What follows belongs to an exercise in optimizing a design on an open flow for small area; a production flow would make more cautious choices. The RTL was checked by simulation tests, not by an equivalence proof against the original design. Not every run is shown, and edits may drop behaviour that the tests do not exercise. Power and IR drop assume default switching activity.

### flow/config.mk
export PLATFORM = sky130hd
export DESIGN_NAME = Arr4x4
export DESIGN_NICKNAME = Arr4x4
export VERILOG_FILES = /design/flow/design.v
export SDC_FILE = /design/flow/constraint.sdc
export NUM_CORES = 4
export LEC_CHECK = 0
export ABC_AREA = 1
export CAP_MARGIN = 20
export CORE_MARGIN = 2
export CORE_UTILIZATION = 40
export SLEW_MARGIN = 20
### flow/constraint.sdc
create_clock -name core_clock -period 7.5 [get_ports {clk}]
set_input_delay 1.5000 -clock core_clock [delete_from_list [all_inputs] [get_ports {clk}]]
set_output_delay 1.5000 -clock core_clock [all_outputs]
set_load 0.01 [all_outputs]
### flow/design.v
module REG8_hold(clk,rst_n,in,out,s);
parameter N=8;
input clk,s,rst_n;
input [N-1:0] in;
output [N-1:0] out;
reg [N-1:0] out;
always @ (posedge clk or negedge rst_n)
begin
    if (!rst_n) out <= {N{1'b0}};
    else if (!s) out <= in;
end
endmodule
module REG24_hold(clk,rst_n,in,out);
parameter N=24;
input clk,rst_n;
input [N-1:0] in;
output [N-1:0] out;
reg [N-1:0] out;
always @ (posedge clk or negedge rst_n)
begin
    if (!rst_n) out <= {N{1'b0}};
    else out <= in;
end
endmodule
module FA(a, b, c, s, co);
input a, b, c;
output s, co;
assign s = a ^ b ^ c;
assign co = (a & b) | (a & c) | (b & c);
endmodule
module HA(a, b, s, co);
input a, b;
output s, co;
assign s = a ^ b;
assign co = a & b;
endmodule
module PE_c2(Err_mac, Err_mult, w, a, w1, a1, mac1, mult1, c_out, k_out);
input Err_mac, Err_mult;
input [7:0] w, a;
output [16:0] c_out;
output [0:0] k_out;
wire [7:0] x = {a[7] & ~(Err_mac | Err_mult), a[6:0] & {7{~Err_mac}}};
wire [7:0] y = {w[7:2] & {6{~Err_mult}}, w[1], Err_mult ? ~w[1] : w[0]};
input [7:0] w1, a1;
input mac1, mult1;
wire [7:0] x1 = {a1[7] & ~(mac1 | mult1), a1[6:0] & {7{~mac1}}};
wire [7:0] y1 = {w1[7:2] & {6{~mult1}}, w1[1], mult1 ? ~w1[1] : w1[0]};
wire n1, n2, n3, n4, n5, n6, n7, n8, n9, n10, n11, n12, n13, n14, n15, n16, n17, n18, n19, n20, n21, n22, n23, n24, n25, n26, n27, n28, n29, n30, n31, n32, n33, n34, n35, n36, n37, n38, n39, n40, n41, n42, n43, n44, n45, n46, n47, n48, n49, n50, n51, n52, n53, n54, n55, n56, n57, n58, n59, n60, n61, n62, n63, n64, n65, n66, n67, n68, n69, n70, n71, n72, n73, n74, n75, n76, n77, n78, n79, n80, n81, n82, n83, n84, n85, n86, n87, n88, n89, n90, n91, n92, n93, n94, n95, n96, n97, n98, n99, n100, n101, n102, n103, n104, n105, n106, n107, n108, n109, n110, n111, n112, n113, n114, n115, n116, n117, n118, n119, n120, n121, n122, n123, n124, n125, n126, n127, n128, n129, n130, n131, n132, n133, n134, n135, n136, n137, n138, n139, n140, n141, n142, n143, n144, n145, n146, n147, n148, n149, n150, n151, n152, n153, n154, n155, n156, n157, n158, n159, n160, n161, n162, n163, n164, n165, n166, n167, n168, n169, n170, n171, n172, n173, n174, n175, n176, n177, n178, n179, n180, n181, n182, n183, n184, n185, n186, n187, n188, n189, n190, n191, n192, n193, n194, n195, n196, n197, n198, n199, n200, n201, n202, n203, n204, n205, n206, n207, n208, n209, n210, n211, n212, n213, n214, n215, n216, n217, n218, n219, n220, n221, n222, n223, n224, n225, n226, n227, n228, n229, n230, n231, n232, n233, n234, n235, n236, n237, n238, n239, n240, n241, n242, n243, n244, n245, n246, n247, n248, n249, n250, n251, n252, n253, n254, n255, n256, n257, n258, n259, n260, n261, n262, n263, n264, n265, n266, n267, n268, n269, n270, n271, n272, n273, n274, n275, n276, n277, n278, n279, n280, n281, n282, n283, n284, n285, n286, n287, n288, n289, n290, n291, n292, n293, n294, n295, n296, n297, n298, n299, n300, n301, n302, n303, n304, n305, n306, n307, n308, n309, n310, n311, n312, n313, n314, n315, n316, n317, n318, n319, n320, n321, n322, n323, n324, n325, n326, n327, n328, n329, n330, n331, n332, n333, n334, n335, n336, n337, n338, n339, n340, n341, n342, n343, n344, n345, n346, n347, n348, n349, n350, n351, n352, n353, n354, n355, n356, n357, n358, n359, n360, n361, n362, n363, n364, n365, n366, n367, n368, n369, n370, n371;
assign n1 = x[0] & y[0];
assign n2 = x[0] & y[1];
assign n3 = x[0] & y[2];
assign n4 = x[0] & y[3];
assign n5 = x[0] & y[4];
assign n6 = x[0] & y[5];
assign n7 = x[0] & y[6];
assign n8 = ~(x[0] & y[7]);
assign n9 = x[1] & y[0];
assign n10 = x[1] & y[1];
assign n11 = x[1] & y[2];
assign n12 = x[1] & y[3];
assign n13 = x[1] & y[4];
assign n14 = x[1] & y[5];
assign n15 = x[1] & y[6];
assign n16 = ~(x[1] & y[7]);
assign n17 = x[2] & y[0];
assign n18 = x[2] & y[1];
assign n19 = x[2] & y[2];
assign n20 = x[2] & y[3];
assign n21 = x[2] & y[4];
assign n22 = x[2] & y[5];
assign n23 = x[2] & y[6];
assign n24 = ~(x[2] & y[7]);
assign n25 = x[3] & y[0];
assign n26 = x[3] & y[1];
assign n27 = x[3] & y[2];
assign n28 = x[3] & y[3];
assign n29 = x[3] & y[4];
assign n30 = x[3] & y[5];
assign n31 = x[3] & y[6];
assign n32 = ~(x[3] & y[7]);
assign n33 = x[4] & y[0];
assign n34 = x[4] & y[1];
assign n35 = x[4] & y[2];
assign n36 = x[4] & y[3];
assign n37 = x[4] & y[4];
assign n38 = x[4] & y[5];
assign n39 = x[4] & y[6];
assign n40 = ~(x[4] & y[7]);
assign n41 = x[5] & y[0];
assign n42 = x[5] & y[1];
assign n43 = x[5] & y[2];
assign n44 = x[5] & y[3];
assign n45 = x[5] & y[4];
assign n46 = x[5] & y[5];
assign n47 = x[5] & y[6];
assign n48 = ~(x[5] & y[7]);
assign n49 = x[6] & y[0];
assign n50 = x[6] & y[1];
assign n51 = x[6] & y[2];
assign n52 = x[6] & y[3];
assign n53 = x[6] & y[4];
assign n54 = x[6] & y[5];
assign n55 = x[6] & y[6];
assign n56 = ~(x[6] & y[7]);
assign n57 = ~(x[7] & y[0]);
assign n58 = ~(x[7] & y[1]);
assign n59 = ~(x[7] & y[2]);
assign n60 = ~(x[7] & y[3]);
assign n61 = ~(x[7] & y[4]);
assign n62 = ~(x[7] & y[5]);
assign n63 = ~(x[7] & y[6]);
assign n64 = x[7] & y[7];
assign n65 = x1[0] & y1[0];
assign n66 = x1[0] & y1[1];
assign n67 = x1[0] & y1[2];
assign n68 = x1[0] & y1[3];
assign n69 = x1[0] & y1[4];
assign n70 = x1[0] & y1[5];
assign n71 = x1[0] & y1[6];
assign n72 = ~(x1[0] & y1[7]);
assign n73 = x1[1] & y1[0];
assign n74 = x1[1] & y1[1];
assign n75 = x1[1] & y1[2];
assign n76 = x1[1] & y1[3];
assign n77 = x1[1] & y1[4];
assign n78 = x1[1] & y1[5];
assign n79 = x1[1] & y1[6];
assign n80 = ~(x1[1] & y1[7]);
assign n81 = x1[2] & y1[0];
assign n82 = x1[2] & y1[1];
assign n83 = x1[2] & y1[2];
assign n84 = x1[2] & y1[3];
assign n85 = x1[2] & y1[4];
assign n86 = x1[2] & y1[5];
assign n87 = x1[2] & y1[6];
assign n88 = ~(x1[2] & y1[7]);
assign n89 = x1[3] & y1[0];
assign n90 = x1[3] & y1[1];
assign n91 = x1[3] & y1[2];
assign n92 = x1[3] & y1[3];
assign n93 = x1[3] & y1[4];
assign n94 = x1[3] & y1[5];
assign n95 = x1[3] & y1[6];
assign n96 = ~(x1[3] & y1[7]);
assign n97 = x1[4] & y1[0];
assign n98 = x1[4] & y1[1];
assign n99 = x1[4] & y1[2];
assign n100 = x1[4] & y1[3];
assign n101 = x1[4] & y1[4];
assign n102 = x1[4] & y1[5];
assign n103 = x1[4] & y1[6];
assign n104 = ~(x1[4] & y1[7]);
assign n105 = x1[5] & y1[0];
assign n106 = x1[5] & y1[1];
assign n107 = x1[5] & y1[2];
assign n108 = x1[5] & y1[3];
assign n109 = x1[5] & y1[4];
assign n110 = x1[5] & y1[5];
assign n111 = x1[5] & y1[6];
assign n112 = ~(x1[5] & y1[7]);
assign n113 = x1[6] & y1[0];
assign n114 = x1[6] & y1[1];
assign n115 = x1[6] & y1[2];
assign n116 = x1[6] & y1[3];
assign n117 = x1[6] & y1[4];
assign n118 = x1[6] & y1[5];
assign n119 = x1[6] & y1[6];
assign n120 = ~(x1[6] & y1[7]);
assign n121 = ~(x1[7] & y1[0]);
assign n122 = ~(x1[7] & y1[1]);
assign n123 = ~(x1[7] & y1[2]);
assign n124 = ~(x1[7] & y1[3]);
assign n125 = ~(x1[7] & y1[4]);
assign n126 = ~(x1[7] & y1[5]);
assign n127 = ~(x1[7] & y1[6]);
assign n128 = x1[7] & y1[7];
HA u_n129 (n7, n14, n129, n130);
FA u_n131 (n8, n15, n22, n131, n132);
FA u_n133 (n29, n36, n43, n133, n134);
FA u_n135 (n16, n23, n30, n135, n136);
HA u_n137 (n37, n44, n137, n138);
FA u_n139 (n24, n31, n38, n139, n140);
HA u_n141 (n5, n12, n141, n142);
FA u_n143 (n6, n13, n20, n143, n144);
FA u_n145 (n27, n34, n41, n145, n146);
FA u_n147 (n129, n21, n28, n147, n148);
FA u_n149 (n35, n42, n49, n149, n150);
FA u_n151 (n71, n78, n85, n151, n152);
FA u_n153 (n130, n131, n133, n153, n154);
FA u_n155 (n50, n57, n72, n155, n156);
FA u_n157 (n79, n86, n93, n157, n158);
HA u_n159 (n100, n107, n159, n160);
FA u_n161 (n132, n134, n135, n161, n162);
FA u_n163 (n137, n51, n58, n163, n164);
FA u_n165 (n80, n87, n94, n165, n166);
FA u_n167 (n101, n108, n115, n167, n168);
FA u_n169 (n136, n138, n139, n169, n170);
FA u_n171 (n45, n52, n59, n171, n172);
FA u_n173 (n88, n95, n102, n173, n174);
FA u_n175 (n109, n116, n123, n175, n176);
FA u_n177 (n140, n32, n39, n177, n178);
FA u_n179 (n46, n53, n60, n179, n180);
FA u_n181 (n96, n103, n110, n181, n182);
FA u_n183 (n40, n47, n54, n183, n184);
FA u_n185 (n4, n11, n18, n185, n186);
FA u_n187 (n141, n19, n26, n187, n188);
FA u_n189 (n33, n69, n76, n189, n190);
FA u_n191 (n142, n143, n145, n191, n192);
FA u_n193 (n70, n77, n84, n193, n194);
HA u_n195 (n91, n98, n195, n196);
FA u_n197 (n144, n146, n147, n197, n198);
FA u_n199 (n149, n151, n92, n199, n200);
FA u_n201 (n99, n106, n113, n201, n202);
FA u_n203 (n148, n150, n152, n203, n204);
FA u_n205 (n153, n155, n157, n205, n206);
FA u_n207 (n159, n114, n121, n207, n208);
FA u_n209 (n154, n156, n158, n209, n210);
FA u_n211 (n160, n161, n163, n211, n212);
FA u_n213 (n165, n167, n122, n213, n214);
FA u_n215 (n162, n164, n166, n215, n216);
FA u_n217 (n168, n169, n171, n217, n218);
FA u_n219 (n173, n175, 1'b1, n219, n220);
FA u_n221 (n170, n172, n174, n221, n222);
FA u_n223 (n176, n177, n179, n223, n224);
FA u_n225 (n181, n117, n124, n225, n226);
FA u_n227 (n178, n180, n182, n227, n228);
FA u_n229 (n183, n61, n104, n229, n230);
FA u_n231 (n111, n118, n125, n231, n232);
FA u_n233 (n184, n48, n55, n233, n234);
FA u_n235 (n62, n112, n119, n235, n236);
FA u_n237 (n3, n10, n17, n237, n238);
FA u_n239 (n185, n25, n68, n239, n240);
HA u_n241 (n75, n82, n241, n242);
FA u_n243 (n186, n187, n189, n243, n244);
FA u_n245 (n83, n90, n97, n245, n246);
FA u_n247 (n188, n190, n191, n247, n248);
FA u_n249 (n193, n195, n105, n249, n250);
FA u_n251 (n192, n194, n196, n251, n252);
FA u_n253 (n197, n199, n201, n253, n254);
FA u_n255 (n198, n200, n202, n255, n256);
FA u_n257 (n203, n205, n207, n257, n258);
FA u_n259 (n204, n206, n208, n259, n260);
FA u_n261 (n209, n211, n213, n261, n262);
FA u_n263 (n210, n212, n214, n263, n264);
FA u_n265 (n215, n217, n219, n265, n266);
FA u_n267 (n216, n218, n220, n267, n268);
FA u_n269 (n221, n223, n225, n269, n270);
FA u_n271 (n222, n224, n226, n271, n272);
FA u_n273 (n227, n229, n231, n273, n274);
FA u_n275 (n228, n230, n232, n275, n276);
FA u_n277 (n233, n235, n126, n277, n278);
FA u_n279 (n234, n236, n56, n279, n280);
FA u_n281 (n63, n120, n127, n281, n282);
HA u_n283 (n2, n9, n283, n284);
FA u_n285 (n237, n67, n74, n285, n286);
FA u_n287 (n238, n239, n241, n287, n288);
FA u_n289 (n240, n242, n243, n289, n290);
FA u_n291 (n244, n246, n247, n291, n292);
FA u_n293 (n248, n250, n251, n293, n294);
FA u_n295 (n252, n254, n255, n295, n296);
FA u_n297 (n256, n258, n259, n297, n298);
FA u_n299 (n260, n262, n263, n299, n300);
FA u_n301 (n264, n266, n267, n301, n302);
FA u_n303 (n268, n270, n271, n303, n304);
FA u_n305 (n272, n274, n275, n305, n306);
FA u_n307 (n276, n278, n279, n307, n308);
FA u_n309 (n280, n282, n64, n309, n310);
HA u_n311 (n283, n66, n311, n312);
FA u_n313 (n284, n285, n81, n313, n314);
FA u_n315 (n286, n287, n89, n315, n316);
FA u_n317 (n288, n289, n245, n317, n318);
FA u_n319 (n290, n291, n249, n319, n320);
FA u_n321 (n292, n293, n253, n321, n322);
FA u_n323 (n294, n295, n257, n323, n324);
FA u_n325 (n296, n297, n261, n325, n326);
FA u_n327 (n298, n299, n265, n327, n328);
FA u_n329 (n300, n301, n269, n329, n330);
FA u_n331 (n302, n303, n273, n331, n332);
FA u_n333 (n304, n305, n277, n333, n334);
FA u_n335 (n306, n307, n281, n335, n336);
FA u_n337 (n308, n309, n128, n337, n338);
HA u_n339 (n1, n65, n339, n340);
FA u_n341 (n311, n73, n340, n341, n342);
FA u_n343 (n312, n313, n342, n343, n344);
FA u_n345 (n314, n315, n344, n345, n346);
FA u_n347 (n316, n317, n346, n347, n348);
FA u_n349 (n318, n319, n348, n349, n350);
FA u_n351 (n320, n321, n350, n351, n352);
FA u_n353 (n322, n323, n352, n353, n354);
FA u_n355 (n324, n325, n354, n355, n356);
FA u_n357 (n326, n327, n356, n357, n358);
FA u_n359 (n328, n329, n358, n359, n360);
HA u_n361 (n330, n331, n361, n362);
FA u_n363 (n332, n333, n362, n363, n364);
FA u_n365 (n334, n335, n364, n365, n366);
FA u_n367 (n336, n337, n366, n367, n368);
FA u_n369 (n338, n310, n368, n369, n370);
assign n371 = 1'b1 ^ n370;
assign c_out = {n371, n369, n367, n365, n363, n361, n359, n357, n355, n353, n351, n349, n347, n345, n343, n341, n339};
assign k_out = {n360};
endmodule
module PE_c3(Err_mac, Err_mult, w, a, c_in, k_in, c_out, k_out);
input Err_mac, Err_mult;
input [7:0] w, a;
input [16:0] c_in;
input [0:0] k_in;
output [16:0] c_out;
output [0:0] k_out;
wire [7:0] x = {a[7] & ~(Err_mac | Err_mult), a[6:0] & {7{~Err_mac}}};
wire [7:0] y = {w[7:2] & {6{~Err_mult}}, w[1], Err_mult ? ~w[1] : w[0]};
wire n1, n2, n3, n4, n5, n6, n7, n8, n9, n10, n11, n12, n13, n14, n15, n16, n17, n18, n19, n20, n21, n22, n23, n24, n25, n26, n27, n28, n29, n30, n31, n32, n33, n34, n35, n36, n37, n38, n39, n40, n41, n42, n43, n44, n45, n46, n47, n48, n49, n50, n51, n52, n53, n54, n55, n56, n57, n58, n59, n60, n61, n62, n63, n64, n65, n66, n67, n68, n69, n70, n71, n72, n73, n74, n75, n76, n77, n78, n79, n80, n81, n82, n83, n84, n85, n86, n87, n88, n89, n90, n91, n92, n93, n94, n95, n96, n97, n98, n99, n100, n101, n102, n103, n104, n105, n106, n107, n108, n109, n110, n111, n112, n113, n114, n115, n116, n117, n118, n119, n120, n121, n122, n123, n124, n125, n126, n127, n128, n129, n130, n131, n132, n133, n134, n135, n136, n137, n138, n139, n140, n141, n142, n143, n144, n145, n146, n147, n148, n149, n150, n151, n152, n153, n154, n155, n156, n157, n158, n159, n160, n161, n162, n163, n164, n165, n166, n167, n168, n169, n170, n171, n172, n173, n174, n175, n176, n177, n178, n179, n180, n181, n182, n183, n184, n185, n186, n187, n188, n189, n190, n191, n192, n193, n194, n195, n196, n197, n198, n199, n200, n201, n202, n203, n204, n205, n206, n207, n208, n209, n210, n211, n212, n213, n214, n215, n216, n217, n218, n219, n220;
assign n1 = x[0] & y[0];
assign n2 = x[0] & y[1];
assign n3 = x[0] & y[2];
assign n4 = x[0] & y[3];
assign n5 = x[0] & y[4];
assign n6 = x[0] & y[5];
assign n7 = x[0] & y[6];
assign n8 = ~(x[0] & y[7]);
assign n9 = x[1] & y[0];
assign n10 = x[1] & y[1];
assign n11 = x[1] & y[2];
assign n12 = x[1] & y[3];
assign n13 = x[1] & y[4];
assign n14 = x[1] & y[5];
assign n15 = x[1] & y[6];
assign n16 = ~(x[1] & y[7]);
assign n17 = x[2] & y[0];
assign n18 = x[2] & y[1];
assign n19 = x[2] & y[2];
assign n20 = x[2] & y[3];
assign n21 = x[2] & y[4];
assign n22 = x[2] & y[5];
assign n23 = x[2] & y[6];
assign n24 = ~(x[2] & y[7]);
assign n25 = x[3] & y[0];
assign n26 = x[3] & y[1];
assign n27 = x[3] & y[2];
assign n28 = x[3] & y[3];
assign n29 = x[3] & y[4];
assign n30 = x[3] & y[5];
assign n31 = x[3] & y[6];
assign n32 = ~(x[3] & y[7]);
assign n33 = x[4] & y[0];
assign n34 = x[4] & y[1];
assign n35 = x[4] & y[2];
assign n36 = x[4] & y[3];
assign n37 = x[4] & y[4];
assign n38 = x[4] & y[5];
assign n39 = x[4] & y[6];
assign n40 = ~(x[4] & y[7]);
assign n41 = x[5] & y[0];
assign n42 = x[5] & y[1];
assign n43 = x[5] & y[2];
assign n44 = x[5] & y[3];
assign n45 = x[5] & y[4];
assign n46 = x[5] & y[5];
assign n47 = x[5] & y[6];
assign n48 = ~(x[5] & y[7]);
assign n49 = x[6] & y[0];
assign n50 = x[6] & y[1];
assign n51 = x[6] & y[2];
assign n52 = x[6] & y[3];
assign n53 = x[6] & y[4];
assign n54 = x[6] & y[5];
assign n55 = x[6] & y[6];
assign n56 = ~(x[6] & y[7]);
assign n57 = ~(x[7] & y[0]);
assign n58 = ~(x[7] & y[1]);
assign n59 = ~(x[7] & y[2]);
assign n60 = ~(x[7] & y[3]);
assign n61 = ~(x[7] & y[4]);
assign n62 = ~(x[7] & y[5]);
assign n63 = ~(x[7] & y[6]);
assign n64 = x[7] & y[7];
assign n65 = ~c_in[16];
HA u_n66 (n6, n13, n66, n67);
FA u_n68 (n7, n14, n21, n68, n69);
HA u_n70 (n28, n35, n70, n71);
FA u_n72 (n8, n15, n22, n72, n73);
FA u_n74 (n29, n36, n43, n74, n75);
HA u_n76 (n50, n57, n76, n77);
FA u_n78 (n16, n23, n30, n78, n79);
FA u_n80 (n37, n44, n51, n80, n81);
FA u_n82 (n58, c_in[8], 1'b1, n82, n83);
FA u_n84 (n24, n31, n38, n84, n85);
FA u_n86 (n45, n52, n59, n86, n87);
FA u_n88 (n32, n39, n46, n88, n89);
HA u_n90 (n40, n47, n90, n91);
HA u_n92 (n4, n11, n92, n93);
FA u_n94 (n5, n12, n19, n94, n95);
HA u_n96 (n26, n33, n96, n97);
FA u_n98 (n66, n20, n27, n98, n99);
FA u_n100 (n34, n41, c_in[5], n100, n101);
FA u_n102 (n67, n68, n70, n102, n103);
FA u_n104 (n42, n49, c_in[6], n104, n105);
FA u_n106 (n69, n71, n72, n106, n107);
FA u_n108 (n74, n76, c_in[7], n108, n109);
FA u_n110 (n73, n75, n77, n110, n111);
FA u_n112 (n78, n80, n82, n112, n113);
FA u_n114 (n79, n81, n83, n114, n115);
FA u_n116 (n84, n86, c_in[9], n116, n117);
FA u_n118 (n85, n87, n88, n118, n119);
FA u_n120 (n53, n60, c_in[10], n120, n121);
FA u_n122 (n89, n90, n54, n122, n123);
FA u_n124 (n61, c_in[11], k_in[0], n124, n125);
FA u_n126 (n91, n48, n55, n126, n127);
HA u_n128 (n62, c_in[12], n128, n129);
HA u_n130 (n56, n63, n130, n131);
HA u_n132 (n3, n10, n132, n133);
FA u_n134 (n92, n18, n25, n134, n135);
FA u_n136 (n93, n94, n96, n136, n137);
FA u_n138 (n95, n97, n98, n138, n139);
FA u_n140 (n99, n101, n102, n140, n141);
FA u_n142 (n103, n105, n106, n142, n143);
FA u_n144 (n107, n109, n110, n144, n145);
FA u_n146 (n111, n113, n114, n146, n147);
FA u_n148 (n115, n117, n118, n148, n149);
FA u_n150 (n119, n121, n122, n150, n151);
FA u_n152 (n123, n125, n126, n152, n153);
FA u_n154 (n127, n129, n130, n154, n155);
HA u_n156 (n131, n64, n156, n157);
HA u_n158 (n2, n9, n158, n159);
FA u_n160 (n132, n17, c_in[2], n160, n161);
FA u_n162 (n133, n134, c_in[3], n162, n163);
FA u_n164 (n135, n136, c_in[4], n164, n165);
FA u_n166 (n137, n138, n100, n166, n167);
FA u_n168 (n139, n140, n104, n168, n169);
FA u_n170 (n141, n142, n108, n170, n171);
FA u_n172 (n143, n144, n112, n172, n173);
FA u_n174 (n145, n146, n116, n174, n175);
FA u_n176 (n147, n148, n120, n176, n177);
FA u_n178 (n149, n150, n124, n178, n179);
FA u_n180 (n151, n152, n128, n180, n181);
FA u_n182 (n153, n154, c_in[13], n182, n183);
FA u_n184 (n155, n156, c_in[14], n184, n185);
FA u_n186 (n157, c_in[15], 1'b1, n186, n187);
HA u_n188 (n1, c_in[0], n188, n189);
FA u_n190 (n158, c_in[1], n189, n190, n191);
FA u_n192 (n159, n160, n191, n192, n193);
FA u_n194 (n161, n162, n193, n194, n195);
FA u_n196 (n163, n164, n195, n196, n197);
FA u_n198 (n165, n166, n197, n198, n199);
FA u_n200 (n167, n168, n199, n200, n201);
FA u_n202 (n169, n170, n201, n202, n203);
FA u_n204 (n171, n172, n203, n204, n205);
FA u_n206 (n173, n174, n205, n206, n207);
FA u_n208 (n175, n176, n207, n208, n209);
HA u_n210 (n177, n178, n210, n211);
FA u_n212 (n179, n180, n211, n212, n213);
FA u_n214 (n181, n182, n213, n214, n215);
FA u_n216 (n183, n184, n215, n216, n217);
FA u_n218 (n185, n186, n217, n218, n219);
assign n220 = n187 ^ n65 ^ n219;
assign c_out = {n220, n218, n216, n214, n212, n210, n208, n206, n204, n202, n200, n198, n196, n194, n192, n190, n188};
assign k_out = {n209};
endmodule
module PE_c4(Err_mac, Err_mult, w, a, c_in, k_in, c_out, k_out);
input Err_mac, Err_mult;
input [7:0] w, a;
input [16:0] c_in;
input [0:0] k_in;
output [17:0] c_out;
output [0:0] k_out;
wire [7:0] x = {a[7] & ~(Err_mac | Err_mult), a[6:0] & {7{~Err_mac}}};
wire [7:0] y = {w[7:2] & {6{~Err_mult}}, w[1], Err_mult ? ~w[1] : w[0]};
wire n1, n2, n3, n4, n5, n6, n7, n8, n9, n10, n11, n12, n13, n14, n15, n16, n17, n18, n19, n20, n21, n22, n23, n24, n25, n26, n27, n28, n29, n30, n31, n32, n33, n34, n35, n36, n37, n38, n39, n40, n41, n42, n43, n44, n45, n46, n47, n48, n49, n50, n51, n52, n53, n54, n55, n56, n57, n58, n59, n60, n61, n62, n63, n64, n65, n66, n67, n68, n69, n70, n71, n72, n73, n74, n75, n76, n77, n78, n79, n80, n81, n82, n83, n84, n85, n86, n87, n88, n89, n90, n91, n92, n93, n94, n95, n96, n97, n98, n99, n100, n101, n102, n103, n104, n105, n106, n107, n108, n109, n110, n111, n112, n113, n114, n115, n116, n117, n118, n119, n120, n121, n122, n123, n124, n125, n126, n127, n128, n129, n130, n131, n132, n133, n134, n135, n136, n137, n138, n139, n140, n141, n142, n143, n144, n145, n146, n147, n148, n149, n150, n151, n152, n153, n154, n155, n156, n157, n158, n159, n160, n161, n162, n163, n164, n165, n166, n167, n168, n169, n170, n171, n172, n173, n174, n175, n176, n177, n178, n179, n180, n181, n182, n183, n184, n185, n186, n187, n188, n189, n190, n191, n192, n193, n194, n195, n196, n197, n198, n199, n200, n201, n202, n203, n204, n205, n206, n207, n208, n209, n210, n211, n212, n213, n214, n215, n216, n217, n218, n219, n220, n221, n222;
assign n1 = x[0] & y[0];
assign n2 = x[0] & y[1];
assign n3 = x[0] & y[2];
assign n4 = x[0] & y[3];
assign n5 = x[0] & y[4];
assign n6 = x[0] & y[5];
assign n7 = x[0] & y[6];
assign n8 = ~(x[0] & y[7]);
assign n9 = x[1] & y[0];
assign n10 = x[1] & y[1];
assign n11 = x[1] & y[2];
assign n12 = x[1] & y[3];
assign n13 = x[1] & y[4];
assign n14 = x[1] & y[5];
assign n15 = x[1] & y[6];
assign n16 = ~(x[1] & y[7]);
assign n17 = x[2] & y[0];
assign n18 = x[2] & y[1];
assign n19 = x[2] & y[2];
assign n20 = x[2] & y[3];
assign n21 = x[2] & y[4];
assign n22 = x[2] & y[5];
assign n23 = x[2] & y[6];
assign n24 = ~(x[2] & y[7]);
assign n25 = x[3] & y[0];
assign n26 = x[3] & y[1];
assign n27 = x[3] & y[2];
assign n28 = x[3] & y[3];
assign n29 = x[3] & y[4];
assign n30 = x[3] & y[5];
assign n31 = x[3] & y[6];
assign n32 = ~(x[3] & y[7]);
assign n33 = x[4] & y[0];
assign n34 = x[4] & y[1];
assign n35 = x[4] & y[2];
assign n36 = x[4] & y[3];
assign n37 = x[4] & y[4];
assign n38 = x[4] & y[5];
assign n39 = x[4] & y[6];
assign n40 = ~(x[4] & y[7]);
assign n41 = x[5] & y[0];
assign n42 = x[5] & y[1];
assign n43 = x[5] & y[2];
assign n44 = x[5] & y[3];
assign n45 = x[5] & y[4];
assign n46 = x[5] & y[5];
assign n47 = x[5] & y[6];
assign n48 = ~(x[5] & y[7]);
assign n49 = x[6] & y[0];
assign n50 = x[6] & y[1];
assign n51 = x[6] & y[2];
assign n52 = x[6] & y[3];
assign n53 = x[6] & y[4];
assign n54 = x[6] & y[5];
assign n55 = x[6] & y[6];
assign n56 = ~(x[6] & y[7]);
assign n57 = ~(x[7] & y[0]);
assign n58 = ~(x[7] & y[1]);
assign n59 = ~(x[7] & y[2]);
assign n60 = ~(x[7] & y[3]);
assign n61 = ~(x[7] & y[4]);
assign n62 = ~(x[7] & y[5]);
assign n63 = ~(x[7] & y[6]);
assign n64 = x[7] & y[7];
assign n65 = ~c_in[16];
HA u_n66 (n6, n13, n66, n67);
FA u_n68 (n7, n14, n21, n68, n69);
HA u_n70 (n28, n35, n70, n71);
FA u_n72 (n8, n15, n22, n72, n73);
FA u_n74 (n29, n36, n43, n74, n75);
HA u_n76 (n50, n57, n76, n77);
FA u_n78 (n16, n23, n30, n78, n79);
FA u_n80 (n37, n44, n51, n80, n81);
FA u_n82 (n58, c_in[8], 1'b1, n82, n83);
FA u_n84 (n24, n31, n38, n84, n85);
FA u_n86 (n45, n52, n59, n86, n87);
FA u_n88 (n32, n39, n46, n88, n89);
HA u_n90 (n40, n47, n90, n91);
HA u_n92 (n4, n11, n92, n93);
FA u_n94 (n5, n12, n19, n94, n95);
HA u_n96 (n26, n33, n96, n97);
FA u_n98 (n66, n20, n27, n98, n99);
FA u_n100 (n34, n41, c_in[5], n100, n101);
FA u_n102 (n67, n68, n70, n102, n103);
FA u_n104 (n42, n49, c_in[6], n104, n105);
FA u_n106 (n69, n71, n72, n106, n107);
FA u_n108 (n74, n76, c_in[7], n108, n109);
FA u_n110 (n73, n75, n77, n110, n111);
FA u_n112 (n78, n80, n82, n112, n113);
FA u_n114 (n79, n81, n83, n114, n115);
FA u_n116 (n84, n86, c_in[9], n116, n117);
FA u_n118 (n85, n87, n88, n118, n119);
FA u_n120 (n53, n60, c_in[10], n120, n121);
FA u_n122 (n89, n90, n54, n122, n123);
FA u_n124 (n61, c_in[11], k_in[0], n124, n125);
FA u_n126 (n91, n48, n55, n126, n127);
HA u_n128 (n62, c_in[12], n128, n129);
HA u_n130 (n56, n63, n130, n131);
HA u_n132 (n3, n10, n132, n133);
FA u_n134 (n92, n18, n25, n134, n135);
FA u_n136 (n93, n94, n96, n136, n137);
FA u_n138 (n95, n97, n98, n138, n139);
FA u_n140 (n99, n101, n102, n140, n141);
FA u_n142 (n103, n105, n106, n142, n143);
FA u_n144 (n107, n109, n110, n144, n145);
FA u_n146 (n111, n113, n114, n146, n147);
FA u_n148 (n115, n117, n118, n148, n149);
FA u_n150 (n119, n121, n122, n150, n151);
FA u_n152 (n123, n125, n126, n152, n153);
FA u_n154 (n127, n129, n130, n154, n155);
HA u_n156 (n131, n64, n156, n157);
HA u_n158 (n2, n9, n158, n159);
FA u_n160 (n132, n17, c_in[2], n160, n161);
FA u_n162 (n133, n134, c_in[3], n162, n163);
FA u_n164 (n135, n136, c_in[4], n164, n165);
FA u_n166 (n137, n138, n100, n166, n167);
FA u_n168 (n139, n140, n104, n168, n169);
FA u_n170 (n141, n142, n108, n170, n171);
FA u_n172 (n143, n144, n112, n172, n173);
FA u_n174 (n145, n146, n116, n174, n175);
FA u_n176 (n147, n148, n120, n176, n177);
FA u_n178 (n149, n150, n124, n178, n179);
FA u_n180 (n151, n152, n128, n180, n181);
FA u_n182 (n153, n154, c_in[13], n182, n183);
FA u_n184 (n155, n156, c_in[14], n184, n185);
FA u_n186 (n157, c_in[15], 1'b1, n186, n187);
HA u_n188 (n1, c_in[0], n188, n189);
FA u_n190 (n158, c_in[1], n189, n190, n191);
FA u_n192 (n159, n160, n191, n192, n193);
FA u_n194 (n161, n162, n193, n194, n195);
FA u_n196 (n163, n164, n195, n196, n197);
FA u_n198 (n165, n166, n197, n198, n199);
FA u_n200 (n167, n168, n199, n200, n201);
FA u_n202 (n169, n170, n201, n202, n203);
FA u_n204 (n171, n172, n203, n204, n205);
FA u_n206 (n173, n174, n205, n206, n207);
FA u_n208 (n175, n176, n207, n208, n209);
HA u_n210 (n177, n178, n210, n211);
FA u_n212 (n179, n180, n211, n212, n213);
FA u_n214 (n181, n182, n213, n214, n215);
FA u_n216 (n183, n184, n215, n216, n217);
FA u_n218 (n185, n186, n217, n218, n219);
FA u_n220 (n187, n65, n219, n220, n221);
assign n222 = 1'b1 ^ n221;
assign c_out = {n222, n220, n218, n216, n214, n212, n210, n208, n206, n204, n202, n200, n198, n196, n194, n192, n190, n188};
assign k_out = {n209};
endmodule
module CSUM_out(s, k, c);
input [17:0] s;
input [0:0] k;
output [23:0] c;
wire n1, n2, n3, n4, n5, n6, n7, n8, n9, n10, n11, n12, n13;
HA u_n1 (s[11], k[0], n1, n2);
HA u_n3 (s[12], n2, n3, n4);
HA u_n5 (s[13], n4, n5, n6);
HA u_n7 (s[14], n6, n7, n8);
HA u_n9 (s[15], n8, n9, n10);
HA u_n11 (s[16], n10, n11, n12);
assign n13 = s[17] ^ n12;
wire [17:0] r = {n13, n11, n9, n7, n5, n3, n1, s[10], s[9], s[8], s[7], s[6], s[5], s[4], s[3], s[2], s[1], s[0]};
assign c = {{6{r[17]}}, r};
endmodule
module PEreg_c1(Err_mac, Err_mult, w_in, a_in, w_out, a_out, mac_d, mult_d, clk, rst_n, hold);
input [7:0] w_in, a_in;
input Err_mac, Err_mult, clk, rst_n, hold;
output [7:0] w_out, a_out;
output mac_d, mult_d;
REG8_hold regW(clk, rst_n, w_in, w_out, hold);
REG8_hold regA(clk, rst_n, a_in, a_out, 1'b0);
REG24_hold #(2) regE(clk, rst_n, {Err_mac, Err_mult}, {mac_d, mult_d});
endmodule
module PEreg_c2(Err_mac, Err_mult, w_in, a_in, a1, mac1, mult1, hold_d, w_out, a_out, c_out, k_out, clk, rst_n, hold);
input [7:0] w_in, a_in;
input Err_mac, Err_mult, clk, rst_n, hold;
output [7:0] w_out, a_out;
output [16:0] c_out;
output [0:0] k_out;
wire [16:0] p_sum;
wire [0:0] p_k;
input [7:0] a1;
input mac1, mult1, hold_d;
wire [7:0] w1 = hold_d ? w_in : w_out;
PE_c2 PE_no_reg(Err_mac, Err_mult, w_out, a_out, w1, a1, mac1, mult1, p_sum, p_k);
REG8_hold regW(clk, rst_n, w_in, w_out, hold);
REG8_hold regA(clk, rst_n, a_in, a_out, 1'b0);
REG24_hold #(17) regC(clk, rst_n, p_sum, c_out);
REG24_hold #(1) regK(clk, rst_n, p_k, k_out);
endmodule
module PEreg_c3(Err_mac, Err_mult, w_in, a_in, c_in, k_in, w_out, a_out, c_out, k_out, clk, rst_n, hold);
input [7:0] w_in, a_in;
input [16:0] c_in;
input [0:0] k_in;
input Err_mac, Err_mult, clk, rst_n, hold;
output [7:0] w_out, a_out;
output [16:0] c_out;
output [0:0] k_out;
wire [16:0] p_sum;
wire [0:0] p_k;
PE_c3 PE_no_reg(Err_mac, Err_mult, w_out, a_out, c_in, k_in, p_sum, p_k);
REG8_hold regW(clk, rst_n, w_in, w_out, hold);
REG8_hold regA(clk, rst_n, a_in, a_out, 1'b0);
REG24_hold #(17) regC(clk, rst_n, p_sum, c_out);
REG24_hold #(1) regK(clk, rst_n, p_k, k_out);
endmodule
module PEreg_c4(Err_mac, Err_mult, w_in, a_in, c_in, k_in, w_out, a_out, c_out, k_out, clk, rst_n, hold);
input [7:0] w_in, a_in;
input [16:0] c_in;
input [0:0] k_in;
input Err_mac, Err_mult, clk, rst_n, hold;
output [7:0] w_out, a_out;
output [17:0] c_out;
output [0:0] k_out;
wire [17:0] p_sum;
wire [0:0] p_k;
PE_c4 PE_no_reg(Err_mac, Err_mult, w_out, a_out, c_in, k_in, p_sum, p_k);
REG8_hold regW(clk, rst_n, w_in, w_out, hold);
REG8_hold regA(clk, rst_n, a_in, a_out, 1'b0);
REG24_hold #(18) regC(clk, rst_n, p_sum, c_out);
REG24_hold #(1) regK(clk, rst_n, p_k, k_out);
endmodule
module Arr4x4(Err_mac, Err_mult,
             w1_in, w2_in, w3_in, w4_in,
             a1_in, a2_in, a3_in, a4_in,
             w1_out, w2_out, w3_out, w4_out,
             a1_out, a2_out, a3_out, a4_out,
             c1_out, c2_out, c3_out, c4_out,
             clk, rst_n, hold);
input [7:0] w1_in, w2_in, w3_in, w4_in;
input [7:0] a1_in, a2_in, a3_in, a4_in;
input clk, rst_n, hold;
input [15:0] Err_mac, Err_mult;
output [7:0] w1_out, w2_out, w3_out, w4_out;
output [7:0] a1_out, a2_out, a3_out, a4_out;
output [23:0] c1_out, c2_out, c3_out, c4_out;
wire [7:0] w11, a11;
wire [15:0] c11;
wire [0:0] k11;
wire [7:0] w12, a12;
wire [16:0] c12;
wire [0:0] k12;
wire [7:0] w13, a13;
wire [16:0] c13;
wire [0:0] k13;
wire [7:0] w14, a14;
wire [17:0] c14;
wire [0:0] k14;
wire [7:0] w21, a21;
wire [15:0] c21;
wire [0:0] k21;
wire [7:0] w22, a22;
wire [16:0] c22;
wire [0:0] k22;
wire [7:0] w23, a23;
wire [16:0] c23;
wire [0:0] k23;
wire [7:0] w24, a24;
wire [17:0] c24;
wire [0:0] k24;
wire [7:0] w31, a31;
wire [15:0] c31;
wire [0:0] k31;
wire [7:0] w32, a32;
wire [16:0] c32;
wire [0:0] k32;
wire [7:0] w33, a33;
wire [16:0] c33;
wire [0:0] k33;
wire [7:0] w34, a34;
wire [17:0] c34;
wire [0:0] k34;
wire [7:0] w41, a41;
wire [15:0] c41;
wire [0:0] k41;
wire [7:0] w42, a42;
wire [16:0] c42;
wire [0:0] k42;
wire [7:0] w43, a43;
wire [16:0] c43;
wire [0:0] k43;
wire [7:0] w44, a44;
wire [17:0] c44;
wire [0:0] k44;
wire hold_d;
wire [7:0] a51;
REG24_hold #(1) regH(clk, rst_n, hold, hold_d);
REG8_hold regA5(clk, rst_n, a41, a51, 1'b0);
wire mac11, mult11;
wire mac21, mult21;
wire mac31, mult31;
wire mac41, mult41;
PEreg_c1 PE11(Err_mac[0], Err_mult[0], w1_in, a1_in, w11, a11, mac11, mult11, clk, rst_n, hold);
PEreg_c1 PE21(Err_mac[1], Err_mult[1], w2_in, a11, w21, a21, mac21, mult21, clk, rst_n, hold);
PEreg_c1 PE31(Err_mac[2], Err_mult[2], w3_in, a21, w31, a31, mac31, mult31, clk, rst_n, hold);
PEreg_c1 PE41(Err_mac[3], Err_mult[3], w4_in, a31, w41, a41, mac41, mult41, clk, rst_n, hold);
PEreg_c2 PE12(Err_mac[4], Err_mult[4], w11, a2_in, a21, mac11, mult11, hold_d, w12, a12, c12, k12, clk, rst_n, hold);
PEreg_c2 PE22(Err_mac[5], Err_mult[5], w21, a12, a31, mac21, mult21, hold_d, w22, a22, c22, k22, clk, rst_n, hold);
PEreg_c2 PE32(Err_mac[6], Err_mult[6], w31, a22, a41, mac31, mult31, hold_d, w32, a32, c32, k32, clk, rst_n, hold);
PEreg_c2 PE42(Err_mac[7], Err_mult[7], w41, a32, a51, mac41, mult41, hold_d, w42, a42, c42, k42, clk, rst_n, hold);
PEreg_c3 PE13(Err_mac[8], Err_mult[8], w12, a3_in, c12, k12, w13, a13, c13, k13, clk, rst_n, hold);
PEreg_c3 PE23(Err_mac[9], Err_mult[9], w22, a13, c22, k22, w23, a23, c23, k23, clk, rst_n, hold);
PEreg_c3 PE33(Err_mac[10], Err_mult[10], w32, a23, c32, k32, w33, a33, c33, k33, clk, rst_n, hold);
PEreg_c3 PE43(Err_mac[11], Err_mult[11], w42, a33, c42, k42, w43, a43, c43, k43, clk, rst_n, hold);
PEreg_c4 PE14(Err_mac[12], Err_mult[12], w13, a4_in, c13, k13, w14, a14, c14, k14, clk, rst_n, hold);
PEreg_c4 PE24(Err_mac[13], Err_mult[13], w23, a14, c23, k23, w24, a24, c24, k24, clk, rst_n, hold);
PEreg_c4 PE34(Err_mac[14], Err_mult[14], w33, a24, c33, k33, w34, a34, c34, k34, clk, rst_n, hold);
PEreg_c4 PE44(Err_mac[15], Err_mult[15], w43, a34, c43, k43, w44, a44, c44, k44, clk, rst_n, hold);
CSUM_out out1(c14, k14, c1_out);
assign w1_out = w14;
assign a1_out = a41;
CSUM_out out2(c24, k24, c2_out);
assign w2_out = w24;
assign a2_out = a42;
CSUM_out out3(c34, k34, c3_out);
assign w3_out = w34;
assign a3_out = a43;
CSUM_out out4(c44, k44, c4_out);
assign w4_out = w44;
assign a4_out = a44;
endmodule
### flow/flow/run.sh
#!/bin/bash
# Standard layout, with one netlist step added after synthesis: invpush.py
# removes inverters around full-adder cells (a full adder is self-dual), which
# leaves the logic and every register unchanged. Ports are buffered with buf_1.
set -euo pipefail
W=$(pwd)
R=$W/orfs/results/$FLOW_PLATFORM/Arr4x4/base
bash standard.sh synth > $W/synth.log 2>&1
python3 $W/flow/invpush.py $R/1_2_yosys.v $R/1_2_yosys_invpush.v > $W/invpush.log 2>&1
cp $R/1_2_yosys.v $W/1_2_yosys_standard.v
mv $R/1_2_yosys_invpush.v $R/1_2_yosys.v
rm -f $R/1_synth.odb $R/1_synth.sdc
bash standard.sh "BUFFER_PORTS_ARGS=-buffer_cell sky130_fd_sc_hd__buf_1" finish > $W/layout.log 2>&1
### flow/flow/invpush.py
#!/usr/bin/env python3
"""Remove inverters around full-adder cells in a flat Yosys netlist.

A full adder is self-dual: FA(~a, ~b, ~c) = (~sum, ~cout). extract_fa often
leaves inverters on full-adder inputs and outputs; flipping the polarity of a
full adder (moving the inversion from its inputs to its outputs, or the other
way round) removes them. Each flip is taken only when it lowers the number of
inverters. The logic function of the netlist does not change.

usage: invpush.py IN.v OUT.v
"""
import re
import sys
from collections import defaultdict

OUT_PINS = {"X", "Y", "Q", "Q_N", "SUM", "COUT", "HI", "LO"}
INV_RE = re.compile(r"sky130_fd_sc_hd__(inv|clkinv)_\d+$")
FA_RE = re.compile(r"sky130_fd_sc_hd__fa_\d+$")

src = open(sys.argv[1]).read()
src = re.sub(r"^\s*\(\*.*?\*\)\s*\n", "", src, flags=re.M)

m = re.search(r"^module\s+(\S+)\s*\(", src, re.M)
mod_start = m.start()
end = src.index("endmodule", mod_start)
body = src[mod_start:end]

cell_re = re.compile(r"^  (sky130_fd_sc_hd__\w+)\s+(\S+)\s*\((.*?)\);\n", re.M | re.S)
pin_re = re.compile(r"\.(\w+)\(([^()]*)\)")

cells = {}
order = []
spans = []
for cm in cell_re.finditer(body):
    typ, name, pins = cm.group(1), cm.group(2), cm.group(3)
    pd = {p: n.strip() for p, n in pin_re.findall(pins)}
    cells[name] = [typ, pd]
    order.append(name)
    spans.append((cm.start(), cm.end()))

# nets that are used outside cell instances (ports, assigns): their polarity is fixed
rest = body
for s, e in reversed(spans):
    rest = rest[:s] + rest[e:]
fixed = set()
for am in re.finditer(r"assign\s+(.*?);", rest, re.S):
    for tok in re.findall(r"\\\S+(?:\s*\[\d+\])?|[A-Za-z_][\w$]*(?:\s*\[\d+\])?", am.group(1)):
        fixed.add(tok.strip())
ports = set()
for pm in re.finditer(r"^\s*(input|output|inout)\s+(?:\[(\d+):(\d+)\]\s+)?(\S+)\s*;", rest, re.M):
    nm = pm.group(4)
    ports.add(nm)
    if pm.group(2) is not None:
        a, b = int(pm.group(2)), int(pm.group(3))
        for i in range(min(a, b), max(a, b) + 1):
            fixed.add(f"{nm} [{i}]")
            fixed.add(f"{nm}[{i}]")
    else:
        fixed.add(nm)

drv = {}
loads = defaultdict(set)


def index():
    drv.clear()
    loads.clear()
    for name, (typ, pd) in cells.items():
        for p, n in pd.items():
            if p in OUT_PINS:
                drv[n] = (name, p)
            else:
                loads[n].add((name, p))


index()

new_id = [0]
new_wires = []


def fresh():
    new_id[0] += 1
    w = f"_invpush_{new_id[0]}_"
    new_wires.append(w)
    return w


def is_inv(name):
    return name in cells and INV_RE.match(cells[name][0])


def inv_of(net):
    """an existing inverter whose input is net, or None"""
    for (c, p) in loads.get(net, ()):
        if is_inv(c) and cells[c][1]["Y"] not in fixed:
            return c
    return None


def connect(c, p, net):
    old = cells[c][1][p]
    loads[old].discard((c, p))
    cells[c][1][p] = net
    loads[net].add((c, p))


def remove(c):
    for p, n in cells[c][1].items():
        if p in OUT_PINS:
            drv.pop(n, None)
        else:
            loads[n].discard((c, p))
    del cells[c]


inv_count = [0]


def add_inv(a):
    inv_count[0] += 1
    name = f"_invpush_inv_{inv_count[0]}_"
    y = fresh()
    cells[name] = ["sky130_fd_sc_hd__inv_1", {"A": a, "Y": y}]
    loads[a].add((name, "A"))
    drv[y] = (name, "Y")
    order.append(name)
    return name, y


def gain(f):
    typ, pd = cells[f]
    g = 0
    used = defaultdict(int)
    for p in ("A", "B", "CIN"):
        n = pd[p]
        d = drv.get(n)
        if d and is_inv(d[0]) and n not in fixed:
            used[d[0]] += 1
        elif inv_of(n) is None:
            g -= 1
    for c, k in used.items():
        out = cells[c][1]["Y"]
        if len(loads[out]) == k:
            g += 1
    for p in ("SUM", "COUT"):
        o = pd[p]
        other = 0
        for (c, q) in loads[o]:
            if is_inv(c) and cells[c][1]["Y"] not in fixed:
                g += 1
            else:
                other += 1
        if other or o in fixed:
            g -= 1
    return g


def flip(f):
    typ, pd = cells[f]
    for p in ("A", "B", "CIN"):
        n = pd[p]
        d = drv.get(n)
        if d and is_inv(d[0]) and n not in fixed:
            i = d[0]
            connect(f, p, cells[i][1]["A"])
            if not loads[n]:
                remove(i)
        else:
            j = inv_of(n)
            if j is None:
                j, _ = add_inv(n)
            connect(f, p, cells[j][1]["Y"])
    for p in ("SUM", "COUT"):
        o = pd[p]
        no = fresh()
        drv.pop(o, None)
        pd[p] = no
        drv[no] = (f, p)
        keep = o in fixed
        for (c, q) in list(loads[o]):
            if is_inv(c) and cells[c][1]["Y"] not in fixed:
                y = cells[c][1]["Y"]
                for (c2, q2) in list(loads[y]):
                    connect(c2, q2, no)
                remove(c)
            else:
                keep = True
        if keep:
            # an inverter from the new output rebuilds the old net
            inv_count[0] += 1
            name = f"_invpush_inv_{inv_count[0]}_"
            cells[name] = ["sky130_fd_sc_hd__inv_1", {"A": no, "Y": o}]
            loads[no].add((name, "A"))
            drv[o] = (name, "Y")
            order.append(name)


def ninv():
    return sum(1 for c in cells if is_inv(c))


before = ninv()
for it in range(50):
    changed = 0
    for f in list(cells):
        if f in cells and FA_RE.match(cells[f][0]) and gain(f) > 0:
            flip(f)
            changed += 1
    # inverters left with no load
    for c in list(cells):
        if c in cells and is_inv(c) and not loads[cells[c][1]["Y"]] and cells[c][1]["Y"] not in fixed:
            remove(c)
    if not changed:
        break
after = ninv()
sys.stderr.write(f"invpush: inverters {before} -> {after}\n")

# write back: drop the old cell instances, add wires and all cells before endmodule
out_body = rest
decl = "".join(f"  wire {w};\n" for w in new_wires)
inst = []
for name in order:
    if name not in cells:
        continue
    typ, pd = cells[name]
    pins = ",\n".join(f"    .{p}({n}{' ' if n.startswith(chr(92)) else ''})" for p, n in pd.items())
    inst.append(f"  {typ} {name} (\n{pins}\n  );\n")
# insert declarations after the port list header (first ';' after module)
hdr_end = out_body.index(";") + 1
out_body = out_body[:hdr_end] + "\n" + decl + out_body[hdr_end:]
out_body = out_body.rstrip() + "\n" + "".join(inst)
open(sys.argv[2], "w").write(src[:mod_start] + out_body + src[end:])
### flow/standard.sh
#!/bin/bash
# synth_recipe.tcl (not shown) runs the flow's synth.tcl, then flattens the netlist and writes it again
# the make line also repeats each setting of config.mk as NAME=value (left out here)
make -C /OpenROAD-flow-scripts/flow DESIGN_CONFIG=/design/flow/config.mk WORK_HOME=/design/flow/orfs CLKGATE_MAP_FILE= SYNTH_SCRIPT=/design/flow/synth_recipe.tcl "${@:-finish}"
### Clock tree branches, run 1

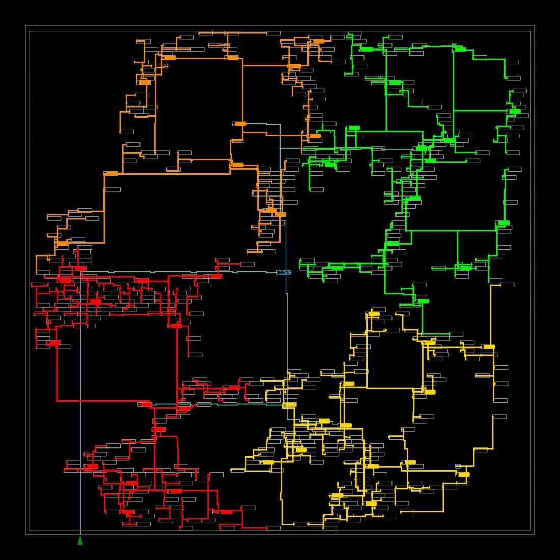
CTS Buf Count: 59
seq_cells: 493

### Clock distribution, run 1

The bar under the picture is 100 um long.
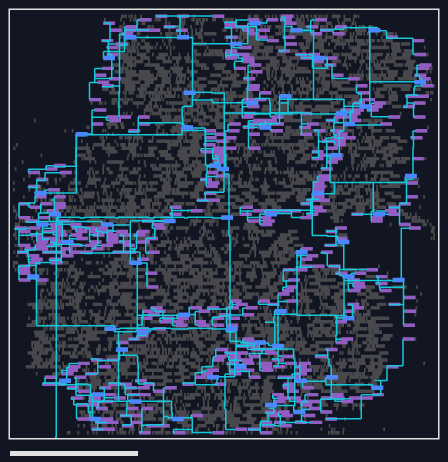
legend:
  purple:
    item: flip-flops
    count: 493
  cyan:
    item: clock wires
    length: 7,800 um
  blue:
    item: clock drivers
    count: 59
routed clock nets: 60
flops lie: spread over the die
Clock Power Share: 21.7%
maximum clock skew at final layout: 0.03915 ns
clock group total power: 3270 uW
latest clock arrival within the worst-skew pair: 0.69 ns

### Local utilization, run 1

34 x 34 tiles, from dark purple (low) to yellow (high), 0 to 100% covered.
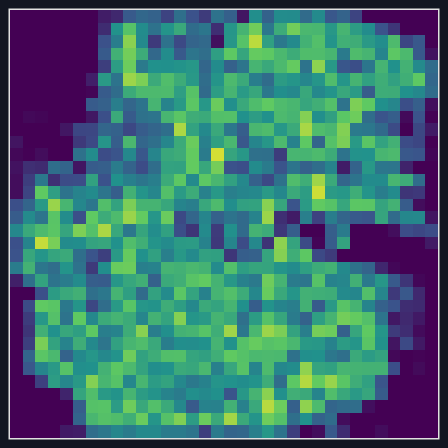
nearly empty tiles: 16%
emptiest ninth of the die: top left
mean over tiles: 42%
tiles over 75% full: 6.8%
fullest tile: 94%
densest ninth of the die: bottom middle

### Port wiring, run 1

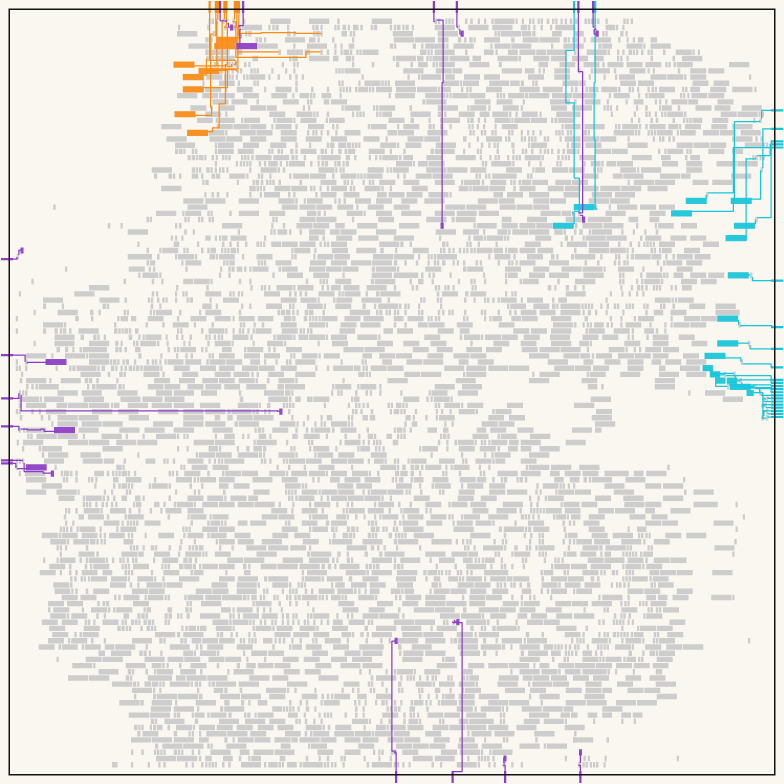
legend:
  cyan:
    port: c3_out
    bits: 24
    direction: output
    end_cells: 18
    buffers: 24
    wire: 720 um
  purple:
    port: Err_mac
    bits: 16
    direction: input
    end_cells: 16
    buffers: 16
    wire: 605 um
  orange:
    port: a2_out
    bits: 8
    direction: output
    end_cells: 8
    buffers: 8
    wire: 432 um

==> run 1: registers in the layout, summed over array words and instances (netlist names), 17 cells and up <==
name           count
PE14.regC.out     18
PE24.regC.out     18
PE34.regC.out     18
PE44.regC.out     18
PE12.regC.out     17
PE13.regC.out     17
PE22.regC.out     17
PE23.regC.out     17
PE32.regC.out     17
PE33.regC.out     17
PE42.regC.out     17
PE43.regC.out     17
==> run 1: metrics by stage <==
step           cell area, um^2  utilization [%]
2_1_floorplan            43940                -
4_1_cts                  48510            44.56
3_3_place_gp             46290            42.52
3_5_place_dp             46290            42.52
5_1_grt                  48510            44.57
6_report                 48510            44.57
==> run 1: path summary, 6_finish.rpt <==
check / end / slack, ns / cells after the start / start
worst max-delay path: PE22.regC.out[10] / 0.58 / 18 / Err_mac[5]
worst min-delay path: PE21.regA.out[3] / 0.34 / 0 / PE11.regA.out[3]
worst max register to register: PE42.regC.out[10] / 0.80 / 17 / regH.out
worst min register to register: PE21.regA.out[3] / 0.34 / 0 / PE11.regA.out[3]
max in group asynchronous: PE23.regC.out[1] / 5.51 / 2 / rst_n
min in group asynchronous: PE13.regC.out[16] / 0.78 / 1 / rst_n
==> run 1: power groups by stage <==
stage / registers, uW / logic, uW / clock network (uW)
after floorplan: 3890 / 5750 / 0
after global placement: 4120 / 7710 / 0
after detailed placement: 4120 / 7970 / 0
after CTS: 4070 / 8000 / 3360
after global routing: 4140 / 9100 / 3470
final: 4070 / 7750 / 3270
==> run 1: per-layer routing <==
layer | global-route usage [%] | share of wire (%)
met5 | 0 | 0.0084
met4 | 5.629 | 2.6
met3 | 3.754 | 6.0
met2 | 34.58 | 46
met1 | 32.02 | 45
==> run 1: critical path: stages <==
cell and delay, ns:
sky130_fd_sc_hd__buf_1 0.16, sky130_fd_sc_hd__inv_1 0.20, sky130_fd_sc_hd__nand2_1 0.10, sky130_fd_sc_hd__inv_1 0.09
sky130_fd_sc_hd__nand2_1 0.08, sky130_fd_sc_hd__fa_1 0.51, sky130_fd_sc_hd__fa_1 0.57, sky130_fd_sc_hd__inv_1 0.06
sky130_fd_sc_hd__fa_1 0.52, sky130_fd_sc_hd__fa_1 0.44, sky130_fd_sc_hd__fa_1 0.42, sky130_fd_sc_hd__fa_1 0.39
sky130_fd_sc_hd__fa_1 0.40, sky130_fd_sc_hd__fa_1 0.39, sky130_fd_sc_hd__fa_1 0.39, sky130_fd_sc_hd__fa_1 0.38
sky130_fd_sc_hd__fa_1 0.38, sky130_fd_sc_hd__fa_1 0.43
==> run 1: layout by cell type, fill, tap and decap left out, drive strengths merged <==
cell      count
fa          940
inv         727
nor2        722
nand2       708
dfrtp       493
buf         324
ha          188
o21ai       133
clkbuf       75
a21oi        52
nand3        44
clkinv       16
bufinv       14
xor2          8
nor3          6
xnor2         4
mux2          3
diode         1
clkinvlp      1
==> run 1: layout make-up <==
cell class                      count  share of cell area [%]
Multi-Input combinational cell   2808                   57.61
Sequential cell                   493                   25.43
Inverter                          723                   5.594
Tap cell                         1414                   3.647
Clock buffer                       73                   3.363
Timing Repair Buffer              326                   3.149
Clock inverter                     35                   1.204
Antenna cell                        1                0.005158
==> results.yml, run 1 <==
cts:
  cts_root_buf: "sky130_fd_sc_hd__clkbuf_16"
  clock_path_buffers: 3
  cts_num_sinks: 493
  clock_edge_transition_at_the_registers_on_the_reported_setup_and_hold_paths_ns: 0.06
  h-tree-depth: 2
  ctsResizeCount: 0
  cts.repair_timing.setup_buffer_count: 0
  cts_tree: "yes"
  post_cts_hold_buffer_count: 0
sta:
  worst_slew_pin_slew_ns: 0.9003
  timing_hold_violations_final: 0
  finalWorstSetupSlack_ns: 0.5807
  worst_hold_margin_ns: 0.3446
  maxClockFrequency_mhz: 144.5
  aggregate_negative_setup_slack_ns: 0
  timing_max_transition_violations_final: 0
  final-setup-viol-count: 0
  final_min_period_over_clock_period_pct: 92.26
  period_minus_slack_ns: 6.919
  grt_setup_unrepaired: "false"
  max_slew_margin_pct: 39.98
global_routing:
  grt_start_max_net_pins: 148
  grt_first_pass_wirelength_um: 187200
  groute.usage.overall_pct: 22.08
  antenna_found_initial: 5
  grt.overflow.total: 0
  first_global_vias: 31230
pwr:
  share_comb_of_total_power_pct: 51.4
  cellLeakagePower_uw: 0.02403
  total_power_uw: 15080
  power.switching_fraction_pct: 40.39
  seq_power_share_pct: 27.0
  power_per_cell_area_nw_per_um2: 310.9
  internal_power_uw: 8991
  vdd_ir_drop_max_mv: 0.2266
  total_switching_power_uw: 6092
synth:
  synth_cells: 4162
  mappedNetlistArea_um2: 43940
  synth_warn: 5
  synth_area_per_cell_um2: 10.56
die:
  die_width_um: 335.4
  die-height_um: 335.4
  initial_core_util_pct: 40.37
  placementRows: 121
  die-area_um2: 112500
  io_pins: 259
  core_region_area_um2: 108900
placed_design:
  numPlacedInstances: 5764
  place_hpwl_um: 101800
  port_buffers: 258
  preCtsSetupSlack_ns: -0.09218
  place_congestion: 0.9616
routing:
  num_vias: 28270
  drc: 0
  route.final.wire_length_um: 119400
  vias_per_cell: 4.813
  drt_first_pass_iters: 6
  drtIter0Drc: 1898
  ant_nets: 0
  routedWlPerCell_um: 20.33
finish:
  footprint_of_the_multi_input_gates_um2: 27950
  stdcell_count: 5873
  final-seq-area_um2: 12340
  post_route_cells_drive_above_1_share_pct: 4.598
  nNetsFinal: 5638
  fillerInstances: 10500
  flow.area_growth_from_synthesis_pct: 10.40
outcome:
  run_status: "no timing/DRC/antenna violations"
setup_path:
  path_max_fanout: 5
  cp-start-kind: "input pin"
  required_ns: 8.03
  criticalPathCategory: "in2reg"
  worstPathArrival_ns: 7.45
  crit_path_end_kind: "flop"
flow_run:
  timing.max_cap.violations: 0
hold_path:
  type_of_the_worst_min_delay_path: "reg2reg"
### Metal layers overlaid, run 1

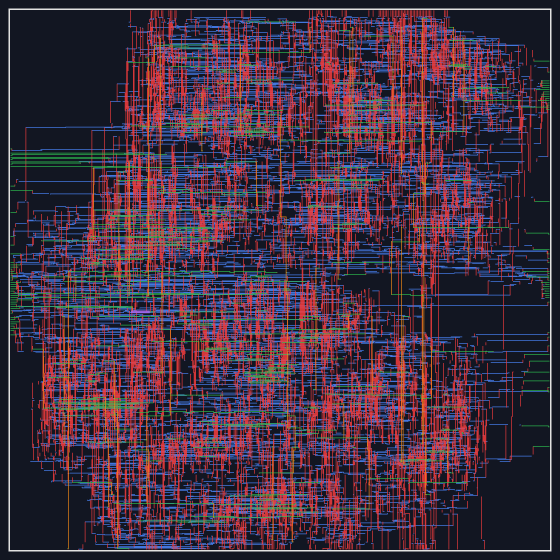

==> inputs of run 2 (changes only) <==
--- a/flow/config.mk
+++ b/flow/config.mk
@@ -8,5 +8,5 @@
 export ABC_AREA = 1
 export CAP_MARGIN = 20
 export CORE_MARGIN = 2
-export CORE_UTILIZATION = 40
+export CORE_UTILIZATION = 60
 export SLEW_MARGIN = 20
### Metal layers overlaid, run 2

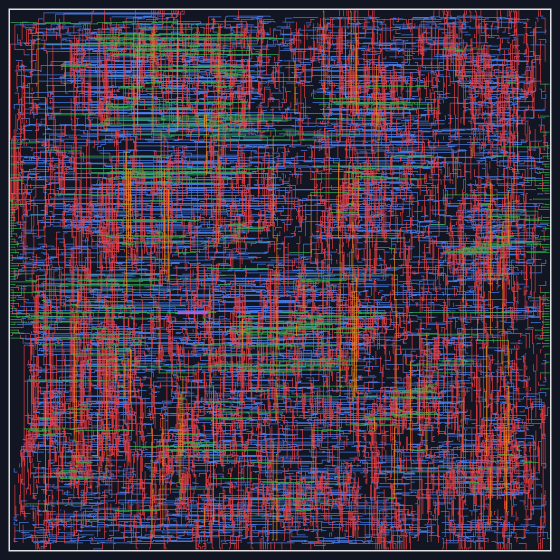
legend:
  blue:
    layer: metal 1
    wire_length: 50.4 mm
  red:
    layer: metal 2
    wire_length: 50.1 mm
  purple:
    layer: metal 5
    wire_length: 13.8 um
  green:
    layer: metal 3
    wire_length: 10,000 um
  orange:
    layer: metal 4
    wire_length: 3,510 um

### Clock tree branches, run 2

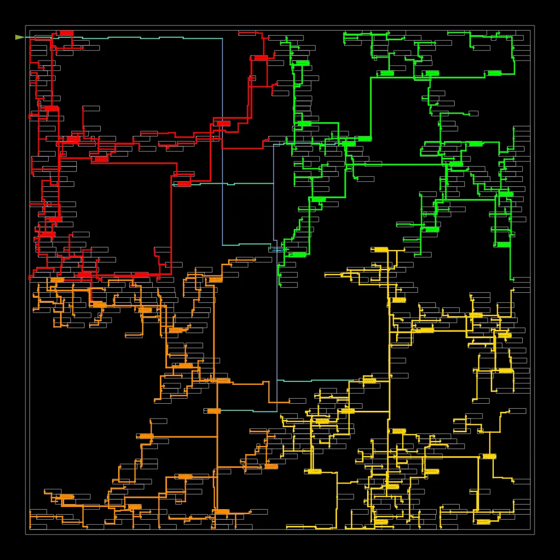
library cell used as clock root buffer: sky130_fd_sc_hd__clkbuf_16
CTS Buf Count: 56
total clock sinks: 493

### Routing congestion map, run 2

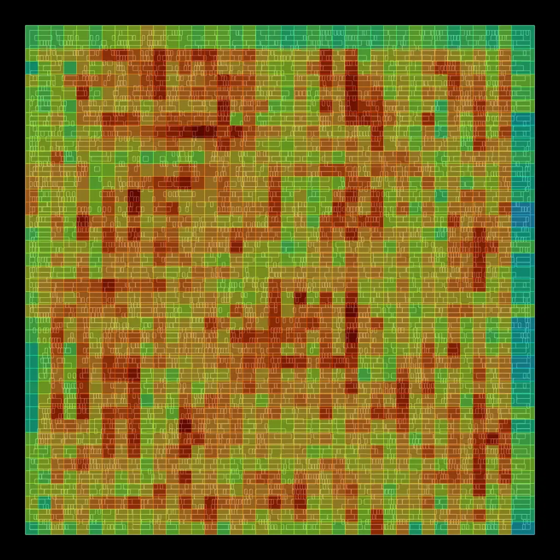
final core utilization: 65.66%
fraction of met1 tracks used by global routing: 48.41%

==> run 2 against run 1 <==
- still clean
- core utilization increased by 21 points
- register-to-register slack barely moved
- synthesized area did not move
- non-clock buffer count is 6 higher
- final cell count decreased by 7.7%
- die area decreased by 33%
- wire length shrank 4.4%
- sequential power about the same
- setup slack worse by 0.055 ns
- global-route usage grew 9.8 points
- first-iteration DRC count grew 34%
- critical endpoint is now PE42.regC.out[10]
==> results.yml, run 2 <==
outcome:
  run_status: "no timing/DRC/antenna violations"
cts:
  cts_tree: "yes"
  clock_insertion_delay_worst_skew_ns: 0.64
  clock_edge_transition_at_the_registers_on_the_reported_setup_and_hold_paths_ns: 0.06
  clock_path_buffers: 3
  h-tree-depth: 2
  ctsResizeCount: 0
setup_path:
  timing.rr.start: "PE41.regE.out[0]"
  termination_of_the_worst_setup_path: "PE42.regC.out[10]"
  critPathLaunch: "Err_mult[7]"
  crit_path_end_kind: "flop"
  slowest_cp_cell: "sky130_fd_sc_hd__fa_1"
  path_max_fanout: 4
  reg2reg_depth: 16
  cp-start-kind: "input pin"
  regToRegSetupSlack_ns: 0.79
  criticalPathCategory: "in2reg"
  crit-reg2reg-capture: "PE42.regC.out[10]"
sta:
  max_slew_margin_pct: 32.76
  timing_hold_violations_final: 0
  worst_clock_skew_ns: 0.02143
  timing_max_transition_violations_final: 0
  grt_setup_unrepaired: "false"
  worst_hold_margin_ns: 0.3449
  final-setup-viol-count: 0
  maxClockFrequency_mhz: 143.4
  finalWorstSetupSlack_ns: 0.5255
  period_minus_slack_ns: 6.974
  final_min_period_over_clock_period_pct: 92.99
global_routing:
  grt_start_max_net_pins: 189
  first_global_vias: 30970
  antenna_found_initial: 4
  groute.usage.overall_pct: 31.90
  grt.overflow.total: 0
die:
  placementRows: 99
  io_pins: 259
  die-height_um: 274.6
  die_width_um: 274.6
  initial_core_util_pct: 60.43
  die-area_um2: 75420
  core_region_area_um2: 72710
finish:
  post_route_cells_drive_above_1_share_pct: 4.663
  flow.area_growth_from_synthesis_pct: 8.653
  stdcell_count: 5422
  leading_cell_types_in_the_layout_fill_and_taps_excluded: "sky130_fd_sc_hd__fa_1 (940), sky130_fd_sc_hd__inv_1 (719), sky130_fd_sc_hd__nor2_1 (716)"
  fillerInstances: 5821
  layout_commonest_cell: "sky130_fd_sc_hd__fa_1"
placed_design:
  place_hpwl_um: 96580
  preCtsSetupSlack_ns: -0.07487
  numPlacedInstances: 5315
  port_buffers: 258
  place_congestion: 0.9834
routing:
  drtIter0Drc: 2534
  routedWlPerCell_um: 21.05
  drc: 0
  num_vias: 28780
  ant_nets: 0
  drt_first_pass_iters: 6
pwr:
  cellLeakagePower_uw: 0.02394
  power_per_cell_area_nw_per_um2: 306.4
  vdd_ir_drop_max_mv: 0.3283
hold_path:
  type_of_the_worst_min_delay_path: "reg2reg"
flow_run:
  timing.max_cap.violations: 0
[run 2: cell types whose count changed in the layout (fill, tap and decap cells not counted), sizes merged]
cell / before / now
buf: 324 / 330
diode: 1 / 2
inv: 727 / 728
clkinvlp: 1 / 4
clkinv: 16 / 19
clkbuf: 75 / 71
bufinv: 14 / 8
[run 2: area by class of cell]
cell class	instances	area [um^2]	area share (%)
repair buffers	332	1569	3.286
inverters	723	2714	5.684
flip-flops and latches	493	12340	25.84
multi-input cells	2808	27950	58.53
well taps	959	1200	2.513
clock buffers	69	1520	3.184
diodes	2	5.005	0.01048
clock inverters	36	452.9	0.9487
[run 2: per-layer routing]
layer,GRT usage (%),vias to the layer above,wire [um]
met5,0,-,13
met4,8.781,2,3508
met3,7.864,195,10010
met2,46.49,1188,50140
met1,48.41,14710,50440
li1,-,12680,-
[run 2: worst max-delay path, delay by kind of cell]
family                   cells  cell delay (ns)
AND/OR/NAND/NOR              2             0.19
buffers and inverters        4             0.41
adder cells (fa/ha/maj)     12             5.35
[run 2: how the worst min path moves through the flow]
stage                     start          endpoint  slack [ns]  depth (start not counted)
3_5_place_dp   PE11.regA.out[3]  PE21.regA.out[3]        0.34                          0
2_1_floorplan  PE11.regA.out[0]  PE21.regA.out[0]        0.33                          0
3_3_place_gp   PE11.regA.out[4]  PE21.regA.out[4]        0.33                          0
6_report       PE11.regA.out[0]  PE21.regA.out[0]        0.34                          0
4_1_cts        PE11.regA.out[6]  PE21.regA.out[6]        0.35                          0
5_1_grt        PE11.regA.out[0]  PE21.regA.out[0]        0.36                          0
[run 2: through the flow]
step / util, % / cell area (um^2)
6_report: 65.66 / 47740
5_1_grt: 65.66 / 47740
4_1_cts: 65.65 / 47740
3_5_place_dp: 62.94 / 45770
3_3_place_gp: 62.94 / 45770
2_1_floorplan: - / 43940
[run 2: power by group]
part / switching (uW) / total [uW] / internal (uW)
clock: 1190 / 2910 / 1730
sequential: 476 / 4060 / 3580
combinational: 4290 / 7650 / 3370
total: 5950 / 14600 / 8680
### Local utilization, run 2

27 x 27 tiles, from dark purple (low) to yellow (high), 0 to 100% covered.
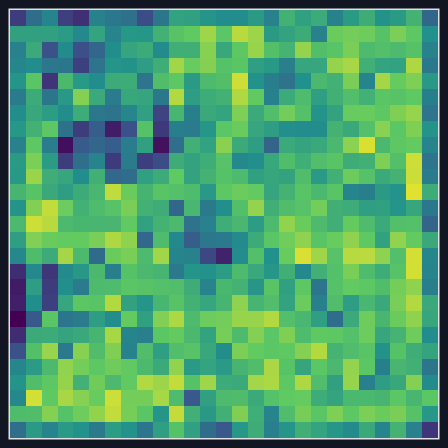

==> inputs of run 3 (changes only) <==
--- a/flow/design.v
+++ b/flow/design.v
@@ -39,12 +39,12 @@
 input [7:0] w, a;
 output [16:0] c_out;
 output [0:0] k_out;
-wire [7:0] x = {a[7] & ~(Err_mac | Err_mult), a[6:0] & {7{~Err_mac}}};
-wire [7:0] y = {w[7:2] & {6{~Err_mult}}, w[1], Err_mult ? ~w[1] : w[0]};
+wire [7:0] x = {a[7] & ~Err_mult, a[6:0]};
+wire [7:0] y = {w[7:2] & {6{~(Err_mac | Err_mult)}}, w[1] & ~Err_mac, ~Err_mac & (Err_mult ? ~w[1] : w[0])};
 input [7:0] w1, a1;
 input mac1, mult1;
-wire [7:0] x1 = {a1[7] & ~(mac1 | mult1), a1[6:0] & {7{~mac1}}};
-wire [7:0] y1 = {w1[7:2] & {6{~mult1}}, w1[1], mult1 ? ~w1[1] : w1[0]};
+wire [7:0] x1 = {a1[7] & ~mult1, a1[6:0]};
+wire [7:0] y1 = {w1[7:2] & {6{~(mac1 | mult1)}}, w1[1] & ~mac1, ~mac1 & (mult1 ? ~w1[1] : w1[0])};
 wire n1, n2, n3, n4, n5, n6, n7, n8, n9, n10, n11, n12, n13, n14, n15, n16, n17, n18, n19, n20, n21, n22, n23, n24, n25, n26, n27, n28, n29, n30, n31, n32, n33, n34, n35, n36, n37, n38, n39, n40, n41, n42, n43, n44, n45, n46, n47, n48, n49, n50, n51, n52, n53, n54, n55, n56, n57, n58, n59, n60, n61, n62, n63, n64, n65, n66, n67, n68, n69, n70, n71, n72, n73, n74, n75, n76, n77, n78, n79, n80, n81, n82, n83, n84, n85, n86, n87, n88, n89, n90, n91, n92, n93, n94, n95, n96, n97, n98, n99, n100, n101, n102, n103, n104, n105, n106, n107, n108, n109, n110, n111, n112, n113, n114, n115, n116, n117, n118, n119, n120, n121, n122, n123, n124, n125, n126, n127, n128, n129, n130, n131, n132, n133, n134, n135, n136, n137, n138, n139, n140, n141, n142, n143, n144, n145, n146, n147, n148, n149, n150, n151, n152, n153, n154, n155, n156, n157, n158, n159, n160, n161, n162, n163, n164, n165, n166, n167, n168, n169, n170, n171, n172, n173, n174, n175, n176, n177, n178, n179, n180, n181, n182, n183, n184, n185, n186, n187, n188, n189, n190, n191, n192, n193, n194, n195, n196, n197, n198, n199, n200, n201, n202, n203, n204, n205, n206, n207, n208, n209, n210, n211, n212, n213, n214, n215, n216, n217, n218, n219, n220, n221, n222, n223, n224, n225, n226, n227, n228, n229, n230, n231, n232, n233, n234, n235, n236, n237, n238, n239, n240, n241, n242, n243, n244, n245, n246, n247, n248, n249, n250, n251, n252, n253, n254, n255, n256, n257, n258, n259, n260, n261, n262, n263, n264, n265, n266, n267, n268, n269, n270, n271, n272, n273, n274, n275, n276, n277, n278, n279, n280, n281, n282, n283, n284, n285, n286, n287, n288, n289, n290, n291, n292, n293, n294, n295, n296, n297, n298, n299, n300, n301, n302, n303, n304, n305, n306, n307, n308, n309, n310, n311, n312, n313, n314, n315, n316, n317, n318, n319, n320, n321, n322, n323, n324, n325, n326, n327, n328, n329, n330, n331, n332, n333, n334, n335, n336, n337, n338, n339, n340, n341, n342, n343, n344, n345, n346, n347, n348, n349, n350, n351, n352, n353, n354, n355, n356, n357, n358, n359, n360, n361, n362, n363, n364, n365, n366, n367, n368, n369, n370, n371;
 assign n1 = x[0] & y[0];
 assign n2 = x[0] & y[1];
@@ -306,8 +306,8 @@
 input [0:0] k_in;
 output [16:0] c_out;
 output [0:0] k_out;
-wire [7:0] x = {a[7] & ~(Err_mac | Err_mult), a[6:0] & {7{~Err_mac}}};
-wire [7:0] y = {w[7:2] & {6{~Err_mult}}, w[1], Err_mult ? ~w[1] : w[0]};
+wire [7:0] x = {a[7] & ~Err_mult, a[6:0]};
+wire [7:0] y = {w[7:2] & {6{~(Err_mac | Err_mult)}}, w[1] & ~Err_mac, ~Err_mac & (Err_mult ? ~w[1] : w[0])};
 wire n1, n2, n3, n4, n5, n6, n7, n8, n9, n10, n11, n12, n13, n14, n15, n16, n17, n18, n19, n20, n21, n22, n23, n24, n25, n26, n27, n28, n29, n30, n31, n32, n33, n34, n35, n36, n37, n38, n39, n40, n41, n42, n43, n44, n45, n46, n47, n48, n49, n50, n51, n52, n53, n54, n55, n56, n57, n58, n59, n60, n61, n62, n63, n64, n65, n66, n67, n68, n69, n70, n71, n72, n73, n74, n75, n76, n77, n78, n79, n80, n81, n82, n83, n84, n85, n86, n87, n88, n89, n90, n91, n92, n93, n94, n95, n96, n97, n98, n99, n100, n101, n102, n103, n104, n105, n106, n107, n108, n109, n110, n111, n112, n113, n114, n115, n116, n117, n118, n119, n120, n121, n122, n123, n124, n125, n126, n127, n128, n129, n130, n131, n132, n133, n134, n135, n136, n137, n138, n139, n140, n141, n142, n143, n144, n145, n146, n147, n148, n149, n150, n151, n152, n153, n154, n155, n156, n157, n158, n159, n160, n161, n162, n163, n164, n165, n166, n167, n168, n169, n170, n171, n172, n173, n174, n175, n176, n177, n178, n179, n180, n181, n182, n183, n184, n185, n186, n187, n188, n189, n190, n191, n192, n193, n194, n195, n196, n197, n198, n199, n200, n201, n202, n203, n204, n205, n206, n207, n208, n209, n210, n211, n212, n213, n214, n215, n216, n217, n218, n219, n220;
 assign n1 = x[0] & y[0];
 assign n2 = x[0] & y[1];
@@ -462,8 +462,8 @@
 input [0:0] k_in;
 output [17:0] c_out;
 output [0:0] k_out;
-wire [7:0] x = {a[7] & ~(Err_mac | Err_mult), a[6:0] & {7{~Err_mac}}};
-wire [7:0] y = {w[7:2] & {6{~Err_mult}}, w[1], Err_mult ? ~w[1] : w[0]};
+wire [7:0] x = {a[7] & ~Err_mult, a[6:0]};
+wire [7:0] y = {w[7:2] & {6{~(Err_mac | Err_mult)}}, w[1] & ~Err_mac, ~Err_mac & (Err_mult ? ~w[1] : w[0])};
 wire n1, n2, n3, n4, n5, n6, n7, n8, n9, n10, n11, n12, n13, n14, n15, n16, n17, n18, n19, n20, n21, n22, n23, n24, n25, n26, n27, n28, n29, n30, n31, n32, n33, n34, n35, n36, n37, n38, n39, n40, n41, n42, n43, n44, n45, n46, n47, n48, n49, n50, n51, n52, n53, n54, n55, n56, n57, n58, n59, n60, n61, n62, n63, n64, n65, n66, n67, n68, n69, n70, n71, n72, n73, n74, n75, n76, n77, n78, n79, n80, n81, n82, n83, n84, n85, n86, n87, n88, n89, n90, n91, n92, n93, n94, n95, n96, n97, n98, n99, n100, n101, n102, n103, n104, n105, n106, n107, n108, n109, n110, n111, n112, n113, n114, n115, n116, n117, n118, n119, n120, n121, n122, n123, n124, n125, n126, n127, n128, n129, n130, n131, n132, n133, n134, n135, n136, n137, n138, n139, n140, n141, n142, n143, n144, n145, n146, n147, n148, n149, n150, n151, n152, n153, n154, n155, n156, n157, n158, n159, n160, n161, n162, n163, n164, n165, n166, n167, n168, n169, n170, n171, n172, n173, n174, n175, n176, n177, n178, n179, n180, n181, n182, n183, n184, n185, n186, n187, n188, n189, n190, n191, n192, n193, n194, n195, n196, n197, n198, n199, n200, n201, n202, n203, n204, n205, n206, n207, n208, n209, n210, n211, n212, n213, n214, n215, n216, n217, n218, n219, n220, n221, n222;
 assign n1 = x[0] & y[0];
 assign n2 = x[0] & y[1];
--- a/flow/config.mk
+++ b/flow/config.mk
@@ -9,4 +9,5 @@
 export CAP_MARGIN = 20
 export CORE_MARGIN = 2
 export CORE_UTILIZATION = 60
+export CTS_BUF_LIST = sky130_fd_sc_hd__clkbuf_4
 export SLEW_MARGIN = 20
### Local utilization, run 3

27 x 27 tiles, from dark purple (low) to yellow (high), 0 to 100% covered.
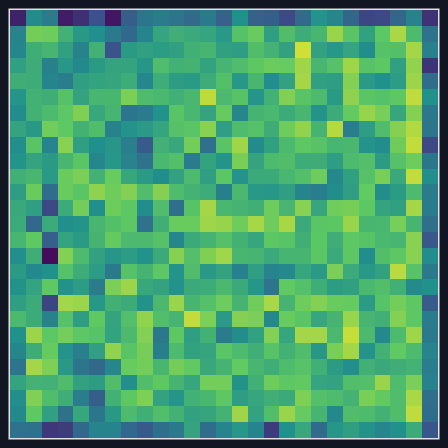
tiles over 75% full: 20%
fullest tile: 93%
mean over tiles: 61%
core area: 71,610 um^2
starting density of the core: 60.78%

### Clock distribution, run 3

The bar under the picture is 100 um long.
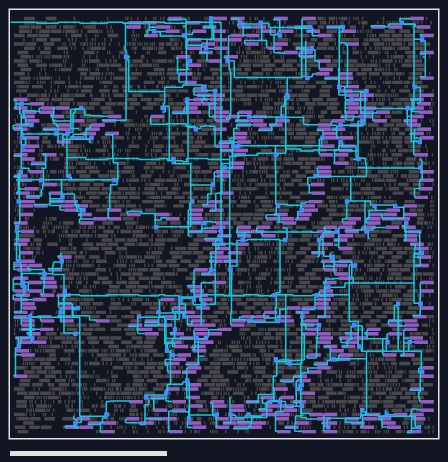
legend:
  blue:
    item: clock drivers
    count: 138
  cyan:
    item: clock wires
    length: 7,800 um
  purple:
    item: flip-flops
    count: 493
flops lie: spread over the die

### Port wiring, run 3

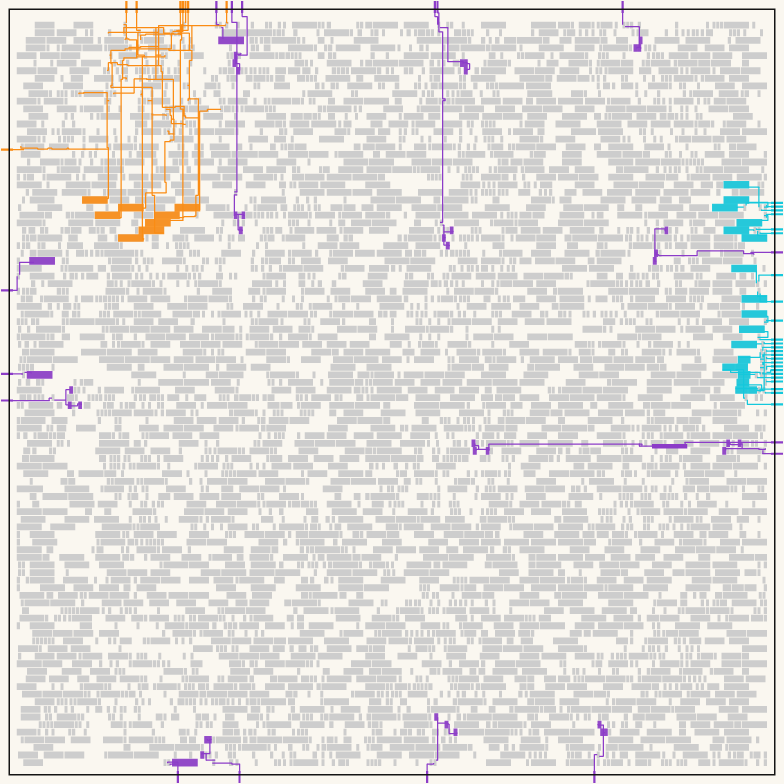
legend:
  orange:
    port: a2_out
    bits: 8
    direction: output
    end_cells: 8
    buffers: 8
    wire: 937 um
  cyan:
    port: c3_out
    bits: 24
    direction: output
    end_cells: 18
    buffers: 24
    wire: 250 um
  purple:
    port: Err_mac
    bits: 16
    direction: input
    end_cells: 40
    buffers: 16
    wire: 635 um

==> run 3 against run 2 <==
- via count decreased by 2.1%
- fmax increased by 5.7%
- first-iteration DRC count decreased by 5.2%
- wire length decreased by 5.6%
- hold slack got worse by 0.019 ns
- critical endpoint is now PE22.regC.out[10]
- clock-buffer cell count increased by 122
==> results.yml, run 3 <==
outcome:
  run_status: "no timing/DRC/antenna violations"
finish:
  layout_commonest_cell: "sky130_fd_sc_hd__fa_1"
  post_route_cells_drive_above_1_share_pct: 7.911
  flow.area_growth_from_synthesis_pct: 8.193
  footprint_of_the_multi_input_gates_um2: 27640
  final-seq-area_um2: 12340
  fillerInstances: 5892
  stdcell_count: 5395
  nNetsFinal: 5569
  leading_cell_types_in_the_layout_fill_and_taps_excluded: "sky130_fd_sc_hd__fa_1 (940), sky130_fd_sc_hd__nor2_1 (753), sky130_fd_sc_hd__inv_1 (675)"
sta:
  period_minus_slack_ns: 6.599
  timing_hold_violations_final: 0
  worst_clock_skew_ns: 0.07597
  max_slew_margin_pct: 38.69
  grt_setup_unrepaired: "false"
  final_min_period_over_clock_period_pct: 87.99
  maxClockFrequency_mhz: 151.5
  timing_max_transition_violations_final: 0
  final-setup-viol-count: 0
  finalWorstSetupSlack_ns: 0.9008
  worst_slew_pin_slew_ns: 0.9196
  aggregate_negative_setup_slack_ns: 0
setup_path:
  worstPathArrival_ns: 7.43
  path_max_fanout: 4
  required_ns: 8.34
  crit_path_end_kind: "flop"
  cp_num_buf_inv: 1
  critical_path.top_delay_family: "adder cells"
  slowest_cp_cell: "sky130_fd_sc_hd__fa_1"
  criticalPathCategory: "in2reg"
  cp-start-kind: "input pin"
  worst_path_most_repeated_cell: "sky130_fd_sc_hd__fa_1"
  critical_path.cell_chain: "buf_1 -> nor2_1 -> nand2_1 -> nor2_1 -> fa_1 -> fa_1 -> fa_1 -> fa_1 -> fa_1 -> fa_1 -> fa_1 -> fa_1 -> fa_1 -> fa_1 -> fa_1 -> fa_1"
  timing.critical_path.slowest_cell_delay_ns: 0.58
cts:
  h-tree-depth: 4
  cts_tree: "yes"
  cts_num_sinks: 493
  clock_path_buffers: 3
  clock_insertion_delay_worst_skew_ns: 1.03
  clock_edge_transition_at_the_registers_on_the_reported_setup_and_hold_paths_ns: 0.07
  cts.repair_timing.setup_buffer_count: 0
  ctsResizeCount: 0
  cts_root_buf: "sky130_fd_sc_hd__clkbuf_4"
  post_cts_hold_buffer_count: 0
  cts-buffers-inserted: 138
global_routing:
  grt_start_max_net_pins: 176
  groute.usage.overall_pct: 30.80
  antenna_found_initial: 5
  first_global_vias: 30560
  grt.overflow.total: 0
  grt_first_pass_wirelength_um: 171600
pwr:
  power_per_cell_area_nw_per_um2: 314.1
  share_comb_of_total_power_pct: 54.8
  power.switching_fraction_pct: 42.42
  internal_power_uw: 8518
  seq_power_share_pct: 27.8
  total_power_uw: 14790
  cellLeakagePower_uw: 0.02415
  total_switching_power_uw: 6275
  vdd_ir_drop_max_mv: 0.4089
  power_frac_clock_pct: 17.4
routing:
  drtIter0Drc: 2403
  drc: 0
  route.final.wire_length_um: 107700
  num_vias: 28180
  vias_per_cell: 5.223
  routedWlPerCell_um: 19.96
  drt_first_pass_iters: 6
  ant_nets: 0
die:
  io_pins: 259
  die-area_um2: 74710
  placementRows: 98
  die-height_um: 273.3
  die_width_um: 273.3
placed_design:
  port_buffers: 258
  place_congestion: 0.9782
  numPlacedInstances: 5152
  place_hpwl_um: 90140
  preCtsSetupSlack_ns: -0.04091
synth:
  synth_cells: 4007
  mappedNetlistArea_um2: 43530
  synth_area_per_cell_um2: 10.86
  synth_warn: 5
hold_path:
  type_of_the_worst_min_delay_path: "reg2reg"
flow_run:
  timing.max_cap.violations: 0
[run 3: worst paths after layout]
| path | startpoint | to | slack (ns) | cells past startpoint |
|---|---|---|---|---|
| max in group asynchronous | rst_n | PE11.regA.out[1] | 5.65 | 3 |
| worst min register to register | PE11.regA.out[1] | PE21.regA.out[1] | 0.33 | 0 |
| worst max register to register | regH.out | PE22.regC.out[10] | 0.95 | 18 |
| worst min-delay path | PE11.regA.out[1] | PE21.regA.out[1] | 0.33 | 0 |
| worst max-delay path | Err_mac[5] | PE22.regC.out[10] | 0.90 | 16 |
| min in group asynchronous | rst_n | PE14.regC.out[9] | 0.43 | 1 |
[run 3: worst register-to-register path: cells and delay by family, from the launching register on]
family | cells | cell delay, ns
AND/OR/NAND/NOR | 3 | 0.28
adder cells (fa/ha/maj) | 11 | 4.64
AO/OA/AOI/OAI | 1 | 0.18
buffers and inverters | 3 | 0.61
flip-flops | 1 | 0.72
[run 3: final cells by class]
type | count | area share [%]
Multi-Input combinational cell | 2695 | 58.69
Sequential cell | 493 | 26.20
Inverter | 689 | 5.508
Timing Repair Buffer | 325 | 3.247
Clock buffer | 191 | 3.045
Tap cell | 950 | 2.524
Clock inverter | 44 | 0.7492
Antenna cell | 8 | 0.04251
[run 3: routing by layer]
layer / vias up / track usage, % / part of all wire, % / wire length, um
met4: 4 / 9.362 / 2.5 / 2719
met3: 201 / 8.965 / 9.4 / 10120
met1: 14360 / 47.25 / 45 / 48720
li1: 12470 / - / - / -
met2: 1146 / 42.94 / 43 / 46090
met5: - / 0 / 0.021 / 23
[run 3: power groups by stage]
stage / Sequential (uW) / Clock [uW] / Combinational, uW
after floorplan: 3900 / 0 / 5690
after global placement: 4140 / 0 / 7950
after detailed placement: 4150 / 0 / 8240
after CTS: 4100 / 2650 / 8260
after global routing: 4180 / 2800 / 9350
final: 4110 / 2580 / 8110
[run 3: metrics by stage]
stage               area (um^2)  hold WS (ns)  util [%]
finish                    47090        0.3257     65.76
global route              47090        0.3440     65.76
global placement          45290        0.3329     63.24
CTS                       47070        0.3325     65.74
floorplan                 43530        0.3312         -
detailed placement        45290        0.3347     63.24
### Metal layers overlaid, run 3

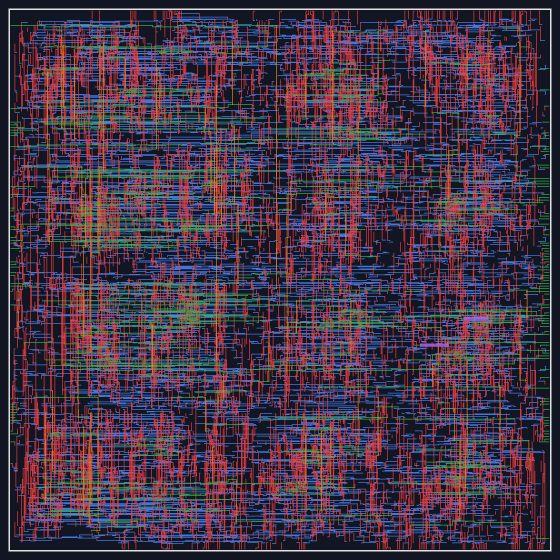

==> inputs of run 4 (changes only) <==
--- a/flow/config.mk
+++ b/flow/config.mk
@@ -6,8 +6,8 @@
 export NUM_CORES = 4
 export LEC_CHECK = 0
 export ABC_AREA = 1
-export CAP_MARGIN = 20
+export CAP_MARGIN = 10
 export CORE_MARGIN = 2
 export CORE_UTILIZATION = 60
-export CTS_BUF_LIST = sky130_fd_sc_hd__clkbuf_4
-export SLEW_MARGIN = 20
+export CTS_BUF_LIST = sky130_fd_sc_hd__clkbuf_8
+export SLEW_MARGIN = 10
### Metal layers overlaid, run 4

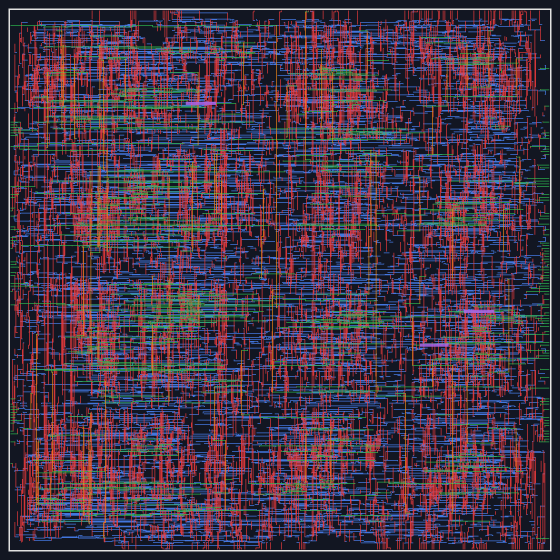
legend:
  blue:
    layer: metal 1
    wire_length: 48.6 mm
  green:
    layer: metal 3
    wire_length: 9,800 um
  red:
    layer: metal 2
    wire_length: 46.2 mm
  purple:
    layer: metal 5
    wire_length: 40.5 um
  orange:
    layer: metal 4
    wire_length: 2,670 um

### Clock tree branches, run 4

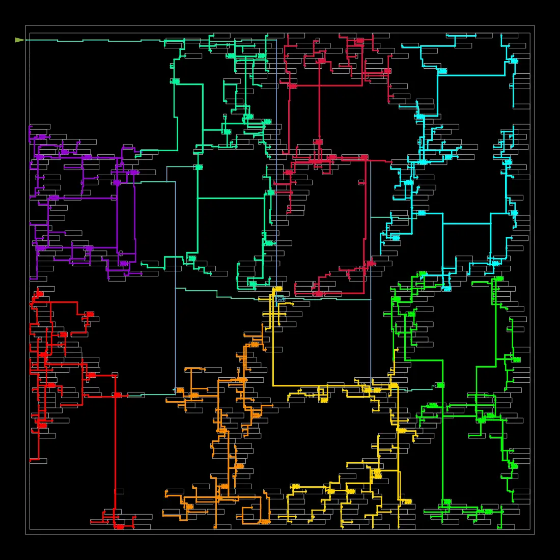
CTS Buf Count: 87
# H-tree levels: 3
library cell used as clock root buffer: sky130_fd_sc_hd__clkbuf_8

### Port wiring, run 4

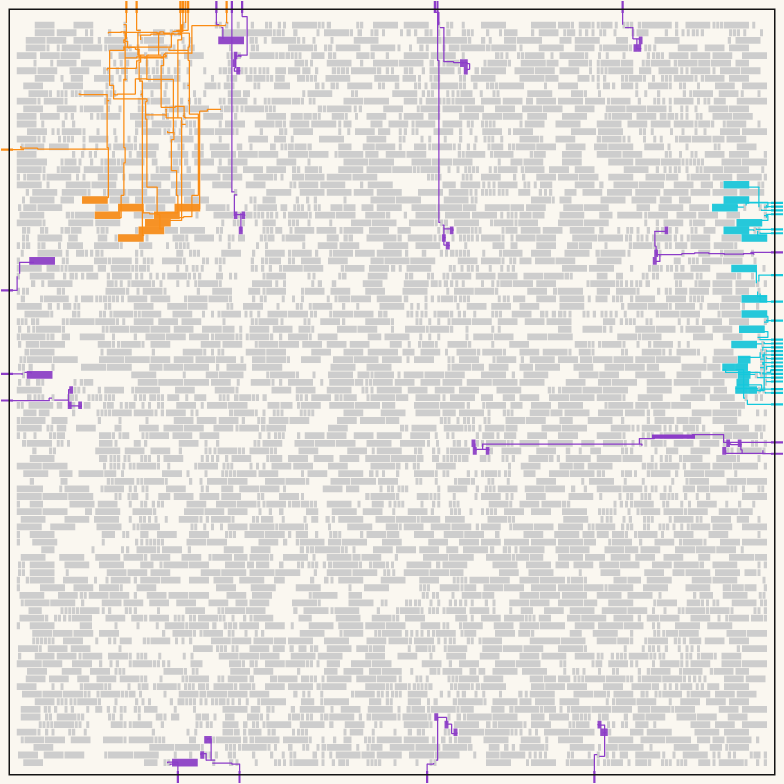
legend:
  purple:
    port: Err_mac
    bits: 16
    direction: input
    end_cells: 40
    buffers: 16
    wire: 639 um
  orange:
    port: a2_out
    bits: 8
    direction: output
    end_cells: 8
    buffers: 8
    wire: 917 um
  cyan:
    port: c3_out
    bits: 24
    direction: output
    end_cells: 18
    buffers: 24
    wire: 251 um
number of placed I/O pins: 259
number of input and output port buffers inserted: 258

==> run 4 against run 3 <==
- setup slack worse by 0.25 ns
- final cell count is 1.6% lower
- first-iteration DRC count fell by 3.7%
- fmax decreased by 3.6%
- cell area is 0.13% higher
- core utilization up 0.084 points
- clock skew decreased by 0.027 ns
- combinational power is 0.5% higher
- non-clock buffer count unchanged
- hold slack improved by 0.019 ns
- critical endpoint unchanged
==> results.yml, run 4 <==
outcome:
  run_status: "no timing/DRC/antenna violations"
routing:
  vias_per_cell: 5.253
  ant_nets: 0
  drc: 0
  drtIter0Drc: 2313
  num_vias: 27870
  route.final.wire_length_um: 107300
  drt_first_pass_iters: 5
  routedWlPerCell_um: 20.23
finish:
  leading_cell_types_in_the_layout_fill_and_taps_excluded: "sky130_fd_sc_hd__fa_1 (940), sky130_fd_sc_hd__nor2_1 (753), sky130_fd_sc_hd__inv_1 (697)"
  final-seq-area_um2: 12340
  nNetsFinal: 5518
  fillerInstances: 5840
  layout_commonest_cell: "sky130_fd_sc_hd__fa_1"
  post_route_cells_drive_above_1_share_pct: 6.178
global_routing:
  grt_first_pass_wirelength_um: 170700
  grt_start_max_net_pins: 176
  antenna_found_initial: 5
  groute.usage.overall_pct: 30.51
  first_global_vias: 30070
synth:
  synth_warn: 5
  mappedNetlistArea_um2: 43530
  synth_cells: 4007
  synth_area_per_cell_um2: 10.86
pwr:
  total_power_uw: 14930
  power_per_cell_area_nw_per_um2: 316.7
  cellLeakagePower_uw: 0.02414
  vdd_ir_drop_max_mv: 0.4040
sta:
  maxClockFrequency_mhz: 146.1
  grt_setup_unrepaired: "false"
  timing_max_transition_violations_final: 0
  worst_slew_pin_slew_ns: 0.9319
  timing_hold_violations_final: 0
  period_minus_slack_ns: 6.846
  max_slew_margin_pct: 37.87
  worst_clock_skew_ns: 0.04877
  finalWorstSetupSlack_ns: 0.6538
  final-setup-viol-count: 0
  final_min_period_over_clock_period_pct: 91.28
setup_path:
  regToRegSetupSlack_ns: 0.95
  crit_path_end_kind: "flop"
  required_ns: 8.05
  timing.rr.start: "regH.out"
  worstPathArrival_ns: 7.40
  reg2reg_depth: 14
  criticalPathCategory: "in2reg"
  path_max_fanout: 4
hold_path:
  hold_depth: 0
  hold_start: "PE11.regA.out[7]"
  hold-path-endpoint: "PE21.regA.out[7]"
flow_run:
  timing.max_cap.violations: 0
die:
  die-height_um: 273.3
  die_width_um: 273.3
  initial_core_util_pct: 60.78
  die-area_um2: 74710
  core_region_area_um2: 71610
  placementRows: 98
cts:
  post_cts_hold_buffer_count: 0
  cts_tree: "yes"
  cts_num_sinks: 493
  cts.repair_timing.setup_buffer_count: 0
  clock_path_buffers: 3
  ctsResizeCount: 0
placed_design:
  preCtsSetupSlack_ns: -0.04091
  place_congestion: 0.9782
[run 4: layout make-up]
| class | count | share of cell area [%] |
|---|---|---|
| clock inverters | 48 | 0.9128 |
| clock buffers | 104 | 3.036 |
| diodes | 2 | 0.01061 |
| well taps | 950 | 2.521 |
| inverters | 689 | 5.501 |
| repair buffers | 325 | 3.243 |
| multi-input cells | 2695 | 58.61 |
| flip-flops and latches | 493 | 26.17 |
[run 4: routing by layer]
layer / part of all wire [%] / vias up / global-route usage [%]
met5: 0.037 / - / 0
li1: - / 12280 / -
met4: 2.5 / 6 / 8.197
met2: 43 / 1114 / 43.02
met1: 45 / 14290 / 47.66
met3: 9.1 / 181 / 7.684
[run 4: power by group]
part           total [uW]  switching (uW)  internal, uW  leakage, uW
Clock                2670            1140          1530      0.00103
Sequential           4110             526          3590      0.00578
Combinational        8150            4590          3560       0.0173
Total               14900            6250          8680       0.0241
[run 4: through the flow]
step	setup TNS (ns)	instances	hold WS, ns	utilization [%]	cell area, um^2
after global routing	0	5306	0.3534	65.85	47150
after CTS	0	5304	0.3447	65.84	47150
after detailed placement	-0.05649	5152	0.3347	63.24	45290
final	0	5306	0.3446	65.85	47150
after global placement	0	5152	0.3329	63.24	45290
after floorplan	0	4007	0.3312	-	43530
[run 4: worst max-delay path by stage]
stage / slack [ns] / start / cells after the start / end
after floorplan: 0.24 / Err_mac[4] / 15 / PE12.regC.out[10]
after global placement: 0.03 / Err_mult[6] / 17 / PE32.regC.out[10]
after detailed placement: -0.04 / Err_mac[5] / 16 / PE22.regC.out[10]
after CTS: 0.72 / Err_mac[5] / 16 / PE22.regC.out[10]
after global routing: 0.41 / Err_mult[6] / 17 / PE32.regC.out[10]
final: 0.65 / Err_mac[5] / 16 / PE22.regC.out[10]
[run 4: critical path, stage by stage]
cell and delay, ns:
sky130_fd_sc_hd__buf_1 0.10, sky130_fd_sc_hd__nor2_1 0.20, sky130_fd_sc_hd__nand2_1 0.15, sky130_fd_sc_hd__nor2_1 0.15, sky130_fd_sc_hd__fa_1 0.48, sky130_fd_sc_hd__fa_1 0.58, sky130_fd_sc_hd__fa_1 0.45, sky130_fd_sc_hd__fa_1 0.50
sky130_fd_sc_hd__fa_1 0.42, sky130_fd_sc_hd__fa_1 0.39, sky130_fd_sc_hd__fa_1 0.45, sky130_fd_sc_hd__fa_1 0.41, sky130_fd_sc_hd__fa_1 0.39, sky130_fd_sc_hd__fa_1 0.39, sky130_fd_sc_hd__fa_1 0.39, sky130_fd_sc_hd__fa_1 0.43
### Clock distribution, run 4

The bar under the picture is 100 um long.
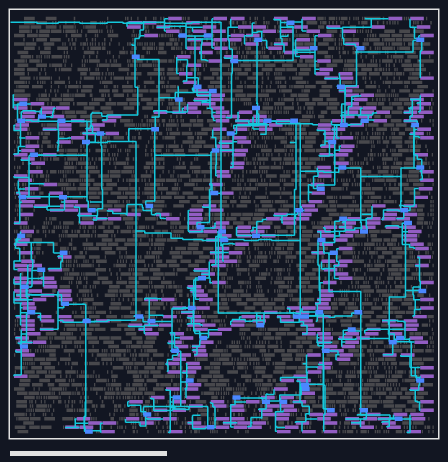

==> inputs of run 5 (changes only) <==
==> flow/flow/run.sh (replaced) <==
#!/bin/bash
# Standard layout, with one netlist step added after synthesis: invpush2.py
# removes inverters around full-adder cells (a full adder is self-dual), which
# leaves the logic and every register unchanged. Ports are buffered with buf_1.
set -euo pipefail
W=$(pwd)
R=$W/orfs/results/$FLOW_PLATFORM/Arr4x4/base
bash standard.sh synth > $W/synth.log 2>&1
python3 $W/flow/invpush2.py $R/1_2_yosys.v $R/1_2_yosys_invpush.v > $W/invpush.log 2>&1
cp $R/1_2_yosys.v $W/1_2_yosys_standard.v
mv $R/1_2_yosys_invpush.v $R/1_2_yosys.v
rm -f $R/1_synth.odb $R/1_synth.sdc
bash standard.sh "BUFFER_PORTS_ARGS=-buffer_cell sky130_fd_sc_hd__buf_1" REMOVE_ABC_BUFFERS=1 finish > $W/layout.log 2>&1
==> flow/flow/invpush2.py (new file) <==
#!/usr/bin/env python3
"""Remove inverters around full-adder cells in a flat Yosys netlist.

A full adder is self-dual: FA(~a, ~b, ~c) = (~sum, ~cout). Synthesis leaves
inverters on many full-adder inputs and outputs. This pass flips the polarity
of full adders (the inversion moves from inputs to outputs or back) whenever
that lowers the cell area: an inverter that is no longer needed is removed, a
single-load driver gate is swapped for its complement (xor2/xnor2, nand2/and2,
nor2/or2) instead of adding an inverter, and an xor2/xnor2 load takes the
inversion by swapping type. The logic function does not change; registers are
not touched.

usage: invpush2.py IN.v OUT.v
"""
import random
import re
import sys
from collections import defaultdict

P = "sky130_fd_sc_hd__"
OUT_PINS = {"X", "Y", "Q", "Q_N", "SUM", "COUT", "HI", "LO"}
INV_RE = re.compile(P + r"(inv|clkinv)_\d+$")
FA_RE = re.compile(P + r"fa_\d+$")
AREA = {"inv_1": 3.7536, "xor2_1": 8.7584, "xnor2_1": 8.7584, "nand2_1": 3.7536,
        "and2_1": 6.256, "and2_0": 6.256, "nor2_1": 3.7536, "or2_1": 6.256, "or2_0": 6.256}
# complement cell (same inputs, inverted output) and output pin names
COMP = {"xor2_1": ("xnor2_1", "X", "Y"), "xnor2_1": ("xor2_1", "Y", "X"),
        "nand2_1": ("and2_1", "Y", "X"), "and2_1": ("nand2_1", "X", "Y"),
        "and2_0": ("nand2_1", "X", "Y"),
        "nor2_1": ("or2_1", "Y", "X"), "or2_1": ("nor2_1", "X", "Y"), "or2_0": ("nor2_1", "X", "Y")}
# cells where inverting one input equals taking the complement cell
INPUT_COMP = {"xor2_1", "xnor2_1"}
INV_A = AREA["inv_1"]

src = open(sys.argv[1]).read()
src = re.sub(r"^\s*\(\*.*?\*\)\s*\n", "", src, flags=re.M)
m = re.search(r"^module\s+(\S+)\s*\(", src, re.M)
mod_start = m.start()
end = src.index("endmodule", mod_start)
body = src[mod_start:end]

cell_re = re.compile(r"^  (" + P + r"\w+)\s+(\S+)\s*\((.*?)\);\n", re.M | re.S)
pin_re = re.compile(r"\.(\w+)\(([^()]*)\)")
cells = {}
order = []
spans = []
for cm in cell_re.finditer(body):
    typ, name, pins = cm.group(1), cm.group(2), cm.group(3)
    cells[name] = [typ, {p: n.strip() for p, n in pin_re.findall(pins)}]
    order.append(name)
    spans.append((cm.start(), cm.end()))
rest = body
for s, e in reversed(spans):
    rest = rest[:s] + rest[e:]
fixed = set()
for am in re.finditer(r"assign\s+(.*?);", rest, re.S):
    for tok in re.findall(r"\\\S+(?:\s*\[\d+\])?|[A-Za-z_][\w$]*(?:\s*\[\d+\])?", am.group(1)):
        fixed.add(tok.strip())
for pm in re.finditer(r"^\s*(input|output|inout)\s+(?:\[(\d+):(\d+)\]\s+)?(\S+)\s*;", rest, re.M):
    nm = pm.group(4)
    if pm.group(2) is not None:
        a, b = int(pm.group(2)), int(pm.group(3))
        for i in range(min(a, b), max(a, b) + 1):
            fixed.add(f"{nm} [{i}]")
            fixed.add(f"{nm}[{i}]")
    else:
        fixed.add(nm)

drv = {}
loads = defaultdict(set)
for name, (typ, pd) in cells.items():
    for p, n in pd.items():
        if p in OUT_PINS:
            drv[n] = (name, p)
        else:
            loads[n].add((name, p))

cnt = [0]
new_wires = []


def fresh():
    cnt[0] += 1
    w = f"_ip_{cnt[0]}_"
    new_wires.append(w)
    return w


def short(c):
    return cells[c][0][len(P):]


def is_inv(c):
    return c in cells and INV_RE.match(cells[c][0])


def outnet(c):
    for p, n in cells[c][1].items():
        if p in OUT_PINS:
            return n


def inv_of(net):
    for (c, p) in loads.get(net, ()):
        if is_inv(c) and outnet(c) not in fixed:
            return c
    return None


def connect(c, p, net):
    old = cells[c][1][p]
    loads[old].discard((c, p))
    cells[c][1][p] = net
    loads[net].add((c, p))


def remove(c):
    for p, n in cells[c][1].items():
        if p in OUT_PINS:
            drv.pop(n, None)
        else:
            loads[n].discard((c, p))
    del cells[c]


def add_inv(a, y=None):
    cnt[0] += 1
    name = f"_ip_inv_{cnt[0]}_"
    if y is None:
        y = fresh()
    cells[name] = [P + "inv_1", {"A": a, "Y": y}]
    loads[a].add((name, "A"))
    drv[y] = (name, "Y")
    order.append(name)
    return name, y


def swap_type(c):
    """replace c by its complement cell, keeping its output net name"""
    typ, pd = cells[c]
    new, op, np_ = COMP[short(c)]
    n = pd.pop(op)
    pd[np_] = n
    cells[c][0] = P + new
    drv[n] = (c, np_)


def in_cost(n):
    """area change to make ~n available for one load that now takes n"""
    if n in fixed:
        return INV_A
    d = drv.get(n)
    if d and is_inv(d[0]):
        return -INV_A if len(loads[n]) == 1 else 0.0
    if d and short(d[0]) in COMP and len(loads[n]) == 1:
        new = COMP[short(d[0])][0]
        return AREA[new] - AREA[short(d[0])]
    if inv_of(n) is not None:
        return 0.0
    return INV_A


def out_cost(o):
    """area change when the net o (driven by a flipped FA) changes polarity"""
    g = 0.0
    other = o in fixed
    for (c, q) in loads[o]:
        if is_inv(c) and outnet(c) not in fixed:
            g -= INV_A
        elif short(c) in INPUT_COMP:
            g += 0.0
        else:
            other = True
    if other:
        g += INV_A
    return g


def gain(f):
    pd = cells[f][1]
    ins = [pd["A"], pd["B"], pd["CIN"]]
    cost = 0.0
    seen = defaultdict(int)
    for n in ins:
        seen[n] += 1
    for n, k in seen.items():
        d = drv.get(n)
        if d and is_inv(d[0]) and n not in fixed:
            cost += -INV_A if len(loads[n]) == k else 0.0
        elif k == 1:
            cost += in_cost(n)
        else:
            cost += INV_A if inv_of(n) is None else 0.0
    cost += out_cost(pd["SUM"]) + out_cost(pd["COUT"])
    return -cost


def flip(f):
    pd = cells[f][1]
    for p in ("A", "B", "CIN"):
        n = pd[p]
        d = drv.get(n)
        if d and is_inv(d[0]) and n not in fixed:
            i = d[0]
            connect(f, p, cells[i][1]["A"])
            if not loads[n]:
                remove(i)
        elif d and short(d[0]) in COMP and len(loads[n]) == 1 and n not in fixed \
                and AREA[COMP[short(d[0])][0]] - AREA[short(d[0])] < INV_A and inv_of(n) is None:
            swap_type(d[0])
        else:
            j = inv_of(n)
            if j is None:
                j, _ = add_inv(n)
            connect(f, p, outnet(j))
    for p in ("SUM", "COUT"):
        o = pd[p]
        no = fresh()
        drv.pop(o, None)
        pd[p] = no
        drv[no] = (f, p)
        keep = o in fixed
        for (c, q) in list(loads[o]):
            if is_inv(c) and outnet(c) not in fixed:
                y = outnet(c)
                for (c2, q2) in list(loads[y]):
                    connect(c2, q2, no)
                remove(c)
            elif short(c) in INPUT_COMP:
                connect(c, q, no)
                swap_type(c)
            else:
                keep = True
        if keep:
            add_inv(no, o)


def area():
    return sum(AREA.get(short(c), 0.0) for c in cells)


def ninv():
    return sum(1 for c in cells if is_inv(c))


before = (ninv(), area())
rng = random.Random(1)
fas = [c for c in cells if FA_RE.match(cells[c][0])]
for it in range(200):
    changed = 0
    for f in fas:
        if f in cells and gain(f) > 1e-6:
            flip(f)
            changed += 1
    if not changed:
        break
for c in list(cells):
    if c in cells and is_inv(c) and not loads[outnet(c)] and outnet(c) not in fixed:
        remove(c)
after = (ninv(), area())
sys.stderr.write(f"invpush2: inverters {before[0]} -> {after[0]}, "
                 f"area of touched cell kinds {before[1]:.1f} -> {after[1]:.1f}\n")

decl = "".join(f"  wire {w};\n" for w in new_wires)
inst = []
for name in order:
    if name not in cells:
        continue
    typ, pd = cells[name]
    pins = ",\n".join(f"    .{p}({n}{' ' if n.startswith(chr(92)) else ''})" for p, n in pd.items())
    inst.append(f"  {typ} {name} (\n{pins}\n  );\n")
hdr_end = rest.index(";") + 1
out_body = rest[:hdr_end] + "\n" + decl + rest[hdr_end:]
out_body = out_body.rstrip() + "\n" + "".join(inst)
open(sys.argv[2], "w").write(src[:mod_start] + out_body + src[end:])
--- a/flow/config.mk
+++ b/flow/config.mk
@@ -6,8 +6,10 @@
 export NUM_CORES = 4
 export LEC_CHECK = 0
 export ABC_AREA = 1
-export CAP_MARGIN = 10
+export CAP_MARGIN = 20
 export CORE_MARGIN = 2
 export CORE_UTILIZATION = 60
-export CTS_BUF_LIST = sky130_fd_sc_hd__clkbuf_8
-export SLEW_MARGIN = 10
+export CTS_BUF_LIST = sky130_fd_sc_hd__clkbuf_16
+export CTS_CLUSTER_DIAMETER = 100
+export CTS_CLUSTER_SIZE = 20
+export SLEW_MARGIN = 20
removed: flow/flow/invpush.py
### Clock distribution, run 5

The bar under the picture is 100 um long.
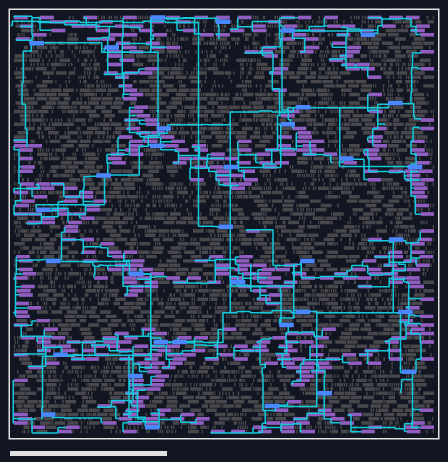
legend:
  blue:
    item: clock drivers
    count: 34
  cyan:
    item: clock wires
    length: 6,450 um
  purple:
    item: flip-flops
    count: 493
routed clock nets: 35
flops lie: spread over the die

### Port wiring, run 5

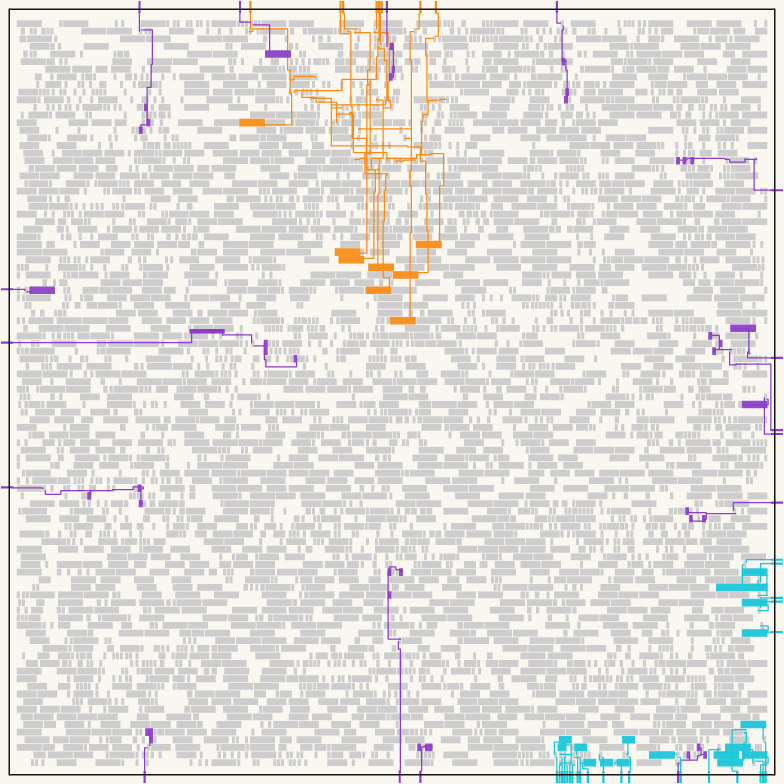
legend:
  purple:
    port: Err_mac
    bits: 16
    direction: input
    end_cells: 40
    buffers: 16
    wire: 669 um
  orange:
    port: a2_out
    bits: 8
    direction: output
    end_cells: 8
    buffers: 8
    wire: 1,060 um
  cyan:
    port: c3_out
    bits: 24
    direction: output
    end_cells: 18
    buffers: 24
    wire: 279 um

### Clock tree branches, run 5

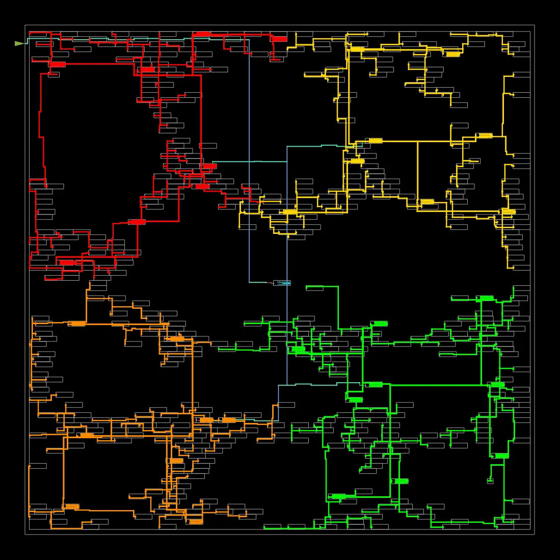
library cell used as clock root buffer: sky130_fd_sc_hd__clkbuf_16
# H-tree levels: 2

==> run 5 against run 4 <==
- non-clock buffer count is 12 higher
- first-iteration DRC count down 8.9%
- critical path depth stayed put
- wire length fell by 2.1%
- fmax decreased by 3.0%
- final cell count down 4.4%
- setup slack got worse by 0.21 ns
- synthesized cell count shrank 3.5%
- combinational power down 7.9%
- critical path type unchanged
- largest power group unchanged
- highest routed layer unchanged
==> results.yml, run 5 <==
outcome:
  run_status: "no timing/DRC/antenna violations"
routing:
  vias_per_cell: 5.347
  route.final.wire_length_um: 105100
  routedWlPerCell_um: 20.71
  drt_first_pass_iters: 6
  num_vias: 27120
  ant_nets: 0
  drtIter0Drc: 2108
  drc: 0
die:
  core_region_area_um2: 71490
  placementRows: 98
  initial_core_util_pct: 60.63
  die-height_um: 272.8
  io_pins: 259
  die_width_um: 272.8
  die-area_um2: 74400
cts:
  clock_path_buffers: 3
  clock_insertion_delay_worst_skew_ns: 0.58
  cts_tree: "yes"
  cts-buffers-inserted: 34
  clock_edge_transition_at_the_registers_on_the_reported_setup_and_hold_paths_ns: 0.08
  cts.repair_timing.setup_buffer_count: 0
  post_cts_hold_buffer_count: 0
  cts_num_sinks: 493
  ctsResizeCount: 0
hold_path:
  type_of_the_worst_min_delay_path: "reg2reg"
  hold_start: "PE11.regA.out[7]"
finish:
  post_route_cells_drive_above_1_share_pct: 4.731
  stdcell_count: 5072
  layout_commonest_cell: "sky130_fd_sc_hd__fa_1"
  flow.area_growth_from_synthesis_pct: 6.692
  final_design_area_no_fill_um2: 46240
  leading_cell_types_in_the_layout_fill_and_taps_excluded: "sky130_fd_sc_hd__fa_1 (940), sky130_fd_sc_hd__nor2_1 (725), sky130_fd_sc_hd__inv_1 (539)"
  postLayoutCoreUtil_pct: 64.69
  fillerInstances: 5844
  antenna-diode-count: 0
  nNetsFinal: 5337
global_routing:
  grt_start_max_net_pins: 170
  grt.overflow.total: 0
  first_global_vias: 29780
  antenna_found_initial: 2
  grt_first_pass_wirelength_um: 168200
  groute.usage.overall_pct: 30.07
pwr:
  share_comb_of_total_power_pct: 55.7
  cellLeakagePower_uw: 0.02281
  power_frac_clock_pct: 14.2
  total_switching_power_uw: 5632
  power.switching_fraction_pct: 41.76
  seq_power_share_pct: 30.1
  vdd_ir_drop_max_mv: 0.4552
  power_per_cell_area_nw_per_um2: 291.6
  internal_power_uw: 7854
setup_path:
  critPathLaunch: "Err_mac[7]"
  criticalPathCategory: "in2reg"
  timing.rr.start: "PE12.regW.out[1]"
  regToRegSetupSlack_ns: 1.08
  path_max_fanout: 6
  crit_path_end_kind: "flop"
  required_ns: 7.96
  cp-start-kind: "input pin"
  worstPathArrival_ns: 7.51
sta:
  maxClockFrequency_mhz: 141.7
  timing_hold_violations_final: 0
  worst_slew_pin_slew_ns: 0.8574
  max_slew_margin_pct: 42.84
  period_minus_slack_ns: 7.057
  grt_setup_unrepaired: "false"
  final-setup-viol-count: 0
  worst_clock_skew_ns: 0.02095
  timing_max_transition_violations_final: 0
  final_min_period_over_clock_period_pct: 94.09
  aggregate_negative_setup_slack_ns: 0
  finalWorstSetupSlack_ns: 0.4430
placed_design:
  place_congestion: 0.9814
  preCtsSetupSlack_ns: -0.1158
  postPlaceCellArea_um2: 45190
  place_hpwl_um: 88860
  port_buffers: 258
  numPlacedInstances: 5024
flow_run:
  timing.max_cap.violations: 0
synth:
  synth_warn: 5
  synth_cells: 3867
  synth_area_per_cell_um2: 11.21
  mappedNetlistArea_um2: 43340
==> run 5: layout make-up <==
class                           count  area [um^2]  share of cell area [%]
Tap cell                          950         1189                   2.570
Timing Repair Buffer              337         1619                   3.501
Multi-Input combinational cell   2695        27980                   60.50
Clock inverter                     11        125.1                  0.2706
Clock buffer                       37        925.9                   2.002
Inverter                          549         2068                   4.473
Sequential cell                   493        12340                   26.68
==> run 5: final timing paths <==
kind	end	cells past startpoint
min reg2reg	PE21.regA.out[7]	0
min	PE21.regA.out[7]	0
max	PE42.regC.out[10]	16
max in group asynchronous	regH.out	2
max reg2reg	PE12.regC.out[10]	16
min in group asynchronous	PE32.regW.out[2]	1
==> run 5: layer usage <==
layer	vias up	global-route usage [%]	wire [um]
met5	-	0	21
met4	4	9.746	3729
met3	163	3.717	5286
met2	772	50.98	53910
met1	14300	40.98	42100
li1	11880	-	-
==> run 5: power by group through the flow <==
stage,Clock [uW],Combinational (uW),Sequential (uW)
6_report,1910,7510,4060
5_1_grt,2070,8820,4130
4_1_cts,1960,7800,4080
3_5_place_dp,0,7730,4130
3_3_place_gp,0,7490,4130
2_1_floorplan,0,5200,3970
==> run 5: worst max-delay path, cell delays in order <==
cell and delay, ns:
sky130_fd_sc_hd__buf_1 0.10, sky130_fd_sc_hd__nor2_1 0.40, sky130_fd_sc_hd__nand2_1 0.18, sky130_fd_sc_hd__nor2_1 0.17
sky130_fd_sc_hd__fa_1 0.46, sky130_fd_sc_hd__fa_1 0.58, sky130_fd_sc_hd__fa_1 0.45, sky130_fd_sc_hd__fa_1 0.50
sky130_fd_sc_hd__fa_1 0.42, sky130_fd_sc_hd__fa_1 0.38, sky130_fd_sc_hd__fa_1 0.40, sky130_fd_sc_hd__fa_1 0.39
sky130_fd_sc_hd__fa_1 0.39, sky130_fd_sc_hd__fa_1 0.39, sky130_fd_sc_hd__fa_1 0.38, sky130_fd_sc_hd__fa_1 0.43
==> run 5: metrics by stage <==
| stage | power, uW | hold slack [ns] |
|---|---|---|
| after floorplan | 9172 | 0.3312 |
| final | 13490 | 0.3534 |
| after CTS | 13840 | 0.3557 |
| after global placement | 11620 | 0.3315 |
| after detailed placement | 11860 | 0.3371 |
| after global routing | 15020 | 0.3642 |
### Routing congestion map, run 5

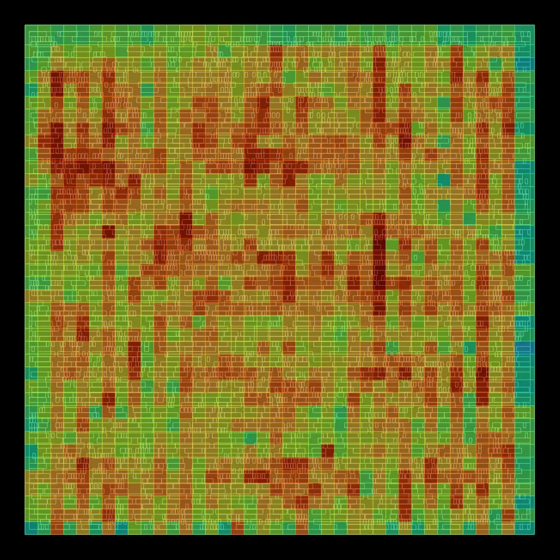

==> inputs of run 6 (changes only) <==
--- a/flow/config.mk
+++ b/flow/config.mk
@@ -9,7 +9,7 @@
 export CAP_MARGIN = 20
 export CORE_MARGIN = 2
 export CORE_UTILIZATION = 60
-export CTS_BUF_LIST = sky130_fd_sc_hd__clkbuf_16
-export CTS_CLUSTER_DIAMETER = 100
-export CTS_CLUSTER_SIZE = 20
+export CTS_BUF_LIST = sky130_fd_sc_hd__clkbuf_8
+export CTS_CLUSTER_DIAMETER = 60
+export CTS_CLUSTER_SIZE = 12
 export SLEW_MARGIN = 20
### Routing congestion map, run 6

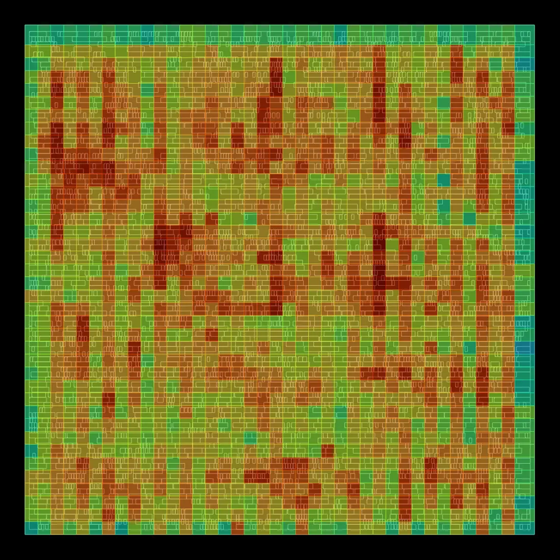
fraction of met1 tracks used by global routing: 40.92%
GR met2 Demand/Resource: 50.91%

### Port wiring, run 6

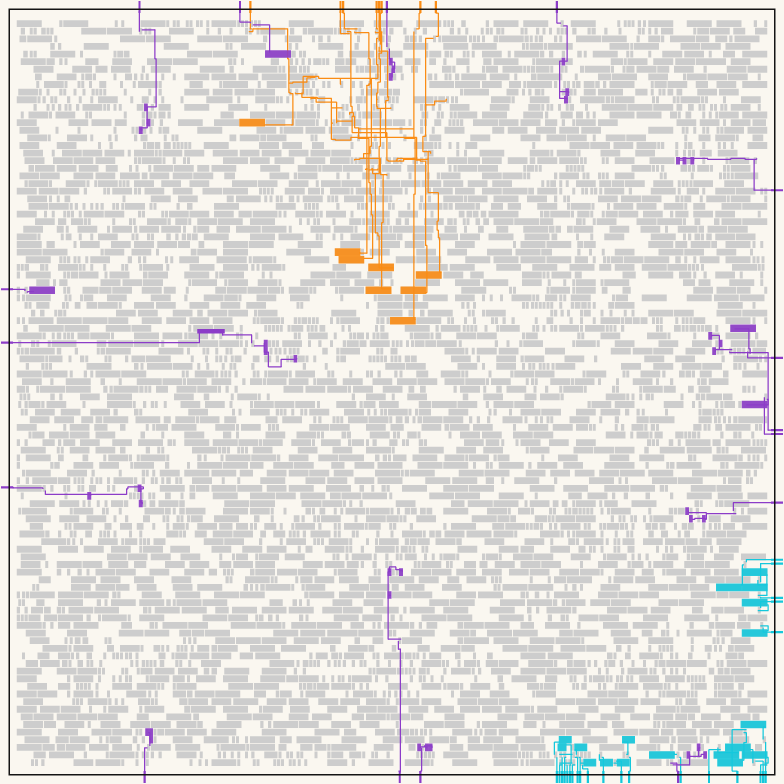
legend:
  orange:
    port: a2_out
    bits: 8
    direction: output
    end_cells: 8
    buffers: 8
    wire: 1,060 um
  cyan:
    port: c3_out
    bits: 24
    direction: output
    end_cells: 18
    buffers: 24
    wire: 279 um
  purple:
    port: Err_mac
    bits: 16
    direction: input
    end_cells: 40
    buffers: 16
    wire: 681 um

### Clock tree branches, run 6

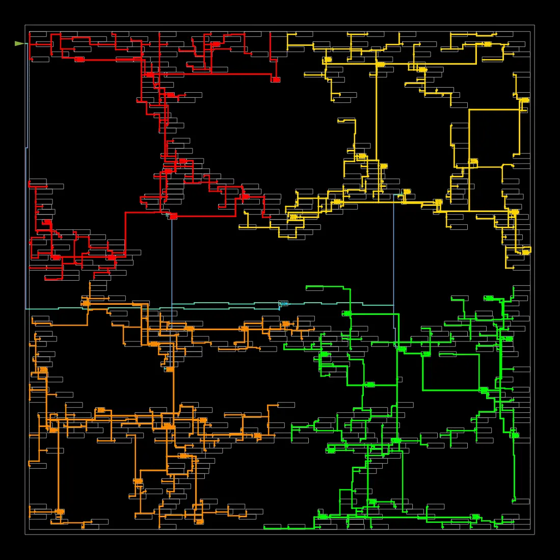
CTS Buf Count: 57
library cell used as clock root buffer: sky130_fd_sc_hd__clkbuf_8

==> run 6 against run 5 <==
- clock-buffer cell count is 24 higher
- final cell count is 0.77% higher
- register-to-register slack better by 0.03 ns
- wire length is 0.35% lower
- clock power is 6% higher
- critical path depth stayed put
- sequential power hardly changed
- total power is 0.52% higher
- non-clock buffer count stayed put
==> results.yml, run 6 <==
sta:
  timing_hold_violations_final: 0
  final-setup-viol-count: 0
  worst_slew_pin_slew_ns: 0.8349
  maxClockFrequency_mhz: 143.8
  final_min_period_over_clock_period_pct: 92.72
  finalWorstSetupSlack_ns: 0.5463
  max_slew_margin_pct: 44.34
  grt_setup_unrepaired: "false"
  worst_clock_skew_ns: 0.03313
  timing_max_transition_violations_final: 0
  period_minus_slack_ns: 6.954
setup_path:
  timing.rr.start: "PE12.regW.out[1]"
  cp-start-kind: "input pin"
  termination_of_the_worst_setup_path: "PE42.regC.out[10]"
  crit_path_end_kind: "flop"
  path_max_fanout: 6
  critPathLaunch: "Err_mac[7]"
  worstPathArrival_ns: 7.52
  crit-reg2reg-capture: "PE12.regC.out[10]"
  regToRegSetupSlack_ns: 1.11
  criticalPathCategory: "in2reg"
  required_ns: 8.07
  reg2reg_depth: 16
die:
  initial_core_util_pct: 60.63
  die-area_um2: 74400
  core_region_area_um2: 71490
  die-height_um: 272.8
  die_width_um: 272.8
  io_pins: 259
  placementRows: 98
finish:
  final-seq-area_um2: 12340
  flow.area_growth_from_synthesis_pct: 6.995
  leading_cell_types_in_the_layout_fill_and_taps_excluded: "sky130_fd_sc_hd__fa_1 (940), sky130_fd_sc_hd__nor2_1 (725), sky130_fd_sc_hd__inv_1 (538)"
  post_route_cells_drive_above_1_share_pct: 5.625
  layout_commonest_cell: "sky130_fd_sc_hd__fa_1"
  nNetsFinal: 5360
  stdcell_count: 5111
  postLayoutCoreUtil_pct: 64.87
  fillerInstances: 5884
  footprint_of_the_multi_input_gates_um2: 27980
pwr:
  cellLeakagePower_uw: 0.02288
  vdd_ir_drop_max_mv: 0.4691
  power_per_cell_area_nw_per_um2: 292.3
  total_power_uw: 13560
synth:
  mappedNetlistArea_um2: 43340
  synth_cells: 3867
  synth_area_per_cell_um2: 11.21
  synth_warn: 5
routing:
  drc: 0
  drtIter0Drc: 2054
  ant_nets: 0
  routedWlPerCell_um: 20.48
  route.final.wire_length_um: 104700
  vias_per_cell: 5.300
  drt_first_pass_iters: 8
  num_vias: 27090
global_routing:
  grt.overflow.total: 0
  first_global_vias: 29810
  grt_start_max_net_pins: 170
  groute.usage.overall_pct: 30.03
  antenna_found_initial: 3
  grt_first_pass_wirelength_um: 168000
hold_path:
  type_of_the_worst_min_delay_path: "reg2reg"
placed_design:
  numPlacedInstances: 5024
  place_congestion: 0.9814
  preCtsSetupSlack_ns: -0.1158
  place_hpwl_um: 88860
  port_buffers: 258
cts:
  clock_insertion_delay_worst_skew_ns: 0.71
  post_cts_hold_buffer_count: 0
  cts.repair_timing.setup_buffer_count: 0
  clock_path_buffers: 3
  cts_tree: "yes"
  cts_num_sinks: 493
  clock_edge_transition_at_the_registers_on_the_reported_setup_and_hold_paths_ns: 0.08
  h-tree-depth: 2
  ctsResizeCount: 0
flow_run:
  timing.max_cap.violations: 0
outcome:
  run_status: "no timing/DRC/antenna violations"
==> run 6: cell count changes in the layout (fill, tap and decap cells not counted), sizes merged <==
cell / delta
bufinv: +6
clkinv: -4
clkbuf: +24
clkinvlp: +5
inv: +7
diode: +1
==> run 6: critical path, cell delays in order <==
cell                      delay [ns]
sky130_fd_sc_hd__buf_1          0.10
sky130_fd_sc_hd__nor2_1         0.41
sky130_fd_sc_hd__nand2_1        0.18
sky130_fd_sc_hd__nor2_1         0.17
sky130_fd_sc_hd__fa_1           0.46
sky130_fd_sc_hd__fa_1           0.58
sky130_fd_sc_hd__fa_1           0.45
sky130_fd_sc_hd__fa_1           0.50
sky130_fd_sc_hd__fa_1           0.42
sky130_fd_sc_hd__fa_1           0.38
sky130_fd_sc_hd__fa_1           0.40
sky130_fd_sc_hd__fa_1           0.39
sky130_fd_sc_hd__fa_1           0.39
sky130_fd_sc_hd__fa_1           0.39
sky130_fd_sc_hd__fa_1           0.38
sky130_fd_sc_hd__fa_1           0.43
==> run 6: worst min path at each step <==
stage / start / to / cells after the start
2_1_floorplan: PE11.regA.out[0] / PE21.regA.out[0] / 0
3_3_place_gp: PE11.regA.out[2] / PE21.regA.out[2] / 0
3_5_place_dp: PE11.regA.out[7] / PE21.regA.out[7] / 0
4_1_cts: PE11.regA.out[7] / PE21.regA.out[7] / 0
5_1_grt: PE11.regA.out[0] / PE21.regA.out[0] / 0
6_report: PE11.regA.out[7] / PE21.regA.out[7] / 0
==> run 6: metrics by stage <==
step	hold WS, ns	TNS (ns)	area [um^2]
2_1_floorplan	0.3312	0	42380
3_3_place_gp	0.3315	-0.1121	45190
3_5_place_dp	0.3371	-0.2578	45190
4_1_cts	0.3564	0	46370
5_1_grt	0.3599	0	46370
6_report	0.3537	0	46370
==> run 6: final cells by class <==
cell class	instances	share of cell area, %
tap	950	2.563
inverter	549	4.460
clock inverter	25	0.7339
antenna	1	0.005396
sequential	493	26.61
clock buffer	61	1.810
timing repair buffer	337	3.491
multi-input combinational	2695	60.33
==> run 6: per-layer routing <==
metal  global-route usage, %  wire length, um  share of wire (%)  vias up
met1                   40.92            41900                 40    14180
met5                       0               18              0.017        -
met3                   3.761             5384                5.1      169
met4                   9.630             3623                3.5        4
met2                   50.91            53760                 51      801
li1                        -                -                  -    11940
==> run 6: report_power, final <==
group	switching, uW	leakage (uW)	internal [uW]	total, uW
clock network	1040	0.000599	975	2020
logic	4120	0.0165	3350	7480
registers	488	0.00578	3580	4070
total	5650	0.0229	7910	13600
### Clock distribution, run 6

The bar under the picture is 100 um long.
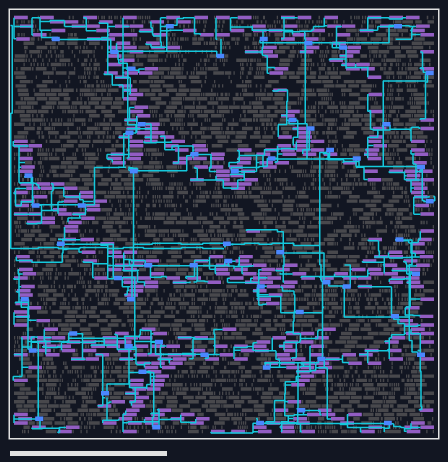

==> inputs of run 7 (changes only) <==
==> flow/flow/run.sh (replaced) <==
#!/bin/bash
# Standard layout, with one netlist step added after synthesis: invpush4.py
# removes inverters around full-adder cells (a full adder is self-dual, and a
# nand2 of two signals is a nor2 of their complements), which
# leaves the logic and every register unchanged. Ports are buffered with buf_1.
set -euo pipefail
W=$(pwd)
R=$W/orfs/results/$FLOW_PLATFORM/Arr4x4/base
bash standard.sh synth > $W/synth.log 2>&1
python3 $W/flow/invpush4.py $R/1_2_yosys.v $R/1_2_yosys_invpush.v > $W/invpush.log 2>&1
cp $R/1_2_yosys.v $W/1_2_yosys_standard.v
mv $R/1_2_yosys_invpush.v $R/1_2_yosys.v
rm -f $R/1_synth.odb $R/1_synth.sdc
bash standard.sh "BUFFER_PORTS_ARGS=-buffer_cell sky130_fd_sc_hd__buf_1" REMOVE_ABC_BUFFERS=1 finish > $W/layout.log 2>&1
==> flow/flow/invpush4.py (new file) <==
#!/usr/bin/env python3
"""Remove inverters around full-adder cells in a flat Yosys netlist.

A full adder is self-dual: FA(~a, ~b, ~c) = (~sum, ~cout). Synthesis leaves
inverters on many full-adder inputs and outputs. This pass flips the polarity
of full adders (the inversion moves from inputs to outputs or back) whenever
that lowers the cell area: an inverter that is no longer needed is removed, a
single-load driver gate is swapped for its complement (xor2/xnor2, nand2/and2,
nor2/or2) instead of adding an inverter, and an xor2/xnor2 load takes the
inversion by swapping type, and a single-load nand2/nor2 whose input
complements already exist is swapped for nor2/nand2 of the complements. The
logic function does not change; registers are not touched.

usage: invpush4.py IN.v OUT.v
"""
import random
import re
import sys
from collections import defaultdict

P = "sky130_fd_sc_hd__"
OUT_PINS = {"X", "Y", "Q", "Q_N", "SUM", "COUT", "HI", "LO"}
INV_RE = re.compile(P + r"(inv|clkinv)_\d+$")
FA_RE = re.compile(P + r"fa_\d+$")
AREA = {"inv_1": 3.7536, "xor2_1": 8.7584, "xnor2_1": 8.7584, "nand2_1": 3.7536,
        "and2_1": 6.256, "and2_0": 6.256, "nor2_1": 3.7536, "or2_1": 6.256, "or2_0": 6.256}
# complement cell (same inputs, inverted output) and output pin names
COMP = {"xor2_1": ("xnor2_1", "X", "Y"), "xnor2_1": ("xor2_1", "Y", "X"),
        "nand2_1": ("and2_1", "Y", "X"), "and2_1": ("nand2_1", "X", "Y"),
        "and2_0": ("nand2_1", "X", "Y"),
        "nor2_1": ("or2_1", "Y", "X"), "or2_1": ("nor2_1", "X", "Y"), "or2_0": ("nor2_1", "X", "Y")}
# cells where inverting one input equals taking the complement cell
INPUT_COMP = {"xor2_1", "xnor2_1"}
INV_A = AREA["inv_1"]

src = open(sys.argv[1]).read()
src = re.sub(r"^\s*\(\*.*?\*\)\s*\n", "", src, flags=re.M)
m = re.search(r"^module\s+(\S+)\s*\(", src, re.M)
mod_start = m.start()
end = src.index("endmodule", mod_start)
body = src[mod_start:end]

cell_re = re.compile(r"^  (" + P + r"\w+)\s+(\S+)\s*\((.*?)\);\n", re.M | re.S)
pin_re = re.compile(r"\.(\w+)\(([^()]*)\)")
cells = {}
order = []
spans = []
for cm in cell_re.finditer(body):
    typ, name, pins = cm.group(1), cm.group(2), cm.group(3)
    cells[name] = [typ, {p: n.strip() for p, n in pin_re.findall(pins)}]
    order.append(name)
    spans.append((cm.start(), cm.end()))
rest = body
for s, e in reversed(spans):
    rest = rest[:s] + rest[e:]
fixed = set()
for am in re.finditer(r"assign\s+(.*?);", rest, re.S):
    for tok in re.findall(r"\\\S+(?:\s*\[\d+\])?|[A-Za-z_][\w$]*(?:\s*\[\d+\])?", am.group(1)):
        fixed.add(tok.strip())
for pm in re.finditer(r"^\s*(input|output|inout)\s+(?:\[(\d+):(\d+)\]\s+)?(\S+)\s*;", rest, re.M):
    nm = pm.group(4)
    if pm.group(2) is not None:
        a, b = int(pm.group(2)), int(pm.group(3))
        for i in range(min(a, b), max(a, b) + 1):
            fixed.add(f"{nm} [{i}]")
            fixed.add(f"{nm}[{i}]")
    else:
        fixed.add(nm)

drv = {}
loads = defaultdict(set)
for name, (typ, pd) in cells.items():
    for p, n in pd.items():
        if p in OUT_PINS:
            drv[n] = (name, p)
        else:
            loads[n].add((name, p))

cnt = [0]
new_wires = []


def fresh():
    cnt[0] += 1
    w = f"_ip_{cnt[0]}_"
    new_wires.append(w)
    return w


def short(c):
    return cells[c][0][len(P):]


def is_inv(c):
    return c in cells and INV_RE.match(cells[c][0])


def outnet(c):
    for p, n in cells[c][1].items():
        if p in OUT_PINS:
            return n


def inv_of(net):
    for (c, p) in loads.get(net, ()):
        if is_inv(c) and outnet(c) not in fixed:
            return c
    return None


def connect(c, p, net):
    old = cells[c][1][p]
    loads[old].discard((c, p))
    cells[c][1][p] = net
    loads[net].add((c, p))


def remove(c):
    for p, n in cells[c][1].items():
        if p in OUT_PINS:
            drv.pop(n, None)
        else:
            loads[n].discard((c, p))
    del cells[c]


def add_inv(a, y=None):
    cnt[0] += 1
    name = f"_ip_inv_{cnt[0]}_"
    if y is None:
        y = fresh()
    cells[name] = [P + "inv_1", {"A": a, "Y": y}]
    loads[a].add((name, "A"))
    drv[y] = (name, "Y")
    order.append(name)
    return name, y


def swap_type(c):
    """replace c by its complement cell, keeping its output net name"""
    typ, pd = cells[c]
    new, op, np_ = COMP[short(c)]
    n = pd.pop(op)
    pd[np_] = n
    cells[c][0] = P + new
    drv[n] = (c, np_)


DEMORGAN = {"nand2_1": "nor2_1", "nor2_1": "nand2_1"}


def comp_net(i):
    """a net that carries ~i without new cells, or None"""
    if i in fixed:
        j = inv_of(i)
        return outnet(j) if j else None
    d = drv.get(i)
    if d and is_inv(d[0]):
        return cells[d[0]][1]["A"]
    j = inv_of(i)
    return outnet(j) if j else None


def demorgan_ok(c):
    if short(c) not in DEMORGAN:
        return False
    pd = cells[c][1]
    return comp_net(pd["A"]) is not None and comp_net(pd["B"]) is not None


def demorgan_gain(c):
    """area freed by inverters that lose their last load when c swaps inputs"""
    pd = cells[c][1]
    g = 0.0
    for p in ("A", "B"):
        i = pd[p]
        d = drv.get(i)
        if d and is_inv(d[0]) and len(loads[i]) == 1 and i not in fixed:
            g += INV_A
    return g


def demorgan(c):
    pd = cells[c][1]
    na, nb = comp_net(pd["A"]), comp_net(pd["B"])
    olds = [pd["A"], pd["B"]]
    connect(c, "A", na)
    connect(c, "B", nb)
    cells[c][0] = P + DEMORGAN[short(c)]
    for i in olds:
        d = drv.get(i)
        if d and is_inv(d[0]) and not loads[i] and i not in fixed:
            remove(d[0])


def in_cost(n):
    """area change to make ~n available for one load that now takes n"""
    if n in fixed:
        return INV_A
    d = drv.get(n)
    if d and is_inv(d[0]):
        return -INV_A if len(loads[n]) == 1 else 0.0
    if d and len(loads[n]) == 1 and demorgan_ok(d[0]):
        return -demorgan_gain(d[0])
    if d and short(d[0]) in COMP and len(loads[n]) == 1:
        new = COMP[short(d[0])][0]
        return AREA[new] - AREA[short(d[0])]
    if inv_of(n) is not None:
        return 0.0
    return INV_A


def out_cost(o):
    """area change when the net o (driven by a flipped FA) changes polarity"""
    g = 0.0
    other = o in fixed
    for (c, q) in loads[o]:
        if is_inv(c) and outnet(c) not in fixed:
            g -= INV_A
        elif short(c) in INPUT_COMP:
            g += 0.0
        else:
            other = True
    if other:
        g += INV_A
    return g


def gain(f):
    pd = cells[f][1]
    ins = [pd["A"], pd["B"], pd["CIN"]]
    cost = 0.0
    seen = defaultdict(int)
    for n in ins:
        seen[n] += 1
    for n, k in seen.items():
        d = drv.get(n)
        if d and is_inv(d[0]) and n not in fixed:
            cost += -INV_A if len(loads[n]) == k else 0.0
        elif k == 1:
            cost += in_cost(n)
        else:
            cost += INV_A if inv_of(n) is None else 0.0
    cost += out_cost(pd["SUM"]) + out_cost(pd["COUT"])
    return -cost


def flip(f):
    pd = cells[f][1]
    for p in ("A", "B", "CIN"):
        n = pd[p]
        d = drv.get(n)
        if d and is_inv(d[0]) and n not in fixed:
            i = d[0]
            connect(f, p, cells[i][1]["A"])
            if not loads[n]:
                remove(i)
        elif d and len(loads[n]) == 1 and n not in fixed and demorgan_ok(d[0]):
            demorgan(d[0])
        elif d and short(d[0]) in COMP and len(loads[n]) == 1 and n not in fixed \
                and AREA[COMP[short(d[0])][0]] - AREA[short(d[0])] < INV_A and inv_of(n) is None:
            swap_type(d[0])
        else:
            j = inv_of(n)
            if j is None:
                j, _ = add_inv(n)
            connect(f, p, outnet(j))
    for p in ("SUM", "COUT"):
        o = pd[p]
        no = fresh()
        drv.pop(o, None)
        pd[p] = no
        drv[no] = (f, p)
        keep = o in fixed
        for (c, q) in list(loads[o]):
            if is_inv(c) and outnet(c) not in fixed:
                y = outnet(c)
                for (c2, q2) in list(loads[y]):
                    connect(c2, q2, no)
                remove(c)
            elif short(c) in INPUT_COMP:
                connect(c, q, no)
                swap_type(c)
            else:
                keep = True
        if keep:
            add_inv(no, o)


def area():
    return sum(AREA.get(short(c), 0.0) for c in cells)


def ninv():
    return sum(1 for c in cells if is_inv(c))


before = (ninv(), area())
rng = random.Random(1)
fas = [c for c in cells if FA_RE.match(cells[c][0])]
for it in range(200):
    changed = 0
    for f in fas:
        if f in cells and gain(f) > 1e-6:
            flip(f)
            changed += 1
    if not changed:
        break


def snapshot():
    return ({k: [v[0], dict(v[1])] for k, v in cells.items()}, list(order), list(new_wires))


def restore(s):
    cells.clear()
    cells.update({k: [v[0], dict(v[1])] for k, v in s[0].items()})
    order[:] = s[1]
    new_wires[:] = s[2]
    drv.clear()
    loads.clear()
    for name, (typ, pd) in cells.items():
        for p, n in pd.items():
            if p in OUT_PINS:
                drv[n] = (name, p)
            else:
                loads[n].add((name, p))


def fa_neighbours(f):
    """full adders joined to f by a net, directly or through one inverter"""
    out = set()
    pd = cells[f][1]
    for p in ("A", "B", "CIN"):
        n = pd[p]
        d = drv.get(n)
        if d and is_inv(d[0]):
            d = drv.get(cells[d[0]][1]["A"])
        if d and FA_RE.match(cells[d[0]][0]):
            out.add(d[0])
    for p in ("SUM", "COUT"):
        for (c, q) in loads[pd[p]]:
            if is_inv(c):
                for (c2, q2) in loads[outnet(c)]:
                    if FA_RE.match(cells[c2][0]):
                        out.add(c2)
            elif FA_RE.match(cells[c][0]):
                out.add(c)
    out.discard(f)
    return out


# neighbourhood moves: flip a full adder even at a loss, then flip its
# neighbours greedily; keep the result only if the total area went down
for rnd in range(3):
    improved = 0
    for f in fas:
        if f not in cells:
            continue
        a0 = area()
        s = snapshot()
        flip(f)
        for g in sorted(fa_neighbours(f)):
            if g in cells and gain(g) > 1e-6:
                flip(g)
        for g in fas:
            pass
        if area() < a0 - 1e-6:
            improved += 1
        else:
            restore(s)
    if not improved:
        break
    for f in fas:
        if f in cells and gain(f) > 1e-6:
            flip(f)

for c in list(cells):
    if c in cells and is_inv(c) and not loads[outnet(c)] and outnet(c) not in fixed:
        remove(c)
after = (ninv(), area())
sys.stderr.write(f"invpush4: inverters {before[0]} -> {after[0]}, "
                 f"area of touched cell kinds {before[1]:.1f} -> {after[1]:.1f}\n")

decl = "".join(f"  wire {w};\n" for w in new_wires)
inst = []
for name in order:
    if name not in cells:
        continue
    typ, pd = cells[name]
    pins = ",\n".join(f"    .{p}({n}{' ' if n.startswith(chr(92)) else ''})" for p, n in pd.items())
    inst.append(f"  {typ} {name} (\n{pins}\n  );\n")
hdr_end = rest.index(";") + 1
out_body = rest[:hdr_end] + "\n" + decl + rest[hdr_end:]
out_body = out_body.rstrip() + "\n" + "".join(inst)
open(sys.argv[2], "w").write(src[:mod_start] + out_body + src[end:])
--- a/flow/config.mk
+++ b/flow/config.mk
@@ -9,7 +9,7 @@
 export CAP_MARGIN = 20
 export CORE_MARGIN = 2
 export CORE_UTILIZATION = 60
-export CTS_BUF_LIST = sky130_fd_sc_hd__clkbuf_8
-export CTS_CLUSTER_DIAMETER = 60
-export CTS_CLUSTER_SIZE = 12
+export CTS_BUF_LIST = sky130_fd_sc_hd__clkbuf_16
+export CTS_CLUSTER_DIAMETER = 100
+export CTS_CLUSTER_SIZE = 30
 export SLEW_MARGIN = 20
removed: flow/flow/invpush2.py
### Clock distribution, run 7

The bar under the picture is 100 um long.
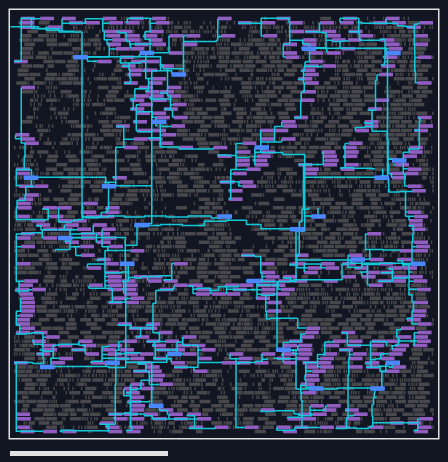
legend:
  blue:
    item: clock drivers
    count: 28
  purple:
    item: flip-flops
    count: 493
  cyan:
    item: clock wires
    length: 5,870 um
flops lie: spread over the die
maximum clock skew at final layout: 0.02031 ns
Clock Power Share: 14.1%
clock group total power: 1890 uW

### Routing congestion map, run 7

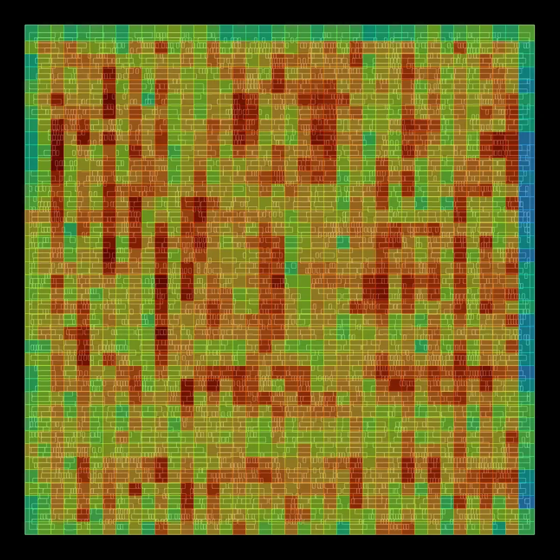
mean routed wirelength per cell: 21.11 um
final core utilization: 64.78%
GR met2 Demand/Resource: 52.54%

==> run 7 against run 6 <==
- critical path depth unchanged
- setup slack better by 0.11 ns
- final cell count down 3.3%
- clock-buffer cell count down 32
- sequential cell count unchanged
- sequential power down 1%
==> results.yml, run 7 <==
routing:
  drtIter0Drc: 2044
  route.final.wire_length_um: 104300
  drt_first_pass_iters: 5
  ant_nets: 0
  drc: 0
  vias_per_cell: 5.459
  num_vias: 26970
finish:
  leading_cell_types_in_the_layout_fill_and_taps_excluded: "sky130_fd_sc_hd__fa_1 (940), sky130_fd_sc_hd__nor2_1 (893), sky130_fd_sc_hd__dfrtp_1 (492)"
  stdcell_count: 4941
  nNetsFinal: 5204
  post_route_cells_drive_above_1_share_pct: 4.551
  layout_commonest_cell: "sky130_fd_sc_hd__fa_1"
  flow.area_growth_from_synthesis_pct: 6.554
  fillerInstances: 5581
setup_path:
  critical_path.cell_chain: "buf_1 -> nor2_1 -> nand2_1 -> nor2_1 -> fa_1 -> fa_1 -> fa_1 -> fa_1 -> fa_1 -> fa_1 -> fa_1 -> fa_1 -> fa_1 -> fa_1 -> fa_1 -> fa_1"
  timing.rr.start: "PE12.regW.out[1]"
  cp_num_buf_inv: 1
  worstPathArrival_ns: 7.34
  crit_path_end_kind: "flop"
  slowest_cp_cell: "sky130_fd_sc_hd__fa_1"
  critPathLaunch: "Err_mac[7]"
  criticalPathCategory: "in2reg"
  timing.critical_path.slowest_cell_delay_ns: 0.57
  required_ns: 7.99
  critical_path.top_delay_family: "adder cells"
  cp-start-kind: "input pin"
  worst_path_most_repeated_cell: "sky130_fd_sc_hd__fa_1"
  path_max_fanout: 3
cts:
  cts_num_sinks: 493
  clock_insertion_delay_worst_skew_ns: 0.62
  cts_root_buf: "sky130_fd_sc_hd__clkbuf_16"
  clock_path_buffers: 3
  cts_tree: "yes"
  cts.repair_timing.setup_buffer_count: 0
  clock_edge_transition_at_the_registers_on_the_reported_setup_and_hold_paths_ns: 0.11
  cts-buffers-inserted: 28
  h-tree-depth: 1
  post_cts_hold_buffer_count: 0
  ctsResizeCount: 0
sta:
  grt_setup_unrepaired: "false"
  max_slew_margin_pct: 33.59
  period_minus_slack_ns: 6.843
  finalWorstSetupSlack_ns: 0.6573
  final-setup-viol-count: 0
  timing_hold_violations_final: 0
  worst_slew_pin_slew_ns: 0.9961
  maxClockFrequency_mhz: 146.1
  final_min_period_over_clock_period_pct: 91.24
  timing_max_transition_violations_final: 0
global_routing:
  antenna_found_initial: 4
  first_global_vias: 30490
  grt_first_pass_wirelength_um: 168700
  grt_start_max_net_pins: 179
  groute.usage.overall_pct: 30.22
  grt.overflow.total: 0
synth:
  mappedNetlistArea_um2: 42650
  synth_warn: 5
  synth_cells: 3755
  synth_area_per_cell_um2: 11.36
die:
  die-height_um: 270.6
  die-area_um2: 73230
  io_pins: 259
  die_width_um: 270.6
  placementRows: 97
hold_path:
  type_of_the_worst_min_delay_path: "reg2reg"
  hold_start: "PE11.regA.out[1]"
flow_run:
  timing.max_cap.violations: 0
placed_design:
  place_hpwl_um: 88960
  port_buffers: 258
  numPlacedInstances: 4886
  place_congestion: 0.9560
  preCtsSetupSlack_ns: -0.00004752
pwr:
  vdd_ir_drop_max_mv: 0.3399
  cellLeakagePower_uw: 0.02209
outcome:
  run_status: "no timing/DRC/antenna violations"
### Local utilization, run 7

27 x 27 tiles, from dark purple (low) to yellow (high), 0 to 100% covered.
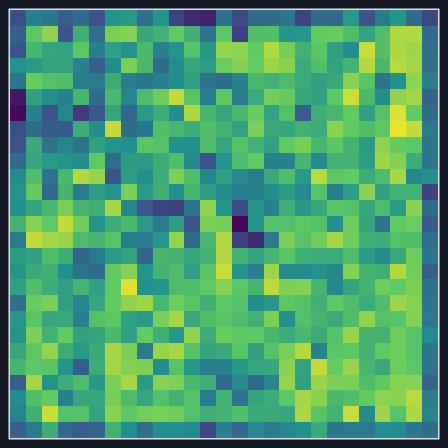
mean over tiles: 60%
tiles over 75% full: 23%
fullest tile: 97%
emptiest ninth of the die: top left
starting density of the core: 60.80%
core area: 70,150 um^2

run 7: per-stage QoR:
step                      util (%)  instance area (um^2)  setup TNS [ns]  total power [uW]  hold WS (ns)
after floorplan                  -                 41690               0              9167        0.3312
after global placement       63.23                 44360               0             11580        0.3334
after detailed placement     63.23                 44360     -0.00004752             11860        0.3347
after CTS                    64.74                 45410               0             13820        0.3594
after global routing         64.78                 45440               0             14960        0.3667
final                        64.78                 45450               0             13430        0.3581
run 7: power by group:
group | total [uW] | switching, uW | leakage [uW] | internal (uW)
sequential | 4030 | 453 | 0.00578 | 3570
clock | 1890 | 1070 | 0.000514 | 825
combinational | 7510 | 4160 | 0.0158 | 3350
total | 13400 | 5680 | 0.0221 | 7750
run 7: path summary, 6_finish.rpt:
check	endpoint	slack [ns]	depth (start not counted)
hold / removal	PE21.regA.out[1]	0.36	0
min in group asynchronous	PE34.regC.out[6]	0.95	1
setup / recovery	PE42.regC.out[10]	0.66	16
hold reg to reg	PE21.regA.out[1]	0.36	0
max in group asynchronous	PE11.regA.out[7]	5.05	3
setup reg to reg	PE12.regC.out[10]	1.10	16
run 7: area by class of cell:
cell class | count | area, um^2 | area share [%]
multi-input cells | 2695 | 27710 | 60.97
flip-flops and latches | 493 | 12340 | 27.15
inverters | 437 | 1648 | 3.626
repair buffers | 322 | 1514 | 3.331
well taps | 940 | 1176 | 2.588
clock buffers | 29 | 725.7 | 1.597
clock inverters | 23 | 332.8 | 0.7323
diodes | 2 | 5.005 | 0.01101
run 7: per-layer routing:
layer | vias up | GRT usage (%) | part of all wire (%)
li1 | 11630 | - | -
met4 | 0 | 9.101 | 3.6
met5 | - | 0 | 0
met2 | 912 | 52.54 | 52
met1 | 14260 | 40.66 | 39
met3 | 167 | 3.195 | 5.4
### Port wiring, run 7

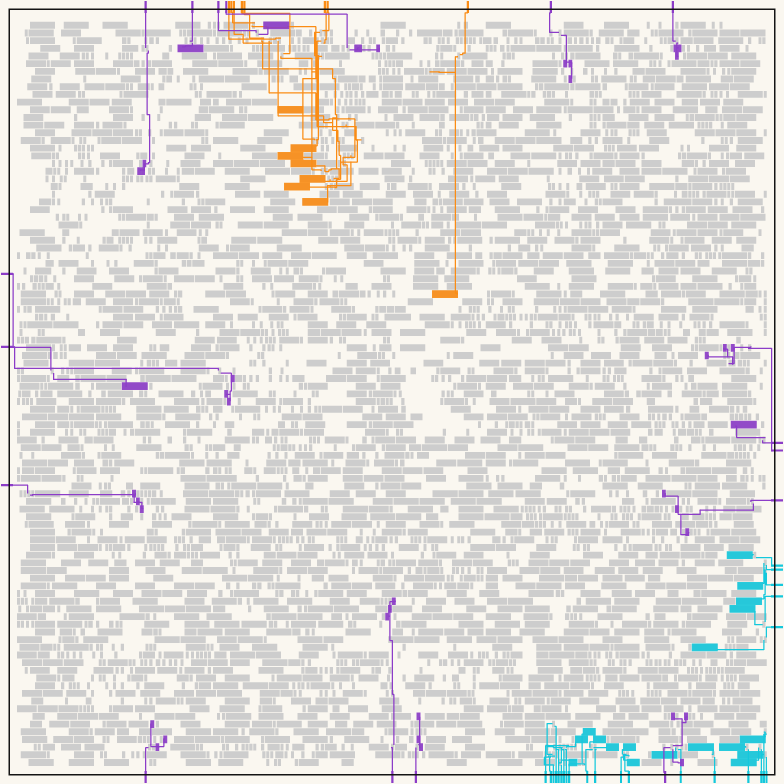

==> inputs of run 8 (changes only) <==
--- a/flow/config.mk
+++ b/flow/config.mk
@@ -6,10 +6,10 @@
 export NUM_CORES = 4
 export LEC_CHECK = 0
 export ABC_AREA = 1
-export CAP_MARGIN = 20
+export CAP_MARGIN = 5
 export CORE_MARGIN = 2
 export CORE_UTILIZATION = 60
 export CTS_BUF_LIST = sky130_fd_sc_hd__clkbuf_16
 export CTS_CLUSTER_DIAMETER = 100
-export CTS_CLUSTER_SIZE = 30
-export SLEW_MARGIN = 20
+export CTS_CLUSTER_SIZE = 20
+export SLEW_MARGIN = 5
### Port wiring, run 8

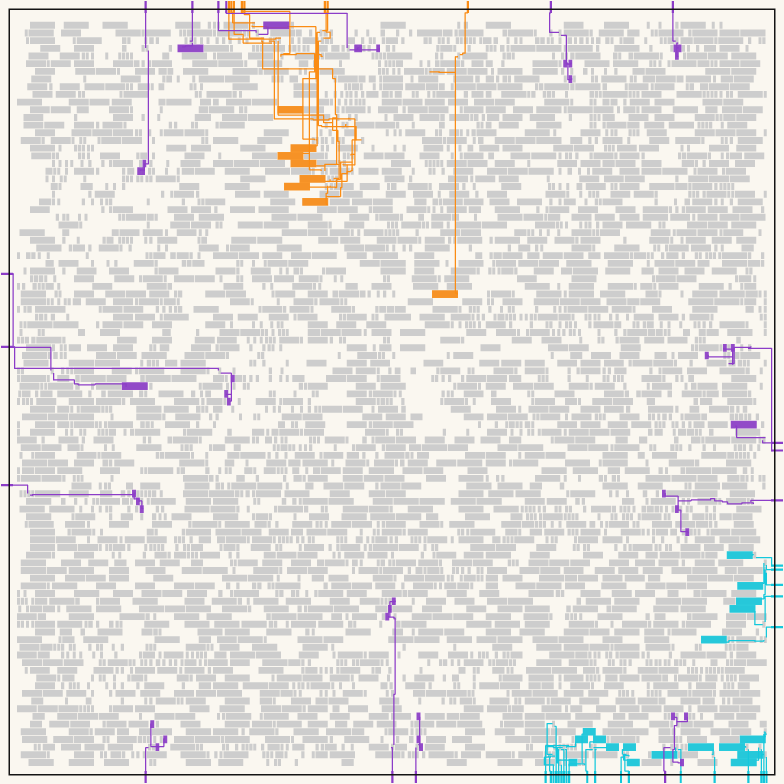
legend:
  purple:
    port: Err_mac
    bits: 16
    direction: input
    end_cells: 40
    buffers: 17
    wire: 762 um
  cyan:
    port: c3_out
    bits: 24
    direction: output
    end_cells: 18
    buffers: 24
    wire: 337 um
  orange:
    port: a2_out
    bits: 8
    direction: output
    end_cells: 8
    buffers: 8
    wire: 801 um

### Clock distribution, run 8

The bar under the picture is 100 um long.
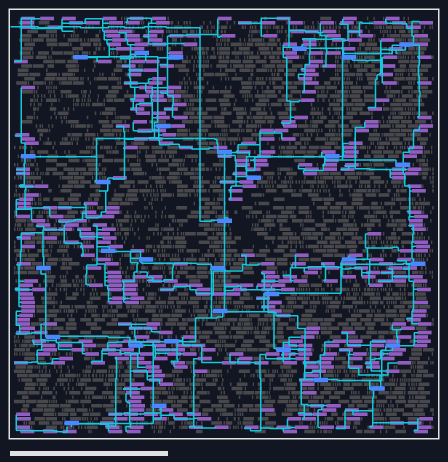
legend:
  purple:
    item: flip-flops
    count: 493
  cyan:
    item: clock wires
    length: 6,040 um
  blue:
    item: clock drivers
    count: 31
routed clock nets: 32
flops lie: spread over the die
latest clock arrival within the worst-skew pair: 0.65 ns
clock group total power: 1780 uW

### Local utilization, run 8

27 x 27 tiles, from dark purple (low) to yellow (high), 0 to 100% covered.
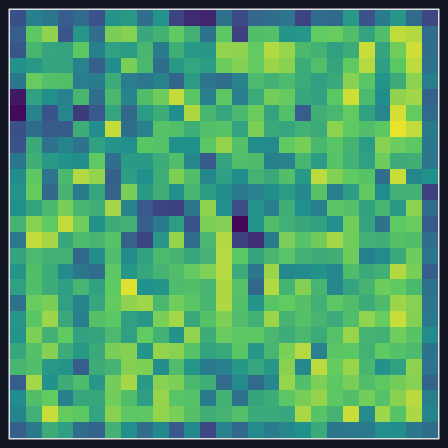
emptiest ninth of the die: top left
fullest tile: 97%
tiles over 75% full: 23%
mean over tiles: 60%

==> run 8 against run 7 <==
- global-route usage hardly changed
- critical path depth increased by 1
- core utilization decreased by 0.21 points
- clock power is 6% lower
- first-iteration DRC count is 6.6% lower
- clock-buffer cell count grew 2
- non-clock buffer count is 1 lower
- critical endpoint is now PE22.regC.out[10]
==> results.yml, run 8 <==
global_routing:
  grt.overflow.total: 0
  grt_first_pass_wirelength_um: 169000
  first_global_vias: 30600
  groute.usage.overall_pct: 30.25
  antenna_found_initial: 3
  grt_start_max_net_pins: 179
routing:
  routedWlPerCell_um: 21.17
  drt_first_pass_iters: 7
  route.final.wire_length_um: 104400
  drtIter0Drc: 1910
  num_vias: 26960
  ant_nets: 0
  vias_per_cell: 5.466
  drc: 0
finish:
  layout_commonest_cell: "sky130_fd_sc_hd__fa_1"
  nNetsFinal: 5206
  post_route_cells_drive_above_1_share_pct: 4.337
  fillerInstances: 5607
  flow.area_growth_from_synthesis_pct: 6.205
  leading_cell_types_in_the_layout_fill_and_taps_excluded: "sky130_fd_sc_hd__fa_1 (940), sky130_fd_sc_hd__nor2_1 (893), sky130_fd_sc_hd__dfrtp_1 (492)"
die:
  placementRows: 97
  die-area_um2: 73230
  initial_core_util_pct: 60.80
  io_pins: 259
  die-height_um: 270.6
  die_width_um: 270.6
  core_region_area_um2: 70150
cts:
  cts_tree: "yes"
  clock_edge_transition_at_the_registers_on_the_reported_setup_and_hold_paths_ns: 0.08
  post_cts_hold_buffer_count: 0
  cts_num_sinks: 493
  cts-buffers-inserted: 31
  clock_path_buffers: 3
  cts.repair_timing.setup_buffer_count: 0
  h-tree-depth: 1
  cts_root_buf: "sky130_fd_sc_hd__clkbuf_16"
  ctsResizeCount: 0
placed_design:
  preCtsSetupSlack_ns: -0.00004752
  place_congestion: 0.9560
  place_hpwl_um: 88960
  port_buffers: 258
sta:
  period_minus_slack_ns: 6.841
  maxClockFrequency_mhz: 146.2
  worst_clock_skew_ns: 0.03748
  final_min_period_over_clock_period_pct: 91.21
  max_slew_margin_pct: 34.70
  worst_slew_pin_slew_ns: 0.9795
  finalWorstSetupSlack_ns: 0.6592
  final-setup-viol-count: 0
  timing_hold_violations_final: 0
  grt_setup_unrepaired: "false"
  timing_max_transition_violations_final: 0
setup_path:
  critPathLaunch: "Err_mult[5]"
  required_ns: 8.01
  cp_num_buf_inv: 2
  criticalPathCategory: "in2reg"
  path_depth: 17
  worst_path_most_repeated_cell: "sky130_fd_sc_hd__fa_1"
  worstPathArrival_ns: 7.35
  crit-reg2reg-capture: "PE12.regC.out[10]"
  slowest_cp_cell: "sky130_fd_sc_hd__fa_1"
  timing.rr.start: "PE12.regW.out[1]"
  critical_path.cell_chain: "buf_1 -> nor2_1 -> buf_4 -> nand2_1 -> nor2_1 -> fa_1 -> fa_1 -> fa_1 -> fa_1 -> fa_1 -> fa_1 -> fa_1 -> fa_1 -> fa_1 -> fa_1 -> fa_1 -> fa_1"
  cp-start-kind: "input pin"
  termination_of_the_worst_setup_path: "PE22.regC.out[10]"
  regToRegSetupSlack_ns: 1.11
  reg2reg_depth: 16
  path_max_fanout: 6
  crit_path_end_kind: "flop"
pwr:
  vdd_ir_drop_max_mv: 0.3369
  cellLeakagePower_uw: 0.02202
  total_power_uw: 13300
outcome:
  run_status: "no timing/DRC/antenna violations"
hold_path:
  hold_depth: 0
  type_of_the_worst_min_delay_path: "reg2reg"
flow_run:
  timing.max_cap.violations: 0
synth:
  synth_warn: 5
  synth_cells: 3755
  synth_area_per_cell_um2: 11.36
  mappedNetlistArea_um2: 42650
run 8: worst min-delay path by stage:
stage	start	endpoint
2_1_floorplan	PE11.regA.out[0]	PE21.regA.out[0]
3_3_place_gp	PE11.regA.out[6]	PE21.regA.out[6]
3_5_place_dp	PE11.regA.out[1]	PE21.regA.out[1]
4_1_cts	PE11.regA.out[1]	PE21.regA.out[1]
5_1_grt	PE11.regA.out[1]	PE21.regA.out[1]
6_report	PE11.regA.out[1]	PE21.regA.out[1]
run 8: area by class of cell:
type	instances	area, um^2	area share (%)
timing repair buffer	321	1486	3.282
clock buffer	31	775.7	1.713
sequential	493	12340	27.24
multi-input combinational	2695	27710	61.17
inverter	437	1648	3.638
antenna	2	5.005	0.01105
clock inverter	12	161.4	0.3563
tap	940	1176	2.596
run 8: worst register-to-register path, stage by stage, from the launching register on:
cell and delay [ns]:
sky130_fd_sc_hd__dfrtp_1 0.48, sky130_fd_sc_hd__inv_1 0.15, sky130_fd_sc_hd__nor2_1 0.15, sky130_fd_sc_hd__inv_1 0.15, sky130_fd_sc_hd__nor2_1 0.15, sky130_fd_sc_hd__fa_1 0.46, sky130_fd_sc_hd__fa_1 0.58, sky130_fd_sc_hd__fa_1 0.44
sky130_fd_sc_hd__fa_1 0.49, sky130_fd_sc_hd__fa_1 0.42, sky130_fd_sc_hd__fa_1 0.39, sky130_fd_sc_hd__fa_1 0.40, sky130_fd_sc_hd__fa_1 0.40, sky130_fd_sc_hd__fa_1 0.39, sky130_fd_sc_hd__fa_1 0.39, sky130_fd_sc_hd__fa_1 0.39
sky130_fd_sc_hd__fa_1 0.43
run 8: metrics by stage:
stage | TNS [ns] | util [%] | instance area, um^2 | std cells | hold slack [ns]
2_1_floorplan | 0 | - | 41690 | 3625 | 0.3312
3_3_place_gp | 0 | 63.23 | 44360 | 4886 | 0.3334
3_5_place_dp | -0.00004752 | 63.23 | 44360 | 4886 | 0.3347
4_1_cts | 0 | 64.57 | 45290 | 4929 | 0.3528
5_1_grt | 0 | 64.57 | 45290 | 4930 | 0.3589
6_report | 0 | 64.57 | 45300 | 4931 | 0.3515
run 8: power by group:
part | leakage, uW | total, uW | switching [uW] | internal, uW
clock network | 0.000462 | 1780 | 947 | 830
registers | 0.00578 | 4030 | 452 | 3580
logic | 0.0158 | 7490 | 4150 | 3340
total | 0.0220 | 13300 | 5550 | 7750
run 8: per-layer routing:
layer	vias to the layer above	routed length [um]	global-route usage (%)
li1	11610	-	-
met1	14250	40820	40.64
met5	-	0	0
met3	188	5545	2.938
met4	0	3991	9.887
met2	906	54010	52.50
### Routing congestion map, run 8

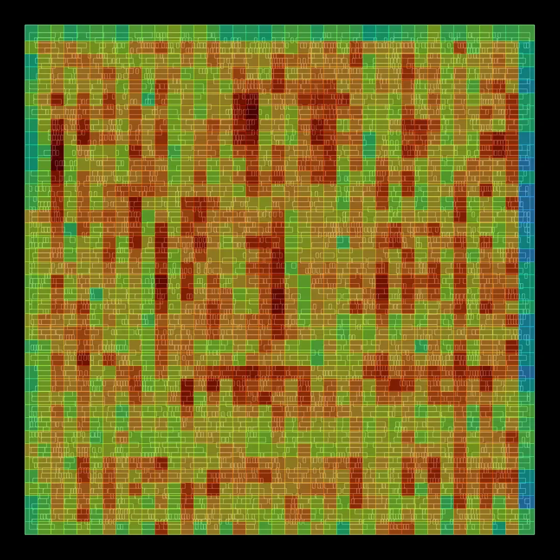

## Run 9: files that changed since run 8, shown whole
==> flow/design.v <==
module REG8_hold(clk,rst_n,in,out,s);
parameter N=8;
input clk,s,rst_n;
input [N-1:0] in;
output [N-1:0] out;
reg [N-1:0] out;
always @ (posedge clk or negedge rst_n)
begin
    if (!rst_n) out <= {N{1'b0}};
    else if (!s) out <= in;
end
endmodule
module REG24_hold(clk,rst_n,in,out);
parameter N=24;
input clk,rst_n;
input [N-1:0] in;
output [N-1:0] out;
reg [N-1:0] out;
always @ (posedge clk or negedge rst_n)
begin
    if (!rst_n) out <= {N{1'b0}};
    else out <= in;
end
endmodule
module FA(a, b, c, s, co);
input a, b, c;
output s, co;
assign s = a ^ b ^ c;
assign co = (a & b) | (a & c) | (b & c);
endmodule
module HA(a, b, s, co);
input a, b;
output s, co;
assign s = a ^ b;
assign co = a & b;
endmodule
module PE_c2(Err_mac, Err_mult, w, a, w1, a1, mac1, mult1, c_out, k_out);
input Err_mac, Err_mult;
input [7:0] w, a;
output [16:0] c_out;
output [0:0] k_out;
wire [7:0] x = {a[7] & ~Err_mult, a[6:0]};
wire [7:0] y = {w[7:2] & {6{~(Err_mac | Err_mult)}}, w[1] & ~Err_mac, ~Err_mac & (Err_mult ? ~w[1] : w[0])};
input [7:0] w1, a1;
input mac1, mult1;
wire [7:0] x1 = {a1[7] & ~mult1, a1[6:0]};
wire [7:0] y1 = {w1[7:2] & {6{~(mac1 | mult1)}}, w1[1] & ~mac1, ~mac1 & (mult1 ? ~w1[1] : w1[0])};
wire n1, n2, n3, n4, n5, n6, n7, n8, n9, n10, n11, n12, n13, n14, n15, n16, n17, n18, n19, n20, n21, n22, n23, n24, n25, n26, n27, n28, n29, n30, n31, n32, n33, n34, n35, n36, n37, n38, n39, n40, n41, n42, n43, n44, n45, n46, n47, n48, n49, n50, n51, n52, n53, n54, n55, n56, n57, n58, n59, n60, n61, n62, n63, n64, n65, n66, n67, n68, n69, n70, n71, n72, n73, n74, n75, n76, n77, n78, n79, n80, n81, n82, n83, n84, n85, n86, n87, n88, n89, n90, n91, n92, n93, n94, n95, n96, n97, n98, n99, n100, n101, n102, n103, n104, n105, n106, n107, n108, n109, n110, n111, n112, n113, n114, n115, n116, n117, n118, n119, n120, n121, n122, n123, n124, n125, n126, n127, n128, n129, n130, n131, n132, n133, n134, n135, n136, n137, n138, n139, n140, n141, n142, n143, n144, n145, n146, n147, n148, n149, n150, n151, n152, n153, n154, n155, n156, n157, n158, n159, n160, n161, n162, n163, n164, n165, n166, n167, n168, n169, n170, n171, n172, n173, n174, n175, n176, n177, n178, n179, n180, n181, n182, n183, n184, n185, n186, n187, n188, n189, n190, n191, n192, n193, n194, n195, n196, n197, n198, n199, n200, n201, n202, n203, n204, n205, n206, n207, n208, n209, n210, n211, n212, n213, n214, n215, n216, n217, n218, n219, n220, n221, n222, n223, n224, n225, n226, n227, n228, n229, n230, n231, n232, n233, n234, n235, n236, n237, n238, n239, n240, n241, n242, n243, n244, n245, n246, n247, n248, n249, n250, n251, n252, n253, n254, n255, n256, n257, n258, n259, n260, n261, n262, n263, n264, n265, n266, n267, n268, n269, n270, n271, n272, n273, n274, n275, n276, n277, n278, n279, n280, n281, n282, n283, n284, n285, n286, n287, n288, n289, n290, n291, n292, n293, n294, n295, n296, n297, n298, n299, n300, n301, n302, n303, n304, n305, n306, n307, n308, n309, n310, n311, n312, n313, n314, n315, n316, n317, n318, n319, n320, n321, n322, n323, n324, n325, n326, n327, n328, n329, n330, n331, n332, n333, n334, n335, n336, n337, n338, n339, n340, n341, n342, n343, n344, n345, n346, n347, n348, n349, n350, n351, n352, n353, n354, n355, n356, n357, n358, n359, n360, n361, n362, n363, n364, n365, n366, n367, n368, n369;
assign n1 = x[0] & y[0];
assign n2 = x[0] & y[1];
assign n3 = x[0] & y[2];
assign n4 = x[0] & y[3];
assign n5 = x[0] & y[4];
assign n6 = x[0] & y[5];
assign n7 = x[0] & y[6];
assign n8 = ~(x[0] & y[7]);
assign n9 = x[1] & y[0];
assign n10 = x[1] & y[1];
assign n11 = x[1] & y[2];
assign n12 = x[1] & y[3];
assign n13 = x[1] & y[4];
assign n14 = x[1] & y[5];
assign n15 = x[1] & y[6];
assign n16 = ~(x[1] & y[7]);
assign n17 = x[2] & y[0];
assign n18 = x[2] & y[1];
assign n19 = x[2] & y[2];
assign n20 = x[2] & y[3];
assign n21 = x[2] & y[4];
assign n22 = x[2] & y[5];
assign n23 = x[2] & y[6];
assign n24 = ~(x[2] & y[7]);
assign n25 = x[3] & y[0];
assign n26 = x[3] & y[1];
assign n27 = x[3] & y[2];
assign n28 = x[3] & y[3];
assign n29 = x[3] & y[4];
assign n30 = x[3] & y[5];
assign n31 = x[3] & y[6];
assign n32 = ~(x[3] & y[7]);
assign n33 = x[4] & y[0];
assign n34 = x[4] & y[1];
assign n35 = x[4] & y[2];
assign n36 = x[4] & y[3];
assign n37 = x[4] & y[4];
assign n38 = x[4] & y[5];
assign n39 = x[4] & y[6];
assign n40 = ~(x[4] & y[7]);
assign n41 = x[5] & y[0];
assign n42 = x[5] & y[1];
assign n43 = x[5] & y[2];
assign n44 = x[5] & y[3];
assign n45 = x[5] & y[4];
assign n46 = x[5] & y[5];
assign n47 = x[5] & y[6];
assign n48 = ~(x[5] & y[7]);
assign n49 = x[6] & y[0];
assign n50 = x[6] & y[1];
assign n51 = x[6] & y[2];
assign n52 = x[6] & y[3];
assign n53 = x[6] & y[4];
assign n54 = x[6] & y[5];
assign n55 = x[6] & y[6];
assign n56 = ~(x[6] & y[7]);
assign n57 = ~(x[7] & y[0]);
assign n58 = ~(x[7] & y[1]);
assign n59 = ~(x[7] & y[2]);
assign n60 = ~(x[7] & y[3]);
assign n61 = ~(x[7] & y[4]);
assign n62 = ~(x[7] & y[5]);
assign n63 = ~(x[7] & y[6]);
assign n64 = x[7] & y[7];
assign n65 = x1[0] & y1[0];
assign n66 = x1[0] & y1[1];
assign n67 = x1[0] & y1[2];
assign n68 = x1[0] & y1[3];
assign n69 = x1[0] & y1[4];
assign n70 = x1[0] & y1[5];
assign n71 = x1[0] & y1[6];
assign n72 = ~(x1[0] & y1[7]);
assign n73 = x1[1] & y1[0];
assign n74 = x1[1] & y1[1];
assign n75 = x1[1] & y1[2];
assign n76 = x1[1] & y1[3];
assign n77 = x1[1] & y1[4];
assign n78 = x1[1] & y1[5];
assign n79 = x1[1] & y1[6];
assign n80 = ~(x1[1] & y1[7]);
assign n81 = x1[2] & y1[0];
assign n82 = x1[2] & y1[1];
assign n83 = x1[2] & y1[2];
assign n84 = x1[2] & y1[3];
assign n85 = x1[2] & y1[4];
assign n86 = x1[2] & y1[5];
assign n87 = x1[2] & y1[6];
assign n88 = ~(x1[2] & y1[7]);
assign n89 = x1[3] & y1[0];
assign n90 = x1[3] & y1[1];
assign n91 = x1[3] & y1[2];
assign n92 = x1[3] & y1[3];
assign n93 = x1[3] & y1[4];
assign n94 = x1[3] & y1[5];
assign n95 = x1[3] & y1[6];
assign n96 = ~(x1[3] & y1[7]);
assign n97 = x1[4] & y1[0];
assign n98 = x1[4] & y1[1];
assign n99 = x1[4] & y1[2];
assign n100 = x1[4] & y1[3];
assign n101 = x1[4] & y1[4];
assign n102 = x1[4] & y1[5];
assign n103 = x1[4] & y1[6];
assign n104 = ~(x1[4] & y1[7]);
assign n105 = x1[5] & y1[0];
assign n106 = x1[5] & y1[1];
assign n107 = x1[5] & y1[2];
assign n108 = x1[5] & y1[3];
assign n109 = x1[5] & y1[4];
assign n110 = x1[5] & y1[5];
assign n111 = x1[5] & y1[6];
assign n112 = ~(x1[5] & y1[7]);
assign n113 = x1[6] & y1[0];
assign n114 = x1[6] & y1[1];
assign n115 = x1[6] & y1[2];
assign n116 = x1[6] & y1[3];
assign n117 = x1[6] & y1[4];
assign n118 = x1[6] & y1[5];
assign n119 = x1[6] & y1[6];
assign n120 = ~(x1[6] & y1[7]);
assign n121 = ~(x1[7] & y1[0]);
assign n122 = ~(x1[7] & y1[1]);
assign n123 = ~(x1[7] & y1[2]);
assign n124 = ~(x1[7] & y1[3]);
assign n125 = ~(x1[7] & y1[4]);
assign n126 = ~(x1[7] & y1[5]);
assign n127 = ~(x1[7] & y1[6]);
assign n128 = x1[7] & y1[7];
FA u_n129 (n2, n9, n66, n129, n130);
FA u_n131 (n3, n10, n17, n131, n132);
FA u_n133 (n67, n74, n81, n133, n134);
FA u_n135 (n4, n11, n18, n135, n136);
FA u_n137 (n25, n68, n75, n137, n138);
FA u_n139 (n5, n12, n19, n139, n140);
FA u_n141 (n26, n33, n69, n141, n142);
FA u_n143 (n76, n83, n90, n143, n144);
FA u_n145 (n6, n13, n20, n145, n146);
FA u_n147 (n27, n34, n41, n147, n148);
FA u_n149 (n70, n77, n84, n149, n150);
FA u_n151 (n91, n98, n105, n151, n152);
FA u_n153 (n7, n14, n21, n153, n154);
FA u_n155 (n28, n35, n42, n155, n156);
FA u_n157 (n49, n71, n78, n157, n158);
FA u_n159 (n85, n92, n99, n159, n160);
FA u_n161 (n8, n15, n22, n161, n162);
FA u_n163 (n29, n36, n43, n163, n164);
FA u_n165 (n50, n57, n72, n165, n166);
FA u_n167 (n79, n86, n93, n167, n168);
FA u_n169 (n100, n107, n114, n169, n170);
FA u_n171 (n16, n23, n30, n171, n172);
FA u_n173 (n37, n44, n51, n173, n174);
FA u_n175 (n58, n80, n87, n175, n176);
FA u_n177 (n94, n101, n108, n177, n178);
FA u_n179 (n24, n31, n38, n179, n180);
FA u_n181 (n45, n52, n59, n181, n182);
FA u_n183 (n88, n95, n102, n183, n184);
FA u_n185 (n109, n116, n123, n185, n186);
FA u_n187 (n32, n39, n46, n187, n188);
FA u_n189 (n53, n60, n96, n189, n190);
FA u_n191 (n103, n110, n117, n191, n192);
FA u_n193 (n40, n47, n54, n193, n194);
FA u_n195 (n61, n104, n111, n195, n196);
FA u_n197 (n48, n55, n62, n197, n198);
FA u_n199 (n112, n119, n126, n199, n200);
FA u_n201 (n56, n63, n120, n201, n202);
FA u_n203 (n130, n131, n133, n203, n204);
FA u_n205 (n132, n134, n135, n205, n206);
FA u_n207 (n137, n82, n89, n207, n208);
FA u_n209 (n136, n138, n139, n209, n210);
FA u_n211 (n141, n143, n97, n211, n212);
FA u_n213 (n140, n142, n144, n213, n214);
FA u_n215 (n145, n147, n149, n215, n216);
FA u_n217 (n146, n148, n150, n217, n218);
FA u_n219 (n152, n153, n155, n219, n220);
FA u_n221 (n157, n159, n106, n221, n222);
FA u_n223 (n154, n156, n158, n223, n224);
FA u_n225 (n160, n161, n163, n225, n226);
FA u_n227 (n165, n167, n169, n227, n228);
FA u_n229 (n162, n164, n166, n229, n230);
FA u_n231 (n168, n170, n171, n231, n232);
FA u_n233 (n173, n175, n177, n233, n234);
FA u_n235 (n172, n174, n176, n235, n236);
FA u_n237 (n178, n179, n181, n237, n238);
FA u_n239 (n183, n185, 1'b1, n239, n240);
FA u_n241 (n180, n182, n184, n241, n242);
FA u_n243 (n186, n187, n189, n243, n244);
FA u_n245 (n188, n190, n192, n245, n246);
FA u_n247 (n193, n195, n118, n247, n248);
FA u_n249 (n194, n196, n197, n249, n250);
FA u_n251 (n198, n200, n201, n251, n252);
FA u_n253 (n202, n64, n128, n253, n254);
FA u_n255 (n204, n205, n207, n255, n256);
FA u_n257 (n206, n208, n209, n257, n258);
FA u_n259 (n210, n212, n213, n259, n260);
FA u_n261 (n214, n216, n217, n261, n262);
FA u_n263 (n219, n221, n113, n263, n264);
FA u_n265 (n218, n220, n222, n265, n266);
FA u_n267 (n223, n225, n227, n267, n268);
FA u_n269 (n224, n226, n228, n269, n270);
FA u_n271 (n229, n231, n233, n271, n272);
FA u_n273 (n230, n232, n234, n273, n274);
FA u_n275 (n235, n237, n239, n275, n276);
FA u_n277 (n236, n238, n240, n277, n278);
FA u_n279 (n241, n243, n191, n279, n280);
FA u_n281 (n242, n244, n245, n281, n282);
FA u_n283 (n246, n248, n249, n283, n284);
FA u_n285 (n250, n251, n127, n285, n286);
FA u_n287 (n256, n257, n211, n287, n288);
FA u_n289 (n258, n259, n215, n289, n290);
FA u_n291 (n260, n261, n263, n291, n292);
FA u_n293 (n262, n264, n265, n293, n294);
FA u_n295 (n266, n268, n269, n295, n296);
FA u_n297 (n271, n115, n122, n297, n298);
FA u_n299 (n270, n272, n273, n299, n300);
FA u_n301 (n274, n276, n277, n301, n302);
FA u_n303 (n278, n280, n281, n303, n304);
FA u_n305 (n282, n283, n199, n305, n306);
FA u_n307 (n286, n252, n253, n307, n308);
FA u_n309 (n288, n289, n151, n309, n310);
FA u_n311 (n292, n293, n267, n311, n312);
FA u_n313 (n294, n295, n297, n313, n314);
FA u_n315 (n296, n298, n299, n315, n316);
FA u_n317 (n300, n301, n279, n317, n318);
FA u_n319 (n302, n303, n247, n319, n320);
FA u_n321 (n306, n284, n285, n321, n322);
FA u_n323 (n310, n290, n291, n323, n324);
FA u_n325 (n314, n315, n275, n325, n326);
FA u_n327 (n316, n317, n124, n327, n328);
FA u_n329 (n318, n319, n125, n329, n330);
FA u_n331 (n320, n304, n305, n331, n332);
FA u_n333 (n324, n311, n121, n333, n334);
FA u_n335 (n334, n312, n313, n335, n336);
HA u_n337 (n1, n65, n337, n338);
FA u_n339 (n129, n73, n338, n339, n340);
HA u_n341 (n203, n340, n341, n342);
HA u_n343 (n255, n342, n343, n344);
HA u_n345 (n287, n344, n345, n346);
HA u_n347 (n309, n346, n347, n348);
HA u_n349 (n323, n348, n349, n350);
HA u_n351 (n333, n350, n351, n352);
HA u_n353 (n335, n352, n353, n354);
FA u_n355 (n336, n325, n354, n355, n356);
FA u_n357 (n326, n327, n356, n357, n358);
HA u_n359 (n328, n329, n359, n360);
FA u_n361 (n330, n331, n360, n361, n362);
FA u_n363 (n332, n321, n362, n363, n364);
FA u_n365 (n322, n307, n364, n365, n366);
FA u_n367 (n308, n254, n366, n367, n368);
assign n369 = 1'b1 ^ n368;
assign c_out = {n369, n367, n365, n363, n361, n359, n357, n355, n353, n351, n349, n347, n345, n343, n341, n339, n337};
assign k_out = {n358};
endmodule
module PE_c3(Err_mac, Err_mult, w, a, c_in, k_in, c_out, k_out);
input Err_mac, Err_mult;
input [7:0] w, a;
input [16:0] c_in;
input [0:0] k_in;
output [16:0] c_out;
output [0:0] k_out;
wire [7:0] x = {a[7] & ~Err_mult, a[6:0]};
wire [7:0] y = {w[7:2] & {6{~(Err_mac | Err_mult)}}, w[1] & ~Err_mac, ~Err_mac & (Err_mult ? ~w[1] : w[0])};
wire n1, n2, n3, n4, n5, n6, n7, n8, n9, n10, n11, n12, n13, n14, n15, n16, n17, n18, n19, n20, n21, n22, n23, n24, n25, n26, n27, n28, n29, n30, n31, n32, n33, n34, n35, n36, n37, n38, n39, n40, n41, n42, n43, n44, n45, n46, n47, n48, n49, n50, n51, n52, n53, n54, n55, n56, n57, n58, n59, n60, n61, n62, n63, n64, n65, n66, n67, n68, n69, n70, n71, n72, n73, n74, n75, n76, n77, n78, n79, n80, n81, n82, n83, n84, n85, n86, n87, n88, n89, n90, n91, n92, n93, n94, n95, n96, n97, n98, n99, n100, n101, n102, n103, n104, n105, n106, n107, n108, n109, n110, n111, n112, n113, n114, n115, n116, n117, n118, n119, n120, n121, n122, n123, n124, n125, n126, n127, n128, n129, n130, n131, n132, n133, n134, n135, n136, n137, n138, n139, n140, n141, n142, n143, n144, n145, n146, n147, n148, n149, n150, n151, n152, n153, n154, n155, n156, n157, n158, n159, n160, n161, n162, n163, n164, n165, n166, n167, n168, n169, n170, n171, n172, n173, n174, n175, n176, n177, n178, n179, n180, n181, n182, n183, n184, n185, n186, n187, n188, n189, n190, n191, n192, n193, n194, n195, n196, n197, n198, n199, n200, n201, n202, n203, n204, n205, n206, n207, n208, n209, n210, n211, n212;
assign n1 = x[0] & y[0];
assign n2 = x[0] & y[1];
assign n3 = x[0] & y[2];
assign n4 = x[0] & y[3];
assign n5 = x[0] & y[4];
assign n6 = x[0] & y[5];
assign n7 = x[0] & y[6];
assign n8 = ~(x[0] & y[7]);
assign n9 = x[1] & y[0];
assign n10 = x[1] & y[1];
assign n11 = x[1] & y[2];
assign n12 = x[1] & y[3];
assign n13 = x[1] & y[4];
assign n14 = x[1] & y[5];
assign n15 = x[1] & y[6];
assign n16 = ~(x[1] & y[7]);
assign n17 = x[2] & y[0];
assign n18 = x[2] & y[1];
assign n19 = x[2] & y[2];
assign n20 = x[2] & y[3];
assign n21 = x[2] & y[4];
assign n22 = x[2] & y[5];
assign n23 = x[2] & y[6];
assign n24 = ~(x[2] & y[7]);
assign n25 = x[3] & y[0];
assign n26 = x[3] & y[1];
assign n27 = x[3] & y[2];
assign n28 = x[3] & y[3];
assign n29 = x[3] & y[4];
assign n30 = x[3] & y[5];
assign n31 = x[3] & y[6];
assign n32 = ~(x[3] & y[7]);
assign n33 = x[4] & y[0];
assign n34 = x[4] & y[1];
assign n35 = x[4] & y[2];
assign n36 = x[4] & y[3];
assign n37 = x[4] & y[4];
assign n38 = x[4] & y[5];
assign n39 = x[4] & y[6];
assign n40 = ~(x[4] & y[7]);
assign n41 = x[5] & y[0];
assign n42 = x[5] & y[1];
assign n43 = x[5] & y[2];
assign n44 = x[5] & y[3];
assign n45 = x[5] & y[4];
assign n46 = x[5] & y[5];
assign n47 = x[5] & y[6];
assign n48 = ~(x[5] & y[7]);
assign n49 = x[6] & y[0];
assign n50 = x[6] & y[1];
assign n51 = x[6] & y[2];
assign n52 = x[6] & y[3];
assign n53 = x[6] & y[4];
assign n54 = x[6] & y[5];
assign n55 = x[6] & y[6];
assign n56 = ~(x[6] & y[7]);
assign n57 = ~(x[7] & y[0]);
assign n58 = ~(x[7] & y[1]);
assign n59 = ~(x[7] & y[2]);
assign n60 = ~(x[7] & y[3]);
assign n61 = ~(x[7] & y[4]);
assign n62 = ~(x[7] & y[5]);
assign n63 = ~(x[7] & y[6]);
assign n64 = x[7] & y[7];
assign n65 = ~c_in[16];
FA u_n66 (n2, n9, c_in[1], n66, n67);
FA u_n68 (n3, n10, n17, n68, n69);
FA u_n70 (n4, n11, n18, n70, n71);
FA u_n72 (n5, n12, n19, n72, n73);
FA u_n74 (n26, n33, c_in[4], n74, n75);
FA u_n76 (n6, n13, n20, n76, n77);
FA u_n78 (n27, n34, n41, n78, n79);
FA u_n80 (n7, n14, n21, n80, n81);
FA u_n82 (n28, n35, n42, n82, n83);
FA u_n84 (n8, n15, n22, n84, n85);
FA u_n86 (n29, n36, n43, n86, n87);
FA u_n88 (n50, n57, c_in[7], n88, n89);
FA u_n90 (n16, n23, n30, n90, n91);
FA u_n92 (n37, n44, n51, n92, n93);
FA u_n94 (n58, c_in[8], 1'b1, n94, n95);
FA u_n96 (n24, n31, n38, n96, n97);
FA u_n98 (n45, n52, n59, n98, n99);
FA u_n100 (n32, n39, n46, n100, n101);
FA u_n102 (n53, n60, c_in[10], n102, n103);
FA u_n104 (n40, n47, n54, n104, n105);
FA u_n106 (n61, c_in[11], k_in[0], n106, n107);
FA u_n108 (n48, n55, n62, n108, n109);
FA u_n110 (n56, n63, c_in[13], n110, n111);
FA u_n112 (n67, n68, c_in[2], n112, n113);
FA u_n114 (n69, n70, n25, n114, n115);
FA u_n116 (n71, n72, n74, n116, n117);
FA u_n118 (n73, n75, n76, n118, n119);
FA u_n120 (n77, n79, n80, n120, n121);
FA u_n122 (n82, n49, c_in[6], n122, n123);
FA u_n124 (n81, n83, n84, n124, n125);
FA u_n126 (n85, n87, n89, n126, n127);
FA u_n128 (n90, n92, n94, n128, n129);
FA u_n130 (n91, n93, n95, n130, n131);
FA u_n132 (n96, n98, c_in[9], n132, n133);
FA u_n134 (n97, n99, n100, n134, n135);
FA u_n136 (n101, n103, n104, n136, n137);
FA u_n138 (n105, n107, n108, n138, n139);
FA u_n140 (n111, n64, c_in[14], n140, n141);
FA u_n142 (n113, n114, c_in[3], n142, n143);
FA u_n144 (n117, n118, n78, n144, n145);
FA u_n146 (n119, n120, n122, n146, n147);
FA u_n148 (n121, n123, n124, n148, n149);
FA u_n150 (n125, n126, n128, n150, n151);
FA u_n152 (n127, n129, n130, n152, n153);
FA u_n154 (n131, n133, n134, n154, n155);
FA u_n156 (n135, n136, n106, n156, n157);
FA u_n158 (n137, n138, c_in[12], n158, n159);
FA u_n160 (n139, n109, n110, n160, n161);
FA u_n162 (n141, c_in[15], 1'b1, n162, n163);
FA u_n164 (n143, n115, n116, n164, n165);
FA u_n166 (n147, n148, n86, n166, n167);
FA u_n168 (n151, n152, n132, n168, n169);
FA u_n170 (n153, n154, n102, n170, n171);
FA u_n172 (n165, n144, c_in[5], n172, n173);
FA u_n174 (n167, n149, n150, n174, n175);
FA u_n176 (n171, n155, n156, n176, n177);
FA u_n178 (n173, n145, n146, n178, n179);
FA u_n180 (n177, n157, n158, n180, n181);
FA u_n182 (n179, n166, n88, n182, n183);
FA u_n184 (n181, n159, n160, n184, n185);
FA u_n186 (n185, n161, n140, n186, n187);
HA u_n188 (n1, c_in[0], n188, n189);
HA u_n190 (n66, n189, n190, n191);
HA u_n192 (n112, n191, n192, n193);
HA u_n194 (n142, n193, n194, n195);
HA u_n196 (n164, n195, n196, n197);
HA u_n198 (n172, n197, n198, n199);
HA u_n200 (n178, n199, n200, n201);
HA u_n202 (n182, n201, n202, n203);
FA u_n204 (n183, n174, n203, n204, n205);
FA u_n206 (n175, n168, n205, n206, n207);
FA u_n208 (n169, n170, n207, n208, n209);
HA u_n210 (n187, n162, n210, n211);
assign n212 = n163 ^ n65 ^ n211;
assign c_out = {n212, n210, n186, n184, n180, n176, n208, n206, n204, n202, n200, n198, n196, n194, n192, n190, n188};
assign k_out = {n209};
endmodule
module PE_c4(Err_mac, Err_mult, w, a, c_in, k_in, c_out, k_out);
input Err_mac, Err_mult;
input [7:0] w, a;
input [16:0] c_in;
input [0:0] k_in;
output [17:0] c_out;
output [0:0] k_out;
wire [7:0] x = {a[7] & ~Err_mult, a[6:0]};
wire [7:0] y = {w[7:2] & {6{~(Err_mac | Err_mult)}}, w[1] & ~Err_mac, ~Err_mac & (Err_mult ? ~w[1] : w[0])};
wire n1, n2, n3, n4, n5, n6, n7, n8, n9, n10, n11, n12, n13, n14, n15, n16, n17, n18, n19, n20, n21, n22, n23, n24, n25, n26, n27, n28, n29, n30, n31, n32, n33, n34, n35, n36, n37, n38, n39, n40, n41, n42, n43, n44, n45, n46, n47, n48, n49, n50, n51, n52, n53, n54, n55, n56, n57, n58, n59, n60, n61, n62, n63, n64, n65, n66, n67, n68, n69, n70, n71, n72, n73, n74, n75, n76, n77, n78, n79, n80, n81, n82, n83, n84, n85, n86, n87, n88, n89, n90, n91, n92, n93, n94, n95, n96, n97, n98, n99, n100, n101, n102, n103, n104, n105, n106, n107, n108, n109, n110, n111, n112, n113, n114, n115, n116, n117, n118, n119, n120, n121, n122, n123, n124, n125, n126, n127, n128, n129, n130, n131, n132, n133, n134, n135, n136, n137, n138, n139, n140, n141, n142, n143, n144, n145, n146, n147, n148, n149, n150, n151, n152, n153, n154, n155, n156, n157, n158, n159, n160, n161, n162, n163, n164, n165, n166, n167, n168, n169, n170, n171, n172, n173, n174, n175, n176, n177, n178, n179, n180, n181, n182, n183, n184, n185, n186, n187, n188, n189, n190, n191, n192, n193, n194, n195, n196, n197, n198, n199, n200, n201, n202, n203, n204, n205, n206, n207, n208, n209, n210, n211, n212, n213, n214;
assign n1 = x[0] & y[0];
assign n2 = x[0] & y[1];
assign n3 = x[0] & y[2];
assign n4 = x[0] & y[3];
assign n5 = x[0] & y[4];
assign n6 = x[0] & y[5];
assign n7 = x[0] & y[6];
assign n8 = ~(x[0] & y[7]);
assign n9 = x[1] & y[0];
assign n10 = x[1] & y[1];
assign n11 = x[1] & y[2];
assign n12 = x[1] & y[3];
assign n13 = x[1] & y[4];
assign n14 = x[1] & y[5];
assign n15 = x[1] & y[6];
assign n16 = ~(x[1] & y[7]);
assign n17 = x[2] & y[0];
assign n18 = x[2] & y[1];
assign n19 = x[2] & y[2];
assign n20 = x[2] & y[3];
assign n21 = x[2] & y[4];
assign n22 = x[2] & y[5];
assign n23 = x[2] & y[6];
assign n24 = ~(x[2] & y[7]);
assign n25 = x[3] & y[0];
assign n26 = x[3] & y[1];
assign n27 = x[3] & y[2];
assign n28 = x[3] & y[3];
assign n29 = x[3] & y[4];
assign n30 = x[3] & y[5];
assign n31 = x[3] & y[6];
assign n32 = ~(x[3] & y[7]);
assign n33 = x[4] & y[0];
assign n34 = x[4] & y[1];
assign n35 = x[4] & y[2];
assign n36 = x[4] & y[3];
assign n37 = x[4] & y[4];
assign n38 = x[4] & y[5];
assign n39 = x[4] & y[6];
assign n40 = ~(x[4] & y[7]);
assign n41 = x[5] & y[0];
assign n42 = x[5] & y[1];
assign n43 = x[5] & y[2];
assign n44 = x[5] & y[3];
assign n45 = x[5] & y[4];
assign n46 = x[5] & y[5];
assign n47 = x[5] & y[6];
assign n48 = ~(x[5] & y[7]);
assign n49 = x[6] & y[0];
assign n50 = x[6] & y[1];
assign n51 = x[6] & y[2];
assign n52 = x[6] & y[3];
assign n53 = x[6] & y[4];
assign n54 = x[6] & y[5];
assign n55 = x[6] & y[6];
assign n56 = ~(x[6] & y[7]);
assign n57 = ~(x[7] & y[0]);
assign n58 = ~(x[7] & y[1]);
assign n59 = ~(x[7] & y[2]);
assign n60 = ~(x[7] & y[3]);
assign n61 = ~(x[7] & y[4]);
assign n62 = ~(x[7] & y[5]);
assign n63 = ~(x[7] & y[6]);
assign n64 = x[7] & y[7];
assign n65 = ~c_in[16];
FA u_n66 (n2, n9, c_in[1], n66, n67);
FA u_n68 (n3, n10, n17, n68, n69);
FA u_n70 (n4, n11, n18, n70, n71);
FA u_n72 (n5, n12, n19, n72, n73);
FA u_n74 (n26, n33, c_in[4], n74, n75);
FA u_n76 (n6, n13, n20, n76, n77);
FA u_n78 (n27, n34, n41, n78, n79);
FA u_n80 (n7, n14, n21, n80, n81);
FA u_n82 (n28, n35, n42, n82, n83);
FA u_n84 (n8, n15, n22, n84, n85);
FA u_n86 (n29, n36, n43, n86, n87);
FA u_n88 (n50, n57, c_in[7], n88, n89);
FA u_n90 (n16, n23, n30, n90, n91);
FA u_n92 (n37, n44, n51, n92, n93);
FA u_n94 (n58, c_in[8], 1'b1, n94, n95);
FA u_n96 (n24, n31, n38, n96, n97);
FA u_n98 (n45, n52, n59, n98, n99);
FA u_n100 (n32, n39, n46, n100, n101);
FA u_n102 (n53, n60, c_in[10], n102, n103);
FA u_n104 (n40, n47, n54, n104, n105);
FA u_n106 (n61, c_in[11], k_in[0], n106, n107);
FA u_n108 (n48, n55, n62, n108, n109);
FA u_n110 (n56, n63, c_in[13], n110, n111);
FA u_n112 (n67, n68, c_in[2], n112, n113);
FA u_n114 (n69, n70, n25, n114, n115);
FA u_n116 (n71, n72, n74, n116, n117);
FA u_n118 (n73, n75, n76, n118, n119);
FA u_n120 (n77, n79, n80, n120, n121);
FA u_n122 (n82, n49, c_in[6], n122, n123);
FA u_n124 (n81, n83, n84, n124, n125);
FA u_n126 (n85, n87, n89, n126, n127);
FA u_n128 (n90, n92, n94, n128, n129);
FA u_n130 (n91, n93, n95, n130, n131);
FA u_n132 (n96, n98, c_in[9], n132, n133);
FA u_n134 (n97, n99, n100, n134, n135);
FA u_n136 (n101, n103, n104, n136, n137);
FA u_n138 (n105, n107, n108, n138, n139);
FA u_n140 (n111, n64, c_in[14], n140, n141);
FA u_n142 (n113, n114, c_in[3], n142, n143);
FA u_n144 (n117, n118, n78, n144, n145);
FA u_n146 (n119, n120, n122, n146, n147);
FA u_n148 (n121, n123, n124, n148, n149);
FA u_n150 (n125, n126, n128, n150, n151);
FA u_n152 (n127, n129, n130, n152, n153);
FA u_n154 (n131, n133, n134, n154, n155);
FA u_n156 (n135, n136, n106, n156, n157);
FA u_n158 (n137, n138, c_in[12], n158, n159);
FA u_n160 (n139, n109, n110, n160, n161);
FA u_n162 (n141, c_in[15], 1'b1, n162, n163);
FA u_n164 (n143, n115, n116, n164, n165);
FA u_n166 (n147, n148, n86, n166, n167);
FA u_n168 (n151, n152, n132, n168, n169);
FA u_n170 (n153, n154, n102, n170, n171);
FA u_n172 (n165, n144, c_in[5], n172, n173);
FA u_n174 (n167, n149, n150, n174, n175);
FA u_n176 (n171, n155, n156, n176, n177);
FA u_n178 (n173, n145, n146, n178, n179);
FA u_n180 (n177, n157, n158, n180, n181);
FA u_n182 (n179, n166, n88, n182, n183);
FA u_n184 (n181, n159, n160, n184, n185);
FA u_n186 (n185, n161, n140, n186, n187);
HA u_n188 (n1, c_in[0], n188, n189);
HA u_n190 (n66, n189, n190, n191);
HA u_n192 (n112, n191, n192, n193);
HA u_n194 (n142, n193, n194, n195);
HA u_n196 (n164, n195, n196, n197);
HA u_n198 (n172, n197, n198, n199);
HA u_n200 (n178, n199, n200, n201);
HA u_n202 (n182, n201, n202, n203);
FA u_n204 (n183, n174, n203, n204, n205);
FA u_n206 (n175, n168, n205, n206, n207);
FA u_n208 (n169, n170, n207, n208, n209);
HA u_n210 (n187, n162, n210, n211);
FA u_n212 (n163, n65, n211, n212, n213);
assign n214 = 1'b1 ^ n213;
assign c_out = {n214, n212, n210, n186, n184, n180, n176, n208, n206, n204, n202, n200, n198, n196, n194, n192, n190, n188};
assign k_out = {n209};
endmodule
module CSUM_out(s, k, c);
input [17:0] s;
input [0:0] k;
output [23:0] c;
wire n1, n2, n3, n4, n5, n6, n7, n8, n9, n10, n11, n12, n13;
HA u_n1 (s[11], k[0], n1, n2);
HA u_n3 (s[12], n2, n3, n4);
HA u_n5 (s[13], n4, n5, n6);
HA u_n7 (s[14], n6, n7, n8);
HA u_n9 (s[15], n8, n9, n10);
HA u_n11 (s[16], n10, n11, n12);
assign n13 = s[17] ^ n12;
wire [17:0] r = {n13, n11, n9, n7, n5, n3, n1, s[10], s[9], s[8], s[7], s[6], s[5], s[4], s[3], s[2], s[1], s[0]};
assign c = {{6{r[17]}}, r};
endmodule
module PEreg_c1(Err_mac, Err_mult, w_in, a_in, w_out, a_out, mac_d, mult_d, clk, rst_n, hold);
input [7:0] w_in, a_in;
input Err_mac, Err_mult, clk, rst_n, hold;
output [7:0] w_out, a_out;
output mac_d, mult_d;
REG8_hold regW(clk, rst_n, w_in, w_out, hold);
REG8_hold regA(clk, rst_n, a_in, a_out, 1'b0);
REG24_hold #(2) regE(clk, rst_n, {Err_mac, Err_mult}, {mac_d, mult_d});
endmodule
module PEreg_c2(Err_mac, Err_mult, w_in, a_in, a1, mac1, mult1, hold_d, w_out, a_out, c_out, k_out, clk, rst_n, hold);
input [7:0] w_in, a_in;
input Err_mac, Err_mult, clk, rst_n, hold;
output [7:0] w_out, a_out;
output [16:0] c_out;
output [0:0] k_out;
wire [16:0] p_sum;
wire [0:0] p_k;
input [7:0] a1;
input mac1, mult1, hold_d;
wire [7:0] w1 = hold_d ? w_in : w_out;
PE_c2 PE_no_reg(Err_mac, Err_mult, w_out, a_out, w1, a1, mac1, mult1, p_sum, p_k);
REG8_hold regW(clk, rst_n, w_in, w_out, hold);
REG8_hold regA(clk, rst_n, a_in, a_out, 1'b0);
REG24_hold #(17) regC(clk, rst_n, p_sum, c_out);
REG24_hold #(1) regK(clk, rst_n, p_k, k_out);
endmodule
module PEreg_c3(Err_mac, Err_mult, w_in, a_in, c_in, k_in, w_out, a_out, c_out, k_out, clk, rst_n, hold);
input [7:0] w_in, a_in;
input [16:0] c_in;
input [0:0] k_in;
input Err_mac, Err_mult, clk, rst_n, hold;
output [7:0] w_out, a_out;
output [16:0] c_out;
output [0:0] k_out;
wire [16:0] p_sum;
wire [0:0] p_k;
PE_c3 PE_no_reg(Err_mac, Err_mult, w_out, a_out, c_in, k_in, p_sum, p_k);
REG8_hold regW(clk, rst_n, w_in, w_out, hold);
REG8_hold regA(clk, rst_n, a_in, a_out, 1'b0);
REG24_hold #(17) regC(clk, rst_n, p_sum, c_out);
REG24_hold #(1) regK(clk, rst_n, p_k, k_out);
endmodule
module PEreg_c4(Err_mac, Err_mult, w_in, a_in, c_in, k_in, w_out, a_out, c_out, k_out, clk, rst_n, hold);
input [7:0] w_in, a_in;
input [16:0] c_in;
input [0:0] k_in;
input Err_mac, Err_mult, clk, rst_n, hold;
output [7:0] w_out, a_out;
output [17:0] c_out;
output [0:0] k_out;
wire [17:0] p_sum;
wire [0:0] p_k;
PE_c4 PE_no_reg(Err_mac, Err_mult, w_out, a_out, c_in, k_in, p_sum, p_k);
REG8_hold regW(clk, rst_n, w_in, w_out, hold);
REG8_hold regA(clk, rst_n, a_in, a_out, 1'b0);
REG24_hold #(18) regC(clk, rst_n, p_sum, c_out);
REG24_hold #(1) regK(clk, rst_n, p_k, k_out);
endmodule
module Arr4x4(Err_mac, Err_mult,
             w1_in, w2_in, w3_in, w4_in,
             a1_in, a2_in, a3_in, a4_in,
             w1_out, w2_out, w3_out, w4_out,
             a1_out, a2_out, a3_out, a4_out,
             c1_out, c2_out, c3_out, c4_out,
             clk, rst_n, hold);
input [7:0] w1_in, w2_in, w3_in, w4_in;
input [7:0] a1_in, a2_in, a3_in, a4_in;
input clk, rst_n, hold;
input [15:0] Err_mac, Err_mult;
output [7:0] w1_out, w2_out, w3_out, w4_out;
output [7:0] a1_out, a2_out, a3_out, a4_out;
output [23:0] c1_out, c2_out, c3_out, c4_out;
wire [7:0] w11, a11;
wire [15:0] c11;
wire [0:0] k11;
wire [7:0] w12, a12;
wire [16:0] c12;
wire [0:0] k12;
wire [7:0] w13, a13;
wire [16:0] c13;
wire [0:0] k13;
wire [7:0] w14, a14;
wire [17:0] c14;
wire [0:0] k14;
wire [7:0] w21, a21;
wire [15:0] c21;
wire [0:0] k21;
wire [7:0] w22, a22;
wire [16:0] c22;
wire [0:0] k22;
wire [7:0] w23, a23;
wire [16:0] c23;
wire [0:0] k23;
wire [7:0] w24, a24;
wire [17:0] c24;
wire [0:0] k24;
wire [7:0] w31, a31;
wire [15:0] c31;
wire [0:0] k31;
wire [7:0] w32, a32;
wire [16:0] c32;
wire [0:0] k32;
wire [7:0] w33, a33;
wire [16:0] c33;
wire [0:0] k33;
wire [7:0] w34, a34;
wire [17:0] c34;
wire [0:0] k34;
wire [7:0] w41, a41;
wire [15:0] c41;
wire [0:0] k41;
wire [7:0] w42, a42;
wire [16:0] c42;
wire [0:0] k42;
wire [7:0] w43, a43;
wire [16:0] c43;
wire [0:0] k43;
wire [7:0] w44, a44;
wire [17:0] c44;
wire [0:0] k44;
wire hold_d;
wire [7:0] a51;
REG24_hold #(1) regH(clk, rst_n, hold, hold_d);
REG8_hold regA5(clk, rst_n, a41, a51, 1'b0);
wire mac11, mult11;
wire mac21, mult21;
wire mac31, mult31;
wire mac41, mult41;
PEreg_c1 PE11(Err_mac[0], Err_mult[0], w1_in, a1_in, w11, a11, mac11, mult11, clk, rst_n, hold);
PEreg_c1 PE21(Err_mac[1], Err_mult[1], w2_in, a11, w21, a21, mac21, mult21, clk, rst_n, hold);
PEreg_c1 PE31(Err_mac[2], Err_mult[2], w3_in, a21, w31, a31, mac31, mult31, clk, rst_n, hold);
PEreg_c1 PE41(Err_mac[3], Err_mult[3], w4_in, a31, w41, a41, mac41, mult41, clk, rst_n, hold);
PEreg_c2 PE12(Err_mac[4], Err_mult[4], w11, a2_in, a21, mac11, mult11, hold_d, w12, a12, c12, k12, clk, rst_n, hold);
PEreg_c2 PE22(Err_mac[5], Err_mult[5], w21, a12, a31, mac21, mult21, hold_d, w22, a22, c22, k22, clk, rst_n, hold);
PEreg_c2 PE32(Err_mac[6], Err_mult[6], w31, a22, a41, mac31, mult31, hold_d, w32, a32, c32, k32, clk, rst_n, hold);
PEreg_c2 PE42(Err_mac[7], Err_mult[7], w41, a32, a51, mac41, mult41, hold_d, w42, a42, c42, k42, clk, rst_n, hold);
PEreg_c3 PE13(Err_mac[8], Err_mult[8], w12, a3_in, c12, k12, w13, a13, c13, k13, clk, rst_n, hold);
PEreg_c3 PE23(Err_mac[9], Err_mult[9], w22, a13, c22, k22, w23, a23, c23, k23, clk, rst_n, hold);
PEreg_c3 PE33(Err_mac[10], Err_mult[10], w32, a23, c32, k32, w33, a33, c33, k33, clk, rst_n, hold);
PEreg_c3 PE43(Err_mac[11], Err_mult[11], w42, a33, c42, k42, w43, a43, c43, k43, clk, rst_n, hold);
PEreg_c4 PE14(Err_mac[12], Err_mult[12], w13, a4_in, c13, k13, w14, a14, c14, k14, clk, rst_n, hold);
PEreg_c4 PE24(Err_mac[13], Err_mult[13], w23, a14, c23, k23, w24, a24, c24, k24, clk, rst_n, hold);
PEreg_c4 PE34(Err_mac[14], Err_mult[14], w33, a24, c33, k33, w34, a34, c34, k34, clk, rst_n, hold);
PEreg_c4 PE44(Err_mac[15], Err_mult[15], w43, a34, c43, k43, w44, a44, c44, k44, clk, rst_n, hold);
CSUM_out out1(c14, k14, c1_out);
assign w1_out = w14;
assign a1_out = a41;
CSUM_out out2(c24, k24, c2_out);
assign w2_out = w24;
assign a2_out = a42;
CSUM_out out3(c34, k34, c3_out);
assign w3_out = w34;
assign a3_out = a43;
CSUM_out out4(c44, k44, c4_out);
assign w4_out = w44;
assign a4_out = a44;
endmodule
==> flow/config.mk <==
export PLATFORM = sky130hd
export DESIGN_NAME = Arr4x4
export DESIGN_NICKNAME = Arr4x4
export VERILOG_FILES = /design/flow/design.v
export SDC_FILE = /design/flow/constraint.sdc
export NUM_CORES = 4
export LEC_CHECK = 0
export ABC_AREA = 1
export CAP_MARGIN = 5
export CORE_MARGIN = 2
export CORE_UTILIZATION = 60
export CTS_BUF_LIST = sky130_fd_sc_hd__clkbuf_16
export CTS_CLUSTER_DIAMETER = 100
export CTS_CLUSTER_SIZE = 25
export GPL_TIMING_DRIVEN = 0
export SLEW_MARGIN = 5
### Routing congestion map, run 9

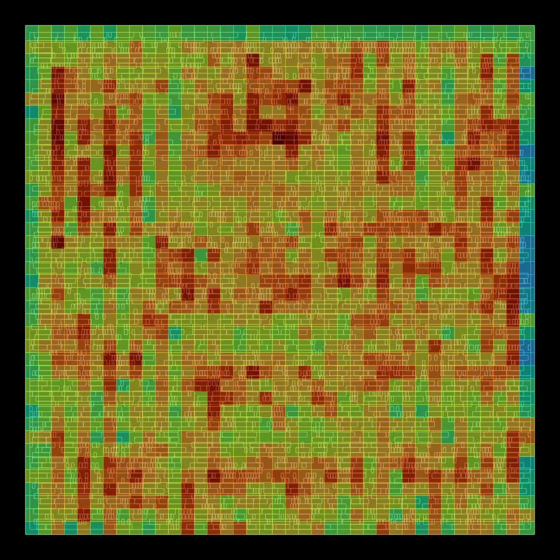
fraction of met1 tracks used by global routing: 39.68%
GR met2 Demand/Resource: 51.39%

### Clock distribution, run 9

The bar under the picture is 100 um long.
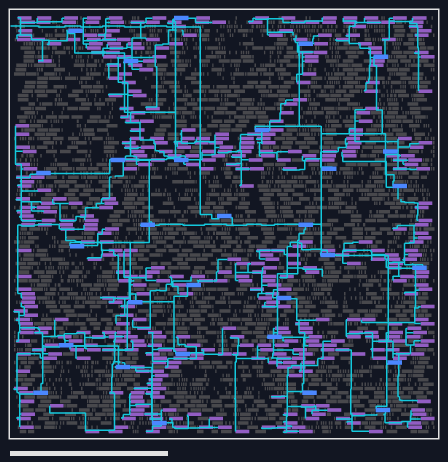
legend:
  purple:
    item: flip-flops
    count: 493
  cyan:
    item: clock wires
    length: 6,130 um
  blue:
    item: clock drivers
    count: 30
flops lie: spread over the die

==> run 9 against run 8 <==
- clock power increased by 11%
- setup slack worse by 0.23 ns
- cell area down 0.24%
- combinational power up 3.7%
- critical endpoint unchanged
==> results.yml, run 9 <==
outcome:
  run_status: "no timing/DRC/antenna violations"
pwr:
  cellLeakagePower_uw: 0.02127
  share_comb_of_total_power_pct: 56.4
  total_switching_power_uw: 5781
  power_per_cell_area_nw_per_um2: 305.0
  power_frac_clock_pct: 14.3
  seq_power_share_pct: 29.3
  internal_power_uw: 7999
  vdd_ir_drop_max_mv: 0.3296
  power.switching_fraction_pct: 41.95
sta:
  timing_hold_violations_final: 0
  aggregate_negative_setup_slack_ns: 0
  worst_slew_pin_slew_ns: 0.7991
  timing_max_transition_violations_final: 0
  final-setup-viol-count: 0
  final_min_period_over_clock_period_pct: 94.24
  worst_clock_skew_ns: 0.02721
  max_slew_margin_pct: 46.73
  period_minus_slack_ns: 7.068
  maxClockFrequency_mhz: 141.5
  grt_setup_unrepaired: "false"
finish:
  antenna-diode-count: 0
  layout_commonest_cell: "sky130_fd_sc_hd__fa_1"
  leading_cell_types_in_the_layout_fill_and_taps_excluded: "sky130_fd_sc_hd__fa_1 (940), sky130_fd_sc_hd__nor2_1 (733), sky130_fd_sc_hd__nand2_1 (537)"
  stdcell_count: 4924
  nNetsFinal: 5153
  flow.area_growth_from_synthesis_pct: 6.280
  post_route_cells_drive_above_1_share_pct: 3.640
placed_design:
  numPlacedInstances: 4870
  place_hpwl_um: 87000
  place_congestion: 0.9508
  port_buffers: 258
die:
  die-area_um2: 73010
  initial_core_util_pct: 60.61
  io_pins: 259
  placementRows: 97
  die_width_um: 270.2
  die-height_um: 270.2
  core_region_area_um2: 70150
global_routing:
  grt_start_max_net_pins: 59
  groute.usage.overall_pct: 29.65
  antenna_found_initial: 3
  first_global_vias: 30290
  grt_first_pass_wirelength_um: 165900
  grt.overflow.total: 0
routing:
  ant_nets: 0
  drtIter0Drc: 2091
  route.final.wire_length_um: 101800
  drc: 0
  vias_per_cell: 5.432
  drt_first_pass_iters: 6
  routedWlPerCell_um: 20.68
  num_vias: 26750
setup_path:
  required_ns: 8.01
  reg2reg_depth: 15
  crit_path_end_kind: "flop"
  path_max_fanout: 8
  worstPathArrival_ns: 7.58
  criticalPathCategory: "in2reg"
  cp-start-kind: "input pin"
cts:
  cts_tree: "yes"
  clock_insertion_delay_worst_skew_ns: 0.65
  clock_path_buffers: 3
  clock_edge_transition_at_the_registers_on_the_reported_setup_and_hold_paths_ns: 0.10
  ctsResizeCount: 0
  cts.repair_timing.setup_buffer_count: 0
  cts_num_sinks: 493
  post_cts_hold_buffer_count: 0
  h-tree-depth: 1
  cts-buffers-inserted: 30
  cts_root_buf: "sky130_fd_sc_hd__clkbuf_16"
hold_path:
  type_of_the_worst_min_delay_path: "reg2reg"
  hold_depth: 0
flow_run:
  timing.max_cap.violations: 0
synth:
  synth_area_per_cell_um2: 11.24
  mappedNetlistArea_um2: 42520
  synth_warn: 5
  synth_cells: 3784
### Local utilization, run 9

27 x 27 tiles, from dark purple (low) to yellow (high), 0 to 100% covered.
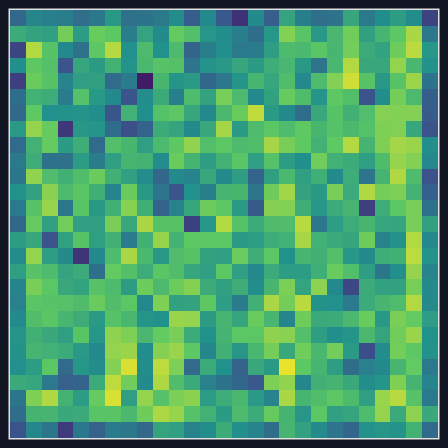
fullest tile: 97%
tiles over 75% full: 20%
mean over tiles: 60%

-- run 9: changes by cell type in the layout (fill, tap and decap cells not counted), moves of 8 or more --
cell / change
sky130_fd_sc_hd__nor2_1: -160
sky130_fd_sc_hd__buf_12: +14
sky130_fd_sc_hd__or2_1: +29
sky130_fd_sc_hd__ha_1: -36
sky130_fd_sc_hd__nor3_1: -8
sky130_fd_sc_hd__nand3_1: +15
sky130_fd_sc_hd__buf_4: -60
sky130_fd_sc_hd__nand2_1: +116
sky130_fd_sc_hd__inv_1: +69
sky130_fd_sc_hd__or2_2: +8
-- run 9: final timing paths --
check | endpoint | slack, ns | startpoint
setup / recovery | PE22.regC.out[10] | 0.43 | Err_mult[5]
hold / removal | PE21.regA.out[2] | 0.35 | PE11.regA.out[2]
setup reg to reg | PE42.regC.out[10] | 0.62 | regH.out
hold reg to reg | PE21.regA.out[2] | 0.35 | PE11.regA.out[2]
max in group asynchronous | regA5.out[5] | 5.01 | rst_n
min in group asynchronous | PE34.regC.out[4] | 0.95 | rst_n
-- run 9: per-layer routing --
layer | vias to the layer above | GRT usage, % | part of all wire, %
met5 | - | 0 | 0.033
met4 | 6 | 9.509 | 3.9
met3 | 239 | 3.361 | 5.2
met2 | 898 | 51.39 | 52
met1 | 14070 | 39.68 | 38
li1 | 11530 | - | -
-- run 9: layout make-up --
type,count,area [um^2]
clock buffer,31,775.7
timing repair buffer,275,1311
sequential,493,12340
clock inverter,23,322.8
fill,5622,24960
tap,940,1176
multi-input combinational,2658,27360
inverter,504,1904
-- run 9: power by group through the flow --
stage                     clock network (uW)  logic (uW)  registers (uW)
after detailed placement                   0        8110            4110
after CTS                               2020        8150            4060
after global routing                    2120        9230            4110
after floorplan                            0        5420            3980
after global placement                     0        7750            4110
final                                   1970        7770            4040
-- run 9: through the flow --
step	worst slack (ns)	util (%)	total power, uW	hold WS (ns)	cell area [um^2]
2_1_floorplan	0.5352	-	9403	0.3312	41600
3_3_place_gp	-18.94	62.36	11870	0.3344	43740
3_5_place_dp	-0.4651	62.85	12230	0.3347	44090
4_1_cts	0.2172	64.41	14230	0.3576	45180
5_1_grt	0.2146	64.42	15460	0.3710	45190
6_report	0.4323	64.42	13780	0.3550	45190
-- run 9: critical path, cell delays in order --
cell	delay (ns)
sky130_fd_sc_hd__buf_1	0.12
sky130_fd_sc_hd__nor2_1	0.53
sky130_fd_sc_hd__nand2_1	0.40
sky130_fd_sc_hd__nor2_1	0.24
sky130_fd_sc_hd__fa_1	0.45
sky130_fd_sc_hd__fa_1	0.43
sky130_fd_sc_hd__fa_1	0.58
sky130_fd_sc_hd__fa_1	0.44
sky130_fd_sc_hd__fa_1	0.43
sky130_fd_sc_hd__fa_1	0.46
sky130_fd_sc_hd__fa_1	0.46
sky130_fd_sc_hd__fa_1	0.49
sky130_fd_sc_hd__ha_1	0.22
sky130_fd_sc_hd__fa_1	0.37
sky130_fd_sc_hd__fa_1	0.44
### Metal layers overlaid, run 9

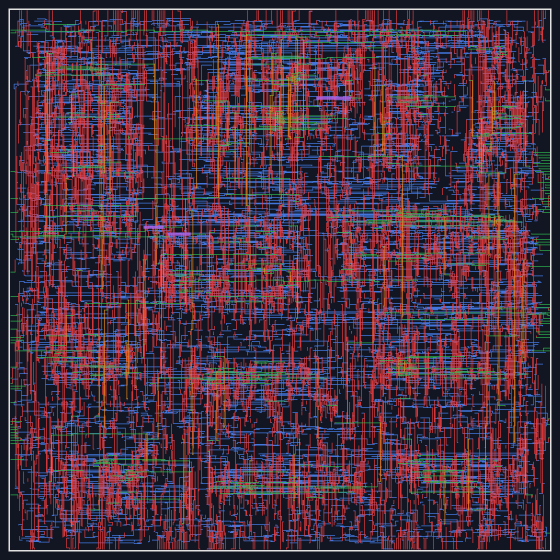

==> inputs of run 10 (changes only) <==
--- a/flow/config.mk
+++ b/flow/config.mk
@@ -12,5 +12,4 @@
 export CTS_BUF_LIST = sky130_fd_sc_hd__clkbuf_16
 export CTS_CLUSTER_DIAMETER = 100
 export CTS_CLUSTER_SIZE = 25
-export GPL_TIMING_DRIVEN = 0
 export SLEW_MARGIN = 5
### Metal layers overlaid, run 10

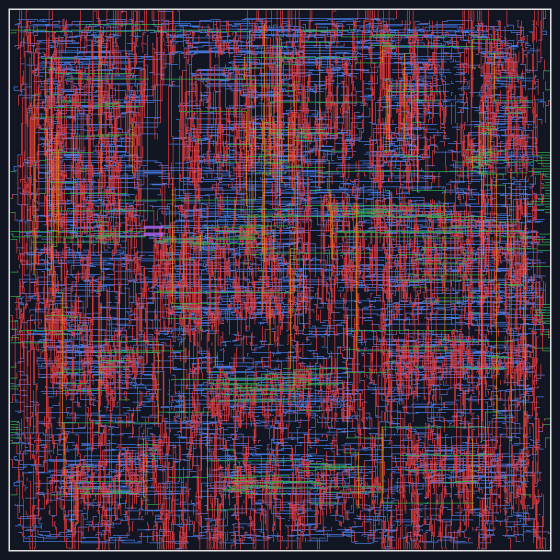
legend:
  green:
    layer: metal 3
    wire_length: 5,740 um
  purple:
    layer: metal 5
    wire_length: 16.6 um
  red:
    layer: metal 2
    wire_length: 54.4 mm
  orange:
    layer: metal 4
    wire_length: 4,320 um
  blue:
    layer: metal 1
    wire_length: 39.7 mm

### Clock tree branches, run 10

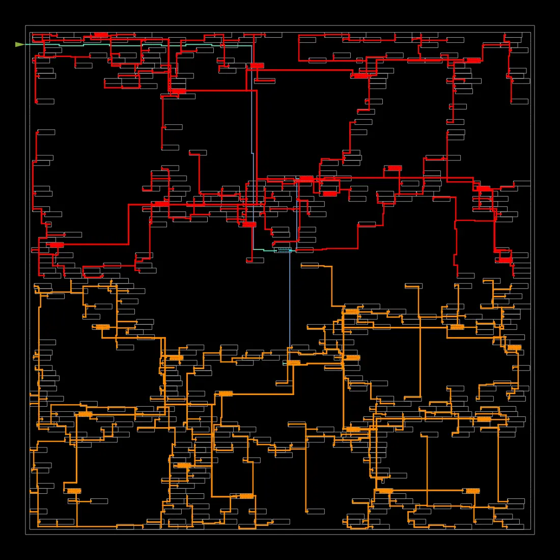
# H-tree levels: 1
CTS Buf Count: 30

### Routing congestion map, run 10

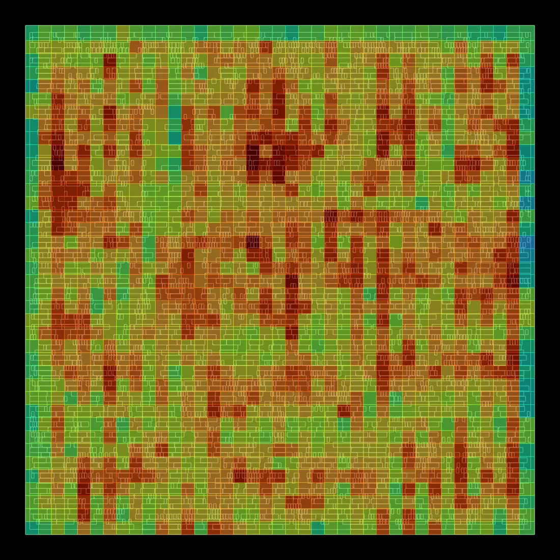
mean routed wirelength per cell: 21.13 um
total track usage: 30.35%

==> run 10 against run 9 <==
- sequential cell count unchanged
- sequential power about the same
- critical path depth is the same
- hold slack improved by 0.0014 ns
- non-clock buffer count increased by 8
- register-to-register slack better by 0.38 ns
- cell area is 0.38% lower
- synthesized area is the same
- die area did not move
- clock-buffer cell count is 1 lower
- clock power down 6%
- first-iteration DRC count grew 9.0%
- largest power group unchanged
==> results.yml, run 10 <==
global_routing:
  grt.overflow.total: 0
  antenna_found_initial: 2
  globalRouteMet2Util_pct: 52.56
  top_usage_layer: "met2"
  met1_usage_pct: 39.99
  met3_track_utilization_from_global_routing_pct: 3.956
  grt_first_pass_wirelength_um: 169500
  grt_start_max_net_pins: 157
  first_global_vias: 30670
routing:
  vias_per_cell: 5.438
  drt_first_pass_iters: 6
  drtIter0Drc: 2280
  num_vias: 26820
  route.final.wire_length_um: 104200
  ant_nets: 0
  drc: 0
sta:
  timing_max_transition_violations_final: 0
  aggregate_negative_setup_slack_ns: 0
  maxClockFrequency_mhz: 150.5
  timing_hold_violations_final: 0
  final_min_period_over_clock_period_pct: 88.59
  worst_slew_pin_slew_ns: 0.8848
  grt_setup_unrepaired: "false"
  final-setup-viol-count: 0
  period_minus_slack_ns: 6.644
  worst_clock_skew_ns: 0.02744
  max_slew_margin_pct: 41.01
finish:
  fillerInstances: 5756
  leading_cell_types_in_the_layout_fill_and_taps_excluded: "sky130_fd_sc_hd__fa_1 (940), sky130_fd_sc_hd__nor2_1 (734), sky130_fd_sc_hd__nand2_1 (537)"
  flow.area_growth_from_synthesis_pct: 5.880
  post_route_cells_drive_above_1_share_pct: 3.733
  layout_commonest_cell: "sky130_fd_sc_hd__fa_1"
  nNetsFinal: 5161
  final_design_area_no_fill_um2: 45020
cts:
  clock_edge_transition_at_the_registers_on_the_reported_setup_and_hold_paths_ns: 0.10
  cts_root_buf: "sky130_fd_sc_hd__clkbuf_16"
  cts_num_sinks: 493
  clock_path_buffers: 3
  cts.repair_timing.setup_buffer_count: 0
  cts_tree: "yes"
  post_cts_hold_buffer_count: 0
  ctsResizeCount: 0
  clock_insertion_delay_worst_skew_ns: 0.65
placed_design:
  port_buffers: 258
  postPlaceCellArea_um2: 43990
  place_congestion: 0.9700
  place_hpwl_um: 87940
synth:
  synth_area_per_cell_um2: 11.24
  synth_cells: 3784
  mappedNetlistArea_um2: 42520
  synth_warn: 5
setup_path:
  regToRegSetupSlack_ns: 1.00
  reg2reg_depth: 14
  termination_of_the_worst_setup_path: "PE43.regC.out[10]"
  criticalPathCategory: "in2reg"
  required_ns: 8.00
  worstPathArrival_ns: 7.15
  timing.rr.start: "regH.out"
  cp-start-kind: "input pin"
  critPathLaunch: "Err_mac[11]"
  crit-reg2reg-capture: "PE42.regC.out[10]"
  crit_path_end_kind: "flop"
  path_max_fanout: 7
flow_run:
  timing.max_cap.violations: 0
die:
  initial_core_util_pct: 60.61
  placementRows: 97
  die_width_um: 270.2
  die-area_um2: 73010
  die-height_um: 270.2
  core_region_area_um2: 70150
  io_pins: 259
pwr:
  power.switching_fraction_pct: 42.64
  power_frac_clock_pct: 13.5
  total_switching_power_uw: 5859
  vdd_ir_drop_max_mv: 0.3940
  internal_power_uw: 7882
  share_comb_of_total_power_pct: 57.1
  cellLeakagePower_uw: 0.02121
  seq_power_share_pct: 29.5
  power_per_cell_area_nw_per_um2: 305.3
hold_path:
  type_of_the_worst_min_delay_path: "reg2reg"
outcome:
  run_status: "no timing/DRC/antenna violations"
## run 10: worst min path at each step
stage | slack [ns] | end | startpoint | cells after the start
3_3_place_gp | 0.34 | PE21.regA.out[4] | PE11.regA.out[4] | 0
2_1_floorplan | 0.33 | PE21.regA.out[0] | PE11.regA.out[0] | 0
6_report | 0.36 | PE21.regA.out[1] | PE11.regA.out[1] | 0
4_1_cts | 0.36 | PE21.regA.out[0] | PE11.regA.out[0] | 0
5_1_grt | 0.37 | PE21.regA.out[1] | PE11.regA.out[1] | 0
3_5_place_dp | 0.33 | PE21.regA.out[0] | PE11.regA.out[0] | 0
## run 10: per-layer routing
metal	up-vias	share of wire, %
met4	4	4.1
li1	11540	-
met5	-	0.015
met1	14160	38
met2	902	52
met3	213	5.5
## run 10: critical path: stages
cell	delay, ns
sky130_fd_sc_hd__buf_1	0.10
sky130_fd_sc_hd__nor2_1	0.36
sky130_fd_sc_hd__nand2_1	0.24
sky130_fd_sc_hd__nor2_1	0.19
sky130_fd_sc_hd__fa_1	0.47
sky130_fd_sc_hd__fa_1	0.51
sky130_fd_sc_hd__fa_1	0.43
sky130_fd_sc_hd__fa_1	0.47
sky130_fd_sc_hd__fa_1	0.47
sky130_fd_sc_hd__fa_1	0.47
sky130_fd_sc_hd__fa_1	0.49
sky130_fd_sc_hd__ha_1	0.23
sky130_fd_sc_hd__fa_1	0.38
sky130_fd_sc_hd__fa_1	0.39
sky130_fd_sc_hd__fa_1	0.45
## run 10: area by class of cell
class | instances | area (um^2) | share of cell area (%)
multi-input combinational | 2658 | 27360 | 60.77
tap | 940 | 1176 | 2.613
clock inverter | 23 | 275.3 | 0.6115
sequential | 493 | 12340 | 27.41
antenna | 1 | 2.502 | 0.005559
timing repair buffer | 283 | 1214 | 2.696
clock buffer | 30 | 750.7 | 1.668
inverter | 504 | 1904 | 4.230
## run 10: power by group through the flow
| stage | sequential [uW] | clock [uW] | combinational, uW |
|---|---|---|---|
| floorplan | 3980 | 0 | 5420 |
| global placement | 4100 | 0 | 7750 |
| detailed placement | 4110 | 0 | 8100 |
| CTS | 4060 | 1920 | 8170 |
| global route | 4110 | 2020 | 9210 |
| finish | 4050 | 1850 | 7840 |
## run 10: per-stage QoR
step	power [uW]	setup WS (ns)	std cells	hold WS [ns]	utilization, %
after floorplan	9403	0.5352	3655	0.3312	-
after global routing	15340	0.5924	4931	0.3655	64.17
after detailed placement	12220	0.1802	4878	0.3347	62.71
after CTS	14140	0.8526	4931	0.3585	64.17
final	13740	0.8556	4932	0.3564	64.17
after global placement	11850	0.2643	4878	0.3369	62.71
### Port wiring, run 10

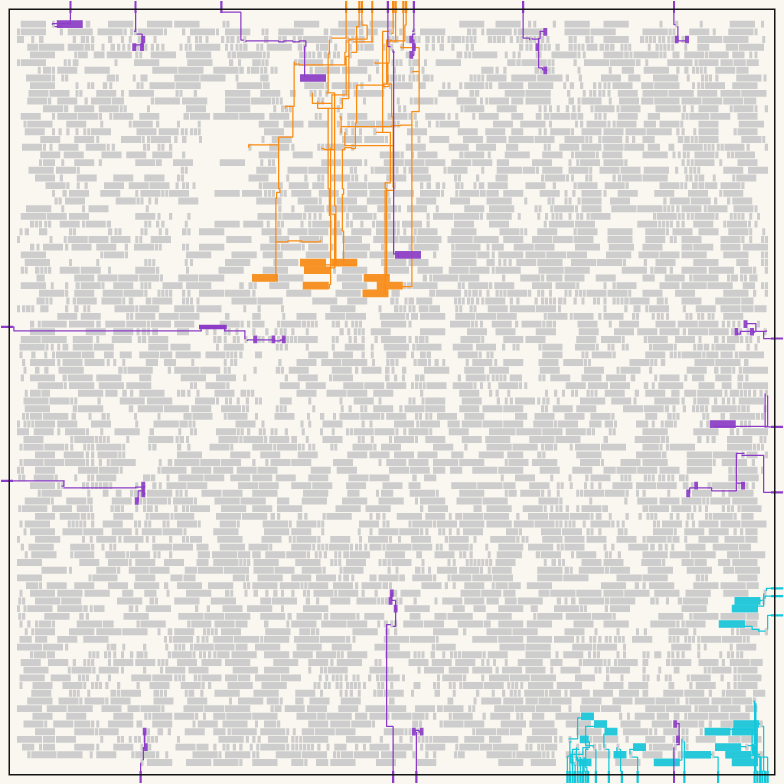

==> inputs of run 11 (changes only) <==
--- a/flow/config.mk
+++ b/flow/config.mk
@@ -8,8 +8,9 @@
 export ABC_AREA = 1
 export CAP_MARGIN = 5
 export CORE_MARGIN = 2
-export CORE_UTILIZATION = 60
+export CORE_UTILIZATION = 70
 export CTS_BUF_LIST = sky130_fd_sc_hd__clkbuf_16
 export CTS_CLUSTER_DIAMETER = 100
 export CTS_CLUSTER_SIZE = 25
+export PLACE_DENSITY = 0.8
 export SLEW_MARGIN = 5
### Port wiring, run 11

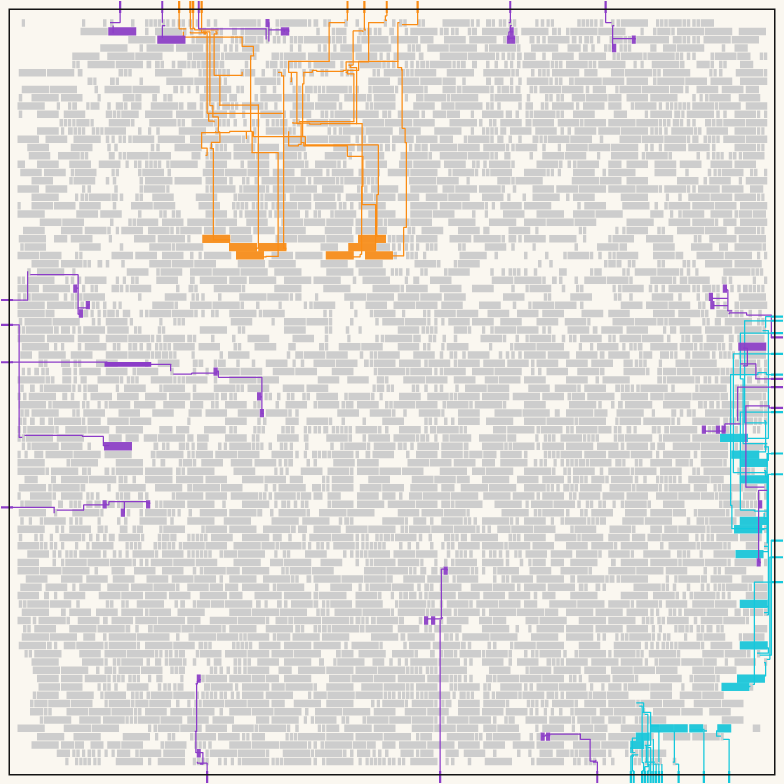
legend:
  orange:
    port: a2_out
    bits: 8
    direction: output
    end_cells: 8
    buffers: 8
    wire: 1,030 um
  cyan:
    port: c3_out
    bits: 24
    direction: output
    end_cells: 18
    buffers: 24
    wire: 785 um
  purple:
    port: Err_mac
    bits: 16
    direction: input
    end_cells: 36
    buffers: 16
    wire: 690 um

### Routing congestion map, run 11

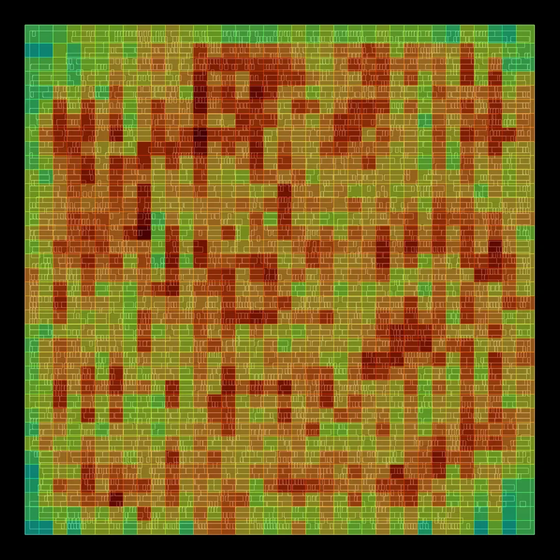
met3 track utilization from global routing: 5.487%
total track usage: 34.96%
fraction of met1 tracks used by global routing: 47.77%
gr busiest metal: met2

==> run 11 against run 10 <==
- synthesized cell count stayed put
- final cell count decreased by 3.0%
- still clean
- cell area fell by 0.14%
- die area is 14% lower
- register-to-register slack worse by 0.18 ns
- clock-buffer cell count is 1 higher
- sequential share of layout area about the same
- hold slack got worse by 0.0019 ns
==> results.yml, run 11 <==
outcome:
  run_status: "no timing/DRC/antenna violations"
synth:
  synth_area_per_cell_um2: 11.24
  synth_cells: 3784
  synth_warn: 5
  mappedNetlistArea_um2: 42520
pwr:
  internal_power_uw: 7944
  seq_power_share_pct: 29.2
  vdd_ir_drop_max_mv: 0.4304
  power_frac_clock_pct: 13.8
  share_comb_of_total_power_pct: 57.0
  cellLeakagePower_uw: 0.02128
  total_switching_power_uw: 5945
  power.switching_fraction_pct: 42.80
  power_per_cell_area_nw_per_um2: 309.0
setup_path:
  cp-start-kind: "input pin"
  slowest_cp_cell: "sky130_fd_sc_hd__fa_1"
  criticalPathCategory: "in2reg"
  crit_path_end_kind: "flop"
  critPathLaunch: "Err_mac[7]"
  reg2reg_depth: 14
  critical_path.cell_chain: "buf_1 -> nor2_1 -> buf_4 -> nand2_1 -> buf_4 -> inv_1 -> nand2_1 -> fa_1 -> fa_1 -> fa_1 -> fa_1 -> fa_1 -> fa_1 -> ha_1 -> fa_1 -> fa_1 -> fa_1 -> fa_1"
  path_max_fanout: 5
  cp_num_buf_inv: 4
  timing.rr.start: "regH.out"
  worst_path_most_repeated_cell: "sky130_fd_sc_hd__fa_1"
  required_ns: 8.01
  worstPathArrival_ns: 7.26
finish:
  fillerInstances: 4158
  final_design_area_no_fill_um2: 44960
  flow.area_growth_from_synthesis_pct: 5.736
  layout_commonest_cell: "sky130_fd_sc_hd__fa_1"
  post_route_cells_drive_above_1_share_pct: 4.124
  footprint_of_the_multi_input_gates_um2: 27360
global_routing:
  first_global_vias: 30490
  grt.overflow.total: 0
  grt_start_max_net_pins: 174
  antenna_found_initial: 6
sta:
  grt_setup_unrepaired: "false"
  worst_clock_skew_ns: 0.02495
  final-setup-viol-count: 0
  aggregate_negative_setup_slack_ns: 0
  maxClockFrequency_mhz: 148.0
  final_min_period_over_clock_period_pct: 90.09
  timing_max_transition_violations_final: 0
  period_minus_slack_ns: 6.756
  worst_slew_pin_slew_ns: 0.9304
  max_slew_margin_pct: 37.98
flow_run:
  timing.max_cap.violations: 0
die:
  placementRows: 90
  die-area_um2: 62730
  die_width_um: 250.5
  initial_core_util_pct: 70.57
  core_region_area_um2: 60250
cts:
  cts_num_sinks: 493
  post_cts_hold_buffer_count: 0
  ctsResizeCount: 0
  h-tree-depth: 1
  cts.repair_timing.setup_buffer_count: 0
placed_design:
  postPlaceCellArea_um2: 43900
  place_congestion: 0.9649
  port_buffers: 258
  place_hpwl_um: 84460
routing:
  num_vias: 27420
  routedWlPerCell_um: 21.45
  drt_first_pass_iters: 6
  vias_per_cell: 5.729
  drtIter0Drc: 2293
  drc: 0
  route.final.wire_length_um: 102700
hold_path:
  hold_start: "PE11.regA.out[4]"
  type_of_the_worst_min_delay_path: "reg2reg"
  hold-path-endpoint: "PE21.regA.out[4]"
  hold_depth: 0
### Clock tree branches, run 11

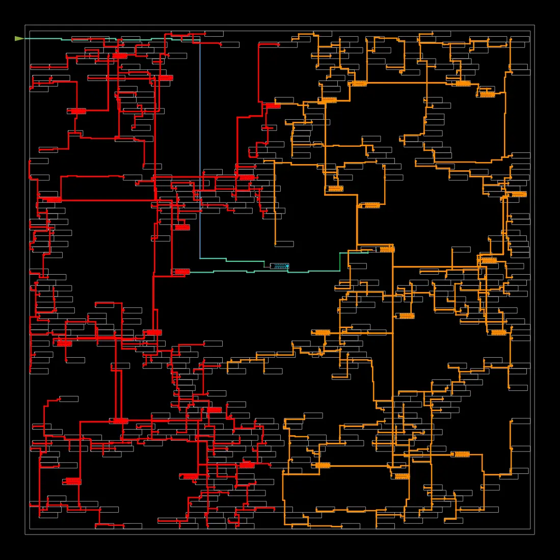
library cell used as clock root buffer: sky130_fd_sc_hd__clkbuf_16
CTS Buf Count: 31

[run 11: cell count changes in the layout (fill, tap and decap cells not counted), sizes merged]
cell / previous run / this run
buf: 281 / 296
clkinv: 11 / 7
diode: 1 / 3
clkbuf: 32 / 33
clkinvlp: 1 / 0
inv: 514 / 513
[run 11: how the worst max path moves through the flow]
stage                             end  slack [ns]  depth (start not counted)
floorplan           PE12.regC.out[10]        0.54                         14
global placement    PE12.regC.out[15]        0.20                         15
detailed placement  PE12.regC.out[15]        0.12                         16
CTS                 PE12.regC.out[15]        0.77                         15
global route        PE12.regC.out[15]        0.52                         15
finish              PE42.regC.out[15]        0.74                         18
[run 11: power by group through the flow]
stage          Sequential, uW  Combinational, uW  Clock [uW]
2_1_floorplan            3980               5420           0
3_3_place_gp             4100               7630           0
3_5_place_dp             4110               8110           0
4_1_cts                  4060               8140        1950
5_1_grt                  4110               9240        2050
6_report                 4050               7920        1910
[run 11: cell type report]
type / count / share of cell area [%]
Clock buffer: 31 / 1.726
Tap cell: 782 / 2.176
Inverter: 504 / 4.236
Sequential cell: 493 / 27.45
Antenna cell: 3 / 0.01670
Clock inverter: 17 / 0.5984
Multi-Input combinational cell: 2658 / 60.85
Timing Repair Buffer: 298 / 2.950
[run 11: per-stage QoR]
stage	setup WS (ns)	instances	utilization [%]	total power [uW]	hold WS [ns]
global route	0.5151	4784	74.61	15400	0.3690
CTS	0.7657	4783	74.61	14140	0.3553
detailed placement	0.1187	4735	72.87	12220	0.3347
global placement	0.1968	4735	72.87	11720	0.3313
floorplan	0.5352	3655	-	9403	0.3312
finish	0.7436	4786	74.62	13890	0.3545
[run 11: per-layer routing]
metal	vias up	global-route usage, %	share of wire [%]
met2	1167	58.35	51
li1	11590	-	-
met4	6	12.34	4.2
met5	-	0	0.043
met3	280	5.487	6.8
met1	14380	47.77	38
### Metal layers overlaid, run 11

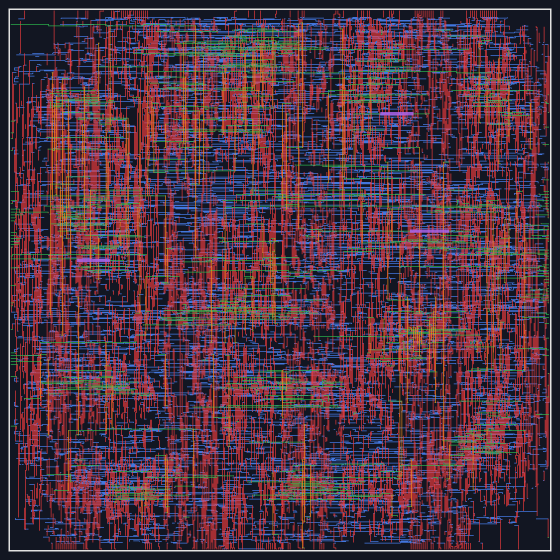

==> inputs of run 12 (changes only) <==
==> flow/config.mk (replaced) <==
export PLATFORM = sky130hd
export DESIGN_NAME = Arr4x4
export DESIGN_NICKNAME = Arr4x4
export VERILOG_FILES = /design/flow/design.v
export SDC_FILE = /design/flow/constraint.sdc
export NUM_CORES = 4
export LEC_CHECK = 0
export ABC_AREA = 1
export CAP_MARGIN = 0
export CORE_MARGIN = 2
export CORE_UTILIZATION = 60
export CTS_BUF_LIST = sky130_fd_sc_hd__clkbuf_16
export CTS_CLUSTER_DIAMETER = 100
export CTS_CLUSTER_SIZE = 20
export SLEW_MARGIN = 0
### Metal layers overlaid, run 12

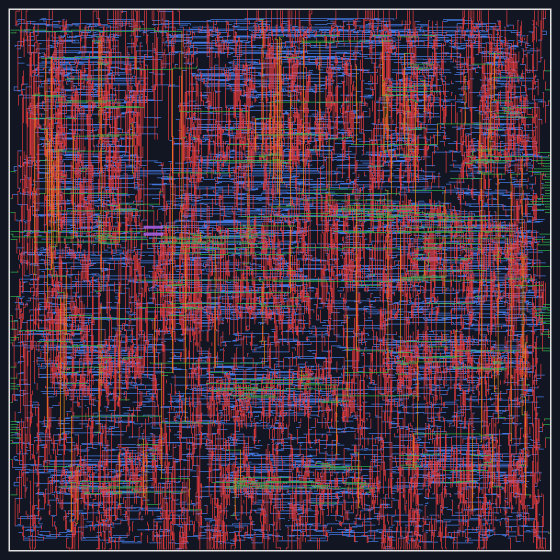
legend:
  red:
    layer: metal 2
    wire_length: 54.6 mm
  purple:
    layer: metal 5
    wire_length: 16.6 um
  blue:
    layer: metal 1
    wire_length: 39.7 mm
  orange:
    layer: metal 4
    wire_length: 4,290 um
  green:
    layer: metal 3
    wire_length: 5,600 um
total track usage: 30.49%
Vias: 26,940
Total Wirelength: 104,200 um
mean routed wirelength per cell: 21.16 um

### Clock tree branches, run 12

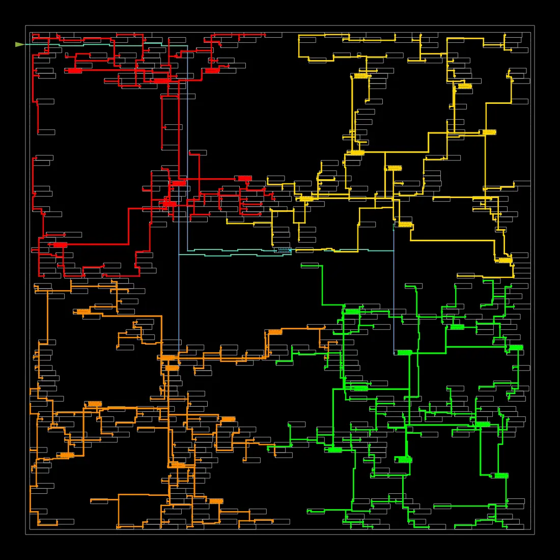
# H-tree levels: 2
CTS Buf Count: 34

### Clock distribution, run 12

The bar under the picture is 100 um long.
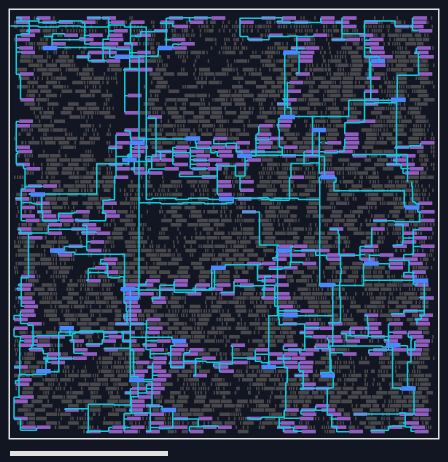
legend:
  cyan:
    item: clock wires
    length: 6,320 um
  blue:
    item: clock drivers
    count: 34
  purple:
    item: flip-flops
    count: 493
routed clock nets: 35
flops lie: spread over the die

==> run 12 against run 11 <==
- die area up 16%
- sequential power hardly changed
- critical path depth shrank 1
- hold slack worse by 0.0033 ns
- clock skew is 0.0034 ns lower
- fmax increased by 0.47%
- register-to-register slack gained 0.17 ns
- wire length grew 1.5%
- first-iteration DRC count decreased by 5.6%
- clock-buffer cell count rose by 4
- non-clock buffer count is 15 lower
==> results.yml, run 12 <==
flow_run:
  timing.max_cap.violations: 0
synth:
  mappedNetlistArea_um2: 42520
  synth_area_per_cell_um2: 11.24
  synth_warn: 5
  synth_cells: 3784
setup_path:
  worstPathArrival_ns: 7.17
  required_ns: 7.94
  timing.critical_path.slowest_cell_delay_ns: 0.59
  critical_path.cell_chain: "buf_1 -> nor2_1 -> buf_4 -> nand2_1 -> inv_1 -> nand2_1 -> fa_1 -> fa_1 -> fa_1 -> fa_1 -> fa_1 -> fa_1 -> ha_1 -> fa_1 -> fa_1 -> fa_1 -> fa_1"
  crit_path_end_kind: "flop"
  criticalPathCategory: "in2reg"
  critical_path.top_delay_family: "adder cells"
  slowest_cp_cell: "sky130_fd_sc_hd__fa_1"
  path_max_fanout: 8
  cp-start-kind: "input pin"
  cp_num_buf_inv: 3
  regToRegSetupSlack_ns: 0.99
  worst_path_most_repeated_cell: "sky130_fd_sc_hd__fa_1"
pwr:
  vdd_ir_drop_max_mv: 0.3623
  cellLeakagePower_uw: 0.02122
  power_per_cell_area_nw_per_um2: 306.7
routing:
  met2_wirelength_um: 54600
  wirelength_met1_um: 39740
  ant_nets: 0
  met3_length_um: 5597
  drtIter0Drc: 2165
  drt_first_pass_iters: 6
  top_metal_layer_carrying_routed_signals: "met5"
  drc: 0
  vias_per_cell: 5.467
global_routing:
  first_global_vias: 30670
  antenna_found_initial: 2
  grt_first_pass_wirelength_um: 169600
  grt_start_max_net_pins: 157
  grt.overflow.total: 0
cts:
  post_cts_hold_buffer_count: 0
  clock_insertion_delay_worst_skew_ns: 0.58
  cts_root_buf: "sky130_fd_sc_hd__clkbuf_16"
  ctsResizeCount: 0
  cts_num_sinks: 493
  clock_path_buffers: 3
  clock_edge_transition_at_the_registers_on_the_reported_setup_and_hold_paths_ns: 0.08
  cts.repair_timing.setup_buffer_count: 0
  cts_tree: "yes"
hold_path:
  type_of_the_worst_min_delay_path: "reg2reg"
finish:
  leading_cell_types_in_the_layout_fill_and_taps_excluded: "sky130_fd_sc_hd__fa_1 (940), sky130_fd_sc_hd__nor2_1 (734), sky130_fd_sc_hd__nand2_1 (537)"
  flow.area_growth_from_synthesis_pct: 5.927
  final_design_area_no_fill_um2: 45040
  postLayoutCoreUtil_pct: 64.20
  post_route_cells_drive_above_1_share_pct: 3.738
  fillerInstances: 5777
  stdcell_count: 4927
  layout_commonest_cell: "sky130_fd_sc_hd__fa_1"
  nNetsFinal: 5165
placed_design:
  postPlaceCellArea_um2: 43990
  port_buffers: 258
  place_hpwl_um: 87940
  numPlacedInstances: 4878
  preCtsSetupSlack_ns: 0.1802
  place_congestion: 0.9700
sta:
  aggregate_negative_setup_slack_ns: 0
  period_minus_slack_ns: 6.724
  finalWorstSetupSlack_ns: 0.7755
  maxClockFrequency_mhz: 148.7
  grt_setup_unrepaired: "false"
  worst_slew_pin_slew_ns: 0.8851
  final-setup-viol-count: 0
  timing_max_transition_violations_final: 0
  final_min_period_over_clock_period_pct: 89.66
  worst_clock_skew_ns: 0.02158
  timing_hold_violations_final: 0
  max_slew_margin_pct: 40.99
die:
  io_pins: 259
  die-area_um2: 73010
  core_region_area_um2: 70150
  placementRows: 97
  initial_core_util_pct: 60.61
  die-height_um: 270.2
  die_width_um: 270.2
outcome:
  run_status: "no timing/DRC/antenna violations"
[run 12: layout make-up]
type / count / area (um^2) / area share, %
Multi-Input combinational cell: 2658 / 27360 / 60.74
Sequential cell: 493 / 12340 / 27.40
Inverter: 504 / 1904 / 4.228
Timing Repair Buffer: 283 / 1214 / 2.695
Tap cell: 940 / 1176 / 2.611
Clock buffer: 35 / 875.8 / 1.945
Clock inverter: 13 / 170.2 / 0.3778
Antenna cell: 1 / 2.502 / 0.005556
[run 12: path summary, 6_finish.rpt]
path	endpoint	cells after the start	startpoint
max	PE12.regC.out[15]	17	Err_mult[4]
min	PE21.regA.out[0]	0	PE11.regA.out[0]
max reg2reg	PE42.regC.out[10]	14	regH.out
min reg2reg	PE21.regA.out[0]	0	PE11.regA.out[0]
max in group asynchronous	PE13.regC.out[15]	3	rst_n
min in group asynchronous	PE34.regC.out[8]	1	rst_n
[run 12: metal layers]
layer / global-route usage, % / up-vias
met3: 3.894 / 208
met4: 11.12 / 4
met1: 40.21 / 14270
met5: 0 / -
met2: 52.50 / 912
li1: - / 11540
[run 12: worst reg2reg max path: cells and delay by family (launching register included)]
kind	cells	cell delay [ns]
fa+ha+maj	11	4.84
simple gates	1	0.16
compound gates	1	0.58
buf+inv	1	0.18
flops	1	0.63
[run 12: per-stage QoR]
stage | hold WS (ns) | total power [uW]
global placement | 0.3369 | 11850
detailed placement | 0.3347 | 12220
finish | 0.3512 | 13810
CTS | 0.3527 | 14230
floorplan | 0.3312 | 9403
global route | 0.3612 | 15430
[run 12: where the power goes]
group / switching [uW] / internal, uW / leakage, uW
clock: 990 / 937 / 0.000515
sequential: 464 / 3580 / 0.00578
combinational: 4350 / 3490 / 0.0149
total: 5810 / 8010 / 0.0212

[static timing again, ports no longer ideal]
The results above use ideal ports. As a check the final layouts listed here were re-extracted and re-timed, cells and wires unchanged. Step 1: set_driving_cell puts a clkbuf_16 on clk and a buf_2 on each other input, an assumption about the parent block. Step 2 adds t to the input delays and takes it off the output delays; t is the mean of the earliest and latest rising clock arrival at the registers after step 1. Input paths then give back, and output paths get back, about the clock's delay inside the block. Slacks: no drivers / after step 1 / after step 2; pairs: no drivers / after step 1.
| run | t, ns | slack for setup (ns) | pins driven straight from the clock port |
|---|---|---|---|
| run 1 | 0.736 | 0.581 / 0.621 / -0.115 | 1 |
| run 2 | 0.696 | 0.526 / 0.561 / -0.135 | 1 |
| run 3 | 1.054 | 0.901 / 0.935 / -0.119 | 1 |
| run 4 | 0.744 | 0.654 / 0.690 / -0.054 | 1 |
| run 5 | 0.643 | 0.443 / 0.487 / -0.156 | 1 |
| run 6 | 0.753 | 0.546 / 0.584 / -0.169 | 1 |
| run 7 | 0.683 | 0.657 / 0.686 / 0.003 | 1 |
| run 8 | 0.699 | 0.659 / 0.664 / -0.035 | 1 |
| run 9 | 0.696 | 0.432 / 0.434 / -0.261 | 1 |
| run 10 | 0.697 | 0.856 / 0.895 / 0.198 | 1 |
| run 11 | 0.685 | 0.744 / 0.767 / 0.082 | 1 |
| run 12 | 0.633 | 0.776 / 0.807 / 0.174 | 1 |
Met with ideal ports but missed after step 2: setup timing in 8 of these runs. The setup slack of run 3, which loses most, moves by +0.034 ns with the drivers and by -1.020 ns with both steps.
